This design comes from an exercise in tuning for small area and a short achievable clock period on the open sky130 flow, not from production work.
Where RTL was checked, it was by simulation tests only, not by an equivalence proof against the original.
Some runs may be left out. An edit can pass the tests and still lose a function that they never use.
Function not checked in run 1: the RTL went through the layout flow alone.

===== flow/design.v =====
module winograd(clk, inp10, inp11, inp12, inp13, inp20, inp21, inp22, inp23, inp30, inp31, inp32, inp33, inp40, inp41, inp42, inp43, ker10, ker11, ker12, ker20, ker21, ker22, ker30, ker31, ker32, out10, out11, out20, out21);
input clk;
input [7:0] inp10;
input [7:0] inp11;
input [7:0] inp12;
input [7:0] inp13;
input [7:0] inp20;
input [7:0] inp21;
input [7:0] inp22;
input [7:0] inp23;
input [7:0] inp30;
input [7:0] inp31;
input [7:0] inp32;
input [7:0] inp33;
input [7:0] inp40;
input [7:0] inp41;
input [7:0] inp42;
input [7:0] inp43;
input [7:0] ker10;
input [7:0] ker11;
input [7:0] ker12;
input [7:0] ker20;
input [7:0] ker21;
input [7:0] ker22;
input [7:0] ker30;
input [7:0] ker31;
input [7:0] ker32;
output [7:0] out10;
output [7:0] out11;
output [7:0] out20;
output [7:0] out21;
reg r1_ker10_0;
reg r1_ker30_0;
reg r1_ker10_1;
reg r1_ker30_1;
reg r1_ker10_2;
reg r1_ker30_2;
reg r1_ker10_3;
reg r1_ker30_3;
reg r1_ker10_4;
reg r1_ker30_4;
reg r1_n8;
reg r1_ker10_5;
reg r1_ker30_5;
reg r1_ker10_6;
reg r1_ker30_6;
reg r1_n15;
reg r1_ker20_2;
reg r1_n5;
reg r1_n20;
reg r1_ker20_3;
reg r1_n7;
reg r1_ker20_4;
reg r1_ker20_5;
reg r1_ker20_6;
reg r1_ker20_7;
reg r1_n36;
reg r1_ker11_0;
reg r1_ker31_0;
reg r1_ker11_1;
reg r1_ker31_1;
reg r1_ker11_2;
reg r1_ker31_2;
reg r1_n52;
reg r1_ker11_3;
reg r1_ker31_3;
reg r1_ker11_4;
reg r1_ker31_4;
reg r1_ker11_5;
reg r1_ker31_5;
reg r1_ker11_6;
reg r1_ker31_6;
reg r1_n63;
reg r1_ker21_0;
reg r1_n49;
reg r1_ker21_1;
reg r1_n51;
reg r1_ker21_2;
reg r1_ker21_3;
reg r1_ker21_4;
reg r1_ker21_5;
reg r1_ker21_6;
reg r1_ker21_7;
reg r1_ker12_0;
reg r1_ker32_0;
reg r1_ker12_1;
reg r1_ker32_1;
reg r1_ker12_2;
reg r1_ker32_2;
reg r1_ker12_3;
reg r1_ker32_3;
reg r1_ker12_4;
reg r1_ker32_4;
reg r1_n104;
reg r1_ker12_5;
reg r1_ker32_5;
reg r1_ker12_6;
reg r1_ker32_6;
reg r1_n111;
reg r1_ker22_2;
reg r1_n101;
reg r1_n116;
reg r1_ker22_3;
reg r1_n103;
reg r1_ker22_4;
reg r1_ker22_5;
reg r1_ker22_6;
reg r1_ker22_7;
reg r1_n132;
reg r1_n148;
reg r1_n145;
reg r1_n147;
reg r1_n190;
reg r1_n187;
reg r1_n189;
reg r1_n17;
reg r1_n113;
reg r1_n230;
reg r1_n19;
reg r1_n115;
reg r1_n229;
reg r1_n33;
reg r1_n129;
reg r1_n35;
reg r1_n131;
reg r1_inp13_0;
reg r1_inp13_1;
reg r1_inp13_2;
reg r1_n330;
reg r1_n333;
reg r1_n332;
reg r1_inp13_3;
reg r1_n334;
reg r1_n337;
reg r1_inp13_4;
reg r1_inp23_4;
reg r1_inp33_4;
reg r1_n338;
reg r1_inp13_5;
reg r1_inp23_5;
reg r1_inp33_5;
reg r1_n349;
reg r1_n355;
reg r1_inp43_0;
reg r1_inp43_1;
reg r1_inp43_2;
reg r1_n362;
reg r1_n365;
reg r1_n364;
reg r1_inp43_3;
reg r1_n366;
reg r1_n369;
reg r1_inp43_4;
reg r1_n370;
reg r1_inp43_5;
reg r1_n381;
reg r1_n387;
reg r1_inp12_3;
reg r1_inp22_3;
reg r1_inp32_3;
reg r1_n398;
reg r1_n400;
reg r1_inp12_4;
reg r1_inp22_4;
reg r1_inp32_4;
reg r1_inp12_5;
reg r1_inp22_5;
reg r1_inp32_5;
reg r1_n413;
reg r1_n419;
reg r1_inp42_3;
reg r1_n430;
reg r1_n432;
reg r1_inp42_4;
reg r1_inp42_5;
reg r1_n445;
reg r1_n451;
reg r1_inp11_3;
reg r1_inp21_3;
reg r1_inp31_3;
reg r1_n462;
reg r1_n464;
reg r1_inp11_4;
reg r1_inp21_4;
reg r1_inp31_4;
reg r1_inp11_5;
reg r1_inp21_5;
reg r1_inp31_5;
reg r1_n477;
reg r1_n483;
reg r1_inp41_3;
reg r1_n494;
reg r1_n496;
reg r1_inp41_4;
reg r1_inp41_5;
reg r1_n509;
reg r1_n515;
reg r1_inp10_0;
reg r1_inp10_1;
reg r1_inp10_2;
reg r1_n522;
reg r1_n525;
reg r1_n524;
reg r1_inp10_3;
reg r1_n526;
reg r1_n529;
reg r1_inp10_4;
reg r1_inp20_4;
reg r1_inp30_4;
reg r1_n530;
reg r1_inp10_5;
reg r1_inp20_5;
reg r1_inp30_5;
reg r1_n541;
reg r1_n547;
reg r1_inp40_0;
reg r1_inp40_1;
reg r1_inp40_2;
reg r1_n554;
reg r1_n557;
reg r1_n556;
reg r1_inp40_3;
reg r1_n558;
reg r1_n561;
reg r1_inp40_4;
reg r1_n562;
reg r1_inp40_5;
reg r1_n573;
reg r1_n579;
reg r1_n519;
reg r1_n584;
reg r1_n459;
reg r1_n395;
reg r1_n582;
reg r1_n523;
reg r1_n463;
reg r1_n399;
reg r1_n327;
reg r1_n614;
reg r1_n616;
reg r1_n331;
reg r1_n487;
reg r1_n423;
reg r1_n551;
reg r1_n491;
reg r1_n427;
reg r1_n555;
reg r1_n495;
reg r1_n431;
reg r1_n359;
reg r1_n363;
reg r1_n718;
reg r1_n720;
reg r1_n734;
reg r1_n742;
reg r1_n745;
reg r1_n744;
reg r1_n746;
reg r1_n762;
reg r1_n774;
reg r1_n776;
reg r1_n790;
reg r1_n798;
reg r1_n801;
reg r1_n800;
reg r1_n802;
reg r1_n818;
reg r1_n615;
reg r2_n937;
reg r2_n942;
reg r2_n948;
reg r2_n943;
reg r2_n950;
reg r2_n956;
reg r2_n896;
reg r2_n949;
reg r2_n923;
reg r2_n951;
reg r2_n958;
reg r2_n971;
reg r2_n925;
reg r2_n972;
reg r2_n973;
reg r1_n583;
reg r2_n1034;
reg r2_n1039;
reg r2_n1045;
reg r2_n1040;
reg r2_n1047;
reg r2_n1053;
reg r2_n1020;
reg r2_n1046;
reg r2_n993;
reg r2_n1048;
reg r2_n1055;
reg r2_n1056;
reg r2_n1068;
reg r2_n994;
reg r2_n1022;
reg r2_n1069;
reg r2_n1276;
reg r2_n1273;
reg r2_n1278;
reg r2_n1275;
reg r2_n1286;
reg r2_n1288;
reg r2_n1294;
reg r2_n1234;
reg r2_n1287;
reg r2_n1261;
reg r2_n1289;
reg r2_n1296;
reg r2_n1297;
reg r2_n1235;
reg r2_n1309;
reg r2_n1263;
reg r2_n1310;
reg r2_n1367;
reg r2_n1364;
reg r2_n1369;
reg r2_n1366;
reg r2_n1377;
reg r2_n1379;
reg r2_n1385;
reg r2_n1325;
reg r2_n1378;
reg r2_n1352;
reg r2_n1380;
reg r2_n1387;
reg r2_n1388;
reg r2_n1326;
reg r2_n1400;
reg r2_n1354;
reg r2_n1401;
reg r1_n1410;
reg r1_n1411;
reg r1_n767;
reg r1_n771;
reg r1_n775;
reg r2_n1534;
reg r2_n1529;
reg r2_n1531;
reg r2_n936;
reg r2_n1274;
reg r2_n1544;
reg r2_n1556;
reg r2_n1570;
reg r2_n1586;
reg r1_n795;
reg r1_n799;
reg r2_n1633;
reg r2_n1628;
reg r2_n1630;
reg r2_n1365;
reg r2_n1033;
reg r2_n1643;
reg r2_n1655;
reg r2_n1669;
reg r2_n1685;
reg r2_n1719;
reg r2_n1716;
reg r2_n1530;
reg r2_n1629;
reg r2_n1720;
reg r2_n1727;
reg r2_n1739;
reg r2_n867;
reg r2_n1205;
reg r2_n1751;
reg r2_n1765;
reg r2_n1752;
reg r2_n877;
reg r2_n1215;
reg r3_n1771;
reg r3_n1773;
reg r2_n889;
reg r2_n1227;
reg r2_n1785;
reg r3_n1774;
reg r3_n1791;
reg r2_n1823;
reg r2_n1829;
reg r2_n1824;
reg r2_n1839;
reg r2_n1847;
reg r2_n1840;
reg r2_n1849;
reg r2_n1478;
reg r2_n1861;
reg r2_n1863;
reg r2_n1157;
reg r2_n1491;
reg r2_n1864;
reg r2_n1879;
reg r1_n711;
reg r1_n715;
reg r1_n719;
reg r2_n1929;
reg r2_n1924;
reg r2_n1926;
reg r2_n1939;
reg r2_n1951;
reg r2_n1965;
reg r2_n1981;
reg r1_n739;
reg r1_n743;
reg r2_n2028;
reg r2_n2023;
reg r2_n2025;
reg r2_n2038;
reg r2_n2050;
reg r2_n2064;
reg r2_n2080;
reg r2_n2113;
reg r2_n2116;
reg r2_n1925;
reg r2_n2024;
reg r2_n2124;
reg r2_n2117;
reg r2_n2136;
reg r2_n2137;
reg r2_n2148;
reg r2_n2164;
reg r3_n2157;
reg r3_n2170;
reg r2_n2165;
reg r2_n2182;
reg r3_n2188;
reg r3_n2171;
reg r2_n2222;
reg r2_n2219;
reg r2_n2230;
reg r2_n2223;
reg r2_n2242;
reg r2_n2256;
reg r2_n2257;
reg r2_n2270;
reg r3_n2263;
reg r3_n2276;
reg r2_n2287;
reg r2_n2271;
reg r3_n2294;
reg r3_n2277;
reg r3_n2156;
reg r4_n2156;
reg r4_n2172;
reg r3_n2120;
reg r4_n2120;
reg r3_n2262;
reg r4_n2262;
reg r3_n2142;
reg r4_n2142;
reg r3_n2130;
reg r4_n2130;
reg r4_n2296;
reg r3_n2248;
reg r4_n2248;
reg r3_n1723;
reg r4_n1723;
reg r4_n2190;
reg r3_n2236;
reg r4_n2236;
reg r4_n1775;
reg r3_n2297;
reg r4_n2297;
reg r3_n1745;
reg r4_n1745;
reg r3_n2299;
reg r4_n2299;
reg r3_n1733;
reg r4_n1733;
reg r3_n1759;
reg r4_n1759;
reg r3_n2226;
reg r4_n2226;
reg r3_n2300;
reg r4_n2300;
reg r3_n1886;
reg r4_n1886;
reg r3_n2301;
reg r4_n2301;
reg r4_n1793;
reg r3_n2298;
reg r4_n2298;
reg r4_n2278;
wire n1, n2;
wino_ha u_n2(ker10[0], ker30[0], n1, n2);
wire n3, n4;
wino_fa u_n4(ker10[1], ker30[1], n2, n3, n4);
wire n5, n6;
wino_fa u_n6(ker10[2], ker30[2], n4, n5, n6);
wire n7, n8;
wino_fa u_n8(ker10[3], ker30[3], n6, n7, n8);
wire n9, n10;
wino_fa u_n10(r1_ker10_4, r1_ker30_4, r1_n8, n9, n10);
wire n11, n12;
wino_fa u_n12(r1_ker10_5, r1_ker30_5, n10, n11, n12);
wire n13, n14;
wino_fa u_n14(r1_ker10_6, r1_ker30_6, n12, n13, n14);
wire n15;
wino_x2 u_n15(ker10[7], ker30[7], n15);
wire n16;
wino_x2 u_n16(r1_n15, n14, n16);
wire n17, n18;
wino_ha u_n18(ker20[0], n1, n17, n18);
wire n19, n20;
wino_fa u_n20(ker20[1], n18, n3, n19, n20);
wire n21, n22;
wino_fa u_n22(r1_ker20_2, r1_n5, r1_n20, n21, n22);
wire n23, n24;
wino_fa u_n24(r1_ker20_3, r1_n7, n22, n23, n24);
wire n25, n26;
wino_fa u_n26(r1_ker20_4, n9, n24, n25, n26);
wire n27, n28;
wino_fa u_n28(r1_ker20_5, n11, n26, n27, n28);
wire n29, n30;
wino_fa u_n30(r1_ker20_6, n13, n28, n29, n30);
wire n31;
wino_x2 u_n31(r1_ker20_7, n16, n31);
wire n32;
wino_x2 u_n32(n30, n31, n32);
wire n33, n34;
wino_xn u_n33(ker20[0], n1, n33);
wino_nandn u_n34(ker20[0], n1, n34);
wire n35, n36;
wino_fa u_n36(~ker20[1], n34, n3, n35, n36);
wire n37, n38;
wino_fa u_n38(~r1_ker20_2, r1_n5, r1_n36, n37, n38);
wire n39, n40;
wino_fa u_n40(~r1_ker20_3, r1_n7, n38, n39, n40);
wire n41, n42;
wino_fa u_n42(~r1_ker20_4, n9, n40, n41, n42);
wire n43, n44;
wino_fa u_n44(~r1_ker20_5, n11, n42, n43, n44);
wire n45, n46;
wino_fa u_n46(~r1_ker20_6, n13, n44, n45, n46);
wire n47;
wino_xn u_n47(r1_ker20_7, n16, n47);
wire n48;
wino_x2 u_n48(n46, n47, n48);
wire n49, n50;
wino_ha u_n50(ker11[0], ker31[0], n49, n50);
wire n51, n52;
wino_fa u_n52(ker11[1], ker31[1], n50, n51, n52);
wire n53, n54;
wino_fa u_n54(r1_ker11_2, r1_ker31_2, r1_n52, n53, n54);
wire n55, n56;
wino_fa u_n56(r1_ker11_3, r1_ker31_3, n54, n55, n56);
wire n57, n58;
wino_fa u_n58(r1_ker11_4, r1_ker31_4, n56, n57, n58);
wire n59, n60;
wino_fa u_n60(r1_ker11_5, r1_ker31_5, n58, n59, n60);
wire n61, n62;
wino_fa u_n62(r1_ker11_6, r1_ker31_6, n60, n61, n62);
wire n63;
wino_x2 u_n63(ker11[7], ker31[7], n63);
wire n64;
wino_x2 u_n64(r1_n63, n62, n64);
wire n65, n66;
wino_ha u_n66(r1_ker21_0, r1_n49, n65, n66);
wire n67, n68;
wino_fa u_n68(r1_ker21_1, n66, r1_n51, n67, n68);
wire n69, n70;
wino_fa u_n70(r1_ker21_2, n53, n68, n69, n70);
wire n71, n72;
wino_fa u_n72(r1_ker21_3, n55, n70, n71, n72);
wire n73, n74;
wino_fa u_n74(r1_ker21_4, n57, n72, n73, n74);
wire n75, n76;
wino_fa u_n76(r1_ker21_5, n59, n74, n75, n76);
wire n77, n78;
wino_fa u_n78(r1_ker21_6, n61, n76, n77, n78);
wire n79;
wino_x2 u_n79(r1_ker21_7, n64, n79);
wire n80;
wino_x2 u_n80(n78, n79, n80);
wire n81, n82;
wino_xn u_n81(r1_ker21_0, r1_n49, n81);
wino_nandn u_n82(r1_ker21_0, r1_n49, n82);
wire n83, n84;
wino_fa u_n84(~r1_ker21_1, n82, r1_n51, n83, n84);
wire n85, n86;
wino_fa u_n86(~r1_ker21_2, n53, n84, n85, n86);
wire n87, n88;
wino_fa u_n88(~r1_ker21_3, n55, n86, n87, n88);
wire n89, n90;
wino_fa u_n90(~r1_ker21_4, n57, n88, n89, n90);
wire n91, n92;
wino_fa u_n92(~r1_ker21_5, n59, n90, n91, n92);
wire n93, n94;
wino_fa u_n94(~r1_ker21_6, n61, n92, n93, n94);
wire n95;
wino_xn u_n95(r1_ker21_7, n64, n95);
wire n96;
wino_x2 u_n96(n94, n95, n96);
wire n97, n98;
wino_ha u_n98(ker12[0], ker32[0], n97, n98);
wire n99, n100;
wino_fa u_n100(ker12[1], ker32[1], n98, n99, n100);
wire n101, n102;
wino_fa u_n102(ker12[2], ker32[2], n100, n101, n102);
wire n103, n104;
wino_fa u_n104(ker12[3], ker32[3], n102, n103, n104);
wire n105, n106;
wino_fa u_n106(r1_ker12_4, r1_ker32_4, r1_n104, n105, n106);
wire n107, n108;
wino_fa u_n108(r1_ker12_5, r1_ker32_5, n106, n107, n108);
wire n109, n110;
wino_fa u_n110(r1_ker12_6, r1_ker32_6, n108, n109, n110);
wire n111;
wino_x2 u_n111(ker12[7], ker32[7], n111);
wire n112;
wino_x2 u_n112(r1_n111, n110, n112);
wire n113, n114;
wino_ha u_n114(ker22[0], n97, n113, n114);
wire n115, n116;
wino_fa u_n116(ker22[1], n114, n99, n115, n116);
wire n117, n118;
wino_fa u_n118(r1_ker22_2, r1_n101, r1_n116, n117, n118);
wire n119, n120;
wino_fa u_n120(r1_ker22_3, r1_n103, n118, n119, n120);
wire n121, n122;
wino_fa u_n122(r1_ker22_4, n105, n120, n121, n122);
wire n123, n124;
wino_fa u_n124(r1_ker22_5, n107, n122, n123, n124);
wire n125, n126;
wino_fa u_n126(r1_ker22_6, n109, n124, n125, n126);
wire n127;
wino_x2 u_n127(r1_ker22_7, n112, n127);
wire n128;
wino_x2 u_n128(n126, n127, n128);
wire n129, n130;
wino_xn u_n129(ker22[0], n97, n129);
wino_nandn u_n130(ker22[0], n97, n130);
wire n131, n132;
wino_fa u_n132(~ker22[1], n130, n99, n131, n132);
wire n133, n134;
wino_fa u_n134(~r1_ker22_2, r1_n101, r1_n132, n133, n134);
wire n135, n136;
wino_fa u_n136(~r1_ker22_3, r1_n103, n134, n135, n136);
wire n137, n138;
wino_fa u_n138(~r1_ker22_4, n105, n136, n137, n138);
wire n139, n140;
wino_fa u_n140(~r1_ker22_5, n107, n138, n139, n140);
wire n141, n142;
wino_fa u_n142(~r1_ker22_6, n109, n140, n141, n142);
wire n143;
wino_xn u_n143(r1_ker22_7, n112, n143);
wire n144;
wino_x2 u_n144(n142, n143, n144);
wire n145, n146;
wino_ha u_n146(ker30[0], ker32[0], n145, n146);
wire n147, n148;
wino_fa u_n148(ker30[1], ker32[1], n146, n147, n148);
wire n149, n150;
wino_fa u_n150(r1_ker30_2, r1_ker32_2, r1_n148, n149, n150);
wire n151, n152;
wino_fa u_n152(r1_ker30_3, r1_ker32_3, n150, n151, n152);
wire n153, n154;
wino_fa u_n154(r1_ker30_4, r1_ker32_4, n152, n153, n154);
wire n155, n156;
wino_fa u_n156(r1_ker30_5, r1_ker32_5, n154, n155, n156);
wire n157;
wino_x2 u_n157(r1_ker30_6, r1_ker32_6, n157);
wire n158;
wino_x2 u_n158(n157, n156, n158);
wire n159, n160;
wino_ha u_n160(r1_ker31_0, r1_n145, n159, n160);
wire n161, n162;
wino_fa u_n162(r1_ker31_1, n160, r1_n147, n161, n162);
wire n163, n164;
wino_fa u_n164(r1_ker31_2, n149, n162, n163, n164);
wire n165, n166;
wino_fa u_n166(r1_ker31_3, n151, n164, n165, n166);
wire n167, n168;
wino_fa u_n168(r1_ker31_4, n153, n166, n167, n168);
wire n169, n170;
wino_fa u_n170(r1_ker31_5, n155, n168, n169, n170);
wire n171;
wino_x2 u_n171(r1_ker31_6, n158, n171);
wire n172;
wino_x2 u_n172(n170, n171, n172);
wire n173, n174;
wino_x2 u_n173(r1_ker31_0, r1_n145, n173);
wino_nandn u_n174(r1_ker31_0, r1_n145, n174);
wire n175, n176;
wino_fa u_n176(~r1_ker31_1, n174, r1_n147, n175, n176);
wire n177, n178;
wino_fa u_n178(~r1_ker31_2, n149, n176, n177, n178);
wire n179, n180;
wino_fa u_n180(~r1_ker31_3, n151, n178, n179, n180);
wire n181, n182;
wino_fa u_n182(~r1_ker31_4, n153, n180, n181, n182);
wire n183, n184;
wino_fa u_n184(~r1_ker31_5, n155, n182, n183, n184);
wire n185;
wino_xn u_n185(r1_ker31_6, n158, n185);
wire n186;
wino_x2 u_n186(n184, n185, n186);
wire n187, n188;
wino_ha u_n188(ker10[0], ker12[0], n187, n188);
wire n189, n190;
wino_fa u_n190(ker10[1], ker12[1], n188, n189, n190);
wire n191, n192;
wino_fa u_n192(r1_ker10_2, r1_ker12_2, r1_n190, n191, n192);
wire n193, n194;
wino_fa u_n194(r1_ker10_3, r1_ker12_3, n192, n193, n194);
wire n195, n196;
wino_fa u_n196(r1_ker10_4, r1_ker12_4, n194, n195, n196);
wire n197, n198;
wino_fa u_n198(r1_ker10_5, r1_ker12_5, n196, n197, n198);
wire n199;
wino_x2 u_n199(r1_ker10_6, r1_ker12_6, n199);
wire n200;
wino_x2 u_n200(n199, n198, n200);
wire n201, n202;
wino_ha u_n202(r1_ker11_0, r1_n187, n201, n202);
wire n203, n204;
wino_fa u_n204(r1_ker11_1, n202, r1_n189, n203, n204);
wire n205, n206;
wino_fa u_n206(r1_ker11_2, n191, n204, n205, n206);
wire n207, n208;
wino_fa u_n208(r1_ker11_3, n193, n206, n207, n208);
wire n209, n210;
wino_fa u_n210(r1_ker11_4, n195, n208, n209, n210);
wire n211, n212;
wino_fa u_n212(r1_ker11_5, n197, n210, n211, n212);
wire n213;
wino_x2 u_n213(r1_ker11_6, n200, n213);
wire n214;
wino_x2 u_n214(n212, n213, n214);
wire n215, n216;
wino_x2 u_n215(r1_ker11_0, r1_n187, n215);
wino_nandn u_n216(r1_ker11_0, r1_n187, n216);
wire n217, n218;
wino_fa u_n218(~r1_ker11_1, n216, r1_n189, n217, n218);
wire n219, n220;
wino_fa u_n220(~r1_ker11_2, n191, n218, n219, n220);
wire n221, n222;
wino_fa u_n222(~r1_ker11_3, n193, n220, n221, n222);
wire n223, n224;
wino_fa u_n224(~r1_ker11_4, n195, n222, n223, n224);
wire n225, n226;
wino_fa u_n226(~r1_ker11_5, n197, n224, n225, n226);
wire n227;
wino_xn u_n227(r1_ker11_6, n200, n227);
wire n228;
wino_x2 u_n228(n226, n227, n228);
wire n229, n230;
wino_ha u_n230(n17, n113, n229, n230);
wire n231, n232;
wino_fa u_n232(r1_n230, r1_n19, r1_n115, n231, n232);
wire n233, n234;
wino_fa u_n234(n21, n117, n232, n233, n234);
wire n235, n236;
wino_fa u_n236(n23, n119, n234, n235, n236);
wire n237, n238;
wino_fa u_n238(n25, n121, n236, n237, n238);
wire n239, n240;
wino_fa u_n240(n27, n123, n238, n239, n240);
wire n241, n242;
wino_fa u_n242(n29, n125, n240, n241, n242);
wire n243;
wino_x2 u_n243(n32, n128, n243);
wire n244;
wino_x2 u_n244(n242, n243, n244);
wire n245, n246;
wino_ha u_n246(n65, r1_n229, n245, n246);
wire n247, n248;
wino_fa u_n248(n246, n67, n231, n247, n248);
wire n249, n250;
wino_fa u_n250(n69, n248, n233, n249, n250);
wire n251, n252;
wino_fa u_n252(n71, n235, n250, n251, n252);
wire n253, n254;
wino_fa u_n254(n73, n237, n252, n253, n254);
wire n255, n256;
wino_fa u_n256(n75, n239, n254, n255, n256);
wire n257, n258;
wino_fa u_n258(n77, n241, n256, n257, n258);
wire n259;
wino_x2 u_n259(n80, n244, n259);
wire n260;
wino_x2 u_n260(n258, n259, n260);
wire n261, n262;
wino_x2 u_n261(n65, r1_n229, n261);
wino_nandn u_n262(n65, r1_n229, n262);
wire n263, n264;
wino_fa u_n264(n262, ~n67, n231, n263, n264);
wire n265, n266;
wino_fa u_n266(~n69, n264, n233, n265, n266);
wire n267, n268;
wino_fa u_n268(~n71, n235, n266, n267, n268);
wire n269, n270;
wino_fa u_n270(~n73, n237, n268, n269, n270);
wire n271, n272;
wino_fa u_n272(~n75, n239, n270, n271, n272);
wire n273, n274;
wino_fa u_n274(~n77, n241, n272, n273, n274);
wire n275;
wino_xn u_n275(n80, n244, n275);
wire n276;
wino_x2 u_n276(n274, n275, n276);
wire n277, n278;
wino_xn u_n277(r1_n33, r1_n129, n277);
wino_nor u_n278(r1_n33, r1_n129, n278);
wire n279, n280;
wino_fa u_n280(n278, r1_n35, r1_n131, n279, n280);
wire n281, n282;
wino_fa u_n282(n37, n133, n280, n281, n282);
wire n283, n284;
wino_fa u_n284(n39, n135, n282, n283, n284);
wire n285, n286;
wino_fa u_n286(n41, n137, n284, n285, n286);
wire n287, n288;
wino_fa u_n288(n43, n139, n286, n287, n288);
wire n289, n290;
wino_fa u_n290(n45, n141, n288, n289, n290);
wire n291;
wino_x2 u_n291(n48, n144, n291);
wire n292;
wino_x2 u_n292(n290, n291, n292);
wire n293, n294;
wino_x2 u_n293(n81, n277, n293);
wino_nor u_n294(n81, n277, n294);
wire n295, n296;
wino_fa u_n296(n294, n83, n279, n295, n296);
wire n297, n298;
wino_fa u_n298(n85, n296, n281, n297, n298);
wire n299, n300;
wino_fa u_n300(n87, n283, n298, n299, n300);
wire n301, n302;
wino_fa u_n302(n89, n285, n300, n301, n302);
wire n303, n304;
wino_fa u_n304(n91, n287, n302, n303, n304);
wire n305, n306;
wino_fa u_n306(n93, n289, n304, n305, n306);
wire n307;
wino_x2 u_n307(n96, n292, n307);
wire n308;
wino_x2 u_n308(n306, n307, n308);
wire n309, n310;
wino_x2 u_n309(n277, n81, n309);
wino_nandn u_n310(n277, n81, n310);
wire n311, n312;
wino_fa u_n312(n310, ~n83, n279, n311, n312);
wire n313, n314;
wino_fa u_n314(~n85, n312, n281, n313, n314);
wire n315, n316;
wino_fa u_n316(~n87, n283, n314, n315, n316);
wire n317, n318;
wino_fa u_n318(~n89, n285, n316, n317, n318);
wire n319, n320;
wino_fa u_n320(~n91, n287, n318, n319, n320);
wire n321, n322;
wino_fa u_n322(~n93, n289, n320, n321, n322);
wire n323;
wino_xn u_n323(n96, n292, n323);
wire n324;
wino_x2 u_n324(n322, n323, n324);
wire n325, n326;
wino_x2 u_n325(inp23[0], inp13[0], n325);
wino_nandn u_n326(inp23[0], inp13[0], n326);
wire n327, n328;
wino_ha u_n328(inp33[0], n325, n327, n328);
wire n329, n330;
wino_fa u_n330(inp13[1], ~inp23[1], inp33[1], n329, n330);
wire n331, n332;
wino_fa u_n332(n326, n328, n329, n331, n332);
wire n333, n334;
wino_fa u_n334(inp13[2], ~inp23[2], inp33[2], n333, n334);
wire n335, n336;
wino_fa u_n336(r1_n330, r1_n333, r1_n332, n335, n336);
wire n337, n338;
wino_fa u_n338(inp13[3], ~inp23[3], inp33[3], n337, n338);
wire n339, n340;
wino_fa u_n340(r1_n334, r1_n337, n336, n339, n340);
wire n341, n342;
wino_fa u_n342(r1_inp13_4, ~r1_inp23_4, r1_inp33_4, n341, n342);
wire n343, n344;
wino_fa u_n344(r1_n338, n341, n340, n343, n344);
wire n345, n346;
wino_fa u_n346(r1_inp13_5, ~r1_inp23_5, r1_inp33_5, n345, n346);
wire n347, n348;
wino_fa u_n348(n342, n345, n344, n347, n348);
wire n349, n350;
wino_fa u_n350(inp13[6], ~inp23[6], inp33[6], n349, n350);
wire n351, n352;
wino_fa u_n352(n346, r1_n349, n348, n351, n352);
wire n353;
wino_xn u_n353(inp13[7], inp23[7], n353);
wire n354;
wino_x2 u_n354(inp33[7], n353, n354);
wire n355;
wino_x2 u_n355(n350, n354, n355);
wire n356;
wino_x2 u_n356(r1_n355, n352, n356);
wire n357, n358;
wino_x2 u_n357(inp23[0], inp33[0], n357);
wino_nor u_n358(inp23[0], inp33[0], n358);
wire n359, n360;
wino_xn u_n359(inp43[0], n357, n359);
wino_nor u_n360(inp43[0], n357, n360);
wire n361, n362;
wino_fa u_n362(inp23[1], inp33[1], ~inp43[1], n361, n362);
wire n363, n364;
wino_fa u_n364(~n358, n360, n361, n363, n364);
wire n365, n366;
wino_fa u_n366(inp23[2], inp33[2], ~inp43[2], n365, n366);
wire n367, n368;
wino_fa u_n368(r1_n362, r1_n365, r1_n364, n367, n368);
wire n369, n370;
wino_fa u_n370(inp23[3], inp33[3], ~inp43[3], n369, n370);
wire n371, n372;
wino_fa u_n372(r1_n366, r1_n369, n368, n371, n372);
wire n373, n374;
wino_fa u_n374(r1_inp23_4, r1_inp33_4, ~r1_inp43_4, n373, n374);
wire n375, n376;
wino_fa u_n376(r1_n370, n373, n372, n375, n376);
wire n377, n378;
wino_fa u_n378(r1_inp23_5, r1_inp33_5, ~r1_inp43_5, n377, n378);
wire n379, n380;
wino_fa u_n380(n374, n377, n376, n379, n380);
wire n381, n382;
wino_fa u_n382(inp23[6], inp33[6], ~inp43[6], n381, n382);
wire n383, n384;
wino_fa u_n384(n378, r1_n381, n380, n383, n384);
wire n385;
wino_x2 u_n385(inp23[7], inp33[7], n385);
wire n386;
wino_xn u_n386(inp43[7], n385, n386);
wire n387;
wino_x2 u_n387(n382, n386, n387);
wire n388;
wino_x2 u_n388(r1_n387, n384, n388);
wire n389, n390;
wino_x2 u_n389(inp22[0], inp12[0], n389);
wino_nandn u_n390(inp22[0], inp12[0], n390);
wire n391, n392;
wino_ha u_n392(inp32[0], n389, n391, n392);
wire n393, n394;
wino_fa u_n394(inp12[1], ~inp22[1], inp32[1], n393, n394);
wire n395, n396;
wino_fa u_n396(n390, n392, n393, n395, n396);
wire n397, n398;
wino_fa u_n398(inp12[2], ~inp22[2], inp32[2], n397, n398);
wire n399, n400;
wino_fa u_n400(n394, n397, n396, n399, n400);
wire n401, n402;
wino_fa u_n402(r1_inp12_3, ~r1_inp22_3, r1_inp32_3, n401, n402);
wire n403, n404;
wino_fa u_n404(r1_n398, n401, r1_n400, n403, n404);
wire n405, n406;
wino_fa u_n406(r1_inp12_4, ~r1_inp22_4, r1_inp32_4, n405, n406);
wire n407, n408;
wino_fa u_n408(n402, n405, n404, n407, n408);
wire n409, n410;
wino_fa u_n410(r1_inp12_5, ~r1_inp22_5, r1_inp32_5, n409, n410);
wire n411, n412;
wino_fa u_n412(n406, n409, n408, n411, n412);
wire n413, n414;
wino_fa u_n414(inp12[6], ~inp22[6], inp32[6], n413, n414);
wire n415, n416;
wino_fa u_n416(n410, r1_n413, n412, n415, n416);
wire n417;
wino_xn u_n417(inp12[7], inp22[7], n417);
wire n418;
wino_x2 u_n418(inp32[7], n417, n418);
wire n419;
wino_x2 u_n419(n414, n418, n419);
wire n420;
wino_x2 u_n420(r1_n419, n416, n420);
wire n421, n422;
wino_x2 u_n421(inp22[0], inp32[0], n421);
wino_nor u_n422(inp22[0], inp32[0], n422);
wire n423, n424;
wino_xn u_n423(inp42[0], n421, n423);
wino_nor u_n424(inp42[0], n421, n424);
wire n425, n426;
wino_fa u_n426(inp22[1], inp32[1], ~inp42[1], n425, n426);
wire n427, n428;
wino_fa u_n428(~n422, n424, n425, n427, n428);
wire n429, n430;
wino_fa u_n430(inp22[2], inp32[2], ~inp42[2], n429, n430);
wire n431, n432;
wino_fa u_n432(n426, n429, n428, n431, n432);
wire n433, n434;
wino_fa u_n434(r1_inp22_3, r1_inp32_3, ~r1_inp42_3, n433, n434);
wire n435, n436;
wino_fa u_n436(r1_n430, n433, r1_n432, n435, n436);
wire n437, n438;
wino_fa u_n438(r1_inp22_4, r1_inp32_4, ~r1_inp42_4, n437, n438);
wire n439, n440;
wino_fa u_n440(n434, n437, n436, n439, n440);
wire n441, n442;
wino_fa u_n442(r1_inp22_5, r1_inp32_5, ~r1_inp42_5, n441, n442);
wire n443, n444;
wino_fa u_n444(n438, n441, n440, n443, n444);
wire n445, n446;
wino_fa u_n446(inp22[6], inp32[6], ~inp42[6], n445, n446);
wire n447, n448;
wino_fa u_n448(n442, r1_n445, n444, n447, n448);
wire n449;
wino_x2 u_n449(inp22[7], inp32[7], n449);
wire n450;
wino_xn u_n450(inp42[7], n449, n450);
wire n451;
wino_x2 u_n451(n446, n450, n451);
wire n452;
wino_x2 u_n452(r1_n451, n448, n452);
wire n453, n454;
wino_x2 u_n453(inp21[0], inp11[0], n453);
wino_nandn u_n454(inp21[0], inp11[0], n454);
wire n455, n456;
wino_ha u_n456(inp31[0], n453, n455, n456);
wire n457, n458;
wino_fa u_n458(inp11[1], ~inp21[1], inp31[1], n457, n458);
wire n459, n460;
wino_fa u_n460(n454, n456, n457, n459, n460);
wire n461, n462;
wino_fa u_n462(inp11[2], ~inp21[2], inp31[2], n461, n462);
wire n463, n464;
wino_fa u_n464(n458, n461, n460, n463, n464);
wire n465, n466;
wino_fa u_n466(r1_inp11_3, ~r1_inp21_3, r1_inp31_3, n465, n466);
wire n467, n468;
wino_fa u_n468(r1_n462, n465, r1_n464, n467, n468);
wire n469, n470;
wino_fa u_n470(r1_inp11_4, ~r1_inp21_4, r1_inp31_4, n469, n470);
wire n471, n472;
wino_fa u_n472(n466, n469, n468, n471, n472);
wire n473, n474;
wino_fa u_n474(r1_inp11_5, ~r1_inp21_5, r1_inp31_5, n473, n474);
wire n475, n476;
wino_fa u_n476(n470, n473, n472, n475, n476);
wire n477, n478;
wino_fa u_n478(inp11[6], ~inp21[6], inp31[6], n477, n478);
wire n479, n480;
wino_fa u_n480(n474, r1_n477, n476, n479, n480);
wire n481;
wino_xn u_n481(inp11[7], inp21[7], n481);
wire n482;
wino_x2 u_n482(inp31[7], n481, n482);
wire n483;
wino_x2 u_n483(n478, n482, n483);
wire n484;
wino_x2 u_n484(r1_n483, n480, n484);
wire n485, n486;
wino_x2 u_n485(inp21[0], inp31[0], n485);
wino_nor u_n486(inp21[0], inp31[0], n486);
wire n487, n488;
wino_xn u_n487(inp41[0], n485, n487);
wino_nor u_n488(inp41[0], n485, n488);
wire n489, n490;
wino_fa u_n490(inp21[1], inp31[1], ~inp41[1], n489, n490);
wire n491, n492;
wino_fa u_n492(~n486, n488, n489, n491, n492);
wire n493, n494;
wino_fa u_n494(inp21[2], inp31[2], ~inp41[2], n493, n494);
wire n495, n496;
wino_fa u_n496(n490, n493, n492, n495, n496);
wire n497, n498;
wino_fa u_n498(r1_inp21_3, r1_inp31_3, ~r1_inp41_3, n497, n498);
wire n499, n500;
wino_fa u_n500(r1_n494, n497, r1_n496, n499, n500);
wire n501, n502;
wino_fa u_n502(r1_inp21_4, r1_inp31_4, ~r1_inp41_4, n501, n502);
wire n503, n504;
wino_fa u_n504(n498, n501, n500, n503, n504);
wire n505, n506;
wino_fa u_n506(r1_inp21_5, r1_inp31_5, ~r1_inp41_5, n505, n506);
wire n507, n508;
wino_fa u_n508(n502, n505, n504, n507, n508);
wire n509, n510;
wino_fa u_n510(inp21[6], inp31[6], ~inp41[6], n509, n510);
wire n511, n512;
wino_fa u_n512(n506, r1_n509, n508, n511, n512);
wire n513;
wino_x2 u_n513(inp21[7], inp31[7], n513);
wire n514;
wino_xn u_n514(inp41[7], n513, n514);
wire n515;
wino_x2 u_n515(n510, n514, n515);
wire n516;
wino_x2 u_n516(r1_n515, n512, n516);
wire n517, n518;
wino_x2 u_n517(inp20[0], inp10[0], n517);
wino_nandn u_n518(inp20[0], inp10[0], n518);
wire n519, n520;
wino_ha u_n520(inp30[0], n517, n519, n520);
wire n521, n522;
wino_fa u_n522(inp10[1], ~inp20[1], inp30[1], n521, n522);
wire n523, n524;
wino_fa u_n524(n518, n520, n521, n523, n524);
wire n525, n526;
wino_fa u_n526(inp10[2], ~inp20[2], inp30[2], n525, n526);
wire n527, n528;
wino_fa u_n528(r1_n522, r1_n525, r1_n524, n527, n528);
wire n529, n530;
wino_fa u_n530(inp10[3], ~inp20[3], inp30[3], n529, n530);
wire n531, n532;
wino_fa u_n532(r1_n526, r1_n529, n528, n531, n532);
wire n533, n534;
wino_fa u_n534(r1_inp10_4, ~r1_inp20_4, r1_inp30_4, n533, n534);
wire n535, n536;
wino_fa u_n536(r1_n530, n533, n532, n535, n536);
wire n537, n538;
wino_fa u_n538(r1_inp10_5, ~r1_inp20_5, r1_inp30_5, n537, n538);
wire n539, n540;
wino_fa u_n540(n534, n537, n536, n539, n540);
wire n541, n542;
wino_fa u_n542(inp10[6], ~inp20[6], inp30[6], n541, n542);
wire n543, n544;
wino_fa u_n544(n538, r1_n541, n540, n543, n544);
wire n545;
wino_xn u_n545(inp10[7], inp20[7], n545);
wire n546;
wino_x2 u_n546(inp30[7], n545, n546);
wire n547;
wino_x2 u_n547(n542, n546, n547);
wire n548;
wino_x2 u_n548(r1_n547, n544, n548);
wire n549, n550;
wino_x2 u_n549(inp20[0], inp30[0], n549);
wino_nor u_n550(inp20[0], inp30[0], n550);
wire n551, n552;
wino_x2 u_n551(inp40[0], n549, n551);
wino_nor u_n552(inp40[0], n549, n552);
wire n553, n554;
wino_fa u_n554(inp20[1], inp30[1], ~inp40[1], n553, n554);
wire n555, n556;
wino_fa u_n556(~n550, n552, n553, n555, n556);
wire n557, n558;
wino_fa u_n558(inp20[2], inp30[2], ~inp40[2], n557, n558);
wire n559, n560;
wino_fa u_n560(r1_n554, r1_n557, r1_n556, n559, n560);
wire n561, n562;
wino_fa u_n562(inp20[3], inp30[3], ~inp40[3], n561, n562);
wire n563, n564;
wino_fa u_n564(r1_n558, r1_n561, n560, n563, n564);
wire n565, n566;
wino_fa u_n566(r1_inp20_4, r1_inp30_4, ~r1_inp40_4, n565, n566);
wire n567, n568;
wino_fa u_n568(r1_n562, n565, n564, n567, n568);
wire n569, n570;
wino_fa u_n570(r1_inp20_5, r1_inp30_5, ~r1_inp40_5, n569, n570);
wire n571, n572;
wino_fa u_n572(n566, n569, n568, n571, n572);
wire n573, n574;
wino_fa u_n574(inp20[6], inp30[6], ~inp40[6], n573, n574);
wire n575, n576;
wino_fa u_n576(n570, r1_n573, n572, n575, n576);
wire n577;
wino_x2 u_n577(inp20[7], inp30[7], n577);
wire n578;
wino_xn u_n578(inp40[7], n577, n578);
wire n579;
wino_x2 u_n579(n574, n578, n579);
wire n580;
wino_x2 u_n580(r1_n579, n576, n580);
wire n581, n582;
wino_x2 u_n581(n455, n391, n581);
wino_nor u_n582(n455, n391, n582);
wire n583, n584;
wino_x2 u_n583(n519, n581, n583);
wino_nor u_n584(n519, n581, n584);
wire n585, n586;
wino_fa u_n586(r1_n584, r1_n459, r1_n395, n585, n586);
wire n587, n588;
wino_fa u_n588(r1_n582, r1_n523, ~n585, n587, n588);
wire n589, n590;
wino_fa u_n590(r1_n463, r1_n399, n586, n589, n590);
wire n591, n592;
wino_fa u_n592(n527, ~n589, n588, n591, n592);
wire n593, n594;
wino_fa u_n594(n467, n403, n590, n593, n594);
wire n595, n596;
wino_fa u_n596(n531, ~n593, n592, n595, n596);
wire n597, n598;
wino_fa u_n598(n471, n407, n594, n597, n598);
wire n599, n600;
wino_fa u_n600(n535, ~n597, n596, n599, n600);
wire n601, n602;
wino_fa u_n602(n475, n411, n598, n601, n602);
wire n603, n604;
wino_fa u_n604(n539, ~n601, n600, n603, n604);
wire n605, n606;
wino_fa u_n606(n479, n415, n602, n605, n606);
wire n607, n608;
wino_fa u_n608(n543, ~n605, n604, n607, n608);
wire n609;
wino_x2 u_n609(n484, n420, n609);
wire n610;
wino_xn u_n610(n548, n606, n610);
wire n611;
wino_x2 u_n611(n609, n610, n611);
wire n612;
wino_xn u_n612(n611, n608, n612);
wire n613, n614;
wino_x2 u_n613(n391, n455, n613);
wino_nandn u_n614(n391, n455, n614);
wire n615, n616;
wino_ha u_n616(n327, n613, n615, n616);
wire n617, n618;
wino_fa u_n618(r1_n614, r1_n616, r1_n459, n617, n618);
wire n619, n620;
wino_fa u_n620(~r1_n395, r1_n331, n617, n619, n620);
wire n621, n622;
wino_fa u_n622(r1_n463, n335, n618, n621, n622);
wire n623, n624;
wino_fa u_n624(~r1_n399, n620, n621, n623, n624);
wire n625, n626;
wino_fa u_n626(n467, n339, n622, n625, n626);
wire n627, n628;
wino_fa u_n628(~n403, n624, n625, n627, n628);
wire n629, n630;
wino_fa u_n630(n471, n343, n626, n629, n630);
wire n631, n632;
wino_fa u_n632(~n407, n628, n629, n631, n632);
wire n633, n634;
wino_fa u_n634(n475, n347, n630, n633, n634);
wire n635, n636;
wino_fa u_n636(~n411, n632, n633, n635, n636);
wire n637, n638;
wino_fa u_n638(n479, n351, n634, n637, n638);
wire n639, n640;
wino_fa u_n640(~n415, n636, n637, n639, n640);
wire n641;
wino_xn u_n641(n484, n420, n641);
wire n642;
wino_x2 u_n642(n356, n638, n642);
wire n643;
wino_x2 u_n643(n641, n642, n643);
wire n644;
wino_x2 u_n644(n640, n643, n644);
wire n645, n646;
wino_x2 u_n645(r1_n487, r1_n423, n645);
wino_nand u_n646(r1_n487, r1_n423, n646);
wire n647, n648;
wino_x2 u_n647(r1_n551, n645, n647);
wino_nor u_n648(r1_n551, n645, n648);
wire n649, n650;
wino_fa u_n650(n646, n648, r1_n491, n649, n650);
wire n651, n652;
wino_fa u_n652(r1_n427, ~r1_n555, n649, n651, n652);
wire n653, n654;
wino_fa u_n654(r1_n495, r1_n431, n650, n653, n654);
wire n655, n656;
wino_fa u_n656(~n559, n652, n653, n655, n656);
wire n657, n658;
wino_fa u_n658(n499, n435, n654, n657, n658);
wire n659, n660;
wino_fa u_n660(~n563, n656, n657, n659, n660);
wire n661, n662;
wino_fa u_n662(n503, n439, n658, n661, n662);
wire n663, n664;
wino_fa u_n664(~n567, n660, n661, n663, n664);
wire n665, n666;
wino_fa u_n666(n507, n443, n662, n665, n666);
wire n667, n668;
wino_fa u_n668(~n571, n664, n665, n667, n668);
wire n669, n670;
wino_fa u_n670(n511, n447, n666, n669, n670);
wire n671, n672;
wino_fa u_n672(~n575, n668, n669, n671, n672);
wire n673;
wino_x2 u_n673(n516, n452, n673);
wire n674;
wino_xn u_n674(n580, n670, n674);
wire n675;
wino_x2 u_n675(n673, n674, n675);
wire n676;
wino_x2 u_n676(n672, n675, n676);
wire n677, n678;
wino_xn u_n677(r1_n487, r1_n423, n677);
wino_nandn u_n678(r1_n487, r1_n423, n678);
wire n679, n680;
wino_x2 u_n679(r1_n359, n677, n679);
wino_nor u_n680(r1_n359, n677, n680);
wire n681, n682;
wino_fa u_n682(n678, n680, r1_n491, n681, n682);
wire n683, n684;
wino_fa u_n684(~r1_n427, r1_n363, n681, n683, n684);
wire n685, n686;
wino_fa u_n686(r1_n495, n367, n682, n685, n686);
wire n687, n688;
wino_fa u_n688(~r1_n431, n684, n685, n687, n688);
wire n689, n690;
wino_fa u_n690(n499, n371, n686, n689, n690);
wire n691, n692;
wino_fa u_n692(~n435, n688, n689, n691, n692);
wire n693, n694;
wino_fa u_n694(n503, n375, n690, n693, n694);
wire n695, n696;
wino_fa u_n696(~n439, n692, n693, n695, n696);
wire n697, n698;
wino_fa u_n698(n507, n379, n694, n697, n698);
wire n699, n700;
wino_fa u_n700(~n443, n696, n697, n699, n700);
wire n701, n702;
wino_fa u_n702(n511, n383, n698, n701, n702);
wire n703, n704;
wino_fa u_n704(~n447, n700, n701, n703, n704);
wire n705;
wino_xn u_n705(n516, n452, n705);
wire n706;
wino_x2 u_n706(n388, n702, n706);
wire n707;
wino_x2 u_n707(n705, n706, n707);
wire n708;
wino_x2 u_n708(n704, n707, n708);
wire n709, n710;
wino_x2 u_n709(inp42[0], inp41[0], n709);
wino_nandn u_n710(inp42[0], inp41[0], n710);
wire n711, n712;
wino_ha u_n712(inp43[0], n709, n711, n712);
wire n713, n714;
wino_fa u_n714(inp41[1], ~inp42[1], inp43[1], n713, n714);
wire n715, n716;
wino_fa u_n716(n710, n712, n713, n715, n716);
wire n717, n718;
wino_fa u_n718(inp41[2], ~inp42[2], inp43[2], n717, n718);
wire n719, n720;
wino_fa u_n720(n714, n717, n716, n719, n720);
wire n721, n722;
wino_fa u_n722(r1_inp41_3, ~r1_inp42_3, r1_inp43_3, n721, n722);
wire n723, n724;
wino_fa u_n724(r1_n718, n721, r1_n720, n723, n724);
wire n725, n726;
wino_fa u_n726(r1_inp41_4, ~r1_inp42_4, r1_inp43_4, n725, n726);
wire n727, n728;
wino_fa u_n728(n722, n725, n724, n727, n728);
wire n729, n730;
wino_fa u_n730(r1_inp41_5, ~r1_inp42_5, r1_inp43_5, n729, n730);
wire n731, n732;
wino_fa u_n732(n726, n729, n728, n731, n732);
wire n733;
wino_xn u_n733(inp41[6], inp42[6], n733);
wire n734;
wino_x2 u_n734(inp43[6], n733, n734);
wire n735;
wino_x2 u_n735(n730, r1_n734, n735);
wire n736;
wino_x2 u_n736(n735, n732, n736);
wire n737, n738;
wino_x2 u_n737(inp41[0], inp42[0], n737);
wino_nor u_n738(inp41[0], inp42[0], n738);
wire n739, n740;
wino_x2 u_n739(inp40[0], n737, n739);
wino_nor u_n740(inp40[0], n737, n740);
wire n741, n742;
wino_fa u_n742(inp41[1], inp42[1], ~inp40[1], n741, n742);
wire n743, n744;
wino_fa u_n744(~n738, n740, n741, n743, n744);
wire n745, n746;
wino_fa u_n746(inp41[2], inp42[2], ~inp40[2], n745, n746);
wire n747, n748;
wino_fa u_n748(r1_n742, r1_n745, r1_n744, n747, n748);
wire n749, n750;
wino_fa u_n750(r1_inp41_3, r1_inp42_3, ~r1_inp40_3, n749, n750);
wire n751, n752;
wino_fa u_n752(r1_n746, n749, n748, n751, n752);
wire n753, n754;
wino_fa u_n754(r1_inp41_4, r1_inp42_4, ~r1_inp40_4, n753, n754);
wire n755, n756;
wino_fa u_n756(n750, n753, n752, n755, n756);
wire n757, n758;
wino_fa u_n758(r1_inp41_5, r1_inp42_5, ~r1_inp40_5, n757, n758);
wire n759, n760;
wino_fa u_n760(n754, n757, n756, n759, n760);
wire n761;
wino_x2 u_n761(inp41[6], inp42[6], n761);
wire n762;
wino_xn u_n762(inp40[6], n761, n762);
wire n763;
wino_x2 u_n763(n758, r1_n762, n763);
wire n764;
wino_x2 u_n764(n763, n760, n764);
wire n765, n766;
wino_x2 u_n765(inp12[0], inp11[0], n765);
wino_nandn u_n766(inp12[0], inp11[0], n766);
wire n767, n768;
wino_ha u_n768(inp13[0], n765, n767, n768);
wire n769, n770;
wino_fa u_n770(inp11[1], ~inp12[1], inp13[1], n769, n770);
wire n771, n772;
wino_fa u_n772(n766, n768, n769, n771, n772);
wire n773, n774;
wino_fa u_n774(inp11[2], ~inp12[2], inp13[2], n773, n774);
wire n775, n776;
wino_fa u_n776(n770, n773, n772, n775, n776);
wire n777, n778;
wino_fa u_n778(r1_inp11_3, ~r1_inp12_3, r1_inp13_3, n777, n778);
wire n779, n780;
wino_fa u_n780(r1_n774, n777, r1_n776, n779, n780);
wire n781, n782;
wino_fa u_n782(r1_inp11_4, ~r1_inp12_4, r1_inp13_4, n781, n782);
wire n783, n784;
wino_fa u_n784(n778, n781, n780, n783, n784);
wire n785, n786;
wino_fa u_n786(r1_inp11_5, ~r1_inp12_5, r1_inp13_5, n785, n786);
wire n787, n788;
wino_fa u_n788(n782, n785, n784, n787, n788);
wire n789;
wino_xn u_n789(inp11[6], inp12[6], n789);
wire n790;
wino_x2 u_n790(inp13[6], n789, n790);
wire n791;
wino_x2 u_n791(n786, r1_n790, n791);
wire n792;
wino_x2 u_n792(n791, n788, n792);
wire n793, n794;
wino_x2 u_n793(inp11[0], inp12[0], n793);
wino_nor u_n794(inp11[0], inp12[0], n794);
wire n795, n796;
wino_x2 u_n795(inp10[0], n793, n795);
wino_nor u_n796(inp10[0], n793, n796);
wire n797, n798;
wino_fa u_n798(inp11[1], inp12[1], ~inp10[1], n797, n798);
wire n799, n800;
wino_fa u_n800(~n794, n796, n797, n799, n800);
wire n801, n802;
wino_fa u_n802(inp11[2], inp12[2], ~inp10[2], n801, n802);
wire n803, n804;
wino_fa u_n804(r1_n798, r1_n801, r1_n800, n803, n804);
wire n805, n806;
wino_fa u_n806(r1_inp11_3, r1_inp12_3, ~r1_inp10_3, n805, n806);
wire n807, n808;
wino_fa u_n808(r1_n802, n805, n804, n807, n808);
wire n809, n810;
wino_fa u_n810(r1_inp11_4, r1_inp12_4, ~r1_inp10_4, n809, n810);
wire n811, n812;
wino_fa u_n812(n806, n809, n808, n811, n812);
wire n813, n814;
wino_fa u_n814(r1_inp11_5, r1_inp12_5, ~r1_inp10_5, n813, n814);
wire n815, n816;
wino_fa u_n816(n810, n813, n812, n815, n816);
wire n817;
wino_x2 u_n817(inp11[6], inp12[6], n817);
wire n818;
wino_xn u_n818(inp10[6], n817, n818);
wire n819;
wino_x2 u_n819(n814, r1_n818, n819);
wire n820;
wino_x2 u_n820(n819, n816, n820);
wire n821;
wino_nand u_n821(r1_n113, r1_n519, n821);
wire n822;
wino_nand u_n822(r1_n113, r1_n523, n822);
wire n823;
wino_nand u_n823(r1_n113, n527, n823);
wire n824;
wino_nand u_n824(r1_n113, n531, n824);
wire n825;
wino_nand u_n825(r1_n113, n535, n825);
wire n826;
wino_nand u_n826(r1_n113, n539, n826);
wire n827;
wino_nand u_n827(r1_n113, n543, n827);
wire n828;
wino_nand u_n828(r1_n115, r1_n519, n828);
wire n829;
wino_nand u_n829(r1_n115, r1_n523, n829);
wire n830;
wino_nand u_n830(r1_n115, n527, n830);
wire n831;
wino_nand u_n831(r1_n115, n531, n831);
wire n832;
wino_nand u_n832(r1_n115, n535, n832);
wire n833;
wino_nand u_n833(r1_n115, n539, n833);
wire n834;
wino_nand u_n834(n117, r1_n519, n834);
wire n835;
wino_nand u_n835(n117, r1_n523, n835);
wire n836;
wino_nand u_n836(n117, n527, n836);
wire n837;
wino_nand u_n837(n117, n531, n837);
wire n838;
wino_nand u_n838(n117, n535, n838);
wire n839;
wino_nand u_n839(n119, r1_n519, n839);
wire n840;
wino_nand u_n840(n119, r1_n523, n840);
wire n841;
wino_nand u_n841(n119, n527, n841);
wire n842;
wino_nand u_n842(n119, n531, n842);
wire n843;
wino_nand u_n843(n121, r1_n519, n843);
wire n844;
wino_nand u_n844(n121, r1_n523, n844);
wire n845;
wino_nand u_n845(n121, n527, n845);
wire n846;
wino_nand u_n846(n123, r1_n519, n846);
wire n847;
wino_nand u_n847(n123, r1_n523, n847);
wire n848;
wino_nand u_n848(n125, r1_n519, n848);
wire n849, n850;
wino_x2 u_n849(n822, n828, n849);
wino_nor u_n850(n822, n828, n850);
wire n851, n852;
wino_fa u_n852(n829, n823, n834, n851, n852);
wire n853, n854;
wino_xn u_n853(n851, n850, n853);
wino_nor u_n854(n851, ~n850, n854);
wire n855, n856;
wino_fa u_n856(n830, n835, n824, n855, n856);
wire n857, n858;
wino_fa u_n858(n852, n839, n855, n857, n858);
wire n859, n860;
wino_xn u_n859(n857, n854, n859);
wino_nor u_n860(n857, ~n854, n860);
wire n861, n862;
wino_fa u_n862(n836, n831, n840, n861, n862);
wire n863, n864;
wino_fa u_n864(n825, n856, n843, n863, n864);
wire n865, n866;
wino_fa u_n866(n861, n858, n863, n865, n866);
wire n867, n868;
wino_xn u_n867(n865, n860, n867);
wino_nor u_n868(n865, ~n860, n868);
wire n869, n870;
wino_fa u_n870(n837, n841, n832, n869, n870);
wire n871, n872;
wino_fa u_n872(n844, n862, n826, n871, n872);
wire n873, n874;
wino_fa u_n874(n869, n846, n864, n873, n874);
wire n875, n876;
wino_fa u_n876(n871, n866, n873, n875, n876);
wire n877, n878;
wino_xn u_n877(n875, n868, n877);
wino_nor u_n878(n875, ~n868, n878);
wire n879;
wino_x2 u_n879(n842, n838, n879);
wire n880;
wino_xn u_n880(n845, n879, n880);
wire n881;
wino_x2 u_n881(n833, n870, n881);
wire n882;
wino_xn u_n882(n880, n847, n882);
wire n883;
wino_x2 u_n883(n881, n882, n883);
wire n884;
wino_x2 u_n884(n827, n872, n884);
wire n885;
wino_x2 u_n885(n848, n874, n885);
wire n886;
wino_x2 u_n886(n883, n884, n886);
wire n887;
wino_x2 u_n887(n885, n886, n887);
wire n888;
wino_xn u_n888(n876, n887, n888);
wire n889;
wino_x2 u_n889(n878, n888, n889);
wire n890;
wino_nand u_n890(n245, r1_n615, n890);
wire n891;
wino_nand u_n891(n245, n619, n891);
wire n892;
wino_nand u_n892(n245, n623, n892);
wire n893;
wino_nand u_n893(n245, n627, n893);
wire n894;
wino_nand u_n894(n245, n631, n894);
wire n895;
wino_nand u_n895(n245, n635, n895);
wire n896;
wino_nand u_n896(n245, n639, n896);
wire n897;
wino_nand u_n897(n245, n644, n897);
wire n898;
wino_nand u_n898(n247, r1_n615, n898);
wire n899;
wino_nand u_n899(n247, n619, n899);
wire n900;
wino_nand u_n900(n247, n623, n900);
wire n901;
wino_nand u_n901(n247, n627, n901);
wire n902;
wino_nand u_n902(n247, n631, n902);
wire n903;
wino_nand u_n903(n247, n635, n903);
wire n904;
wino_nand u_n904(n247, n639, n904);
wire n905;
wino_nand u_n905(n249, r1_n615, n905);
wire n906;
wino_nand u_n906(n249, n619, n906);
wire n907;
wino_nand u_n907(n249, n623, n907);
wire n908;
wino_nand u_n908(n249, n627, n908);
wire n909;
wino_nand u_n909(n249, n631, n909);
wire n910;
wino_nand u_n910(n249, n635, n910);
wire n911;
wino_nand u_n911(n251, r1_n615, n911);
wire n912;
wino_nand u_n912(n251, n619, n912);
wire n913;
wino_nand u_n913(n251, n623, n913);
wire n914;
wino_nand u_n914(n251, n627, n914);
wire n915;
wino_nand u_n915(n251, n631, n915);
wire n916;
wino_nand u_n916(n253, r1_n615, n916);
wire n917;
wino_nand u_n917(n253, n619, n917);
wire n918;
wino_nand u_n918(n253, n623, n918);
wire n919;
wino_nand u_n919(n253, n627, n919);
wire n920;
wino_nand u_n920(n255, r1_n615, n920);
wire n921;
wino_nand u_n921(n255, n619, n921);
wire n922;
wino_nand u_n922(n255, n623, n922);
wire n923;
wino_nand u_n923(n257, r1_n615, n923);
wire n924;
wino_nand u_n924(n257, n619, n924);
wire n925;
wino_nand u_n925(n260, r1_n615, n925);
wire n926, n927;
wino_xn u_n926(n891, n898, n926);
wino_nor u_n927(n891, n898, n927);
wire n928, n929;
wino_fa u_n929(n899, n892, n905, n928, n929);
wire n930, n931;
wino_x2 u_n930(n928, n927, n930);
wino_nor u_n931(n928, ~n927, n931);
wire n932, n933;
wino_fa u_n933(n900, n906, n893, n932, n933);
wire n934, n935;
wino_fa u_n935(n911, n929, n932, n934, n935);
wire n936, n937;
wino_x2 u_n936(n934, n931, n936);
wino_nor u_n937(n934, ~n931, n937);
wire n938, n939;
wino_fa u_n939(n907, n901, n912, n938, n939);
wire n940, n941;
wino_fa u_n941(n894, n933, n916, n940, n941);
wire n942, n943;
wino_fa u_n943(n938, n935, n940, n942, n943);
wire n944, n945;
wino_xn u_n944(r2_n942, r2_n937, n944);
wino_nor u_n945(r2_n942, ~r2_n937, n945);
wire n946, n947;
wino_fa u_n947(n908, n913, n902, n946, n947);
wire n948, n949;
wino_fa u_n949(n917, n939, n895, n948, n949);
wire n950, n951;
wino_fa u_n951(n946, n920, n941, n950, n951);
wire n952, n953;
wino_fa u_n953(r2_n948, r2_n943, r2_n950, n952, n953);
wire n954, n955;
wino_xn u_n954(n952, n945, n954);
wino_nor u_n955(n952, ~n945, n955);
wire n956, n957;
wino_fa u_n957(n914, n909, n918, n956, n957);
wire n958, n959;
wino_fa u_n959(n903, n947, n921, n958, n959);
wire n960, n961;
wino_fa u_n961(r2_n956, r2_n896, r2_n949, n960, n961);
wire n962, n963;
wino_fa u_n963(r2_n923, r2_n951, r2_n958, n962, n963);
wire n964, n965;
wino_fa u_n965(n960, n953, n962, n964, n965);
wire n966, n967;
wino_xn u_n966(n964, n955, n966);
wino_nor u_n967(n964, ~n955, n967);
wire n968;
wino_x2 u_n968(n915, n919, n968);
wire n969;
wino_xn u_n969(n968, n910, n969);
wire n970;
wino_x2 u_n970(n922, n957, n970);
wire n971;
wino_x2 u_n971(n969, n970, n971);
wire n972;
wino_x2 u_n972(n904, n924, n972);
wire n973;
wino_x2 u_n973(n959, n897, n973);
wire n974;
wino_xn u_n974(r2_n971, r2_n925, n974);
wire n975;
wino_xn u_n975(r2_n972, n961, n975);
wire n976;
wino_x2 u_n976(r2_n973, n974, n976);
wire n977;
wino_xn u_n977(n963, n975, n977);
wire n978;
wino_x2 u_n978(n976, n977, n978);
wire n979;
wino_xn u_n979(n965, n978, n979);
wire n980;
wino_x2 u_n980(n967, n979, n980);
wire n981;
assign n981 = ~n587;
wire n982;
assign n982 = ~n591;
wire n983;
assign n983 = ~n595;
wire n984;
assign n984 = ~n599;
wire n985;
assign n985 = ~n603;
wire n986;
assign n986 = ~n607;
wire n987;
wino_nand u_n987(n261, r1_n583, n987);
wire n988;
wino_nand u_n988(n261, n981, n988);
wire n989;
wino_nand u_n989(n261, n982, n989);
wire n990;
wino_nand u_n990(n261, n983, n990);
wire n991;
wino_nand u_n991(n261, n984, n991);
wire n992;
wino_nand u_n992(n261, n985, n992);
wire n993;
wino_nand u_n993(n261, n986, n993);
wire n994;
wino_nand u_n994(n261, n612, n994);
wire n995;
wino_nand u_n995(n263, r1_n583, n995);
wire n996;
wino_nand u_n996(n263, n981, n996);
wire n997;
wino_nand u_n997(n263, n982, n997);
wire n998;
wino_nand u_n998(n263, n983, n998);
wire n999;
wino_nand u_n999(n263, n984, n999);
wire n1000;
wino_nand u_n1000(n263, n985, n1000);
wire n1001;
wino_nand u_n1001(n263, n986, n1001);
wire n1002;
wino_nand u_n1002(n265, r1_n583, n1002);
wire n1003;
wino_nand u_n1003(n265, n981, n1003);
wire n1004;
wino_nand u_n1004(n265, n982, n1004);
wire n1005;
wino_nand u_n1005(n265, n983, n1005);
wire n1006;
wino_nand u_n1006(n265, n984, n1006);
wire n1007;
wino_nand u_n1007(n265, n985, n1007);
wire n1008;
wino_nand u_n1008(n267, r1_n583, n1008);
wire n1009;
wino_nand u_n1009(n267, n981, n1009);
wire n1010;
wino_nand u_n1010(n267, n982, n1010);
wire n1011;
wino_nand u_n1011(n267, n983, n1011);
wire n1012;
wino_nand u_n1012(n267, n984, n1012);
wire n1013;
wino_nand u_n1013(n269, r1_n583, n1013);
wire n1014;
wino_nand u_n1014(n269, n981, n1014);
wire n1015;
wino_nand u_n1015(n269, n982, n1015);
wire n1016;
wino_nand u_n1016(n269, n983, n1016);
wire n1017;
wino_nand u_n1017(n271, r1_n583, n1017);
wire n1018;
wino_nand u_n1018(n271, n981, n1018);
wire n1019;
wino_nand u_n1019(n271, n982, n1019);
wire n1020;
wino_nand u_n1020(n273, r1_n583, n1020);
wire n1021;
wino_nand u_n1021(n273, n981, n1021);
wire n1022;
wino_nand u_n1022(n276, r1_n583, n1022);
wire n1023, n1024;
wino_xn u_n1023(n995, n988, n1023);
wino_nor u_n1024(n995, n988, n1024);
wire n1025, n1026;
wino_fa u_n1026(n996, n1002, n989, n1025, n1026);
wire n1027, n1028;
wino_x2 u_n1027(n1025, n1024, n1027);
wino_nor u_n1028(n1025, ~n1024, n1028);
wire n1029, n1030;
wino_fa u_n1030(n1003, n997, n1008, n1029, n1030);
wire n1031, n1032;
wino_fa u_n1032(n990, n1026, ~n1028, n1031, n1032);
wire n1033, n1034;
wino_xn u_n1033(n1029, n1031, n1033);
wino_nor u_n1034(n1029, n1031, n1034);
wire n1035, n1036;
wino_fa u_n1036(n1004, n1009, n998, n1035, n1036);
wire n1037, n1038;
wino_fa u_n1038(n1013, n1030, n991, n1037, n1038);
wire n1039, n1040;
wino_fa u_n1040(n1035, n1032, n1037, n1039, n1040);
wire n1041, n1042;
wino_xn u_n1041(r2_n1039, r2_n1034, n1041);
wino_nor u_n1042(r2_n1039, ~r2_n1034, n1042);
wire n1043, n1044;
wino_fa u_n1044(n1010, n1005, n1014, n1043, n1044);
wire n1045, n1046;
wino_fa u_n1046(n999, n1036, n1017, n1045, n1046);
wire n1047, n1048;
wino_fa u_n1048(n992, n1038, n1043, n1047, n1048);
wire n1049, n1050;
wino_fa u_n1050(r2_n1045, r2_n1040, r2_n1047, n1049, n1050);
wire n1051, n1052;
wino_x2 u_n1051(n1049, n1042, n1051);
wino_nor u_n1052(n1049, ~n1042, n1052);
wire n1053, n1054;
wino_fa u_n1054(n1011, n1015, n1006, n1053, n1054);
wire n1055, n1056;
wino_fa u_n1056(n1018, n1044, n1000, n1055, n1056);
wire n1057, n1058;
wino_fa u_n1058(r2_n1053, r2_n1020, r2_n1046, n1057, n1058);
wire n1059, n1060;
wino_fa u_n1060(r2_n993, r2_n1048, r2_n1055, n1059, n1060);
wire n1061, n1062;
wino_fa u_n1062(n1057, n1050, n1059, n1061, n1062);
wire n1063, n1064;
wino_x2 u_n1063(n1061, n1052, n1063);
wino_nor u_n1064(n1061, ~n1052, n1064);
wire n1065;
wino_x2 u_n1065(n1016, n1012, n1065);
wire n1066;
wino_xn u_n1066(n1065, n1019, n1066);
wire n1067;
wino_x2 u_n1067(n1007, n1054, n1067);
wire n1068;
wino_x2 u_n1068(n1066, n1067, n1068);
wire n1069;
wino_x2 u_n1069(n1021, n1001, n1069);
wire n1070;
wino_xn u_n1070(r2_n1056, r2_n1068, n1070);
wire n1071;
wino_x2 u_n1071(r2_n994, r2_n1022, n1071);
wire n1072;
wino_x2 u_n1072(r2_n1069, n1070, n1072);
wire n1073;
wino_xn u_n1073(n1058, n1071, n1073);
wire n1074;
wino_xn u_n1074(n1060, n1072, n1074);
wire n1075;
wino_x2 u_n1075(n1073, n1074, n1075);
wire n1076;
wino_xn u_n1076(n1062, n1075, n1076);
wire n1077;
wino_x2 u_n1077(n1064, n1076, n1077);
wire n1078;
wino_nand u_n1078(r1_n17, r1_n327, n1078);
wire n1079;
wino_nand u_n1079(r1_n17, r1_n331, n1079);
wire n1080;
wino_nand u_n1080(r1_n17, n335, n1080);
wire n1081;
wino_nand u_n1081(r1_n17, n339, n1081);
wire n1082;
wino_nand u_n1082(r1_n17, n343, n1082);
wire n1083;
wino_nand u_n1083(r1_n17, n347, n1083);
wire n1084;
wino_nand u_n1084(r1_n17, n351, n1084);
wire n1085;
wino_nand u_n1085(r1_n19, r1_n327, n1085);
wire n1086;
wino_nand u_n1086(r1_n19, r1_n331, n1086);
wire n1087;
wino_nand u_n1087(r1_n19, n335, n1087);
wire n1088;
wino_nand u_n1088(r1_n19, n339, n1088);
wire n1089;
wino_nand u_n1089(r1_n19, n343, n1089);
wire n1090;
wino_nand u_n1090(r1_n19, n347, n1090);
wire n1091;
wino_nand u_n1091(n21, r1_n327, n1091);
wire n1092;
wino_nand u_n1092(n21, r1_n331, n1092);
wire n1093;
wino_nand u_n1093(n21, n335, n1093);
wire n1094;
wino_nand u_n1094(n21, n339, n1094);
wire n1095;
wino_nand u_n1095(n21, n343, n1095);
wire n1096;
wino_nand u_n1096(n23, r1_n327, n1096);
wire n1097;
wino_nand u_n1097(n23, r1_n331, n1097);
wire n1098;
wino_nand u_n1098(n23, n335, n1098);
wire n1099;
wino_nand u_n1099(n23, n339, n1099);
wire n1100;
wino_nand u_n1100(n25, r1_n327, n1100);
wire n1101;
wino_nand u_n1101(n25, r1_n331, n1101);
wire n1102;
wino_nand u_n1102(n25, n335, n1102);
wire n1103;
wino_nand u_n1103(n27, r1_n327, n1103);
wire n1104;
wino_nand u_n1104(n27, r1_n331, n1104);
wire n1105;
wino_nand u_n1105(n29, r1_n327, n1105);
wire n1106, n1107;
wino_xn u_n1106(n1078, n1079, n1106);
wino_nor u_n1107(n1078, n1079, n1107);
wire n1108, n1109;
wino_ha u_n1109(n1085, n1106, n1108, n1109);
wire n1110, n1111;
wino_x2 u_n1110(n1107, n1086, n1110);
wino_nandn u_n1111(n1107, n1086, n1111);
wire n1112, n1113;
wino_fa u_n1113(n1080, n1109, n1110, n1112, n1113);
wire n1114, n1115;
wino_ha u_n1115(n1091, n1112, n1114, n1115);
wire n1116, n1117;
wino_xn u_n1116(n1087, n1111, n1116);
wino_nor u_n1117(n1087, n1111, n1117);
wire n1118, n1119;
wino_fa u_n1119(n1092, n1116, n1081, n1118, n1119);
wire n1120, n1121;
wino_fa u_n1121(n1113, n1096, n1115, n1120, n1121);
wire n1122, n1123;
wino_ha u_n1123(n1118, n1120, n1122, n1123);
wire n1124, n1125;
wino_x2 u_n1124(n1117, n1093, n1124);
wino_nandn u_n1125(n1117, n1093, n1125);
wire n1126, n1127;
wino_fa u_n1127(n1088, n1097, n1124, n1126, n1127);
wire n1128, n1129;
wino_fa u_n1129(n1082, n1119, n1100, n1128, n1129);
wire n1130, n1131;
wino_fa u_n1131(n1126, n1121, n1128, n1130, n1131);
wire n1132, n1133;
wino_ha u_n1133(n1123, n1130, n1132, n1133);
wire n1134, n1135;
wino_xn u_n1134(n1094, n1098, n1134);
wino_nor u_n1135(n1094, n1098, n1135);
wire n1136, n1137;
wino_fa u_n1137(n1125, n1134, n1089, n1136, n1137);
wire n1138, n1139;
wino_fa u_n1139(n1101, n1127, n1083, n1138, n1139);
wire n1140, n1141;
wino_fa u_n1141(n1136, n1103, n1129, n1140, n1141);
wire n1142, n1143;
wino_fa u_n1143(n1138, n1131, n1140, n1142, n1143);
wire n1144, n1145;
wino_ha u_n1145(n1133, n1142, n1144, n1145);
wire n1146;
wino_x2 u_n1146(n1099, n1135, n1146);
wire n1147;
wino_x2 u_n1147(n1095, n1102, n1147);
wire n1148;
wino_x2 u_n1148(n1146, n1147, n1148);
wire n1149;
wino_x2 u_n1149(n1090, n1137, n1149);
wire n1150;
wino_x2 u_n1150(n1104, n1148, n1150);
wire n1151;
wino_x2 u_n1151(n1149, n1084, n1151);
wire n1152;
wino_x2 u_n1152(n1139, n1150, n1152);
wire n1153;
wino_x2 u_n1153(n1105, n1141, n1153);
wire n1154;
wino_x2 u_n1154(n1151, n1152, n1154);
wire n1155;
wino_x2 u_n1155(n1153, n1154, n1155);
wire n1156;
wino_x2 u_n1156(n1143, n1155, n1156);
wire n1157;
wino_x2 u_n1157(n1145, n1156, n1157);
wire n1158;
assign n1158 = ~r1_n129;
wire n1159;
wino_nand u_n1159(n1158, r1_n551, n1159);
wire n1160;
wino_nand u_n1160(n1158, r1_n555, n1160);
wire n1161;
wino_nand u_n1161(n1158, n559, n1161);
wire n1162;
wino_nand u_n1162(n1158, n563, n1162);
wire n1163;
wino_nand u_n1163(n1158, n567, n1163);
wire n1164;
wino_nand u_n1164(n1158, n571, n1164);
wire n1165;
wino_nand u_n1165(n1158, n575, n1165);
wire n1166;
wino_nand u_n1166(r1_n131, r1_n551, n1166);
wire n1167;
wino_nand u_n1167(r1_n131, r1_n555, n1167);
wire n1168;
wino_nand u_n1168(r1_n131, n559, n1168);
wire n1169;
wino_nand u_n1169(r1_n131, n563, n1169);
wire n1170;
wino_nand u_n1170(r1_n131, n567, n1170);
wire n1171;
wino_nand u_n1171(r1_n131, n571, n1171);
wire n1172;
wino_nand u_n1172(n133, r1_n551, n1172);
wire n1173;
wino_nand u_n1173(n133, r1_n555, n1173);
wire n1174;
wino_nand u_n1174(n133, n559, n1174);
wire n1175;
wino_nand u_n1175(n133, n563, n1175);
wire n1176;
wino_nand u_n1176(n133, n567, n1176);
wire n1177;
wino_nand u_n1177(n135, r1_n551, n1177);
wire n1178;
wino_nand u_n1178(n135, r1_n555, n1178);
wire n1179;
wino_nand u_n1179(n135, n559, n1179);
wire n1180;
wino_nand u_n1180(n135, n563, n1180);
wire n1181;
wino_nand u_n1181(n137, r1_n551, n1181);
wire n1182;
wino_nand u_n1182(n137, r1_n555, n1182);
wire n1183;
wino_nand u_n1183(n137, n559, n1183);
wire n1184;
wino_nand u_n1184(n139, r1_n551, n1184);
wire n1185;
wino_nand u_n1185(n139, r1_n555, n1185);
wire n1186;
wino_nand u_n1186(n141, r1_n551, n1186);
wire n1187, n1188;
wino_xn u_n1187(n1160, n1166, n1187);
wino_nor u_n1188(n1160, n1166, n1188);
wire n1189, n1190;
wino_fa u_n1190(n1167, n1161, n1172, n1189, n1190);
wire n1191, n1192;
wino_xn u_n1191(n1189, n1188, n1191);
wino_nor u_n1192(n1189, ~n1188, n1192);
wire n1193, n1194;
wino_fa u_n1194(n1168, n1173, n1162, n1193, n1194);
wire n1195, n1196;
wino_fa u_n1196(n1190, n1177, n1193, n1195, n1196);
wire n1197, n1198;
wino_xn u_n1197(n1195, n1192, n1197);
wino_nor u_n1198(n1195, ~n1192, n1198);
wire n1199, n1200;
wino_fa u_n1200(n1174, n1169, n1178, n1199, n1200);
wire n1201, n1202;
wino_fa u_n1202(n1163, n1194, n1181, n1201, n1202);
wire n1203, n1204;
wino_fa u_n1204(n1199, n1196, n1201, n1203, n1204);
wire n1205, n1206;
wino_xn u_n1205(n1203, n1198, n1205);
wino_nor u_n1206(n1203, ~n1198, n1206);
wire n1207, n1208;
wino_fa u_n1208(n1175, n1179, n1170, n1207, n1208);
wire n1209, n1210;
wino_fa u_n1210(n1182, n1200, n1164, n1209, n1210);
wire n1211, n1212;
wino_fa u_n1212(n1207, n1184, n1202, n1211, n1212);
wire n1213, n1214;
wino_fa u_n1214(n1209, n1204, n1211, n1213, n1214);
wire n1215, n1216;
wino_xn u_n1215(n1213, n1206, n1215);
wino_nor u_n1216(n1213, ~n1206, n1216);
wire n1217;
wino_x2 u_n1217(n1180, n1176, n1217);
wire n1218;
wino_xn u_n1218(n1183, n1217, n1218);
wire n1219;
wino_x2 u_n1219(n1171, n1208, n1219);
wire n1220;
wino_xn u_n1220(n1218, n1185, n1220);
wire n1221;
wino_x2 u_n1221(n1219, n1220, n1221);
wire n1222;
wino_x2 u_n1222(n1165, n1210, n1222);
wire n1223;
wino_x2 u_n1223(n1186, n1212, n1223);
wire n1224;
wino_x2 u_n1224(n1221, n1222, n1224);
wire n1225;
wino_x2 u_n1225(n1223, n1224, n1225);
wire n1226;
wino_xn u_n1226(n1214, n1225, n1226);
wire n1227;
wino_x2 u_n1227(n1216, n1226, n1227);
wire n1228;
wino_nand u_n1228(n293, n679, n1228);
wire n1229;
wino_nand u_n1229(n293, n683, n1229);
wire n1230;
wino_nand u_n1230(n293, n687, n1230);
wire n1231;
wino_nand u_n1231(n293, n691, n1231);
wire n1232;
wino_nand u_n1232(n293, n695, n1232);
wire n1233;
wino_nand u_n1233(n293, n699, n1233);
wire n1234;
wino_nand u_n1234(n293, n703, n1234);
wire n1235;
wino_nand u_n1235(n293, n708, n1235);
wire n1236;
wino_nand u_n1236(n295, n679, n1236);
wire n1237;
wino_nand u_n1237(n295, n683, n1237);
wire n1238;
wino_nand u_n1238(n295, n687, n1238);
wire n1239;
wino_nand u_n1239(n295, n691, n1239);
wire n1240;
wino_nand u_n1240(n295, n695, n1240);
wire n1241;
wino_nand u_n1241(n295, n699, n1241);
wire n1242;
wino_nand u_n1242(n295, n703, n1242);
wire n1243;
wino_nand u_n1243(n297, n679, n1243);
wire n1244;
wino_nand u_n1244(n297, n683, n1244);
wire n1245;
wino_nand u_n1245(n297, n687, n1245);
wire n1246;
wino_nand u_n1246(n297, n691, n1246);
wire n1247;
wino_nand u_n1247(n297, n695, n1247);
wire n1248;
wino_nand u_n1248(n297, n699, n1248);
wire n1249;
wino_nand u_n1249(n299, n679, n1249);
wire n1250;
wino_nand u_n1250(n299, n683, n1250);
wire n1251;
wino_nand u_n1251(n299, n687, n1251);
wire n1252;
wino_nand u_n1252(n299, n691, n1252);
wire n1253;
wino_nand u_n1253(n299, n695, n1253);
wire n1254;
wino_nand u_n1254(n301, n679, n1254);
wire n1255;
wino_nand u_n1255(n301, n683, n1255);
wire n1256;
wino_nand u_n1256(n301, n687, n1256);
wire n1257;
wino_nand u_n1257(n301, n691, n1257);
wire n1258;
wino_nand u_n1258(n303, n679, n1258);
wire n1259;
wino_nand u_n1259(n303, n683, n1259);
wire n1260;
wino_nand u_n1260(n303, n687, n1260);
wire n1261;
wino_nand u_n1261(n305, n679, n1261);
wire n1262;
wino_nand u_n1262(n305, n683, n1262);
wire n1263;
wino_nand u_n1263(n308, n679, n1263);
wire n1264, n1265;
wino_xn u_n1264(n1229, n1236, n1264);
wino_nor u_n1265(n1229, n1236, n1265);
wire n1266, n1267;
wino_fa u_n1267(n1237, n1230, n1243, n1266, n1267);
wire n1268, n1269;
wino_x2 u_n1268(n1266, n1265, n1268);
wino_nor u_n1269(n1266, ~n1265, n1269);
wire n1270, n1271;
wino_fa u_n1271(n1238, n1244, n1231, n1270, n1271);
wire n1272, n1273;
wino_fa u_n1273(n1249, n1267, n1270, n1272, n1273);
wire n1274, n1275;
wino_x2 u_n1274(n1272, n1269, n1274);
wino_nor u_n1275(n1272, ~n1269, n1275);
wire n1276, n1277;
wino_fa u_n1277(n1245, n1239, n1250, n1276, n1277);
wire n1278, n1279;
wino_fa u_n1279(n1232, n1271, n1254, n1278, n1279);
wire n1280, n1281;
wino_fa u_n1281(r2_n1276, r2_n1273, r2_n1278, n1280, n1281);
wire n1282, n1283;
wino_xn u_n1282(n1280, r2_n1275, n1282);
wino_nor u_n1283(n1280, ~r2_n1275, n1283);
wire n1284, n1285;
wino_fa u_n1285(n1246, n1251, n1240, n1284, n1285);
wire n1286, n1287;
wino_fa u_n1287(n1255, n1277, n1233, n1286, n1287);
wire n1288, n1289;
wino_fa u_n1289(n1284, n1258, n1279, n1288, n1289);
wire n1290, n1291;
wino_fa u_n1291(r2_n1286, n1281, r2_n1288, n1290, n1291);
wire n1292, n1293;
wino_xn u_n1292(n1290, n1283, n1292);
wino_nor u_n1293(n1290, ~n1283, n1293);
wire n1294, n1295;
wino_fa u_n1295(n1252, n1247, n1256, n1294, n1295);
wire n1296, n1297;
wino_fa u_n1297(n1241, n1285, n1259, n1296, n1297);
wire n1298, n1299;
wino_fa u_n1299(r2_n1294, r2_n1234, r2_n1287, n1298, n1299);
wire n1300, n1301;
wino_fa u_n1301(r2_n1261, r2_n1289, r2_n1296, n1300, n1301);
wire n1302, n1303;
wino_fa u_n1303(n1298, n1291, n1300, n1302, n1303);
wire n1304, n1305;
wino_xn u_n1304(n1302, n1293, n1304);
wino_nor u_n1305(n1302, ~n1293, n1305);
wire n1306;
wino_x2 u_n1306(n1253, n1257, n1306);
wire n1307;
wino_xn u_n1307(n1306, n1248, n1307);
wire n1308;
wino_x2 u_n1308(n1260, n1295, n1308);
wire n1309;
wino_x2 u_n1309(n1307, n1308, n1309);
wire n1310;
wino_x2 u_n1310(n1242, n1262, n1310);
wire n1311;
wino_x2 u_n1311(r2_n1297, r2_n1235, n1311);
wire n1312;
wino_xn u_n1312(r2_n1309, r2_n1263, n1312);
wire n1313;
wino_xn u_n1313(r2_n1310, n1299, n1313);
wire n1314;
wino_x2 u_n1314(n1311, n1312, n1314);
wire n1315;
wino_xn u_n1315(n1301, n1313, n1315);
wire n1316;
wino_x2 u_n1316(n1314, n1315, n1316);
wire n1317;
wino_xn u_n1317(n1303, n1316, n1317);
wire n1318;
wino_x2 u_n1318(n1305, n1317, n1318);
wire n1319;
wino_nand u_n1319(n309, n647, n1319);
wire n1320;
wino_nand u_n1320(n309, n651, n1320);
wire n1321;
wino_nand u_n1321(n309, n655, n1321);
wire n1322;
wino_nand u_n1322(n309, n659, n1322);
wire n1323;
wino_nand u_n1323(n309, n663, n1323);
wire n1324;
wino_nand u_n1324(n309, n667, n1324);
wire n1325;
wino_nand u_n1325(n309, n671, n1325);
wire n1326;
wino_nand u_n1326(n309, n676, n1326);
wire n1327;
wino_nand u_n1327(n311, n647, n1327);
wire n1328;
wino_nand u_n1328(n311, n651, n1328);
wire n1329;
wino_nand u_n1329(n311, n655, n1329);
wire n1330;
wino_nand u_n1330(n311, n659, n1330);
wire n1331;
wino_nand u_n1331(n311, n663, n1331);
wire n1332;
wino_nand u_n1332(n311, n667, n1332);
wire n1333;
wino_nand u_n1333(n311, n671, n1333);
wire n1334;
wino_nand u_n1334(n313, n647, n1334);
wire n1335;
wino_nand u_n1335(n313, n651, n1335);
wire n1336;
wino_nand u_n1336(n313, n655, n1336);
wire n1337;
wino_nand u_n1337(n313, n659, n1337);
wire n1338;
wino_nand u_n1338(n313, n663, n1338);
wire n1339;
wino_nand u_n1339(n313, n667, n1339);
wire n1340;
wino_nand u_n1340(n315, n647, n1340);
wire n1341;
wino_nand u_n1341(n315, n651, n1341);
wire n1342;
wino_nand u_n1342(n315, n655, n1342);
wire n1343;
wino_nand u_n1343(n315, n659, n1343);
wire n1344;
wino_nand u_n1344(n315, n663, n1344);
wire n1345;
wino_nand u_n1345(n317, n647, n1345);
wire n1346;
wino_nand u_n1346(n317, n651, n1346);
wire n1347;
wino_nand u_n1347(n317, n655, n1347);
wire n1348;
wino_nand u_n1348(n317, n659, n1348);
wire n1349;
wino_nand u_n1349(n319, n647, n1349);
wire n1350;
wino_nand u_n1350(n319, n651, n1350);
wire n1351;
wino_nand u_n1351(n319, n655, n1351);
wire n1352;
wino_nand u_n1352(n321, n647, n1352);
wire n1353;
wino_nand u_n1353(n321, n651, n1353);
wire n1354;
wino_nand u_n1354(n324, n647, n1354);
wire n1355, n1356;
wino_xn u_n1355(n1320, n1327, n1355);
wino_nor u_n1356(n1320, n1327, n1356);
wire n1357, n1358;
wino_fa u_n1358(n1328, n1321, n1334, n1357, n1358);
wire n1359, n1360;
wino_x2 u_n1359(n1357, n1356, n1359);
wino_nor u_n1360(n1357, ~n1356, n1360);
wire n1361, n1362;
wino_fa u_n1362(n1329, n1335, n1322, n1361, n1362);
wire n1363, n1364;
wino_fa u_n1364(n1340, n1358, n1361, n1363, n1364);
wire n1365, n1366;
wino_x2 u_n1365(n1363, n1360, n1365);
wino_nor u_n1366(n1363, ~n1360, n1366);
wire n1367, n1368;
wino_fa u_n1368(n1336, n1330, n1341, n1367, n1368);
wire n1369, n1370;
wino_fa u_n1370(n1323, n1362, n1345, n1369, n1370);
wire n1371, n1372;
wino_fa u_n1372(r2_n1367, r2_n1364, r2_n1369, n1371, n1372);
wire n1373, n1374;
wino_xn u_n1373(n1371, r2_n1366, n1373);
wino_nor u_n1374(n1371, ~r2_n1366, n1374);
wire n1375, n1376;
wino_fa u_n1376(n1337, n1342, n1331, n1375, n1376);
wire n1377, n1378;
wino_fa u_n1378(n1346, n1368, n1324, n1377, n1378);
wire n1379, n1380;
wino_fa u_n1380(n1375, n1349, n1370, n1379, n1380);
wire n1381, n1382;
wino_fa u_n1382(r2_n1377, n1372, r2_n1379, n1381, n1382);
wire n1383, n1384;
wino_xn u_n1383(n1381, n1374, n1383);
wino_nor u_n1384(n1381, ~n1374, n1384);
wire n1385, n1386;
wino_fa u_n1386(n1343, n1338, n1347, n1385, n1386);
wire n1387, n1388;
wino_fa u_n1388(n1332, n1376, n1350, n1387, n1388);
wire n1389, n1390;
wino_fa u_n1390(r2_n1385, r2_n1325, r2_n1378, n1389, n1390);
wire n1391, n1392;
wino_fa u_n1392(r2_n1352, r2_n1380, r2_n1387, n1391, n1392);
wire n1393, n1394;
wino_fa u_n1394(n1389, n1382, n1391, n1393, n1394);
wire n1395, n1396;
wino_xn u_n1395(n1393, n1384, n1395);
wino_nor u_n1396(n1393, ~n1384, n1396);
wire n1397;
wino_x2 u_n1397(n1344, n1348, n1397);
wire n1398;
wino_xn u_n1398(n1397, n1339, n1398);
wire n1399;
wino_x2 u_n1399(n1351, n1386, n1399);
wire n1400;
wino_x2 u_n1400(n1398, n1399, n1400);
wire n1401;
wino_x2 u_n1401(n1333, n1353, n1401);
wire n1402;
wino_x2 u_n1402(r2_n1388, r2_n1326, n1402);
wire n1403;
wino_xn u_n1403(r2_n1400, r2_n1354, n1403);
wire n1404;
wino_xn u_n1404(r2_n1401, n1390, n1404);
wire n1405;
wino_x2 u_n1405(n1402, n1403, n1405);
wire n1406;
wino_xn u_n1406(n1392, n1404, n1406);
wire n1407;
wino_x2 u_n1407(n1405, n1406, n1407);
wire n1408;
wino_xn u_n1408(n1394, n1407, n1408);
wire n1409;
wino_x2 u_n1409(n1396, n1408, n1409);
wire n1410;
assign n1410 = ~n33;
wire n1411;
assign n1411 = ~n359;
wire n1412;
wino_nand u_n1412(r1_n1410, r1_n1411, n1412);
wire n1413;
wino_nand u_n1413(r1_n1410, r1_n363, n1413);
wire n1414;
wino_nand u_n1414(r1_n1410, n367, n1414);
wire n1415;
wino_nand u_n1415(r1_n1410, n371, n1415);
wire n1416;
wino_nand u_n1416(r1_n1410, n375, n1416);
wire n1417;
wino_nand u_n1417(r1_n1410, n379, n1417);
wire n1418;
wino_nand u_n1418(r1_n1410, n383, n1418);
wire n1419;
wino_nand u_n1419(r1_n35, r1_n1411, n1419);
wire n1420;
wino_nand u_n1420(r1_n35, r1_n363, n1420);
wire n1421;
wino_nand u_n1421(r1_n35, n367, n1421);
wire n1422;
wino_nand u_n1422(r1_n35, n371, n1422);
wire n1423;
wino_nand u_n1423(r1_n35, n375, n1423);
wire n1424;
wino_nand u_n1424(r1_n35, n379, n1424);
wire n1425;
wino_nand u_n1425(n37, r1_n1411, n1425);
wire n1426;
wino_nand u_n1426(n37, r1_n363, n1426);
wire n1427;
wino_nand u_n1427(n37, n367, n1427);
wire n1428;
wino_nand u_n1428(n37, n371, n1428);
wire n1429;
wino_nand u_n1429(n37, n375, n1429);
wire n1430;
wino_nand u_n1430(n39, r1_n1411, n1430);
wire n1431;
wino_nand u_n1431(n39, r1_n363, n1431);
wire n1432;
wino_nand u_n1432(n39, n367, n1432);
wire n1433;
wino_nand u_n1433(n39, n371, n1433);
wire n1434;
wino_nand u_n1434(n41, r1_n1411, n1434);
wire n1435;
wino_nand u_n1435(n41, r1_n363, n1435);
wire n1436;
wino_nand u_n1436(n41, n367, n1436);
wire n1437;
wino_nand u_n1437(n43, r1_n1411, n1437);
wire n1438;
wino_nand u_n1438(n43, r1_n363, n1438);
wire n1439;
wino_nand u_n1439(n45, r1_n1411, n1439);
wire n1440, n1441;
wino_xn u_n1440(n1412, n1413, n1440);
wino_nor u_n1441(n1412, n1413, n1441);
wire n1442, n1443;
wino_ha u_n1443(n1419, n1440, n1442, n1443);
wire n1444, n1445;
wino_x2 u_n1444(n1441, n1420, n1444);
wino_nandn u_n1445(n1441, n1420, n1445);
wire n1446, n1447;
wino_fa u_n1447(n1414, n1443, n1444, n1446, n1447);
wire n1448, n1449;
wino_ha u_n1449(n1425, n1446, n1448, n1449);
wire n1450, n1451;
wino_xn u_n1450(n1421, n1445, n1450);
wino_nor u_n1451(n1421, n1445, n1451);
wire n1452, n1453;
wino_fa u_n1453(n1426, n1450, n1415, n1452, n1453);
wire n1454, n1455;
wino_fa u_n1455(n1447, n1430, n1449, n1454, n1455);
wire n1456, n1457;
wino_ha u_n1457(n1452, n1454, n1456, n1457);
wire n1458, n1459;
wino_x2 u_n1458(n1451, n1427, n1458);
wino_nandn u_n1459(n1451, n1427, n1459);
wire n1460, n1461;
wino_fa u_n1461(n1422, n1431, n1458, n1460, n1461);
wire n1462, n1463;
wino_fa u_n1463(n1416, n1453, n1434, n1462, n1463);
wire n1464, n1465;
wino_fa u_n1465(n1460, n1455, n1462, n1464, n1465);
wire n1466, n1467;
wino_ha u_n1467(n1457, n1464, n1466, n1467);
wire n1468, n1469;
wino_xn u_n1468(n1428, n1432, n1468);
wino_nor u_n1469(n1428, n1432, n1469);
wire n1470, n1471;
wino_fa u_n1471(n1459, n1468, n1423, n1470, n1471);
wire n1472, n1473;
wino_fa u_n1473(n1435, n1461, n1417, n1472, n1473);
wire n1474, n1475;
wino_fa u_n1475(n1470, n1437, n1463, n1474, n1475);
wire n1476, n1477;
wino_fa u_n1477(n1472, n1465, n1474, n1476, n1477);
wire n1478, n1479;
wino_ha u_n1479(n1467, n1476, n1478, n1479);
wire n1480;
wino_x2 u_n1480(n1433, n1469, n1480);
wire n1481;
wino_x2 u_n1481(n1429, n1436, n1481);
wire n1482;
wino_x2 u_n1482(n1480, n1481, n1482);
wire n1483;
wino_x2 u_n1483(n1424, n1471, n1483);
wire n1484;
wino_x2 u_n1484(n1438, n1482, n1484);
wire n1485;
wino_x2 u_n1485(n1483, n1418, n1485);
wire n1486;
wino_x2 u_n1486(n1473, n1484, n1486);
wire n1487;
wino_x2 u_n1487(n1439, n1475, n1487);
wire n1488;
wino_x2 u_n1488(n1485, n1486, n1488);
wire n1489;
wino_x2 u_n1489(n1487, n1488, n1489);
wire n1490;
wino_x2 u_n1490(n1477, n1489, n1490);
wire n1491;
wino_x2 u_n1491(n1479, n1490, n1491);
wire n1492;
wino_nand u_n1492(n201, r1_n767, n1492);
wire n1493;
wino_nand u_n1493(n201, r1_n771, n1493);
wire n1494;
wino_nand u_n1494(n201, r1_n775, n1494);
wire n1495;
wino_nand u_n1495(n201, n779, n1495);
wire n1496;
wino_nand u_n1496(n201, n783, n1496);
wire n1497;
wino_nand u_n1497(n201, n787, n1497);
wire n1498;
wino_nand u_n1498(n201, n792, n1498);
wire n1499;
wino_nand u_n1499(n203, r1_n767, n1499);
wire n1500;
wino_nand u_n1500(n203, r1_n771, n1500);
wire n1501;
wino_nand u_n1501(n203, r1_n775, n1501);
wire n1502;
wino_nand u_n1502(n203, n779, n1502);
wire n1503;
wino_nand u_n1503(n203, n783, n1503);
wire n1504;
wino_nand u_n1504(n203, n787, n1504);
wire n1505;
wino_nand u_n1505(n205, r1_n767, n1505);
wire n1506;
wino_nand u_n1506(n205, r1_n771, n1506);
wire n1507;
wino_nand u_n1507(n205, r1_n775, n1507);
wire n1508;
wino_nand u_n1508(n205, n779, n1508);
wire n1509;
wino_nand u_n1509(n205, n783, n1509);
wire n1510;
wino_nand u_n1510(n207, r1_n767, n1510);
wire n1511;
wino_nand u_n1511(n207, r1_n771, n1511);
wire n1512;
wino_nand u_n1512(n207, r1_n775, n1512);
wire n1513;
wino_nand u_n1513(n207, n779, n1513);
wire n1514;
wino_nand u_n1514(n209, r1_n767, n1514);
wire n1515;
wino_nand u_n1515(n209, r1_n771, n1515);
wire n1516;
wino_nand u_n1516(n209, r1_n775, n1516);
wire n1517;
wino_nand u_n1517(n211, r1_n767, n1517);
wire n1518;
wino_nand u_n1518(n211, r1_n771, n1518);
wire n1519;
wino_nand u_n1519(n214, r1_n767, n1519);
wire n1520, n1521;
wino_x2 u_n1520(n1228, n890, n1520);
wino_nor u_n1521(n1228, n890, n1521);
wire n1522, n1523;
wino_x2 u_n1522(n1492, n1521, n1522);
wino_nor u_n1523(n1492, n1521, n1523);
wire n1524, n1525;
wino_fa u_n1525(n1522, n926, n1264, n1524, n1525);
wire n1526, n1527;
wino_x2 u_n1526(n1493, n1499, n1526);
wino_nor u_n1527(n1493, n1499, n1527);
wire n1528, n1529;
wino_fa u_n1529(n1526, n1523, n1525, n1528, n1529);
wire n1530, n1531;
wino_fa u_n1531(n1528, n930, n1268, n1530, n1531);
wire n1532, n1533;
wino_x2 u_n1532(n1527, n1500, n1532);
wino_nandn u_n1533(n1527, n1500, n1533);
wire n1534, n1535;
wino_fa u_n1535(n1494, n1505, n1532, n1534, n1535);
wire n1536, n1537;
wino_fa u_n1537(~r2_n1534, r2_n1529, r2_n1531, n1536, n1537);
wire n1538, n1539;
wino_fa u_n1539(r2_n936, r2_n1274, n1536, n1538, n1539);
wire n1540, n1541;
wino_xn u_n1540(n1501, n1506, n1540);
wino_nor u_n1541(n1501, n1506, n1541);
wire n1542, n1543;
wino_fa u_n1543(n1533, n1540, n1495, n1542, n1543);
wire n1544, n1545;
wino_fa u_n1545(n1510, n1535, n1542, n1544, n1545);
wire n1546, n1547;
wino_fa u_n1547(r2_n1544, n944, n1282, n1546, n1547);
wire n1548, n1549;
wino_fa u_n1549(n1537, n1539, ~n1546, n1548, n1549);
wire n1550, n1551;
wino_x2 u_n1550(n1541, n1507, n1550);
wino_nandn u_n1551(n1541, n1507, n1551);
wire n1552, n1553;
wino_fa u_n1553(n1502, n1511, n1550, n1552, n1553);
wire n1554, n1555;
wino_fa u_n1555(n1496, n1543, n1514, n1554, n1555);
wire n1556, n1557;
wino_fa u_n1557(n1552, n1545, n1554, n1556, n1557);
wire n1558, n1559;
wino_fa u_n1559(r2_n1556, n954, n1292, n1558, n1559);
wire n1560, n1561;
wino_fa u_n1561(n1547, n1558, ~n1549, n1560, n1561);
wire n1562, n1563;
wino_xn u_n1562(n1508, n1512, n1562);
wino_nor u_n1563(n1508, n1512, n1563);
wire n1564, n1565;
wino_fa u_n1565(n1551, n1562, n1503, n1564, n1565);
wire n1566, n1567;
wino_fa u_n1567(n1515, n1553, n1497, n1566, n1567);
wire n1568, n1569;
wino_fa u_n1569(n1564, n1517, n1555, n1568, n1569);
wire n1570, n1571;
wino_fa u_n1571(n1566, n1557, n1568, n1570, n1571);
wire n1572, n1573;
wino_fa u_n1573(r2_n1570, n1559, n966, n1572, n1573);
wire n1574, n1575;
wino_fa u_n1575(n1304, n1572, n1561, n1574, n1575);
wire n1576;
wino_x2 u_n1576(n1513, n1563, n1576);
wire n1577;
wino_x2 u_n1577(n1509, n1516, n1577);
wire n1578;
wino_x2 u_n1578(n1576, n1577, n1578);
wire n1579;
wino_x2 u_n1579(n1504, n1565, n1579);
wire n1580;
wino_x2 u_n1580(n1518, n1498, n1580);
wire n1581;
wino_x2 u_n1581(n1578, n1579, n1581);
wire n1582;
wino_x2 u_n1582(n1519, n1567, n1582);
wire n1583;
wino_x2 u_n1583(n1580, n1581, n1583);
wire n1584;
wino_x2 u_n1584(n1569, n1582, n1584);
wire n1585;
wino_x2 u_n1585(n1583, n1584, n1585);
wire n1586;
wino_x2 u_n1586(n1571, n1585, n1586);
wire n1587;
wino_x2 u_n1587(r2_n1586, n980, n1587);
wire n1588;
wino_x2 u_n1588(n1318, n1573, n1588);
wire n1589;
wino_x2 u_n1589(n1587, n1588, n1589);
wire n1590;
wino_x2 u_n1590(n1589, n1575, n1590);
wire n1591;
wino_nand u_n1591(n215, r1_n795, n1591);
wire n1592;
wino_nand u_n1592(n215, r1_n799, n1592);
wire n1593;
wino_nand u_n1593(n215, n803, n1593);
wire n1594;
wino_nand u_n1594(n215, n807, n1594);
wire n1595;
wino_nand u_n1595(n215, n811, n1595);
wire n1596;
wino_nand u_n1596(n215, n815, n1596);
wire n1597;
wino_nand u_n1597(n215, n820, n1597);
wire n1598;
wino_nand u_n1598(n217, r1_n795, n1598);
wire n1599;
wino_nand u_n1599(n217, r1_n799, n1599);
wire n1600;
wino_nand u_n1600(n217, n803, n1600);
wire n1601;
wino_nand u_n1601(n217, n807, n1601);
wire n1602;
wino_nand u_n1602(n217, n811, n1602);
wire n1603;
wino_nand u_n1603(n217, n815, n1603);
wire n1604;
wino_nand u_n1604(n219, r1_n795, n1604);
wire n1605;
wino_nand u_n1605(n219, r1_n799, n1605);
wire n1606;
wino_nand u_n1606(n219, n803, n1606);
wire n1607;
wino_nand u_n1607(n219, n807, n1607);
wire n1608;
wino_nand u_n1608(n219, n811, n1608);
wire n1609;
wino_nand u_n1609(n221, r1_n795, n1609);
wire n1610;
wino_nand u_n1610(n221, r1_n799, n1610);
wire n1611;
wino_nand u_n1611(n221, n803, n1611);
wire n1612;
wino_nand u_n1612(n221, n807, n1612);
wire n1613;
wino_nand u_n1613(n223, r1_n795, n1613);
wire n1614;
wino_nand u_n1614(n223, r1_n799, n1614);
wire n1615;
wino_nand u_n1615(n223, n803, n1615);
wire n1616;
wino_nand u_n1616(n225, r1_n795, n1616);
wire n1617;
wino_nand u_n1617(n225, r1_n799, n1617);
wire n1618;
wino_nand u_n1618(n228, r1_n795, n1618);
wire n1619, n1620;
wino_xn u_n1619(n1319, n987, n1619);
wino_nor u_n1620(n1319, n987, n1620);
wire n1621, n1622;
wino_x2 u_n1621(n1591, n1620, n1621);
wino_nor u_n1622(n1591, n1620, n1622);
wire n1623, n1624;
wino_fa u_n1624(n1621, n1355, n1023, n1623, n1624);
wire n1625, n1626;
wino_x2 u_n1625(n1592, n1598, n1625);
wino_nor u_n1626(n1592, n1598, n1626);
wire n1627, n1628;
wino_fa u_n1628(n1625, n1622, n1624, n1627, n1628);
wire n1629, n1630;
wino_fa u_n1630(n1359, n1027, n1627, n1629, n1630);
wire n1631, n1632;
wino_x2 u_n1631(n1626, n1599, n1631);
wino_nandn u_n1632(n1626, n1599, n1632);
wire n1633, n1634;
wino_fa u_n1634(n1593, n1604, n1631, n1633, n1634);
wire n1635, n1636;
wino_fa u_n1636(~r2_n1633, r2_n1628, r2_n1630, n1635, n1636);
wire n1637, n1638;
wino_fa u_n1638(r2_n1365, r2_n1033, n1635, n1637, n1638);
wire n1639, n1640;
wino_xn u_n1639(n1600, n1605, n1639);
wino_nor u_n1640(n1600, n1605, n1640);
wire n1641, n1642;
wino_fa u_n1642(n1632, n1639, n1594, n1641, n1642);
wire n1643, n1644;
wino_fa u_n1644(n1609, n1634, n1641, n1643, n1644);
wire n1645, n1646;
wino_fa u_n1646(r2_n1643, n1373, n1041, n1645, n1646);
wire n1647, n1648;
wino_fa u_n1648(n1636, n1638, ~n1645, n1647, n1648);
wire n1649, n1650;
wino_x2 u_n1649(n1640, n1606, n1649);
wino_nandn u_n1650(n1640, n1606, n1650);
wire n1651, n1652;
wino_fa u_n1652(n1601, n1610, n1649, n1651, n1652);
wire n1653, n1654;
wino_fa u_n1654(n1595, n1642, n1613, n1653, n1654);
wire n1655, n1656;
wino_fa u_n1656(n1651, n1644, n1653, n1655, n1656);
wire n1657, n1658;
wino_fa u_n1658(r2_n1655, n1383, n1646, n1657, n1658);
wire n1659, n1660;
wino_fa u_n1660(n1051, ~n1657, n1648, n1659, n1660);
wire n1661, n1662;
wino_xn u_n1661(n1607, n1611, n1661);
wino_nor u_n1662(n1607, n1611, n1662);
wire n1663, n1664;
wino_fa u_n1664(n1650, n1661, n1602, n1663, n1664);
wire n1665, n1666;
wino_fa u_n1666(n1614, n1652, n1596, n1665, n1666);
wire n1667, n1668;
wino_fa u_n1668(n1663, n1616, n1654, n1667, n1668);
wire n1669, n1670;
wino_fa u_n1670(n1665, n1656, n1667, n1669, n1670);
wire n1671, n1672;
wino_fa u_n1672(r2_n1669, n1658, n1395, n1671, n1672);
wire n1673, n1674;
wino_fa u_n1674(n1063, ~n1671, n1660, n1673, n1674);
wire n1675;
wino_x2 u_n1675(n1612, n1662, n1675);
wire n1676;
wino_x2 u_n1676(n1608, n1615, n1676);
wire n1677;
wino_x2 u_n1677(n1675, n1676, n1677);
wire n1678;
wino_x2 u_n1678(n1603, n1664, n1678);
wire n1679;
wino_x2 u_n1679(n1617, n1597, n1679);
wire n1680;
wino_x2 u_n1680(n1677, n1678, n1680);
wire n1681;
wino_x2 u_n1681(n1618, n1666, n1681);
wire n1682;
wino_x2 u_n1682(n1679, n1680, n1682);
wire n1683;
wino_x2 u_n1683(n1668, n1681, n1683);
wire n1684;
wino_x2 u_n1684(n1682, n1683, n1684);
wire n1685;
wino_x2 u_n1685(n1670, n1684, n1685);
wire n1686;
wino_x2 u_n1686(r2_n1685, n1409, n1686);
wire n1687;
wino_x2 u_n1687(n1077, n1672, n1687);
wire n1688;
wino_x2 u_n1688(n1686, n1687, n1688);
wire n1689;
wino_xn u_n1689(n1688, n1674, n1689);
wire n1690;
wino_nand u_n1690(r1_ker12_0, r1_inp10_0, n1690);
wire n1691;
wino_nand u_n1691(r1_ker12_0, r1_inp10_1, n1691);
wire n1692;
wino_nand u_n1692(r1_ker12_0, r1_inp10_2, n1692);
wire n1693;
wino_nand u_n1693(r1_ker12_0, r1_inp10_3, n1693);
wire n1694;
wino_nand u_n1694(r1_ker12_0, r1_inp10_4, n1694);
wire n1695;
wino_nand u_n1695(r1_ker12_0, r1_inp10_5, n1695);
wire n1696;
wino_nand u_n1696(r1_ker12_1, r1_inp10_0, n1696);
wire n1697;
wino_nand u_n1697(r1_ker12_1, r1_inp10_1, n1697);
wire n1698;
wino_nand u_n1698(r1_ker12_1, r1_inp10_2, n1698);
wire n1699;
wino_nand u_n1699(r1_ker12_1, r1_inp10_3, n1699);
wire n1700;
wino_nand u_n1700(r1_ker12_1, r1_inp10_4, n1700);
wire n1701;
wino_nand u_n1701(r1_ker12_2, r1_inp10_0, n1701);
wire n1702;
wino_nand u_n1702(r1_ker12_2, r1_inp10_1, n1702);
wire n1703;
wino_nand u_n1703(r1_ker12_2, r1_inp10_2, n1703);
wire n1704;
wino_nand u_n1704(r1_ker12_2, r1_inp10_3, n1704);
wire n1705;
wino_nand u_n1705(r1_ker12_3, r1_inp10_0, n1705);
wire n1706;
wino_nand u_n1706(r1_ker12_3, r1_inp10_1, n1706);
wire n1707;
wino_nand u_n1707(r1_ker12_3, r1_inp10_2, n1707);
wire n1708;
wino_nand u_n1708(r1_ker12_4, r1_inp10_0, n1708);
wire n1709;
wino_nand u_n1709(r1_ker12_4, r1_inp10_1, n1709);
wire n1710;
wino_nand u_n1710(r1_ker12_5, r1_inp10_0, n1710);
wire n1711, n1712;
wino_xn u_n1711(n1619, n1520, n1711);
wino_nand u_n1712(n1619, n1520, n1712);
wire n1713, n1714;
wino_fa u_n1714(n821, n1159, n1712, n1713, n1714);
wire n1715, n1716;
wino_fa u_n1716(n1713, n1524, ~n1623, n1715, n1716);
wire n1717, n1718;
wino_xn u_n1717(n1690, n849, n1717);
wino_nand u_n1718(n1690, n849, n1718);
wire n1719, n1720;
wino_fa u_n1720(n1187, n1717, n1714, n1719, n1720);
wire n1721, n1722;
wino_fa u_n1722(r2_n1719, r2_n1716, r2_n1530, n1721, n1722);
wire n1723, n1724;
wino_xn u_n1723(r2_n1629, n1721, n1723);
wino_nor u_n1724(r2_n1629, ~n1721, n1724);
wire n1725, n1726;
wino_fa u_n1726(n1691, n1696, ~n1718, n1725, n1726);
wire n1727, n1728;
wino_fa u_n1728(n1725, n853, n1191, n1727, n1728);
wire n1729, n1730;
wino_fa u_n1730(r2_n1720, ~r2_n1727, n1722, n1729, n1730);
wire n1731, n1732;
wino_fa u_n1732(n1724, n1538, n1729, n1731, n1732);
wire n1733, n1734;
wino_xn u_n1733(n1637, n1731, n1733);
wino_nor u_n1734(n1637, ~n1731, n1734);
wire n1735, n1736;
wino_fa u_n1736(n1692, n1697, n1701, n1735, n1736);
wire n1737, n1738;
wino_fa u_n1738(n1735, n1726, n1728, n1737, n1738);
wire n1739, n1740;
wino_fa u_n1740(n859, n1197, n1737, n1739, n1740);
wire n1741, n1742;
wino_fa u_n1742(~r2_n1739, n1730, n1732, n1741, n1742);
wire n1743, n1744;
wino_fa u_n1744(n1734, n1741, n1548, n1743, n1744);
wire n1745, n1746;
wino_xn u_n1745(n1647, n1743, n1745);
wino_nor u_n1746(n1647, ~n1743, n1746);
wire n1747, n1748;
wino_fa u_n1748(n1693, n1698, n1702, n1747, n1748);
wire n1749, n1750;
wino_fa u_n1750(n1705, n1736, n1747, n1749, n1750);
wire n1751, n1752;
wino_fa u_n1752(n1749, n1738, n1740, n1751, n1752);
wire n1753, n1754;
wino_fa u_n1754(r2_n867, r2_n1205, r2_n1751, n1753, n1754);
wire n1755, n1756;
wino_fa u_n1756(n1753, n1659, n1560, n1755, n1756);
wire n1757, n1758;
wino_fa u_n1758(n1742, n1744, n1746, n1757, n1758);
wire n1759, n1760;
wino_xn u_n1759(n1755, n1757, n1759);
wino_nor u_n1760(n1755, ~n1757, n1760);
wire n1761, n1762;
wino_fa u_n1762(n1694, n1699, n1703, n1761, n1762);
wire n1763, n1764;
wino_fa u_n1764(n1706, n1708, n1748, n1763, n1764);
wire n1765, n1766;
wino_fa u_n1766(n1761, n1750, n1763, n1765, n1766);
wire n1767, n1768;
wino_fa u_n1768(r2_n1765, r2_n1752, r2_n877, n1767, n1768);
wire n1769, n1770;
wino_fa u_n1770(r2_n1215, n1754, n1767, n1769, n1770);
wire n1771, n1772;
wino_fa u_n1772(n1769, n1673, n1574, n1771, n1772);
wire n1773, n1774;
wino_fa u_n1774(~n1756, n1758, n1760, n1773, n1774);
wire n1775, n1776;
wino_xn u_n1775(r3_n1771, r3_n1773, n1775);
wino_nor u_n1776(r3_n1771, ~r3_n1773, n1776);
wire n1777;
wino_x2 u_n1777(n1695, n1700, n1777);
wire n1778;
wino_x2 u_n1778(n1704, n1707, n1778);
wire n1779;
wino_x2 u_n1779(n1709, n1710, n1779);
wire n1780;
wino_x2 u_n1780(n1777, n1778, n1780);
wire n1781;
wino_xn u_n1781(n1779, n1762, n1781);
wire n1782;
wino_x2 u_n1782(n1780, n1781, n1782);
wire n1783;
wino_xn u_n1783(n1764, n1782, n1783);
wire n1784;
wino_xn u_n1784(n1783, n1766, n1784);
wire n1785;
wino_xn u_n1785(n1784, n889, n1785);
wire n1786;
wino_x2 u_n1786(r2_n1227, n1768, n1786);
wire n1787;
wino_x2 u_n1787(r2_n1785, n1786, n1787);
wire n1788;
wino_xn u_n1788(n1770, n1787, n1788);
wire n1789;
wino_x2 u_n1789(n1788, n1689, n1789);
wire n1790;
wino_xn u_n1790(n1590, n1789, n1790);
wire n1791;
wino_xn u_n1791(n1772, n1790, n1791);
wire n1792;
wino_x2 u_n1792(r3_n1774, r3_n1791, n1792);
wire n1793;
wino_x2 u_n1793(n1792, n1776, n1793);
wire n1794;
wino_nand u_n1794(r1_ker10_0, r1_inp13_0, n1794);
wire n1795;
wino_nand u_n1795(r1_ker10_0, r1_inp13_1, n1795);
wire n1796;
wino_nand u_n1796(r1_ker10_0, r1_inp13_2, n1796);
wire n1797;
wino_nand u_n1797(r1_ker10_0, r1_inp13_3, n1797);
wire n1798;
wino_nand u_n1798(r1_ker10_0, r1_inp13_4, n1798);
wire n1799;
wino_nand u_n1799(r1_ker10_0, r1_inp13_5, n1799);
wire n1800;
wino_nand u_n1800(r1_ker10_1, r1_inp13_0, n1800);
wire n1801;
wino_nand u_n1801(r1_ker10_1, r1_inp13_1, n1801);
wire n1802;
wino_nand u_n1802(r1_ker10_1, r1_inp13_2, n1802);
wire n1803;
wino_nand u_n1803(r1_ker10_1, r1_inp13_3, n1803);
wire n1804;
wino_nand u_n1804(r1_ker10_1, r1_inp13_4, n1804);
wire n1805;
wino_nand u_n1805(r1_ker10_2, r1_inp13_0, n1805);
wire n1806;
wino_nand u_n1806(r1_ker10_2, r1_inp13_1, n1806);
wire n1807;
wino_nand u_n1807(r1_ker10_2, r1_inp13_2, n1807);
wire n1808;
wino_nand u_n1808(r1_ker10_2, r1_inp13_3, n1808);
wire n1809;
wino_nand u_n1809(r1_ker10_3, r1_inp13_0, n1809);
wire n1810;
wino_nand u_n1810(r1_ker10_3, r1_inp13_1, n1810);
wire n1811;
wino_nand u_n1811(r1_ker10_3, r1_inp13_2, n1811);
wire n1812;
wino_nand u_n1812(r1_ker10_4, r1_inp13_0, n1812);
wire n1813;
wino_nand u_n1813(r1_ker10_4, r1_inp13_1, n1813);
wire n1814;
wino_nand u_n1814(r1_ker10_5, r1_inp13_0, n1814);
wire n1815, n1816;
wino_xn u_n1815(n1619, n1520, n1815);
wino_nor u_n1816(n1619, ~n1520, n1816);
wire n1817, n1818;
wino_fa u_n1818(n1078, n1412, ~n1816, n1817, n1818);
wire n1819, n1820;
wino_fa u_n1820(n1817, n1524, n1623, n1819, n1820);
wire n1821, n1822;
wino_fa u_n1822(~n1794, n1108, n1442, n1821, n1822);
wire n1823, n1824;
wino_fa u_n1824(n1818, ~n1821, n1820, n1823, n1824);
wire n1825, n1826;
wino_fa u_n1826(r2_n1530, r2_n1629, r2_n1823, n1825, n1826);
wire n1827, n1828;
wino_fa u_n1828(n1795, n1800, ~n1822, n1827, n1828);
wire n1829, n1830;
wino_fa u_n1830(n1114, n1448, ~n1827, n1829, n1830);
wire n1831, n1832;
wino_fa u_n1832(~r2_n1829, r2_n1824, n1826, n1831, n1832);
wire n1833, n1834;
wino_fa u_n1834(n1538, n1637, n1831, n1833, n1834);
wire n1835, n1836;
wino_fa u_n1836(n1796, n1801, n1805, n1835, n1836);
wire n1837, n1838;
wino_fa u_n1838(n1122, n1456, n1830, n1837, n1838);
wire n1839, n1840;
wino_fa u_n1840(n1835, n1828, ~n1837, n1839, n1840);
wire n1841, n1842;
wino_fa u_n1842(r2_n1839, n1832, n1834, n1841, n1842);
wire n1843, n1844;
wino_fa u_n1844(n1841, n1548, n1647, n1843, n1844);
wire n1845, n1846;
wino_fa u_n1846(n1797, n1802, n1806, n1845, n1846);
wire n1847, n1848;
wino_fa u_n1848(n1809, n1836, n1845, n1847, n1848);
wire n1849, n1850;
wino_fa u_n1850(n1838, n1132, n1466, n1849, n1850);
wire n1851, n1852;
wino_fa u_n1852(r2_n1847, r2_n1840, ~r2_n1849, n1851, n1852);
wire n1853, n1854;
wino_fa u_n1854(n1851, n1842, n1659, n1853, n1854);
wire n1855, n1856;
wino_fa u_n1856(n1844, ~n1560, n1853, n1855, n1856);
wire n1857, n1858;
wino_fa u_n1858(n1798, n1803, n1807, n1857, n1858);
wire n1859, n1860;
wino_fa u_n1860(n1810, n1812, n1846, n1859, n1860);
wire n1861, n1862;
wino_fa u_n1862(n1857, n1848, n1859, n1861, n1862);
wire n1863, n1864;
wino_fa u_n1864(n1144, n1478, n1850, n1863, n1864);
wire n1865, n1866;
wino_fa u_n1866(r2_n1861, ~r2_n1863, n1852, n1865, n1866);
wire n1867, n1868;
wino_fa u_n1868(n1865, n1854, n1673, n1867, n1868);
wire n1869, n1870;
wino_fa u_n1870(~n1574, n1856, n1867, n1869, n1870);
wire n1871;
wino_x2 u_n1871(n1799, n1804, n1871);
wire n1872;
wino_x2 u_n1872(n1808, n1811, n1872);
wire n1873;
wino_x2 u_n1873(n1813, n1814, n1873);
wire n1874;
wino_x2 u_n1874(n1871, n1872, n1874);
wire n1875;
wino_xn u_n1875(n1873, n1858, n1875);
wire n1876;
wino_x2 u_n1876(n1874, n1875, n1876);
wire n1877;
wino_xn u_n1877(n1860, n1876, n1877);
wire n1878;
wino_xn u_n1878(n1877, n1862, n1878);
wire n1879;
wino_x2 u_n1879(n1878, n1157, n1879);
wire n1880;
wino_x2 u_n1880(r2_n1491, r2_n1864, n1880);
wire n1881;
wino_x2 u_n1881(r2_n1879, n1880, n1881);
wire n1882;
wino_xn u_n1882(n1881, n1866, n1882);
wire n1883;
wino_x2 u_n1883(n1882, n1689, n1883);
wire n1884;
wino_xn u_n1884(n1590, n1868, n1884);
wire n1885;
wino_x2 u_n1885(n1883, n1884, n1885);
wire n1886;
wino_xn u_n1886(n1870, n1885, n1886);
wire n1887;
wino_nand u_n1887(n159, r1_n711, n1887);
wire n1888;
wino_nand u_n1888(n159, r1_n715, n1888);
wire n1889;
wino_nand u_n1889(n159, r1_n719, n1889);
wire n1890;
wino_nand u_n1890(n159, n723, n1890);
wire n1891;
wino_nand u_n1891(n159, n727, n1891);
wire n1892;
wino_nand u_n1892(n159, n731, n1892);
wire n1893;
wino_nand u_n1893(n159, n736, n1893);
wire n1894;
wino_nand u_n1894(n161, r1_n711, n1894);
wire n1895;
wino_nand u_n1895(n161, r1_n715, n1895);
wire n1896;
wino_nand u_n1896(n161, r1_n719, n1896);
wire n1897;
wino_nand u_n1897(n161, n723, n1897);
wire n1898;
wino_nand u_n1898(n161, n727, n1898);
wire n1899;
wino_nand u_n1899(n161, n731, n1899);
wire n1900;
wino_nand u_n1900(n163, r1_n711, n1900);
wire n1901;
wino_nand u_n1901(n163, r1_n715, n1901);
wire n1902;
wino_nand u_n1902(n163, r1_n719, n1902);
wire n1903;
wino_nand u_n1903(n163, n723, n1903);
wire n1904;
wino_nand u_n1904(n163, n727, n1904);
wire n1905;
wino_nand u_n1905(n165, r1_n711, n1905);
wire n1906;
wino_nand u_n1906(n165, r1_n715, n1906);
wire n1907;
wino_nand u_n1907(n165, r1_n719, n1907);
wire n1908;
wino_nand u_n1908(n165, n723, n1908);
wire n1909;
wino_nand u_n1909(n167, r1_n711, n1909);
wire n1910;
wino_nand u_n1910(n167, r1_n715, n1910);
wire n1911;
wino_nand u_n1911(n167, r1_n719, n1911);
wire n1912;
wino_nand u_n1912(n169, r1_n711, n1912);
wire n1913;
wino_nand u_n1913(n169, r1_n715, n1913);
wire n1914;
wino_nand u_n1914(n172, r1_n711, n1914);
wire n1915, n1916;
wino_x2 u_n1915(n1228, n890, n1915);
wino_nandn u_n1916(n1228, n890, n1916);
wire n1917, n1918;
wino_x2 u_n1917(n1887, n1916, n1917);
wino_nor u_n1918(n1887, n1916, n1918);
wire n1919, n1920;
wino_fa u_n1920(n1917, n1264, ~n926, n1919, n1920);
wire n1921, n1922;
wino_x2 u_n1921(n1888, n1894, n1921);
wino_nor u_n1922(n1888, n1894, n1922);
wire n1923, n1924;
wino_fa u_n1924(n1921, n1918, n1920, n1923, n1924);
wire n1925, n1926;
wino_fa u_n1926(n1268, ~n930, n1923, n1925, n1926);
wire n1927, n1928;
wino_x2 u_n1927(n1922, n1895, n1927);
wino_nandn u_n1928(n1922, n1895, n1928);
wire n1929, n1930;
wino_fa u_n1930(n1889, n1900, n1927, n1929, n1930);
wire n1931, n1932;
wino_fa u_n1932(~r2_n1929, r2_n1924, r2_n1926, n1931, n1932);
wire n1933, n1934;
wino_fa u_n1934(r2_n1274, ~r2_n936, n1931, n1933, n1934);
wire n1935, n1936;
wino_xn u_n1935(n1896, n1901, n1935);
wino_nor u_n1936(n1896, n1901, n1936);
wire n1937, n1938;
wino_fa u_n1938(n1928, n1935, n1890, n1937, n1938);
wire n1939, n1940;
wino_fa u_n1940(n1905, n1930, n1937, n1939, n1940);
wire n1941, n1942;
wino_fa u_n1942(n1932, n944, n1934, n1941, n1942);
wire n1943, n1944;
wino_fa u_n1944(r2_n1939, n1282, ~n1941, n1943, n1944);
wire n1945, n1946;
wino_x2 u_n1945(n1936, n1902, n1945);
wino_nandn u_n1946(n1936, n1902, n1946);
wire n1947, n1948;
wino_fa u_n1948(n1897, n1906, n1945, n1947, n1948);
wire n1949, n1950;
wino_fa u_n1950(n1891, n1938, n1909, n1949, n1950);
wire n1951, n1952;
wino_fa u_n1952(n1947, n1940, n1949, n1951, n1952);
wire n1953, n1954;
wino_fa u_n1954(r2_n1951, n1292, ~n954, n1953, n1954);
wire n1955, n1956;
wino_fa u_n1956(~n1942, n1953, n1944, n1955, n1956);
wire n1957, n1958;
wino_xn u_n1957(n1903, n1907, n1957);
wino_nor u_n1958(n1903, n1907, n1958);
wire n1959, n1960;
wino_fa u_n1960(n1946, n1957, n1898, n1959, n1960);
wire n1961, n1962;
wino_fa u_n1962(n1910, n1948, n1892, n1961, n1962);
wire n1963, n1964;
wino_fa u_n1964(n1959, n1912, n1950, n1963, n1964);
wire n1965, n1966;
wino_fa u_n1966(n1961, n1952, n1963, n1965, n1966);
wire n1967, n1968;
wino_fa u_n1968(r2_n1965, n1304, n1954, n1967, n1968);
wire n1969, n1970;
wino_fa u_n1970(~n966, n1967, n1956, n1969, n1970);
wire n1971;
wino_x2 u_n1971(n1908, n1958, n1971);
wire n1972;
wino_x2 u_n1972(n1904, n1911, n1972);
wire n1973;
wino_x2 u_n1973(n1971, n1972, n1973);
wire n1974;
wino_x2 u_n1974(n1899, n1960, n1974);
wire n1975;
wino_x2 u_n1975(n1913, n1893, n1975);
wire n1976;
wino_x2 u_n1976(n1973, n1974, n1976);
wire n1977;
wino_x2 u_n1977(n1914, n1962, n1977);
wire n1978;
wino_x2 u_n1978(n1975, n1976, n1978);
wire n1979;
wino_x2 u_n1979(n1964, n1977, n1979);
wire n1980;
wino_x2 u_n1980(n1978, n1979, n1980);
wire n1981;
wino_x2 u_n1981(n1966, n1980, n1981);
wire n1982;
wino_x2 u_n1982(r2_n1981, n1318, n1982);
wire n1983;
wino_xn u_n1983(n980, n1968, n1983);
wire n1984;
wino_x2 u_n1984(n1982, n1983, n1984);
wire n1985;
wino_x2 u_n1985(n1984, n1970, n1985);
wire n1986;
wino_nand u_n1986(n173, r1_n739, n1986);
wire n1987;
wino_nand u_n1987(n173, r1_n743, n1987);
wire n1988;
wino_nand u_n1988(n173, n747, n1988);
wire n1989;
wino_nand u_n1989(n173, n751, n1989);
wire n1990;
wino_nand u_n1990(n173, n755, n1990);
wire n1991;
wino_nand u_n1991(n173, n759, n1991);
wire n1992;
wino_nand u_n1992(n173, n764, n1992);
wire n1993;
wino_nand u_n1993(n175, r1_n739, n1993);
wire n1994;
wino_nand u_n1994(n175, r1_n743, n1994);
wire n1995;
wino_nand u_n1995(n175, n747, n1995);
wire n1996;
wino_nand u_n1996(n175, n751, n1996);
wire n1997;
wino_nand u_n1997(n175, n755, n1997);
wire n1998;
wino_nand u_n1998(n175, n759, n1998);
wire n1999;
wino_nand u_n1999(n177, r1_n739, n1999);
wire n2000;
wino_nand u_n2000(n177, r1_n743, n2000);
wire n2001;
wino_nand u_n2001(n177, n747, n2001);
wire n2002;
wino_nand u_n2002(n177, n751, n2002);
wire n2003;
wino_nand u_n2003(n177, n755, n2003);
wire n2004;
wino_nand u_n2004(n179, r1_n739, n2004);
wire n2005;
wino_nand u_n2005(n179, r1_n743, n2005);
wire n2006;
wino_nand u_n2006(n179, n747, n2006);
wire n2007;
wino_nand u_n2007(n179, n751, n2007);
wire n2008;
wino_nand u_n2008(n181, r1_n739, n2008);
wire n2009;
wino_nand u_n2009(n181, r1_n743, n2009);
wire n2010;
wino_nand u_n2010(n181, n747, n2010);
wire n2011;
wino_nand u_n2011(n183, r1_n739, n2011);
wire n2012;
wino_nand u_n2012(n183, r1_n743, n2012);
wire n2013;
wino_nand u_n2013(n186, r1_n739, n2013);
wire n2014, n2015;
wino_xn u_n2014(n1319, n987, n2014);
wino_nandn u_n2015(n1319, n987, n2015);
wire n2016, n2017;
wino_x2 u_n2016(n1986, n2015, n2016);
wino_nor u_n2017(n1986, n2015, n2017);
wire n2018, n2019;
wino_fa u_n2019(n2016, n1355, ~n1023, n2018, n2019);
wire n2020, n2021;
wino_x2 u_n2020(n1987, n1993, n2020);
wino_nor u_n2021(n1987, n1993, n2021);
wire n2022, n2023;
wino_fa u_n2023(n2020, n2017, n2019, n2022, n2023);
wire n2024, n2025;
wino_fa u_n2025(n1359, ~n1027, n2022, n2024, n2025);
wire n2026, n2027;
wino_x2 u_n2026(n2021, n1994, n2026);
wino_nandn u_n2027(n2021, n1994, n2027);
wire n2028, n2029;
wino_fa u_n2029(n1988, n1999, n2026, n2028, n2029);
wire n2030, n2031;
wino_fa u_n2031(~r2_n2028, r2_n2023, r2_n2025, n2030, n2031);
wire n2032, n2033;
wino_fa u_n2033(r2_n1365, ~r2_n1033, n2030, n2032, n2033);
wire n2034, n2035;
wino_xn u_n2034(n1995, n2000, n2034);
wino_nor u_n2035(n1995, n2000, n2035);
wire n2036, n2037;
wino_fa u_n2037(n2027, n2034, n1989, n2036, n2037);
wire n2038, n2039;
wino_fa u_n2039(n2004, n2029, n2036, n2038, n2039);
wire n2040, n2041;
wino_fa u_n2041(n2031, n1041, n2033, n2040, n2041);
wire n2042, n2043;
wino_fa u_n2043(r2_n2038, n1373, ~n2040, n2042, n2043);
wire n2044, n2045;
wino_x2 u_n2044(n2035, n2001, n2044);
wino_nandn u_n2045(n2035, n2001, n2045);
wire n2046, n2047;
wino_fa u_n2047(n1996, n2005, n2044, n2046, n2047);
wire n2048, n2049;
wino_fa u_n2049(n1990, n2037, n2008, n2048, n2049);
wire n2050, n2051;
wino_fa u_n2051(n2046, n2039, n2048, n2050, n2051);
wire n2052, n2053;
wino_fa u_n2053(r2_n2050, n1383, n1051, n2052, n2053);
wire n2054, n2055;
wino_fa u_n2055(~n2041, n2052, n2043, n2054, n2055);
wire n2056, n2057;
wino_xn u_n2056(n2002, n2006, n2056);
wino_nor u_n2057(n2002, n2006, n2057);
wire n2058, n2059;
wino_fa u_n2059(n2045, n2056, n1997, n2058, n2059);
wire n2060, n2061;
wino_fa u_n2061(n2009, n2047, n1991, n2060, n2061);
wire n2062, n2063;
wino_fa u_n2063(n2058, n2011, n2049, n2062, n2063);
wire n2064, n2065;
wino_fa u_n2065(n2060, n2051, n2062, n2064, n2065);
wire n2066, n2067;
wino_fa u_n2067(r2_n2064, n1395, n2053, n2066, n2067);
wire n2068, n2069;
wino_fa u_n2069(n1063, n2066, n2055, n2068, n2069);
wire n2070;
wino_x2 u_n2070(n2007, n2057, n2070);
wire n2071;
wino_x2 u_n2071(n2003, n2010, n2071);
wire n2072;
wino_x2 u_n2072(n2070, n2071, n2072);
wire n2073;
wino_x2 u_n2073(n1998, n2059, n2073);
wire n2074;
wino_x2 u_n2074(n2012, n1992, n2074);
wire n2075;
wino_x2 u_n2075(n2072, n2073, n2075);
wire n2076;
wino_x2 u_n2076(n2013, n2061, n2076);
wire n2077;
wino_x2 u_n2077(n2074, n2075, n2077);
wire n2078;
wino_x2 u_n2078(n2063, n2076, n2078);
wire n2079;
wino_x2 u_n2079(n2077, n2078, n2079);
wire n2080;
wino_x2 u_n2080(n2065, n2079, n2080);
wire n2081;
wino_x2 u_n2081(r2_n2080, n1409, n2081);
wire n2082;
wino_xn u_n2082(n1077, n2067, n2082);
wire n2083;
wino_x2 u_n2083(n2081, n2082, n2083);
wire n2084;
wino_x2 u_n2084(n2083, n2069, n2084);
wire n2085;
wino_nand u_n2085(r1_ker32_0, r1_inp40_0, n2085);
wire n2086;
wino_nand u_n2086(r1_ker32_0, r1_inp40_1, n2086);
wire n2087;
wino_nand u_n2087(r1_ker32_0, r1_inp40_2, n2087);
wire n2088;
wino_nand u_n2088(r1_ker32_0, r1_inp40_3, n2088);
wire n2089;
wino_nand u_n2089(r1_ker32_0, r1_inp40_4, n2089);
wire n2090;
wino_nand u_n2090(r1_ker32_0, r1_inp40_5, n2090);
wire n2091;
wino_nand u_n2091(r1_ker32_1, r1_inp40_0, n2091);
wire n2092;
wino_nand u_n2092(r1_ker32_1, r1_inp40_1, n2092);
wire n2093;
wino_nand u_n2093(r1_ker32_1, r1_inp40_2, n2093);
wire n2094;
wino_nand u_n2094(r1_ker32_1, r1_inp40_3, n2094);
wire n2095;
wino_nand u_n2095(r1_ker32_1, r1_inp40_4, n2095);
wire n2096;
wino_nand u_n2096(r1_ker32_2, r1_inp40_0, n2096);
wire n2097;
wino_nand u_n2097(r1_ker32_2, r1_inp40_1, n2097);
wire n2098;
wino_nand u_n2098(r1_ker32_2, r1_inp40_2, n2098);
wire n2099;
wino_nand u_n2099(r1_ker32_2, r1_inp40_3, n2099);
wire n2100;
wino_nand u_n2100(r1_ker32_3, r1_inp40_0, n2100);
wire n2101;
wino_nand u_n2101(r1_ker32_3, r1_inp40_1, n2101);
wire n2102;
wino_nand u_n2102(r1_ker32_3, r1_inp40_2, n2102);
wire n2103;
wino_nand u_n2103(r1_ker32_4, r1_inp40_0, n2103);
wire n2104;
wino_nand u_n2104(r1_ker32_4, r1_inp40_1, n2104);
wire n2105;
wino_nand u_n2105(r1_ker32_5, r1_inp40_0, n2105);
wire n2106, n2107;
wino_xn u_n2106(n2014, n1915, n2106);
wino_nand u_n2107(n2014, n1915, n2107);
wire n2108, n2109;
wino_x2 u_n2108(n821, n1159, n2108);
wino_nandn u_n2109(n821, n1159, n2109);
wire n2110, n2111;
wino_fa u_n2111(n2108, n2107, n1919, n2110, n2111);
wire n2112, n2113;
wino_xn u_n2112(n2018, n2110, n2112);
wino_nor u_n2113(n2018, ~n2110, n2113);
wire n2114, n2115;
wino_fa u_n2115(n2109, n1187, n849, n2114, n2115);
wire n2116, n2117;
wino_fa u_n2117(~n2085, n2114, n2111, n2116, n2117);
wire n2118, n2119;
wino_fa u_n2119(r2_n2113, r2_n2116, r2_n1925, n2118, n2119);
wire n2120, n2121;
wino_xn u_n2120(r2_n2024, n2118, n2120);
wino_nor u_n2121(r2_n2024, ~n2118, n2121);
wire n2122, n2123;
wino_fa u_n2123(n2086, n2091, ~n2115, n2122, n2123);
wire n2124, n2125;
wino_fa u_n2125(n1191, ~n853, n2122, n2124, n2125);
wire n2126, n2127;
wino_fa u_n2127(~r2_n2124, r2_n2117, n2119, n2126, n2127);
wire n2128, n2129;
wino_fa u_n2129(n2121, n1933, n2126, n2128, n2129);
wire n2130, n2131;
wino_xn u_n2130(n2032, n2128, n2130);
wino_nor u_n2131(n2032, ~n2128, n2131);
wire n2132, n2133;
wino_fa u_n2133(n2087, n2092, n2096, n2132, n2133);
wire n2134, n2135;
wino_fa u_n2135(n2132, n2123, n2125, n2134, n2135);
wire n2136, n2137;
wino_fa u_n2137(n1197, ~n859, n2134, n2136, n2137);
wire n2138, n2139;
wino_fa u_n2139(~r2_n2136, n2127, n2129, n2138, n2139);
wire n2140, n2141;
wino_fa u_n2141(n2131, n2138, n2042, n2140, n2141);
wire n2142, n2143;
wino_xn u_n2142(n1943, n2140, n2142);
wino_nor u_n2143(n1943, ~n2140, n2143);
wire n2144, n2145;
wino_fa u_n2145(n2088, n2093, n2097, n2144, n2145);
wire n2146, n2147;
wino_fa u_n2147(n2100, n2133, n2144, n2146, n2147);
wire n2148, n2149;
wino_fa u_n2149(n2146, n2135, n1205, n2148, n2149);
wire n2150, n2151;
wino_fa u_n2151(~r2_n867, r2_n2137, r2_n2148, n2150, n2151);
wire n2152, n2153;
wino_fa u_n2153(n2139, n2054, n2141, n2152, n2153);
wire n2154, n2155;
wino_fa u_n2155(n2150, n1955, ~n2143, n2154, n2155);
wire n2156, n2157;
wino_xn u_n2156(n2154, n2152, n2156);
wino_nor u_n2157(n2154, ~n2152, n2157);
wire n2158, n2159;
wino_fa u_n2159(n2089, n2094, n2098, n2158, n2159);
wire n2160, n2161;
wino_fa u_n2161(n2101, n2103, n2145, n2160, n2161);
wire n2162, n2163;
wino_fa u_n2163(n2158, n2147, n2160, n2162, n2163);
wire n2164, n2165;
wino_fa u_n2165(n2162, n1215, n2149, n2164, n2165);
wire n2166, n2167;
wino_fa u_n2167(~r2_n877, n2151, r2_n2164, n2166, n2167);
wire n2168, n2169;
wino_fa u_n2169(n2166, n1969, ~n2068, n2168, n2169);
wire n2170, n2171;
wino_fa u_n2171(~n2153, n2155, n2168, n2170, n2171);
wire n2172, n2173;
wino_xn u_n2172(r3_n2170, r3_n2157, n2172);
wino_nor u_n2173(r3_n2170, ~r3_n2157, n2173);
wire n2174;
wino_x2 u_n2174(n2090, n2095, n2174);
wire n2175;
wino_x2 u_n2175(n2099, n2102, n2175);
wire n2176;
wino_x2 u_n2176(n2104, n2105, n2176);
wire n2177;
wino_x2 u_n2177(n2174, n2175, n2177);
wire n2178;
wino_xn u_n2178(n2176, n2159, n2178);
wire n2179;
wino_x2 u_n2179(n2177, n2178, n2179);
wire n2180;
wino_xn u_n2180(n2161, n2179, n2180);
wire n2181;
wino_xn u_n2181(n2180, n2163, n2181);
wire n2182;
wino_xn u_n2182(n2181, n1227, n2182);
wire n2183;
wino_xn u_n2183(r2_n889, r2_n2165, n2183);
wire n2184;
wino_x2 u_n2184(r2_n2182, n2183, n2184);
wire n2185;
wino_xn u_n2185(n2167, n2184, n2185);
wire n2186;
wino_xn u_n2186(n2185, n1985, n2186);
wire n2187;
wino_x2 u_n2187(n2084, n2186, n2187);
wire n2188;
wino_xn u_n2188(n2169, n2187, n2188);
wire n2189;
wino_xn u_n2189(r3_n2188, r3_n2171, n2189);
wire n2190;
wino_x2 u_n2190(n2189, n2173, n2190);
wire n2191;
wino_nand u_n2191(r1_ker30_0, r1_inp43_0, n2191);
wire n2192;
wino_nand u_n2192(r1_ker30_0, r1_inp43_1, n2192);
wire n2193;
wino_nand u_n2193(r1_ker30_0, r1_inp43_2, n2193);
wire n2194;
wino_nand u_n2194(r1_ker30_0, r1_inp43_3, n2194);
wire n2195;
wino_nand u_n2195(r1_ker30_0, r1_inp43_4, n2195);
wire n2196;
wino_nand u_n2196(r1_ker30_0, r1_inp43_5, n2196);
wire n2197;
wino_nand u_n2197(r1_ker30_1, r1_inp43_0, n2197);
wire n2198;
wino_nand u_n2198(r1_ker30_1, r1_inp43_1, n2198);
wire n2199;
wino_nand u_n2199(r1_ker30_1, r1_inp43_2, n2199);
wire n2200;
wino_nand u_n2200(r1_ker30_1, r1_inp43_3, n2200);
wire n2201;
wino_nand u_n2201(r1_ker30_1, r1_inp43_4, n2201);
wire n2202;
wino_nand u_n2202(r1_ker30_2, r1_inp43_0, n2202);
wire n2203;
wino_nand u_n2203(r1_ker30_2, r1_inp43_1, n2203);
wire n2204;
wino_nand u_n2204(r1_ker30_2, r1_inp43_2, n2204);
wire n2205;
wino_nand u_n2205(r1_ker30_2, r1_inp43_3, n2205);
wire n2206;
wino_nand u_n2206(r1_ker30_3, r1_inp43_0, n2206);
wire n2207;
wino_nand u_n2207(r1_ker30_3, r1_inp43_1, n2207);
wire n2208;
wino_nand u_n2208(r1_ker30_3, r1_inp43_2, n2208);
wire n2209;
wino_nand u_n2209(r1_ker30_4, r1_inp43_0, n2209);
wire n2210;
wino_nand u_n2210(r1_ker30_4, r1_inp43_1, n2210);
wire n2211;
wino_nand u_n2211(r1_ker30_5, r1_inp43_0, n2211);
wire n2212, n2213;
wino_xn u_n2212(n2014, n1915, n2212);
wino_nor u_n2213(n2014, ~n1915, n2213);
wire n2214, n2215;
wino_xn u_n2214(n1412, n1078, n2214);
wino_nandn u_n2215(n1412, n1078, n2215);
wire n2216, n2217;
wino_fa u_n2217(n2214, n1919, n2018, n2216, n2217);
wire n2218, n2219;
wino_xn u_n2218(n2216, n2213, n2218);
wino_nor u_n2219(n2216, ~n2213, n2219);
wire n2220, n2221;
wino_fa u_n2221(~n2191, n2215, n1442, n2220, n2221);
wire n2222, n2223;
wino_fa u_n2223(n1108, ~n2220, n2217, n2222, n2223);
wire n2224, n2225;
wino_fa u_n2225(r2_n1925, r2_n2024, r2_n2222, n2224, n2225);
wire n2226, n2227;
wino_xn u_n2226(n2224, r2_n2219, n2226);
wino_nor u_n2227(n2224, ~r2_n2219, n2227);
wire n2228, n2229;
wino_fa u_n2229(n2192, n2197, ~n2221, n2228, n2229);
wire n2230, n2231;
wino_fa u_n2231(~n1448, n1114, n2228, n2230, n2231);
wire n2232, n2233;
wino_fa u_n2233(r2_n2230, r2_n2223, n2225, n2232, n2233);
wire n2234, n2235;
wino_fa u_n2235(n1933, n2032, n2232, n2234, n2235);
wire n2236, n2237;
wino_xn u_n2236(n2234, n2227, n2236);
wino_nor u_n2237(n2234, ~n2227, n2237);
wire n2238, n2239;
wino_fa u_n2239(n2193, n2198, n2202, n2238, n2239);
wire n2240, n2241;
wino_fa u_n2241(n2238, n2229, n2231, n2240, n2241);
wire n2242, n2243;
wino_fa u_n2243(~n1456, n1122, n2240, n2242, n2243);
wire n2244, n2245;
wino_fa u_n2245(r2_n2242, n2233, n2235, n2244, n2245);
wire n2246, n2247;
wino_fa u_n2247(n2237, n1943, n2042, n2246, n2247);
wire n2248, n2249;
wino_xn u_n2248(n2244, n2246, n2248);
wino_nor u_n2249(n2244, ~n2246, n2249);
wire n2250, n2251;
wino_fa u_n2251(n2194, n2199, n2203, n2250, n2251);
wire n2252, n2253;
wino_fa u_n2253(n2206, n2239, n2250, n2252, n2253);
wire n2254, n2255;
wino_fa u_n2255(n2252, n2241, n1132, n2254, n2255);
wire n2256, n2257;
wino_fa u_n2257(~n1466, n2243, n2254, n2256, n2257);
wire n2258, n2259;
wino_fa u_n2259(n1955, n2054, n2247, n2258, n2259);
wire n2260, n2261;
wino_fa u_n2261(r2_n2256, n2245, ~n2249, n2260, n2261);
wire n2262, n2263;
wino_xn u_n2262(n2260, n2258, n2262);
wino_nor u_n2263(n2260, ~n2258, n2263);
wire n2264, n2265;
wino_fa u_n2265(n2195, n2200, n2204, n2264, n2265);
wire n2266, n2267;
wino_fa u_n2267(n2207, n2209, n2251, n2266, n2267);
wire n2268, n2269;
wino_fa u_n2269(n2264, n2253, n2266, n2268, n2269);
wire n2270, n2271;
wino_fa u_n2271(n2268, n1144, n2255, n2270, n2271);
wire n2272, n2273;
wino_fa u_n2273(~r2_n1478, r2_n2257, r2_n2270, n2272, n2273);
wire n2274, n2275;
wino_fa u_n2275(n1969, n2068, n2259, n2274, n2275);
wire n2276, n2277;
wino_fa u_n2277(n2272, n2261, ~n2274, n2276, n2277);
wire n2278, n2279;
wino_xn u_n2278(r3_n2276, r3_n2263, n2278);
wino_nor u_n2279(r3_n2276, ~r3_n2263, n2279);
wire n2280;
wino_x2 u_n2280(n2196, n2201, n2280);
wire n2281;
wino_x2 u_n2281(n2205, n2208, n2281);
wire n2282;
wino_x2 u_n2282(n2210, n2211, n2282);
wire n2283;
wino_x2 u_n2283(n2280, n2281, n2283);
wire n2284;
wino_xn u_n2284(n2282, n2265, n2284);
wire n2285;
wino_x2 u_n2285(n2283, n2284, n2285);
wire n2286;
wino_xn u_n2286(n2267, n2285, n2286);
wire n2287;
wino_xn u_n2287(n2286, n2269, n2287);
wire n2288;
wino_x2 u_n2288(r2_n2287, r2_n1491, n2288);
wire n2289;
wino_x2 u_n2289(r2_n1157, r2_n2271, n2289);
wire n2290;
wino_x2 u_n2290(n2288, n2289, n2290);
wire n2291;
wino_xn u_n2291(n2273, n2290, n2291);
wire n2292;
wino_x2 u_n2292(n2291, n1985, n2292);
wire n2293;
wino_x2 u_n2293(n2084, n2292, n2293);
wire n2294;
wino_x2 u_n2294(n2275, n2293, n2294);
wire n2295;
wino_xn u_n2295(r3_n2294, r3_n2277, n2295);
wire n2296;
wino_x2 u_n2296(n2295, n2279, n2296);
wire n2297;
assign n2297 = ~n1825;
wire n2298;
assign n2298 = ~n1833;
wire n2299;
assign n2299 = ~n1843;
wire n2300;
assign n2300 = ~n1855;
wire n2301;
assign n2301 = ~n1869;
always @(posedge clk) begin
  r1_ker10_0 <= ker10[0];
  r1_ker30_0 <= ker30[0];
  r1_ker10_1 <= ker10[1];
  r1_ker30_1 <= ker30[1];
  r1_ker10_2 <= ker10[2];
  r1_ker30_2 <= ker30[2];
  r1_ker10_3 <= ker10[3];
  r1_ker30_3 <= ker30[3];
  r1_ker10_4 <= ker10[4];
  r1_ker30_4 <= ker30[4];
  r1_n8 <= n8;
  r1_ker10_5 <= ker10[5];
  r1_ker30_5 <= ker30[5];
  r1_ker10_6 <= ker10[6];
  r1_ker30_6 <= ker30[6];
  r1_n15 <= n15;
  r1_ker20_2 <= ker20[2];
  r1_n5 <= n5;
  r1_n20 <= n20;
  r1_ker20_3 <= ker20[3];
  r1_n7 <= n7;
  r1_ker20_4 <= ker20[4];
  r1_ker20_5 <= ker20[5];
  r1_ker20_6 <= ker20[6];
  r1_ker20_7 <= ker20[7];
  r1_n36 <= n36;
  r1_ker11_0 <= ker11[0];
  r1_ker31_0 <= ker31[0];
  r1_ker11_1 <= ker11[1];
  r1_ker31_1 <= ker31[1];
  r1_ker11_2 <= ker11[2];
  r1_ker31_2 <= ker31[2];
  r1_n52 <= n52;
  r1_ker11_3 <= ker11[3];
  r1_ker31_3 <= ker31[3];
  r1_ker11_4 <= ker11[4];
  r1_ker31_4 <= ker31[4];
  r1_ker11_5 <= ker11[5];
  r1_ker31_5 <= ker31[5];
  r1_ker11_6 <= ker11[6];
  r1_ker31_6 <= ker31[6];
  r1_n63 <= n63;
  r1_ker21_0 <= ker21[0];
  r1_n49 <= n49;
  r1_ker21_1 <= ker21[1];
  r1_n51 <= n51;
  r1_ker21_2 <= ker21[2];
  r1_ker21_3 <= ker21[3];
  r1_ker21_4 <= ker21[4];
  r1_ker21_5 <= ker21[5];
  r1_ker21_6 <= ker21[6];
  r1_ker21_7 <= ker21[7];
  r1_ker12_0 <= ker12[0];
  r1_ker32_0 <= ker32[0];
  r1_ker12_1 <= ker12[1];
  r1_ker32_1 <= ker32[1];
  r1_ker12_2 <= ker12[2];
  r1_ker32_2 <= ker32[2];
  r1_ker12_3 <= ker12[3];
  r1_ker32_3 <= ker32[3];
  r1_ker12_4 <= ker12[4];
  r1_ker32_4 <= ker32[4];
  r1_n104 <= n104;
  r1_ker12_5 <= ker12[5];
  r1_ker32_5 <= ker32[5];
  r1_ker12_6 <= ker12[6];
  r1_ker32_6 <= ker32[6];
  r1_n111 <= n111;
  r1_ker22_2 <= ker22[2];
  r1_n101 <= n101;
  r1_n116 <= n116;
  r1_ker22_3 <= ker22[3];
  r1_n103 <= n103;
  r1_ker22_4 <= ker22[4];
  r1_ker22_5 <= ker22[5];
  r1_ker22_6 <= ker22[6];
  r1_ker22_7 <= ker22[7];
  r1_n132 <= n132;
  r1_n148 <= n148;
  r1_n145 <= n145;
  r1_n147 <= n147;
  r1_n190 <= n190;
  r1_n187 <= n187;
  r1_n189 <= n189;
  r1_n17 <= n17;
  r1_n113 <= n113;
  r1_n230 <= n230;
  r1_n19 <= n19;
  r1_n115 <= n115;
  r1_n229 <= n229;
  r1_n33 <= n33;
  r1_n129 <= n129;
  r1_n35 <= n35;
  r1_n131 <= n131;
  r1_inp13_0 <= inp13[0];
  r1_inp13_1 <= inp13[1];
  r1_inp13_2 <= inp13[2];
  r1_n330 <= n330;
  r1_n333 <= n333;
  r1_n332 <= n332;
  r1_inp13_3 <= inp13[3];
  r1_n334 <= n334;
  r1_n337 <= n337;
  r1_inp13_4 <= inp13[4];
  r1_inp23_4 <= inp23[4];
  r1_inp33_4 <= inp33[4];
  r1_n338 <= n338;
  r1_inp13_5 <= inp13[5];
  r1_inp23_5 <= inp23[5];
  r1_inp33_5 <= inp33[5];
  r1_n349 <= n349;
  r1_n355 <= n355;
  r1_inp43_0 <= inp43[0];
  r1_inp43_1 <= inp43[1];
  r1_inp43_2 <= inp43[2];
  r1_n362 <= n362;
  r1_n365 <= n365;
  r1_n364 <= n364;
  r1_inp43_3 <= inp43[3];
  r1_n366 <= n366;
  r1_n369 <= n369;
  r1_inp43_4 <= inp43[4];
  r1_n370 <= n370;
  r1_inp43_5 <= inp43[5];
  r1_n381 <= n381;
  r1_n387 <= n387;
  r1_inp12_3 <= inp12[3];
  r1_inp22_3 <= inp22[3];
  r1_inp32_3 <= inp32[3];
  r1_n398 <= n398;
  r1_n400 <= n400;
  r1_inp12_4 <= inp12[4];
  r1_inp22_4 <= inp22[4];
  r1_inp32_4 <= inp32[4];
  r1_inp12_5 <= inp12[5];
  r1_inp22_5 <= inp22[5];
  r1_inp32_5 <= inp32[5];
  r1_n413 <= n413;
  r1_n419 <= n419;
  r1_inp42_3 <= inp42[3];
  r1_n430 <= n430;
  r1_n432 <= n432;
  r1_inp42_4 <= inp42[4];
  r1_inp42_5 <= inp42[5];
  r1_n445 <= n445;
  r1_n451 <= n451;
  r1_inp11_3 <= inp11[3];
  r1_inp21_3 <= inp21[3];
  r1_inp31_3 <= inp31[3];
  r1_n462 <= n462;
  r1_n464 <= n464;
  r1_inp11_4 <= inp11[4];
  r1_inp21_4 <= inp21[4];
  r1_inp31_4 <= inp31[4];
  r1_inp11_5 <= inp11[5];
  r1_inp21_5 <= inp21[5];
  r1_inp31_5 <= inp31[5];
  r1_n477 <= n477;
  r1_n483 <= n483;
  r1_inp41_3 <= inp41[3];
  r1_n494 <= n494;
  r1_n496 <= n496;
  r1_inp41_4 <= inp41[4];
  r1_inp41_5 <= inp41[5];
  r1_n509 <= n509;
  r1_n515 <= n515;
  r1_inp10_0 <= inp10[0];
  r1_inp10_1 <= inp10[1];
  r1_inp10_2 <= inp10[2];
  r1_n522 <= n522;
  r1_n525 <= n525;
  r1_n524 <= n524;
  r1_inp10_3 <= inp10[3];
  r1_n526 <= n526;
  r1_n529 <= n529;
  r1_inp10_4 <= inp10[4];
  r1_inp20_4 <= inp20[4];
  r1_inp30_4 <= inp30[4];
  r1_n530 <= n530;
  r1_inp10_5 <= inp10[5];
  r1_inp20_5 <= inp20[5];
  r1_inp30_5 <= inp30[5];
  r1_n541 <= n541;
  r1_n547 <= n547;
  r1_inp40_0 <= inp40[0];
  r1_inp40_1 <= inp40[1];
  r1_inp40_2 <= inp40[2];
  r1_n554 <= n554;
  r1_n557 <= n557;
  r1_n556 <= n556;
  r1_inp40_3 <= inp40[3];
  r1_n558 <= n558;
  r1_n561 <= n561;
  r1_inp40_4 <= inp40[4];
  r1_n562 <= n562;
  r1_inp40_5 <= inp40[5];
  r1_n573 <= n573;
  r1_n579 <= n579;
  r1_n519 <= n519;
  r1_n584 <= n584;
  r1_n459 <= n459;
  r1_n395 <= n395;
  r1_n582 <= n582;
  r1_n523 <= n523;
  r1_n463 <= n463;
  r1_n399 <= n399;
  r1_n327 <= n327;
  r1_n614 <= n614;
  r1_n616 <= n616;
  r1_n331 <= n331;
  r1_n487 <= n487;
  r1_n423 <= n423;
  r1_n551 <= n551;
  r1_n491 <= n491;
  r1_n427 <= n427;
  r1_n555 <= n555;
  r1_n495 <= n495;
  r1_n431 <= n431;
  r1_n359 <= n359;
  r1_n363 <= n363;
  r1_n718 <= n718;
  r1_n720 <= n720;
  r1_n734 <= n734;
  r1_n742 <= n742;
  r1_n745 <= n745;
  r1_n744 <= n744;
  r1_n746 <= n746;
  r1_n762 <= n762;
  r1_n774 <= n774;
  r1_n776 <= n776;
  r1_n790 <= n790;
  r1_n798 <= n798;
  r1_n801 <= n801;
  r1_n800 <= n800;
  r1_n802 <= n802;
  r1_n818 <= n818;
  r1_n615 <= n615;
  r2_n937 <= n937;
  r2_n942 <= n942;
  r2_n948 <= n948;
  r2_n943 <= n943;
  r2_n950 <= n950;
  r2_n956 <= n956;
  r2_n896 <= n896;
  r2_n949 <= n949;
  r2_n923 <= n923;
  r2_n951 <= n951;
  r2_n958 <= n958;
  r2_n971 <= n971;
  r2_n925 <= n925;
  r2_n972 <= n972;
  r2_n973 <= n973;
  r1_n583 <= n583;
  r2_n1034 <= n1034;
  r2_n1039 <= n1039;
  r2_n1045 <= n1045;
  r2_n1040 <= n1040;
  r2_n1047 <= n1047;
  r2_n1053 <= n1053;
  r2_n1020 <= n1020;
  r2_n1046 <= n1046;
  r2_n993 <= n993;
  r2_n1048 <= n1048;
  r2_n1055 <= n1055;
  r2_n1056 <= n1056;
  r2_n1068 <= n1068;
  r2_n994 <= n994;
  r2_n1022 <= n1022;
  r2_n1069 <= n1069;
  r2_n1276 <= n1276;
  r2_n1273 <= n1273;
  r2_n1278 <= n1278;
  r2_n1275 <= n1275;
  r2_n1286 <= n1286;
  r2_n1288 <= n1288;
  r2_n1294 <= n1294;
  r2_n1234 <= n1234;
  r2_n1287 <= n1287;
  r2_n1261 <= n1261;
  r2_n1289 <= n1289;
  r2_n1296 <= n1296;
  r2_n1297 <= n1297;
  r2_n1235 <= n1235;
  r2_n1309 <= n1309;
  r2_n1263 <= n1263;
  r2_n1310 <= n1310;
  r2_n1367 <= n1367;
  r2_n1364 <= n1364;
  r2_n1369 <= n1369;
  r2_n1366 <= n1366;
  r2_n1377 <= n1377;
  r2_n1379 <= n1379;
  r2_n1385 <= n1385;
  r2_n1325 <= n1325;
  r2_n1378 <= n1378;
  r2_n1352 <= n1352;
  r2_n1380 <= n1380;
  r2_n1387 <= n1387;
  r2_n1388 <= n1388;
  r2_n1326 <= n1326;
  r2_n1400 <= n1400;
  r2_n1354 <= n1354;
  r2_n1401 <= n1401;
  r1_n1410 <= n1410;
  r1_n1411 <= n1411;
  r1_n767 <= n767;
  r1_n771 <= n771;
  r1_n775 <= n775;
  r2_n1534 <= n1534;
  r2_n1529 <= n1529;
  r2_n1531 <= n1531;
  r2_n936 <= n936;
  r2_n1274 <= n1274;
  r2_n1544 <= n1544;
  r2_n1556 <= n1556;
  r2_n1570 <= n1570;
  r2_n1586 <= n1586;
  r1_n795 <= n795;
  r1_n799 <= n799;
  r2_n1633 <= n1633;
  r2_n1628 <= n1628;
  r2_n1630 <= n1630;
  r2_n1365 <= n1365;
  r2_n1033 <= n1033;
  r2_n1643 <= n1643;
  r2_n1655 <= n1655;
  r2_n1669 <= n1669;
  r2_n1685 <= n1685;
  r2_n1719 <= n1719;
  r2_n1716 <= n1716;
  r2_n1530 <= n1530;
  r2_n1629 <= n1629;
  r2_n1720 <= n1720;
  r2_n1727 <= n1727;
  r2_n1739 <= n1739;
  r2_n867 <= n867;
  r2_n1205 <= n1205;
  r2_n1751 <= n1751;
  r2_n1765 <= n1765;
  r2_n1752 <= n1752;
  r2_n877 <= n877;
  r2_n1215 <= n1215;
  r3_n1771 <= n1771;
  r3_n1773 <= n1773;
  r2_n889 <= n889;
  r2_n1227 <= n1227;
  r2_n1785 <= n1785;
  r3_n1774 <= n1774;
  r3_n1791 <= n1791;
  r2_n1823 <= n1823;
  r2_n1829 <= n1829;
  r2_n1824 <= n1824;
  r2_n1839 <= n1839;
  r2_n1847 <= n1847;
  r2_n1840 <= n1840;
  r2_n1849 <= n1849;
  r2_n1478 <= n1478;
  r2_n1861 <= n1861;
  r2_n1863 <= n1863;
  r2_n1157 <= n1157;
  r2_n1491 <= n1491;
  r2_n1864 <= n1864;
  r2_n1879 <= n1879;
  r1_n711 <= n711;
  r1_n715 <= n715;
  r1_n719 <= n719;
  r2_n1929 <= n1929;
  r2_n1924 <= n1924;
  r2_n1926 <= n1926;
  r2_n1939 <= n1939;
  r2_n1951 <= n1951;
  r2_n1965 <= n1965;
  r2_n1981 <= n1981;
  r1_n739 <= n739;
  r1_n743 <= n743;
  r2_n2028 <= n2028;
  r2_n2023 <= n2023;
  r2_n2025 <= n2025;
  r2_n2038 <= n2038;
  r2_n2050 <= n2050;
  r2_n2064 <= n2064;
  r2_n2080 <= n2080;
  r2_n2113 <= n2113;
  r2_n2116 <= n2116;
  r2_n1925 <= n1925;
  r2_n2024 <= n2024;
  r2_n2124 <= n2124;
  r2_n2117 <= n2117;
  r2_n2136 <= n2136;
  r2_n2137 <= n2137;
  r2_n2148 <= n2148;
  r2_n2164 <= n2164;
  r3_n2157 <= n2157;
  r3_n2170 <= n2170;
  r2_n2165 <= n2165;
  r2_n2182 <= n2182;
  r3_n2188 <= n2188;
  r3_n2171 <= n2171;
  r2_n2222 <= n2222;
  r2_n2219 <= n2219;
  r2_n2230 <= n2230;
  r2_n2223 <= n2223;
  r2_n2242 <= n2242;
  r2_n2256 <= n2256;
  r2_n2257 <= n2257;
  r2_n2270 <= n2270;
  r3_n2263 <= n2263;
  r3_n2276 <= n2276;
  r2_n2287 <= n2287;
  r2_n2271 <= n2271;
  r3_n2294 <= n2294;
  r3_n2277 <= n2277;
  r3_n2156 <= n2156;
  r4_n2156 <= r3_n2156;
  r4_n2172 <= n2172;
  r3_n2120 <= n2120;
  r4_n2120 <= r3_n2120;
  r3_n2262 <= n2262;
  r4_n2262 <= r3_n2262;
  r3_n2142 <= n2142;
  r4_n2142 <= r3_n2142;
  r3_n2130 <= n2130;
  r4_n2130 <= r3_n2130;
  r4_n2296 <= n2296;
  r3_n2248 <= n2248;
  r4_n2248 <= r3_n2248;
  r3_n1723 <= n1723;
  r4_n1723 <= r3_n1723;
  r4_n2190 <= n2190;
  r3_n2236 <= n2236;
  r4_n2236 <= r3_n2236;
  r4_n1775 <= n1775;
  r3_n2297 <= n2297;
  r4_n2297 <= r3_n2297;
  r3_n1745 <= n1745;
  r4_n1745 <= r3_n1745;
  r3_n2299 <= n2299;
  r4_n2299 <= r3_n2299;
  r3_n1733 <= n1733;
  r4_n1733 <= r3_n1733;
  r3_n1759 <= n1759;
  r4_n1759 <= r3_n1759;
  r3_n2226 <= n2226;
  r4_n2226 <= r3_n2226;
  r3_n2300 <= n2300;
  r4_n2300 <= r3_n2300;
  r3_n1886 <= n1886;
  r4_n1886 <= r3_n1886;
  r3_n2301 <= n2301;
  r4_n2301 <= r3_n2301;
  r4_n1793 <= n1793;
  r3_n2298 <= n2298;
  r4_n2298 <= r3_n2298;
  r4_n2278 <= n2278;
end
assign out10 = {r4_n1793, r4_n1793, r4_n1793, r4_n1775, r4_n1759, r4_n1745, r4_n1733, r4_n1723};
assign out11 = {r4_n1886, r4_n1886, r4_n1886, r4_n2301, r4_n2300, r4_n2299, r4_n2298, r4_n2297};
assign out20 = {r4_n2190, r4_n2190, r4_n2190, r4_n2172, r4_n2156, r4_n2142, r4_n2130, r4_n2120};
assign out21 = {r4_n2296, r4_n2296, r4_n2296, r4_n2278, r4_n2262, r4_n2248, r4_n2236, r4_n2226};
endmodule
module wino_ha(a, b, s, c);
input a, b;
output s, c;
assign s = a ^ b;
assign c = a & b;
endmodule
module wino_nand(a, b, y);
input a, b;
output y;
assign y = ~(a & b);
endmodule
module wino_nandn(an, b, y);
input an, b;
output y;
assign y = ~(an & ~b);
endmodule
module wino_nor(a, b, y);
input a, b;
output y;
assign y = ~(a | b);
endmodule
module wino_x2(a, b, y);
input a, b;
output y;
assign y = a ^ b;
endmodule
module wino_xn(a, b, y);
input a, b;
output y;
assign y = ~(a ^ b);
endmodule
module wino_fa(a, b, c, s, co);
input a, b, c;
output s, co;
assign s = a ^ b ^ c;
assign co = (a & b) | (a & c) | (b & c);
endmodule
module winograd_top(clk, rst_n, in_valid,
    inp10, inp11, inp12, inp13, inp20, inp21, inp22, inp23,
    inp30, inp31, inp32, inp33, inp40, inp41, inp42, inp43,
    ker10, ker11, ker12, ker20, ker21, ker22, ker30, ker31, ker32,
    out_valid, out10, out11, out20, out21);
    input clk, rst_n, in_valid;
    input [7:0] inp10, inp11, inp12, inp13;
    input [7:0] inp20, inp21, inp22, inp23;
    input [7:0] inp30, inp31, inp32, inp33;
    input [7:0] inp40, inp41, inp42, inp43;
    input [7:0] ker10, ker11, ker12;
    input [7:0] ker20, ker21, ker22;
    input [7:0] ker30, ker31, ker32;
    output out_valid;
    output [7:0] out10, out11, out20, out21;
    reg [4:1] vld;
    always @(posedge clk) begin
        if (rst_n == 1'b0)
            vld <= {4{1'b0}};
        else
            vld <= {vld[3:1], in_valid};
    end
    assign out_valid = vld[4];
    winograd core(clk, inp10, inp11, inp12, inp13, inp20, inp21, inp22, inp23,
                  inp30, inp31, inp32, inp33, inp40, inp41, inp42, inp43,
                  ker10, ker11, ker12, ker20, ker21, ker22, ker30, ker31, ker32,
                  out10, out11, out20, out21);
endmodule

===== flow/flow/run.sh =====
#!/bin/bash
# Own layout flow: the standard flow (standard.sh) with two changes:
#  - the port buffers use a small buffer cell (buf_2) instead of the default choice;
#  - timing repair aims for 11.3 ns of setup slack, i.e. it works on every path
#    longer than 4.2 ns (the clock period stays 15.5 ns).
export BUFFER_PORTS_ARGS="-buffer_cell sky130_fd_sc_hd__buf_2"
export SETUP_SLACK_MARGIN=11.3
bash standard.sh > standard.log 2>&1

===== flow/standard.sh =====
#!/bin/bash
# synth_recipe.tcl (not shown) runs the flow's synth.tcl, then flattens the netlist and writes it again
# the make line also repeats each setting of config.mk as NAME=value (left out here)
make -C /OpenROAD-flow-scripts/flow DESIGN_CONFIG=/design/flow/config.mk WORK_HOME=/design/flow/orfs CLKGATE_MAP_FILE= SYNTH_SCRIPT=/design/flow/synth_recipe.tcl "${@:-finish}"

===== flow/config.mk =====
export PLATFORM = sky130hd
export DESIGN_NAME = winograd_top
export DESIGN_NICKNAME = winograd_top
export VERILOG_FILES = /design/flow/design.v
export SDC_FILE = /design/flow/constraint.sdc
export NUM_CORES = 4
export LEC_CHECK = 0
export CAP_MARGIN = 20
export CORE_MARGIN = 2
export CORE_UTILIZATION = 60
export CTS_CLUSTER_DIAMETER = 100
export CTS_CLUSTER_SIZE = 25
export SLEW_MARGIN = 20
export SYNTH_HIERARCHICAL = 1

===== flow/constraint.sdc =====
create_clock -name core_clock -period 15.5 [get_ports {clk}]
set_input_delay 3.1000 -clock core_clock [delete_from_list [all_inputs] [get_ports {clk}]]
set_output_delay 3.1000 -clock core_clock [all_outputs]
set_load 0.01 [all_outputs]

==> run notes, run 1 <==
• **count of synthesis-stage warnings from yosys** 8
• **Mapped Area** 28840 sq um
• **met2 track demand over resource in global routing** 0.5445
• **maximum number of pins on one net before global-route repair** 26
• **slew at the pin closest to its max-slew limit** 856.3 ps
• **Endpoint, Worst Hold** core.r4_n2297$_DFF_P_
• **gr busiest metal** met2
• **Fin Setup TNS** 0 ps
• **global-route congestion overflow total** 0
• **M1 GR Usage** 0.4119
• **data arrival time at the worst-slack endpoint** 4670 ps
• **number of failing hold endpoints at the final stage** 0
• **synthesized instance count** 2400
• **Buffers on Ports** 235
• **register ranked first by flip-flop count** vld
• **reg2reg start** core.r1_inp41_3$_DFF_P_
• **Area contributors post-synth** sky130_fd_sc_hd__fa_1 (41%), sky130_fd_sc_hd__dfxtp_1 (32%), sky130_fd_sc_hd__xor2_1 (9.4%)
• **register bit total from synthesis** 458
• **Cell variety after synth** 11
• **number of design-rule violations left by the first detailed-router iteration** 1042
• **via count normalized by instance count** 5.173
• **DR DRC count** 0
• **biggest area consumer among synthesized cells** sky130_fd_sc_hd__fa_1
• **Setup-failing EPs final** 0
• **synthesized netlist net count** 3225
• **area share of the largest cell type after synthesis** 0.4116
• **root buffer selected by CTS** sky130_fd_sc_hd__clkbuf_16
• **number of max-cap violations** 0
• **pre-CTS setup slack** 10710 ps
• **area of the die** 49840 sq um
• **post-route fraction of the period consumed by the critical path** 0.2710
• **met3 global-route usage** 0.05084
• **required time at the endpoint of the critical path** 15960 ps
• **number of antenna violations at the first check in global routing** 3
• **post-detailed-route wirelength per cell** 22.97 microns
• **via count** 17050
• **CP startpoint** core.r1_inp41_3$_DFF_P_
• **async set-reset flop share out of synthesis** 0
• **remaining antenna violation count after routing** 0
• **biggest fanout along the worst timing path** 4
• **first-pass iteration count of the detailed router** 5
• **flip-flop count of the largest register, all copies and words added** 4
• **row count** 80
• **wire length of the first global-routing pass** 111.5 mm
• **final weighted congestion in routability-driven placement** 0.9336
• **mean instance size in the synthesized netlist** 12.02 sq um
• **total number of nets in the final design** 3501
• **reg-to-reg critical path endpoint** core.r2_n1379$_DFF_P_
• **floorplan core area** 47550 sq um
• **proportion of synthesized chip area in sequential cells** 0.3179
• **highest layer used for signal routing** met5
• **Layout Skew** 28.61 ps
• **hold-fix buffers at CTS** 0
• **width of the chip** 223.3 microns
• **number of max-slew violations in the final report** 0
• **met1 layer wirelength in the final routing** 29.91 mm
• **Tmin final** 4200 ps
• **ys flop type** sky130_fd_sc_hd__dfxtp_1
• **worst reg-to-reg setup slack** 11300 ps
• **class of the tightest hold or removal check** reg -> reg
• **area added between synthesis and finish** 12.01%
• **CTS Buffer Depth** 3
• **CTS sink cnt** 458
• **Final Routed Wirelength** 75.74 mm
• **setup slack of the critical path after layout** 11300 ps
• **global-route usage over all layers** 0.3148
• **remaining max-slew budget at the tightest pin** 0.4272
• **most used standard cells in the synthesized netlist** sky130_fd_sc_hd__fa_1 (593), sky130_fd_sc_hd__dfxtp_1 (458), sky130_fd_sc_hd__nand2_1 (456)
• **Worst Min Path Start** core.r3_n2297$_DFF_P_
• **Setup crit end kind** flop
• **ratio of cells with drive above 1 in the final layout** 0.1996
• **clock transition at the register clock pins on the worst setup and hold paths after CTS** 100 ps
• **number of global-route vias before repair** 18550
• **clock tree from TritonCTS** built
• **worst-case reg-to-reg path depth** 9
• **result of the run** complete, no violations
• **number of cells on the worst hold path** 0
• **Worst Setup EP** core.r2_n1379$_DFF_P_
• **effective utilization at floorplan** 0.6066
• **Clk Latency, worst-skew pair** 590 ps
• **met2 routed wirelength** 37.68 mm
• **nature of the critical path startpoint** flop
• **number of flops mapped to enable cells by yosys** 0
• **ports placed on the boundary** 236
• **maximum clock frequency** 238.1 MHz
• **unrepaired setup endpoints after global routing** yes
• **most common cell in the synthesized netlist** sky130_fd_sc_hd__fa_1
• **Worst Setup Path Type** reg -> reg
• **vertical extent of the die** 223.3 microns
• **Detailed Place HPWL** 66.43 mm
• **CTS H-tree lvls** 1
• **number of buffers created by CTS** 23
• **met3 wirelength from detailed routing** 4.955 mm
run 1: worst max-delay path, stage by stage (launching register included):
cell	delay, ps
sky130_fd_sc_hd__dfxtp_4	390
sky130_fd_sc_hd__inv_1	80
sky130_fd_sc_hd__fa_1	510
sky130_fd_sc_hd__fa_2	490
sky130_fd_sc_hd__fa_2	410
sky130_fd_sc_hd__fa_1	520
sky130_fd_sc_hd__fa_2	630
sky130_fd_sc_hd__nand2_1	90
sky130_fd_sc_hd__fa_1	470
sky130_fd_sc_hd__fa_1	500
run 1: kinds of logic (layout without fill, tap and decap cells):
group         after synthesis  after routing  synth area share
simple gates              586            586           0.07930
xor+xnor                  455            455            0.1382
fa+ha+maj                 622            622            0.4242
other cells                 0              1                 0
flops                     458            458            0.3179
buf+inv                   279            560           0.04047
run 1: layout by cell type, fill, tap and decap left out, drive strengths merged, types with 23 or more instances in the layout:
master  synthesis  layout
fa            593     593
dfxtp         458     458
nand2b         31      31
nor2           95      95
buf            32     283
ha             29      29
nand2         456     456
xor2          310     310
xnor2         145     145
clkbuf          0      23
inv           247     250
run 1: timing repair:
item / 4_1_cts / 5_1_grt
pin swaps: 39 / 81
hold endpoints to repair: 0 / 0
resized for setup: 107 / 109
buffers inserted: 17 / 31
endpoints found under the setup margin: 78 / 71
run 1: cell type report:
type                            count  area (sq um)
Tap cell                          615         769.5
Timing Repair Buffer              283          1556
Fill cell                        3596         15240
Antenna cell                        1         2.502
Clock inverter                      7         111.4
Clock buffer                       23         575.6
Sequential cell                   458          9233
Inverter                          247         927.1
Multi-Input combinational cell   1663         19130
run 1: per-stage QoR:
stage / util / hold slack (ps) / cell area [sq um] / cells
2_1_floorplan: - / 309.6 / 28910 / 2400
3_3_place_gp: 0.6440 / 313.5 / 30620 / 3218
3_5_place_dp: 0.6440 / 314.7 / 30620 / 3218
4_1_cts: 0.6683 / 331.3 / 31780 / 3265
5_1_grt: 0.6794 / 341.7 / 32300 / 3296
6_report: 0.6795 / 324.8 / 32310 / 3297
**Run 1: supply network**

Pins as bars on the die edge.
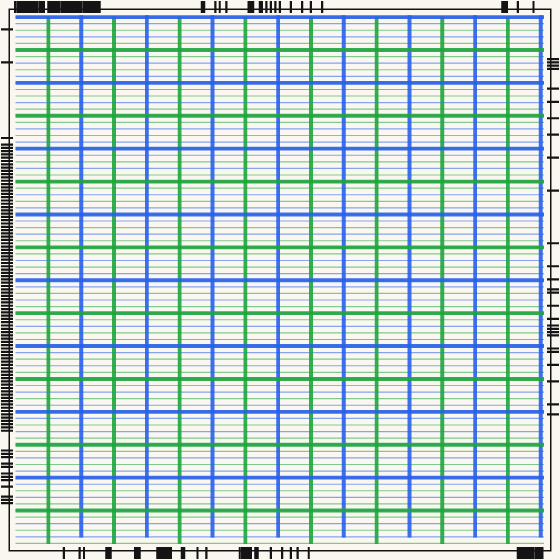
net	colour
VSS	green
VDD	blue
met4 straps	16
signal pins	236
met1 rails	81
met5 straps	16
rows	80

**Run 1: cell classes on the final placement**

Fill, decap, tap and diode cells in grey.
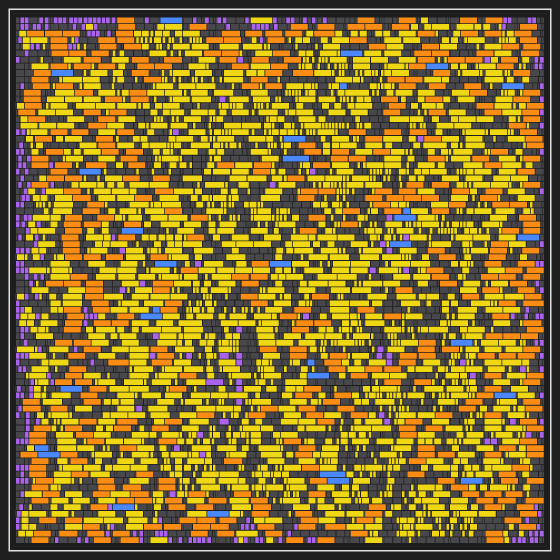
class	colour	cells	share of their area
sequential cells	orange	458	29%
remaining buffers and delay cells	purple	283	4.9%
remaining logic cells	yellow	1910	64%
clock drivers and dummy loads	blue	30	2.2%

**Run 1: routed clock nets over the placement**

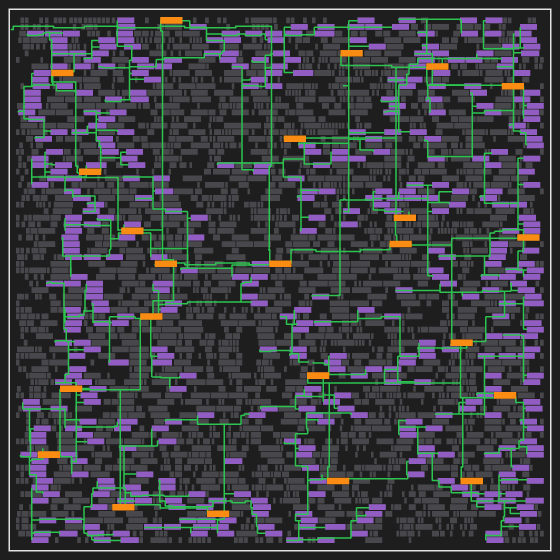
[flip-flops] purple | count: 458
[clock-net drivers] orange | count: 23
[clock wires] green | length: 5080 microns
flops lie	all over the die

## Run 2: large edit since run 1, in outline
flow/design.v: 4239 -> 4045 lines; modules unchanged: 7
  winograd: edited, 4174 -> 3980 lines
  winograd_top: edited, 28 -> 28 lines
==> module winograd_top as of run 2 <==
module winograd_top(clk, rst_n, in_valid,
    inp10, inp11, inp12, inp13, inp20, inp21, inp22, inp23,
    inp30, inp31, inp32, inp33, inp40, inp41, inp42, inp43,
    ker10, ker11, ker12, ker20, ker21, ker22, ker30, ker31, ker32,
    out_valid, out10, out11, out20, out21);
    input clk, rst_n, in_valid;
    input [7:0] inp10, inp11, inp12, inp13;
    input [7:0] inp20, inp21, inp22, inp23;
    input [7:0] inp30, inp31, inp32, inp33;
    input [7:0] inp40, inp41, inp42, inp43;
    input [7:0] ker10, ker11, ker12;
    input [7:0] ker20, ker21, ker22;
    input [7:0] ker30, ker31, ker32;
    output out_valid;
    output [7:0] out10, out11, out20, out21;
    reg [3:1] vld;
    always @(posedge clk) begin
        if (rst_n == 1'b0)
            vld <= {3{1'b0}};
        else
            vld <= {vld[2:1], in_valid};
    end
    assign out_valid = vld[3];
    winograd core(clk, inp10, inp11, inp12, inp13, inp20, inp21, inp22, inp23,
                  inp30, inp31, inp32, inp33, inp40, inp41, inp42, inp43,
                  ker10, ker11, ker12, ker20, ker21, ker22, ker30, ker31, ker32,
                  out10, out11, out20, out21);
endmodule
==> flow/run.sh (new file) <==
#!/bin/bash
# synth_recipe.tcl (not shown) runs the flow's synth.tcl, then flattens the netlist and writes it again
# the make line also repeats each setting of config.mk as NAME=value (left out here)
make -C /OpenROAD-flow-scripts/flow DESIGN_CONFIG=/design/flow/config.mk WORK_HOME=/design/flow/orfs CLKGATE_MAP_FILE= SYNTH_SCRIPT=/design/flow/synth_recipe.tcl finish
--- a/flow/config.mk
+++ b/flow/config.mk
@@ -8,7 +8,5 @@
 export CAP_MARGIN = 20
 export CORE_MARGIN = 2
-export CORE_UTILIZATION = 60
-export CTS_CLUSTER_DIAMETER = 100
-export CTS_CLUSTER_SIZE = 25
+export CORE_UTILIZATION = 40
 export SLEW_MARGIN = 20
 export SYNTH_HIERARCHICAL = 1
removed: flow/flow/run.sh
removed: flow/standard.sh
==> run 2 against run 1 <==
  * Still clean
  * Setup slack worse by 850 ps
  * Design area is 2.0% lower
  * Routed wire length shrank 1.3%
  * Register-to-register slack got worse by 850 ps
  * Die area up 39%
  * Worst hold slack about the same
  * Utilization fell by 21 points
  * Via count down 5.7%
  * Synthesized area fell by 6.8%
==> run notes, run 2 <==
• **reg2reg start** core.r1_ker20_2$_DFF_P_
• **ports placed on the boundary** 236
• **register bit total from synthesis** 360
• **Final Routed Wirelength** 74.72 mm
• **maximum number of pins on one net before global-route repair** 15
• **global-route usage over all layers** 0.2248
• **flip-flop count of the largest register, all copies and words added** 3
• **Fin Setup TNS** 0 ps
• **Clk Latency, worst-skew pair** 590 ps
• **required time at the endpoint of the critical path** 15960 ps
• **ANT cells** 0
• **Post-Layout Inst Area** 31660 sq um
• **simple-gate share of the synthesized area** 0.08483
• **number of max-slew violations in the final report** 0
• **mean instance size in the synthesized netlist** 11.67 sq um
• **unrepaired setup endpoints after global routing** no
• **proportion of synthesized chip area in sequential cells** 0.2680
• **CTS H-tree lvls** 2
• **Final Core Density** 0.4739
• **hold-fix buffers at CTS** 0
• **setup repair bufs after CTS** 0
• **Buffers on Ports** 235
• **ratio of cells with drive above 1 in the final layout** 0.02973
• **nature of the critical path startpoint** flop
• **post-route fraction of the period consumed by the critical path** 0.3260
• **total number of nets in the final design** 3381
• **chain of cells forming the critical path** inv_1 > fa_1 > fa_1 > fa_1 > nand2_1 > fa_1 > fa_1 > fa_1 > ha_1 > fa_1 > inv_1 > fa_1
• **floorplan core area** 66800 sq um
• **slew at the pin closest to its max-slew limit** 828.2 ps
• **Adder-Cell Fraction of Synth Area** 0.4550
• **Cell variety after synth** 11
• **most used cell along the critical path** sky130_fd_sc_hd__fa_1
• **leading cell types in the layout, fill and taps excluded** sky130_fd_sc_hd__fa_1 (593), sky130_fd_sc_hd__nand2_1 (456), sky130_fd_sc_hd__dfxtp_1 (360)
• **DR DRC count** 0
• **highest layer used for signal routing** met5
• **Compound-Gate Fraction of Synth Area** 0
• **met2 routed wirelength** 36.19 mm
• **clock tree from TritonCTS** built
• **wire length of the first global-routing pass** 112.5 mm
• **root buffer selected by CTS** sky130_fd_sc_hd__clkbuf_16
• **data arrival time at the worst-slack endpoint** 5510 ps
• **CTS sink cnt** 360
• **number of antenna violations at the first check in global routing** 1
• **synthesized-area fraction occupied by xor and xnor cells** 0.1482
• **maximum clock frequency** 197.9 MHz
• **number of buffers created by CTS** 43
• **area added between synthesis and finish** 17.72%
• **via count normalized by instance count** 4.646
• **global-route congestion overflow total** 0
• **synthesized instance count** 2305
• **clock transition at the register clock pins on the worst setup and hold paths after CTS** 60 ps
• **combinational family with the most area after synthesis** adder cells
• **area share of the largest cell type after synthesis** 0.4415
• **remaining antenna violation count after routing** 0
• **vertical extent of the die** 263.3 microns
• **via count** 16090
• **effective utilization at floorplan** 0.4025
• **Setup crit end kind** flop
• **number of design-rule violations left by the first detailed-router iteration** 983
• **most used standard cells in the synthesized netlist** sky130_fd_sc_hd__fa_1 (593), sky130_fd_sc_hd__nand2_1 (456), sky130_fd_sc_hd__dfxtp_1 (360)
• **ys flop type** sky130_fd_sc_hd__dfxtp_1
• **Layout Skew** 35.56 ps
• **number of gates resized after CTS** 0
• **number of max-cap violations** 0
• **class of the tightest hold or removal check** reg -> reg
• **area of the die** 69310 sq um
• **number of global-route vias before repair** 18230
• **most frequent standard cell in the layout excluding fill and tap cells** sky130_fd_sc_hd__fa_1
• **placed cell area** 30120 sq um
• **Mapped Area** 26890 sq um
• **Setup-failing EPs final** 0
• **width of the chip** 263.3 microns
• **met1 layer wirelength in the final routing** 30.00 mm
• **async set-reset flop share out of synthesis** 0
• **most common cell in the synthesized netlist** sky130_fd_sc_hd__fa_1
• **synthesized netlist net count** 3130
• **share of synthesized area spent on multiplexers** 0
• **Worst Setup Path Type** reg -> reg
• **delay contributed by the slowest stage of the critical path** 720 ps
• **met3 wirelength from detailed routing** 5.114 mm
• **register ranked first by flip-flop count** vld
• **final weighted congestion in routability-driven placement** 0.9146
• **count of synthesis-stage warnings from yosys** 8
• **remaining max-slew budget at the tightest pin** 0.4439
• **CTS Buffer Depth** 3
• **CP max-delay cell** sky130_fd_sc_hd__fa_1
• **number of failing hold endpoints at the final stage** 0
• **Tmin final** 5053 ps
• **biggest fanout along the worst timing path** 4
• **result of the run** complete, no violations
• **first-pass iteration count of the detailed router** 6
• **CP startpoint** core.r1_ker20_2$_DFF_P_
• **Detailed Place HPWL** 66.24 mm
• **post-detailed-route wirelength per cell** 21.58 microns
• **Worst Min Path Start** core.r2_n2297$_DFF_P_
• **Area contributors post-synth** sky130_fd_sc_hd__fa_1 (44%), sky130_fd_sc_hd__dfxtp_1 (27%), sky130_fd_sc_hd__xor2_1 (10%)
• **biggest area consumer among synthesized cells** sky130_fd_sc_hd__fa_1
• **number of flops mapped to enable cells by yosys** 0
[run 2: changes by cell type after synthesis]
cell / delta
sky130_fd_sc_hd__dfxtp_1: -98
sky130_fd_sc_hd__and2_1: -1
sky130_fd_sc_hd__inv_1: +4
[run 2: area by class of cell]
type,instances,area [sq um]
fillers,6053,35150
well taps,873,1092
inverters,251,942.2
flip-flops and latches,360,7207
clock buffers,56,1205
clock inverters,23,334.1
repair buffers,238,2375
multi-input cells,1662,18500
[run 2: kinds of logic after synthesis]
group | count (synthesis)
fa+ha+maj | 622
simple gates | 585
xor+xnor | 455
flops | 360
buf+inv | 283
[run 2: critical path, delay by kind of cell (launching register included)]
family / cells / cell delay (ps)
simple gates: 1 / 120
flops: 1 / 370
fa+ha+maj: 9 / 4300
buf+inv: 2 / 140
[run 2: final timing paths]
check                                              to  slack, ps  depth (start not counted)
worst max-delay path            core.r2_n1865$_DFF_P_      10450                         12
worst min-delay path            core.r3_n2297$_DFF_P_        320                          0
worst max register to register  core.r2_n1865$_DFF_P_      10450                         12
worst min register to register  core.r3_n2297$_DFF_P_        320                          0
[run 2: metrics by stage]
step	setup slack (ps)	cells	hold slack [ps]
floorplan	10870	2305	309.6
global placement	10380	3384	315.8
detailed placement	10350	3384	312.8
CTS	10450	3463	325.6
global route	10270	3463	332.8
finish	10450	3463	324.8
[run 2: Yosys stat by module (local to each module, per instance), excerpt]
module	cell area, sq um	cells	times used	flip-flops and latches
wino_x2	8.758	1	310	0
wino_nandn	6.256	1	31	0
winograd	8329	640	1	357
wino_xn	8.758	1	145	0
wino_fa	20.02	1	593	0
wino_nand	3.754	1	456	0
wino_nor	3.754	1	95	0
winograd_top	78.83	6	1	3
[run 2: metal layers]
layer  global-route usage  up-vias
met5                    0        -
met4              0.09405        2
met3              0.04424      121
met2               0.3768      533
met1               0.2852     8206
li1                     -     7227
**Run 2: routed metal, one colour a layer**

Bar = 100 microns.
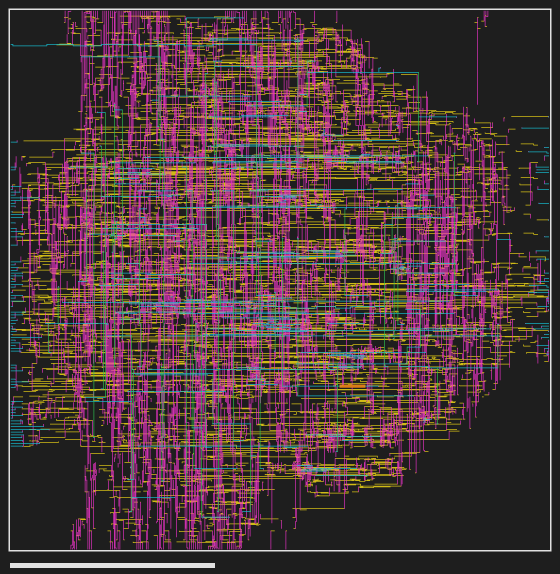
layer	colour	wire length
M3	cyan	5110 microns
M2	magenta	36.2 mm
M4	green	3410 microns
M1	yellow	30.0 mm
M5	orange	11.0 microns

**Run 2: routed clock nets over the placement**

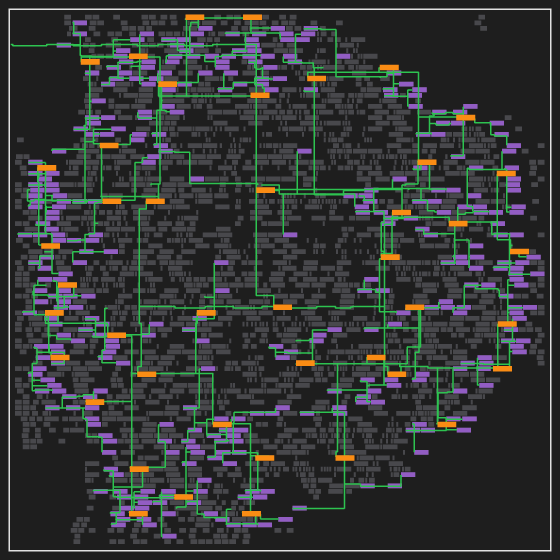
[clock wires] green | length: 5390 microns
[flip-flops] purple | count: 360
[clock-net drivers] orange | count: 43
flops lie	all over the die
routed clock nets	44

**Run 2: cell placement**

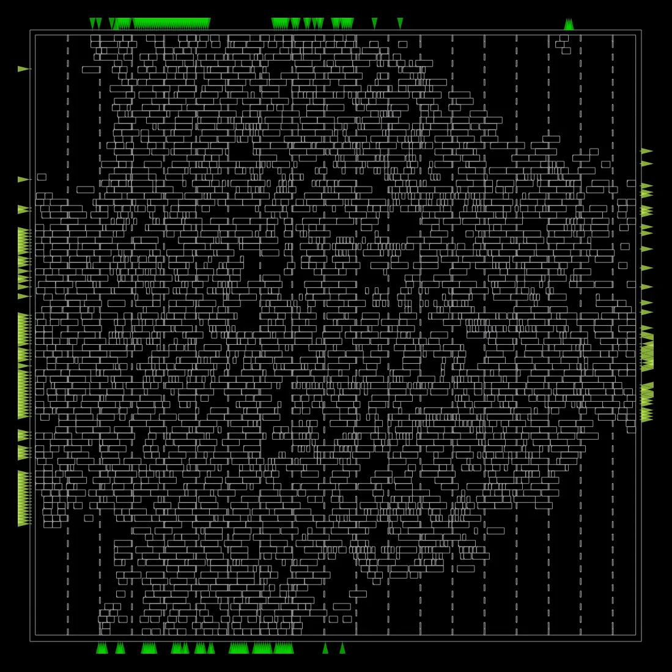
final cell count without fillers: 3463
row count: 95
total of fill cells in the finished design: 6053

-- what the ideal ports hide --
Ports are ideal in the flow. The routed layouts listed here were re-timed in OpenROAD. Step 1 sets driving cells, clkbuf_16 on the clock port and buf_2 on the other inputs (assumed; they add their load-dependent delay and slew). Step 2 also shifts input and output timing later by t, the mid clock arrival at the registers, as if the neighbouring blocks saw the same clock. Slacks: ideal ports / drivers / drivers and shift; pairs: ideal ports / drivers.
run	t (ns)	setup WS [ns]	worst hold slack (ns)
run 1	0.629	11.300 / 11.298 / 10.738	0.325 / 0.325 / 0.325
run 2	0.644	10.447 / 10.447 / 10.379	0.325 / 0.325 / 0.325
After both steps every run listed still meets setup and hold. For run 1, which loses most, drivers alone change the setup slack by -0.002 ns; drivers and shift together by -0.562 ns.
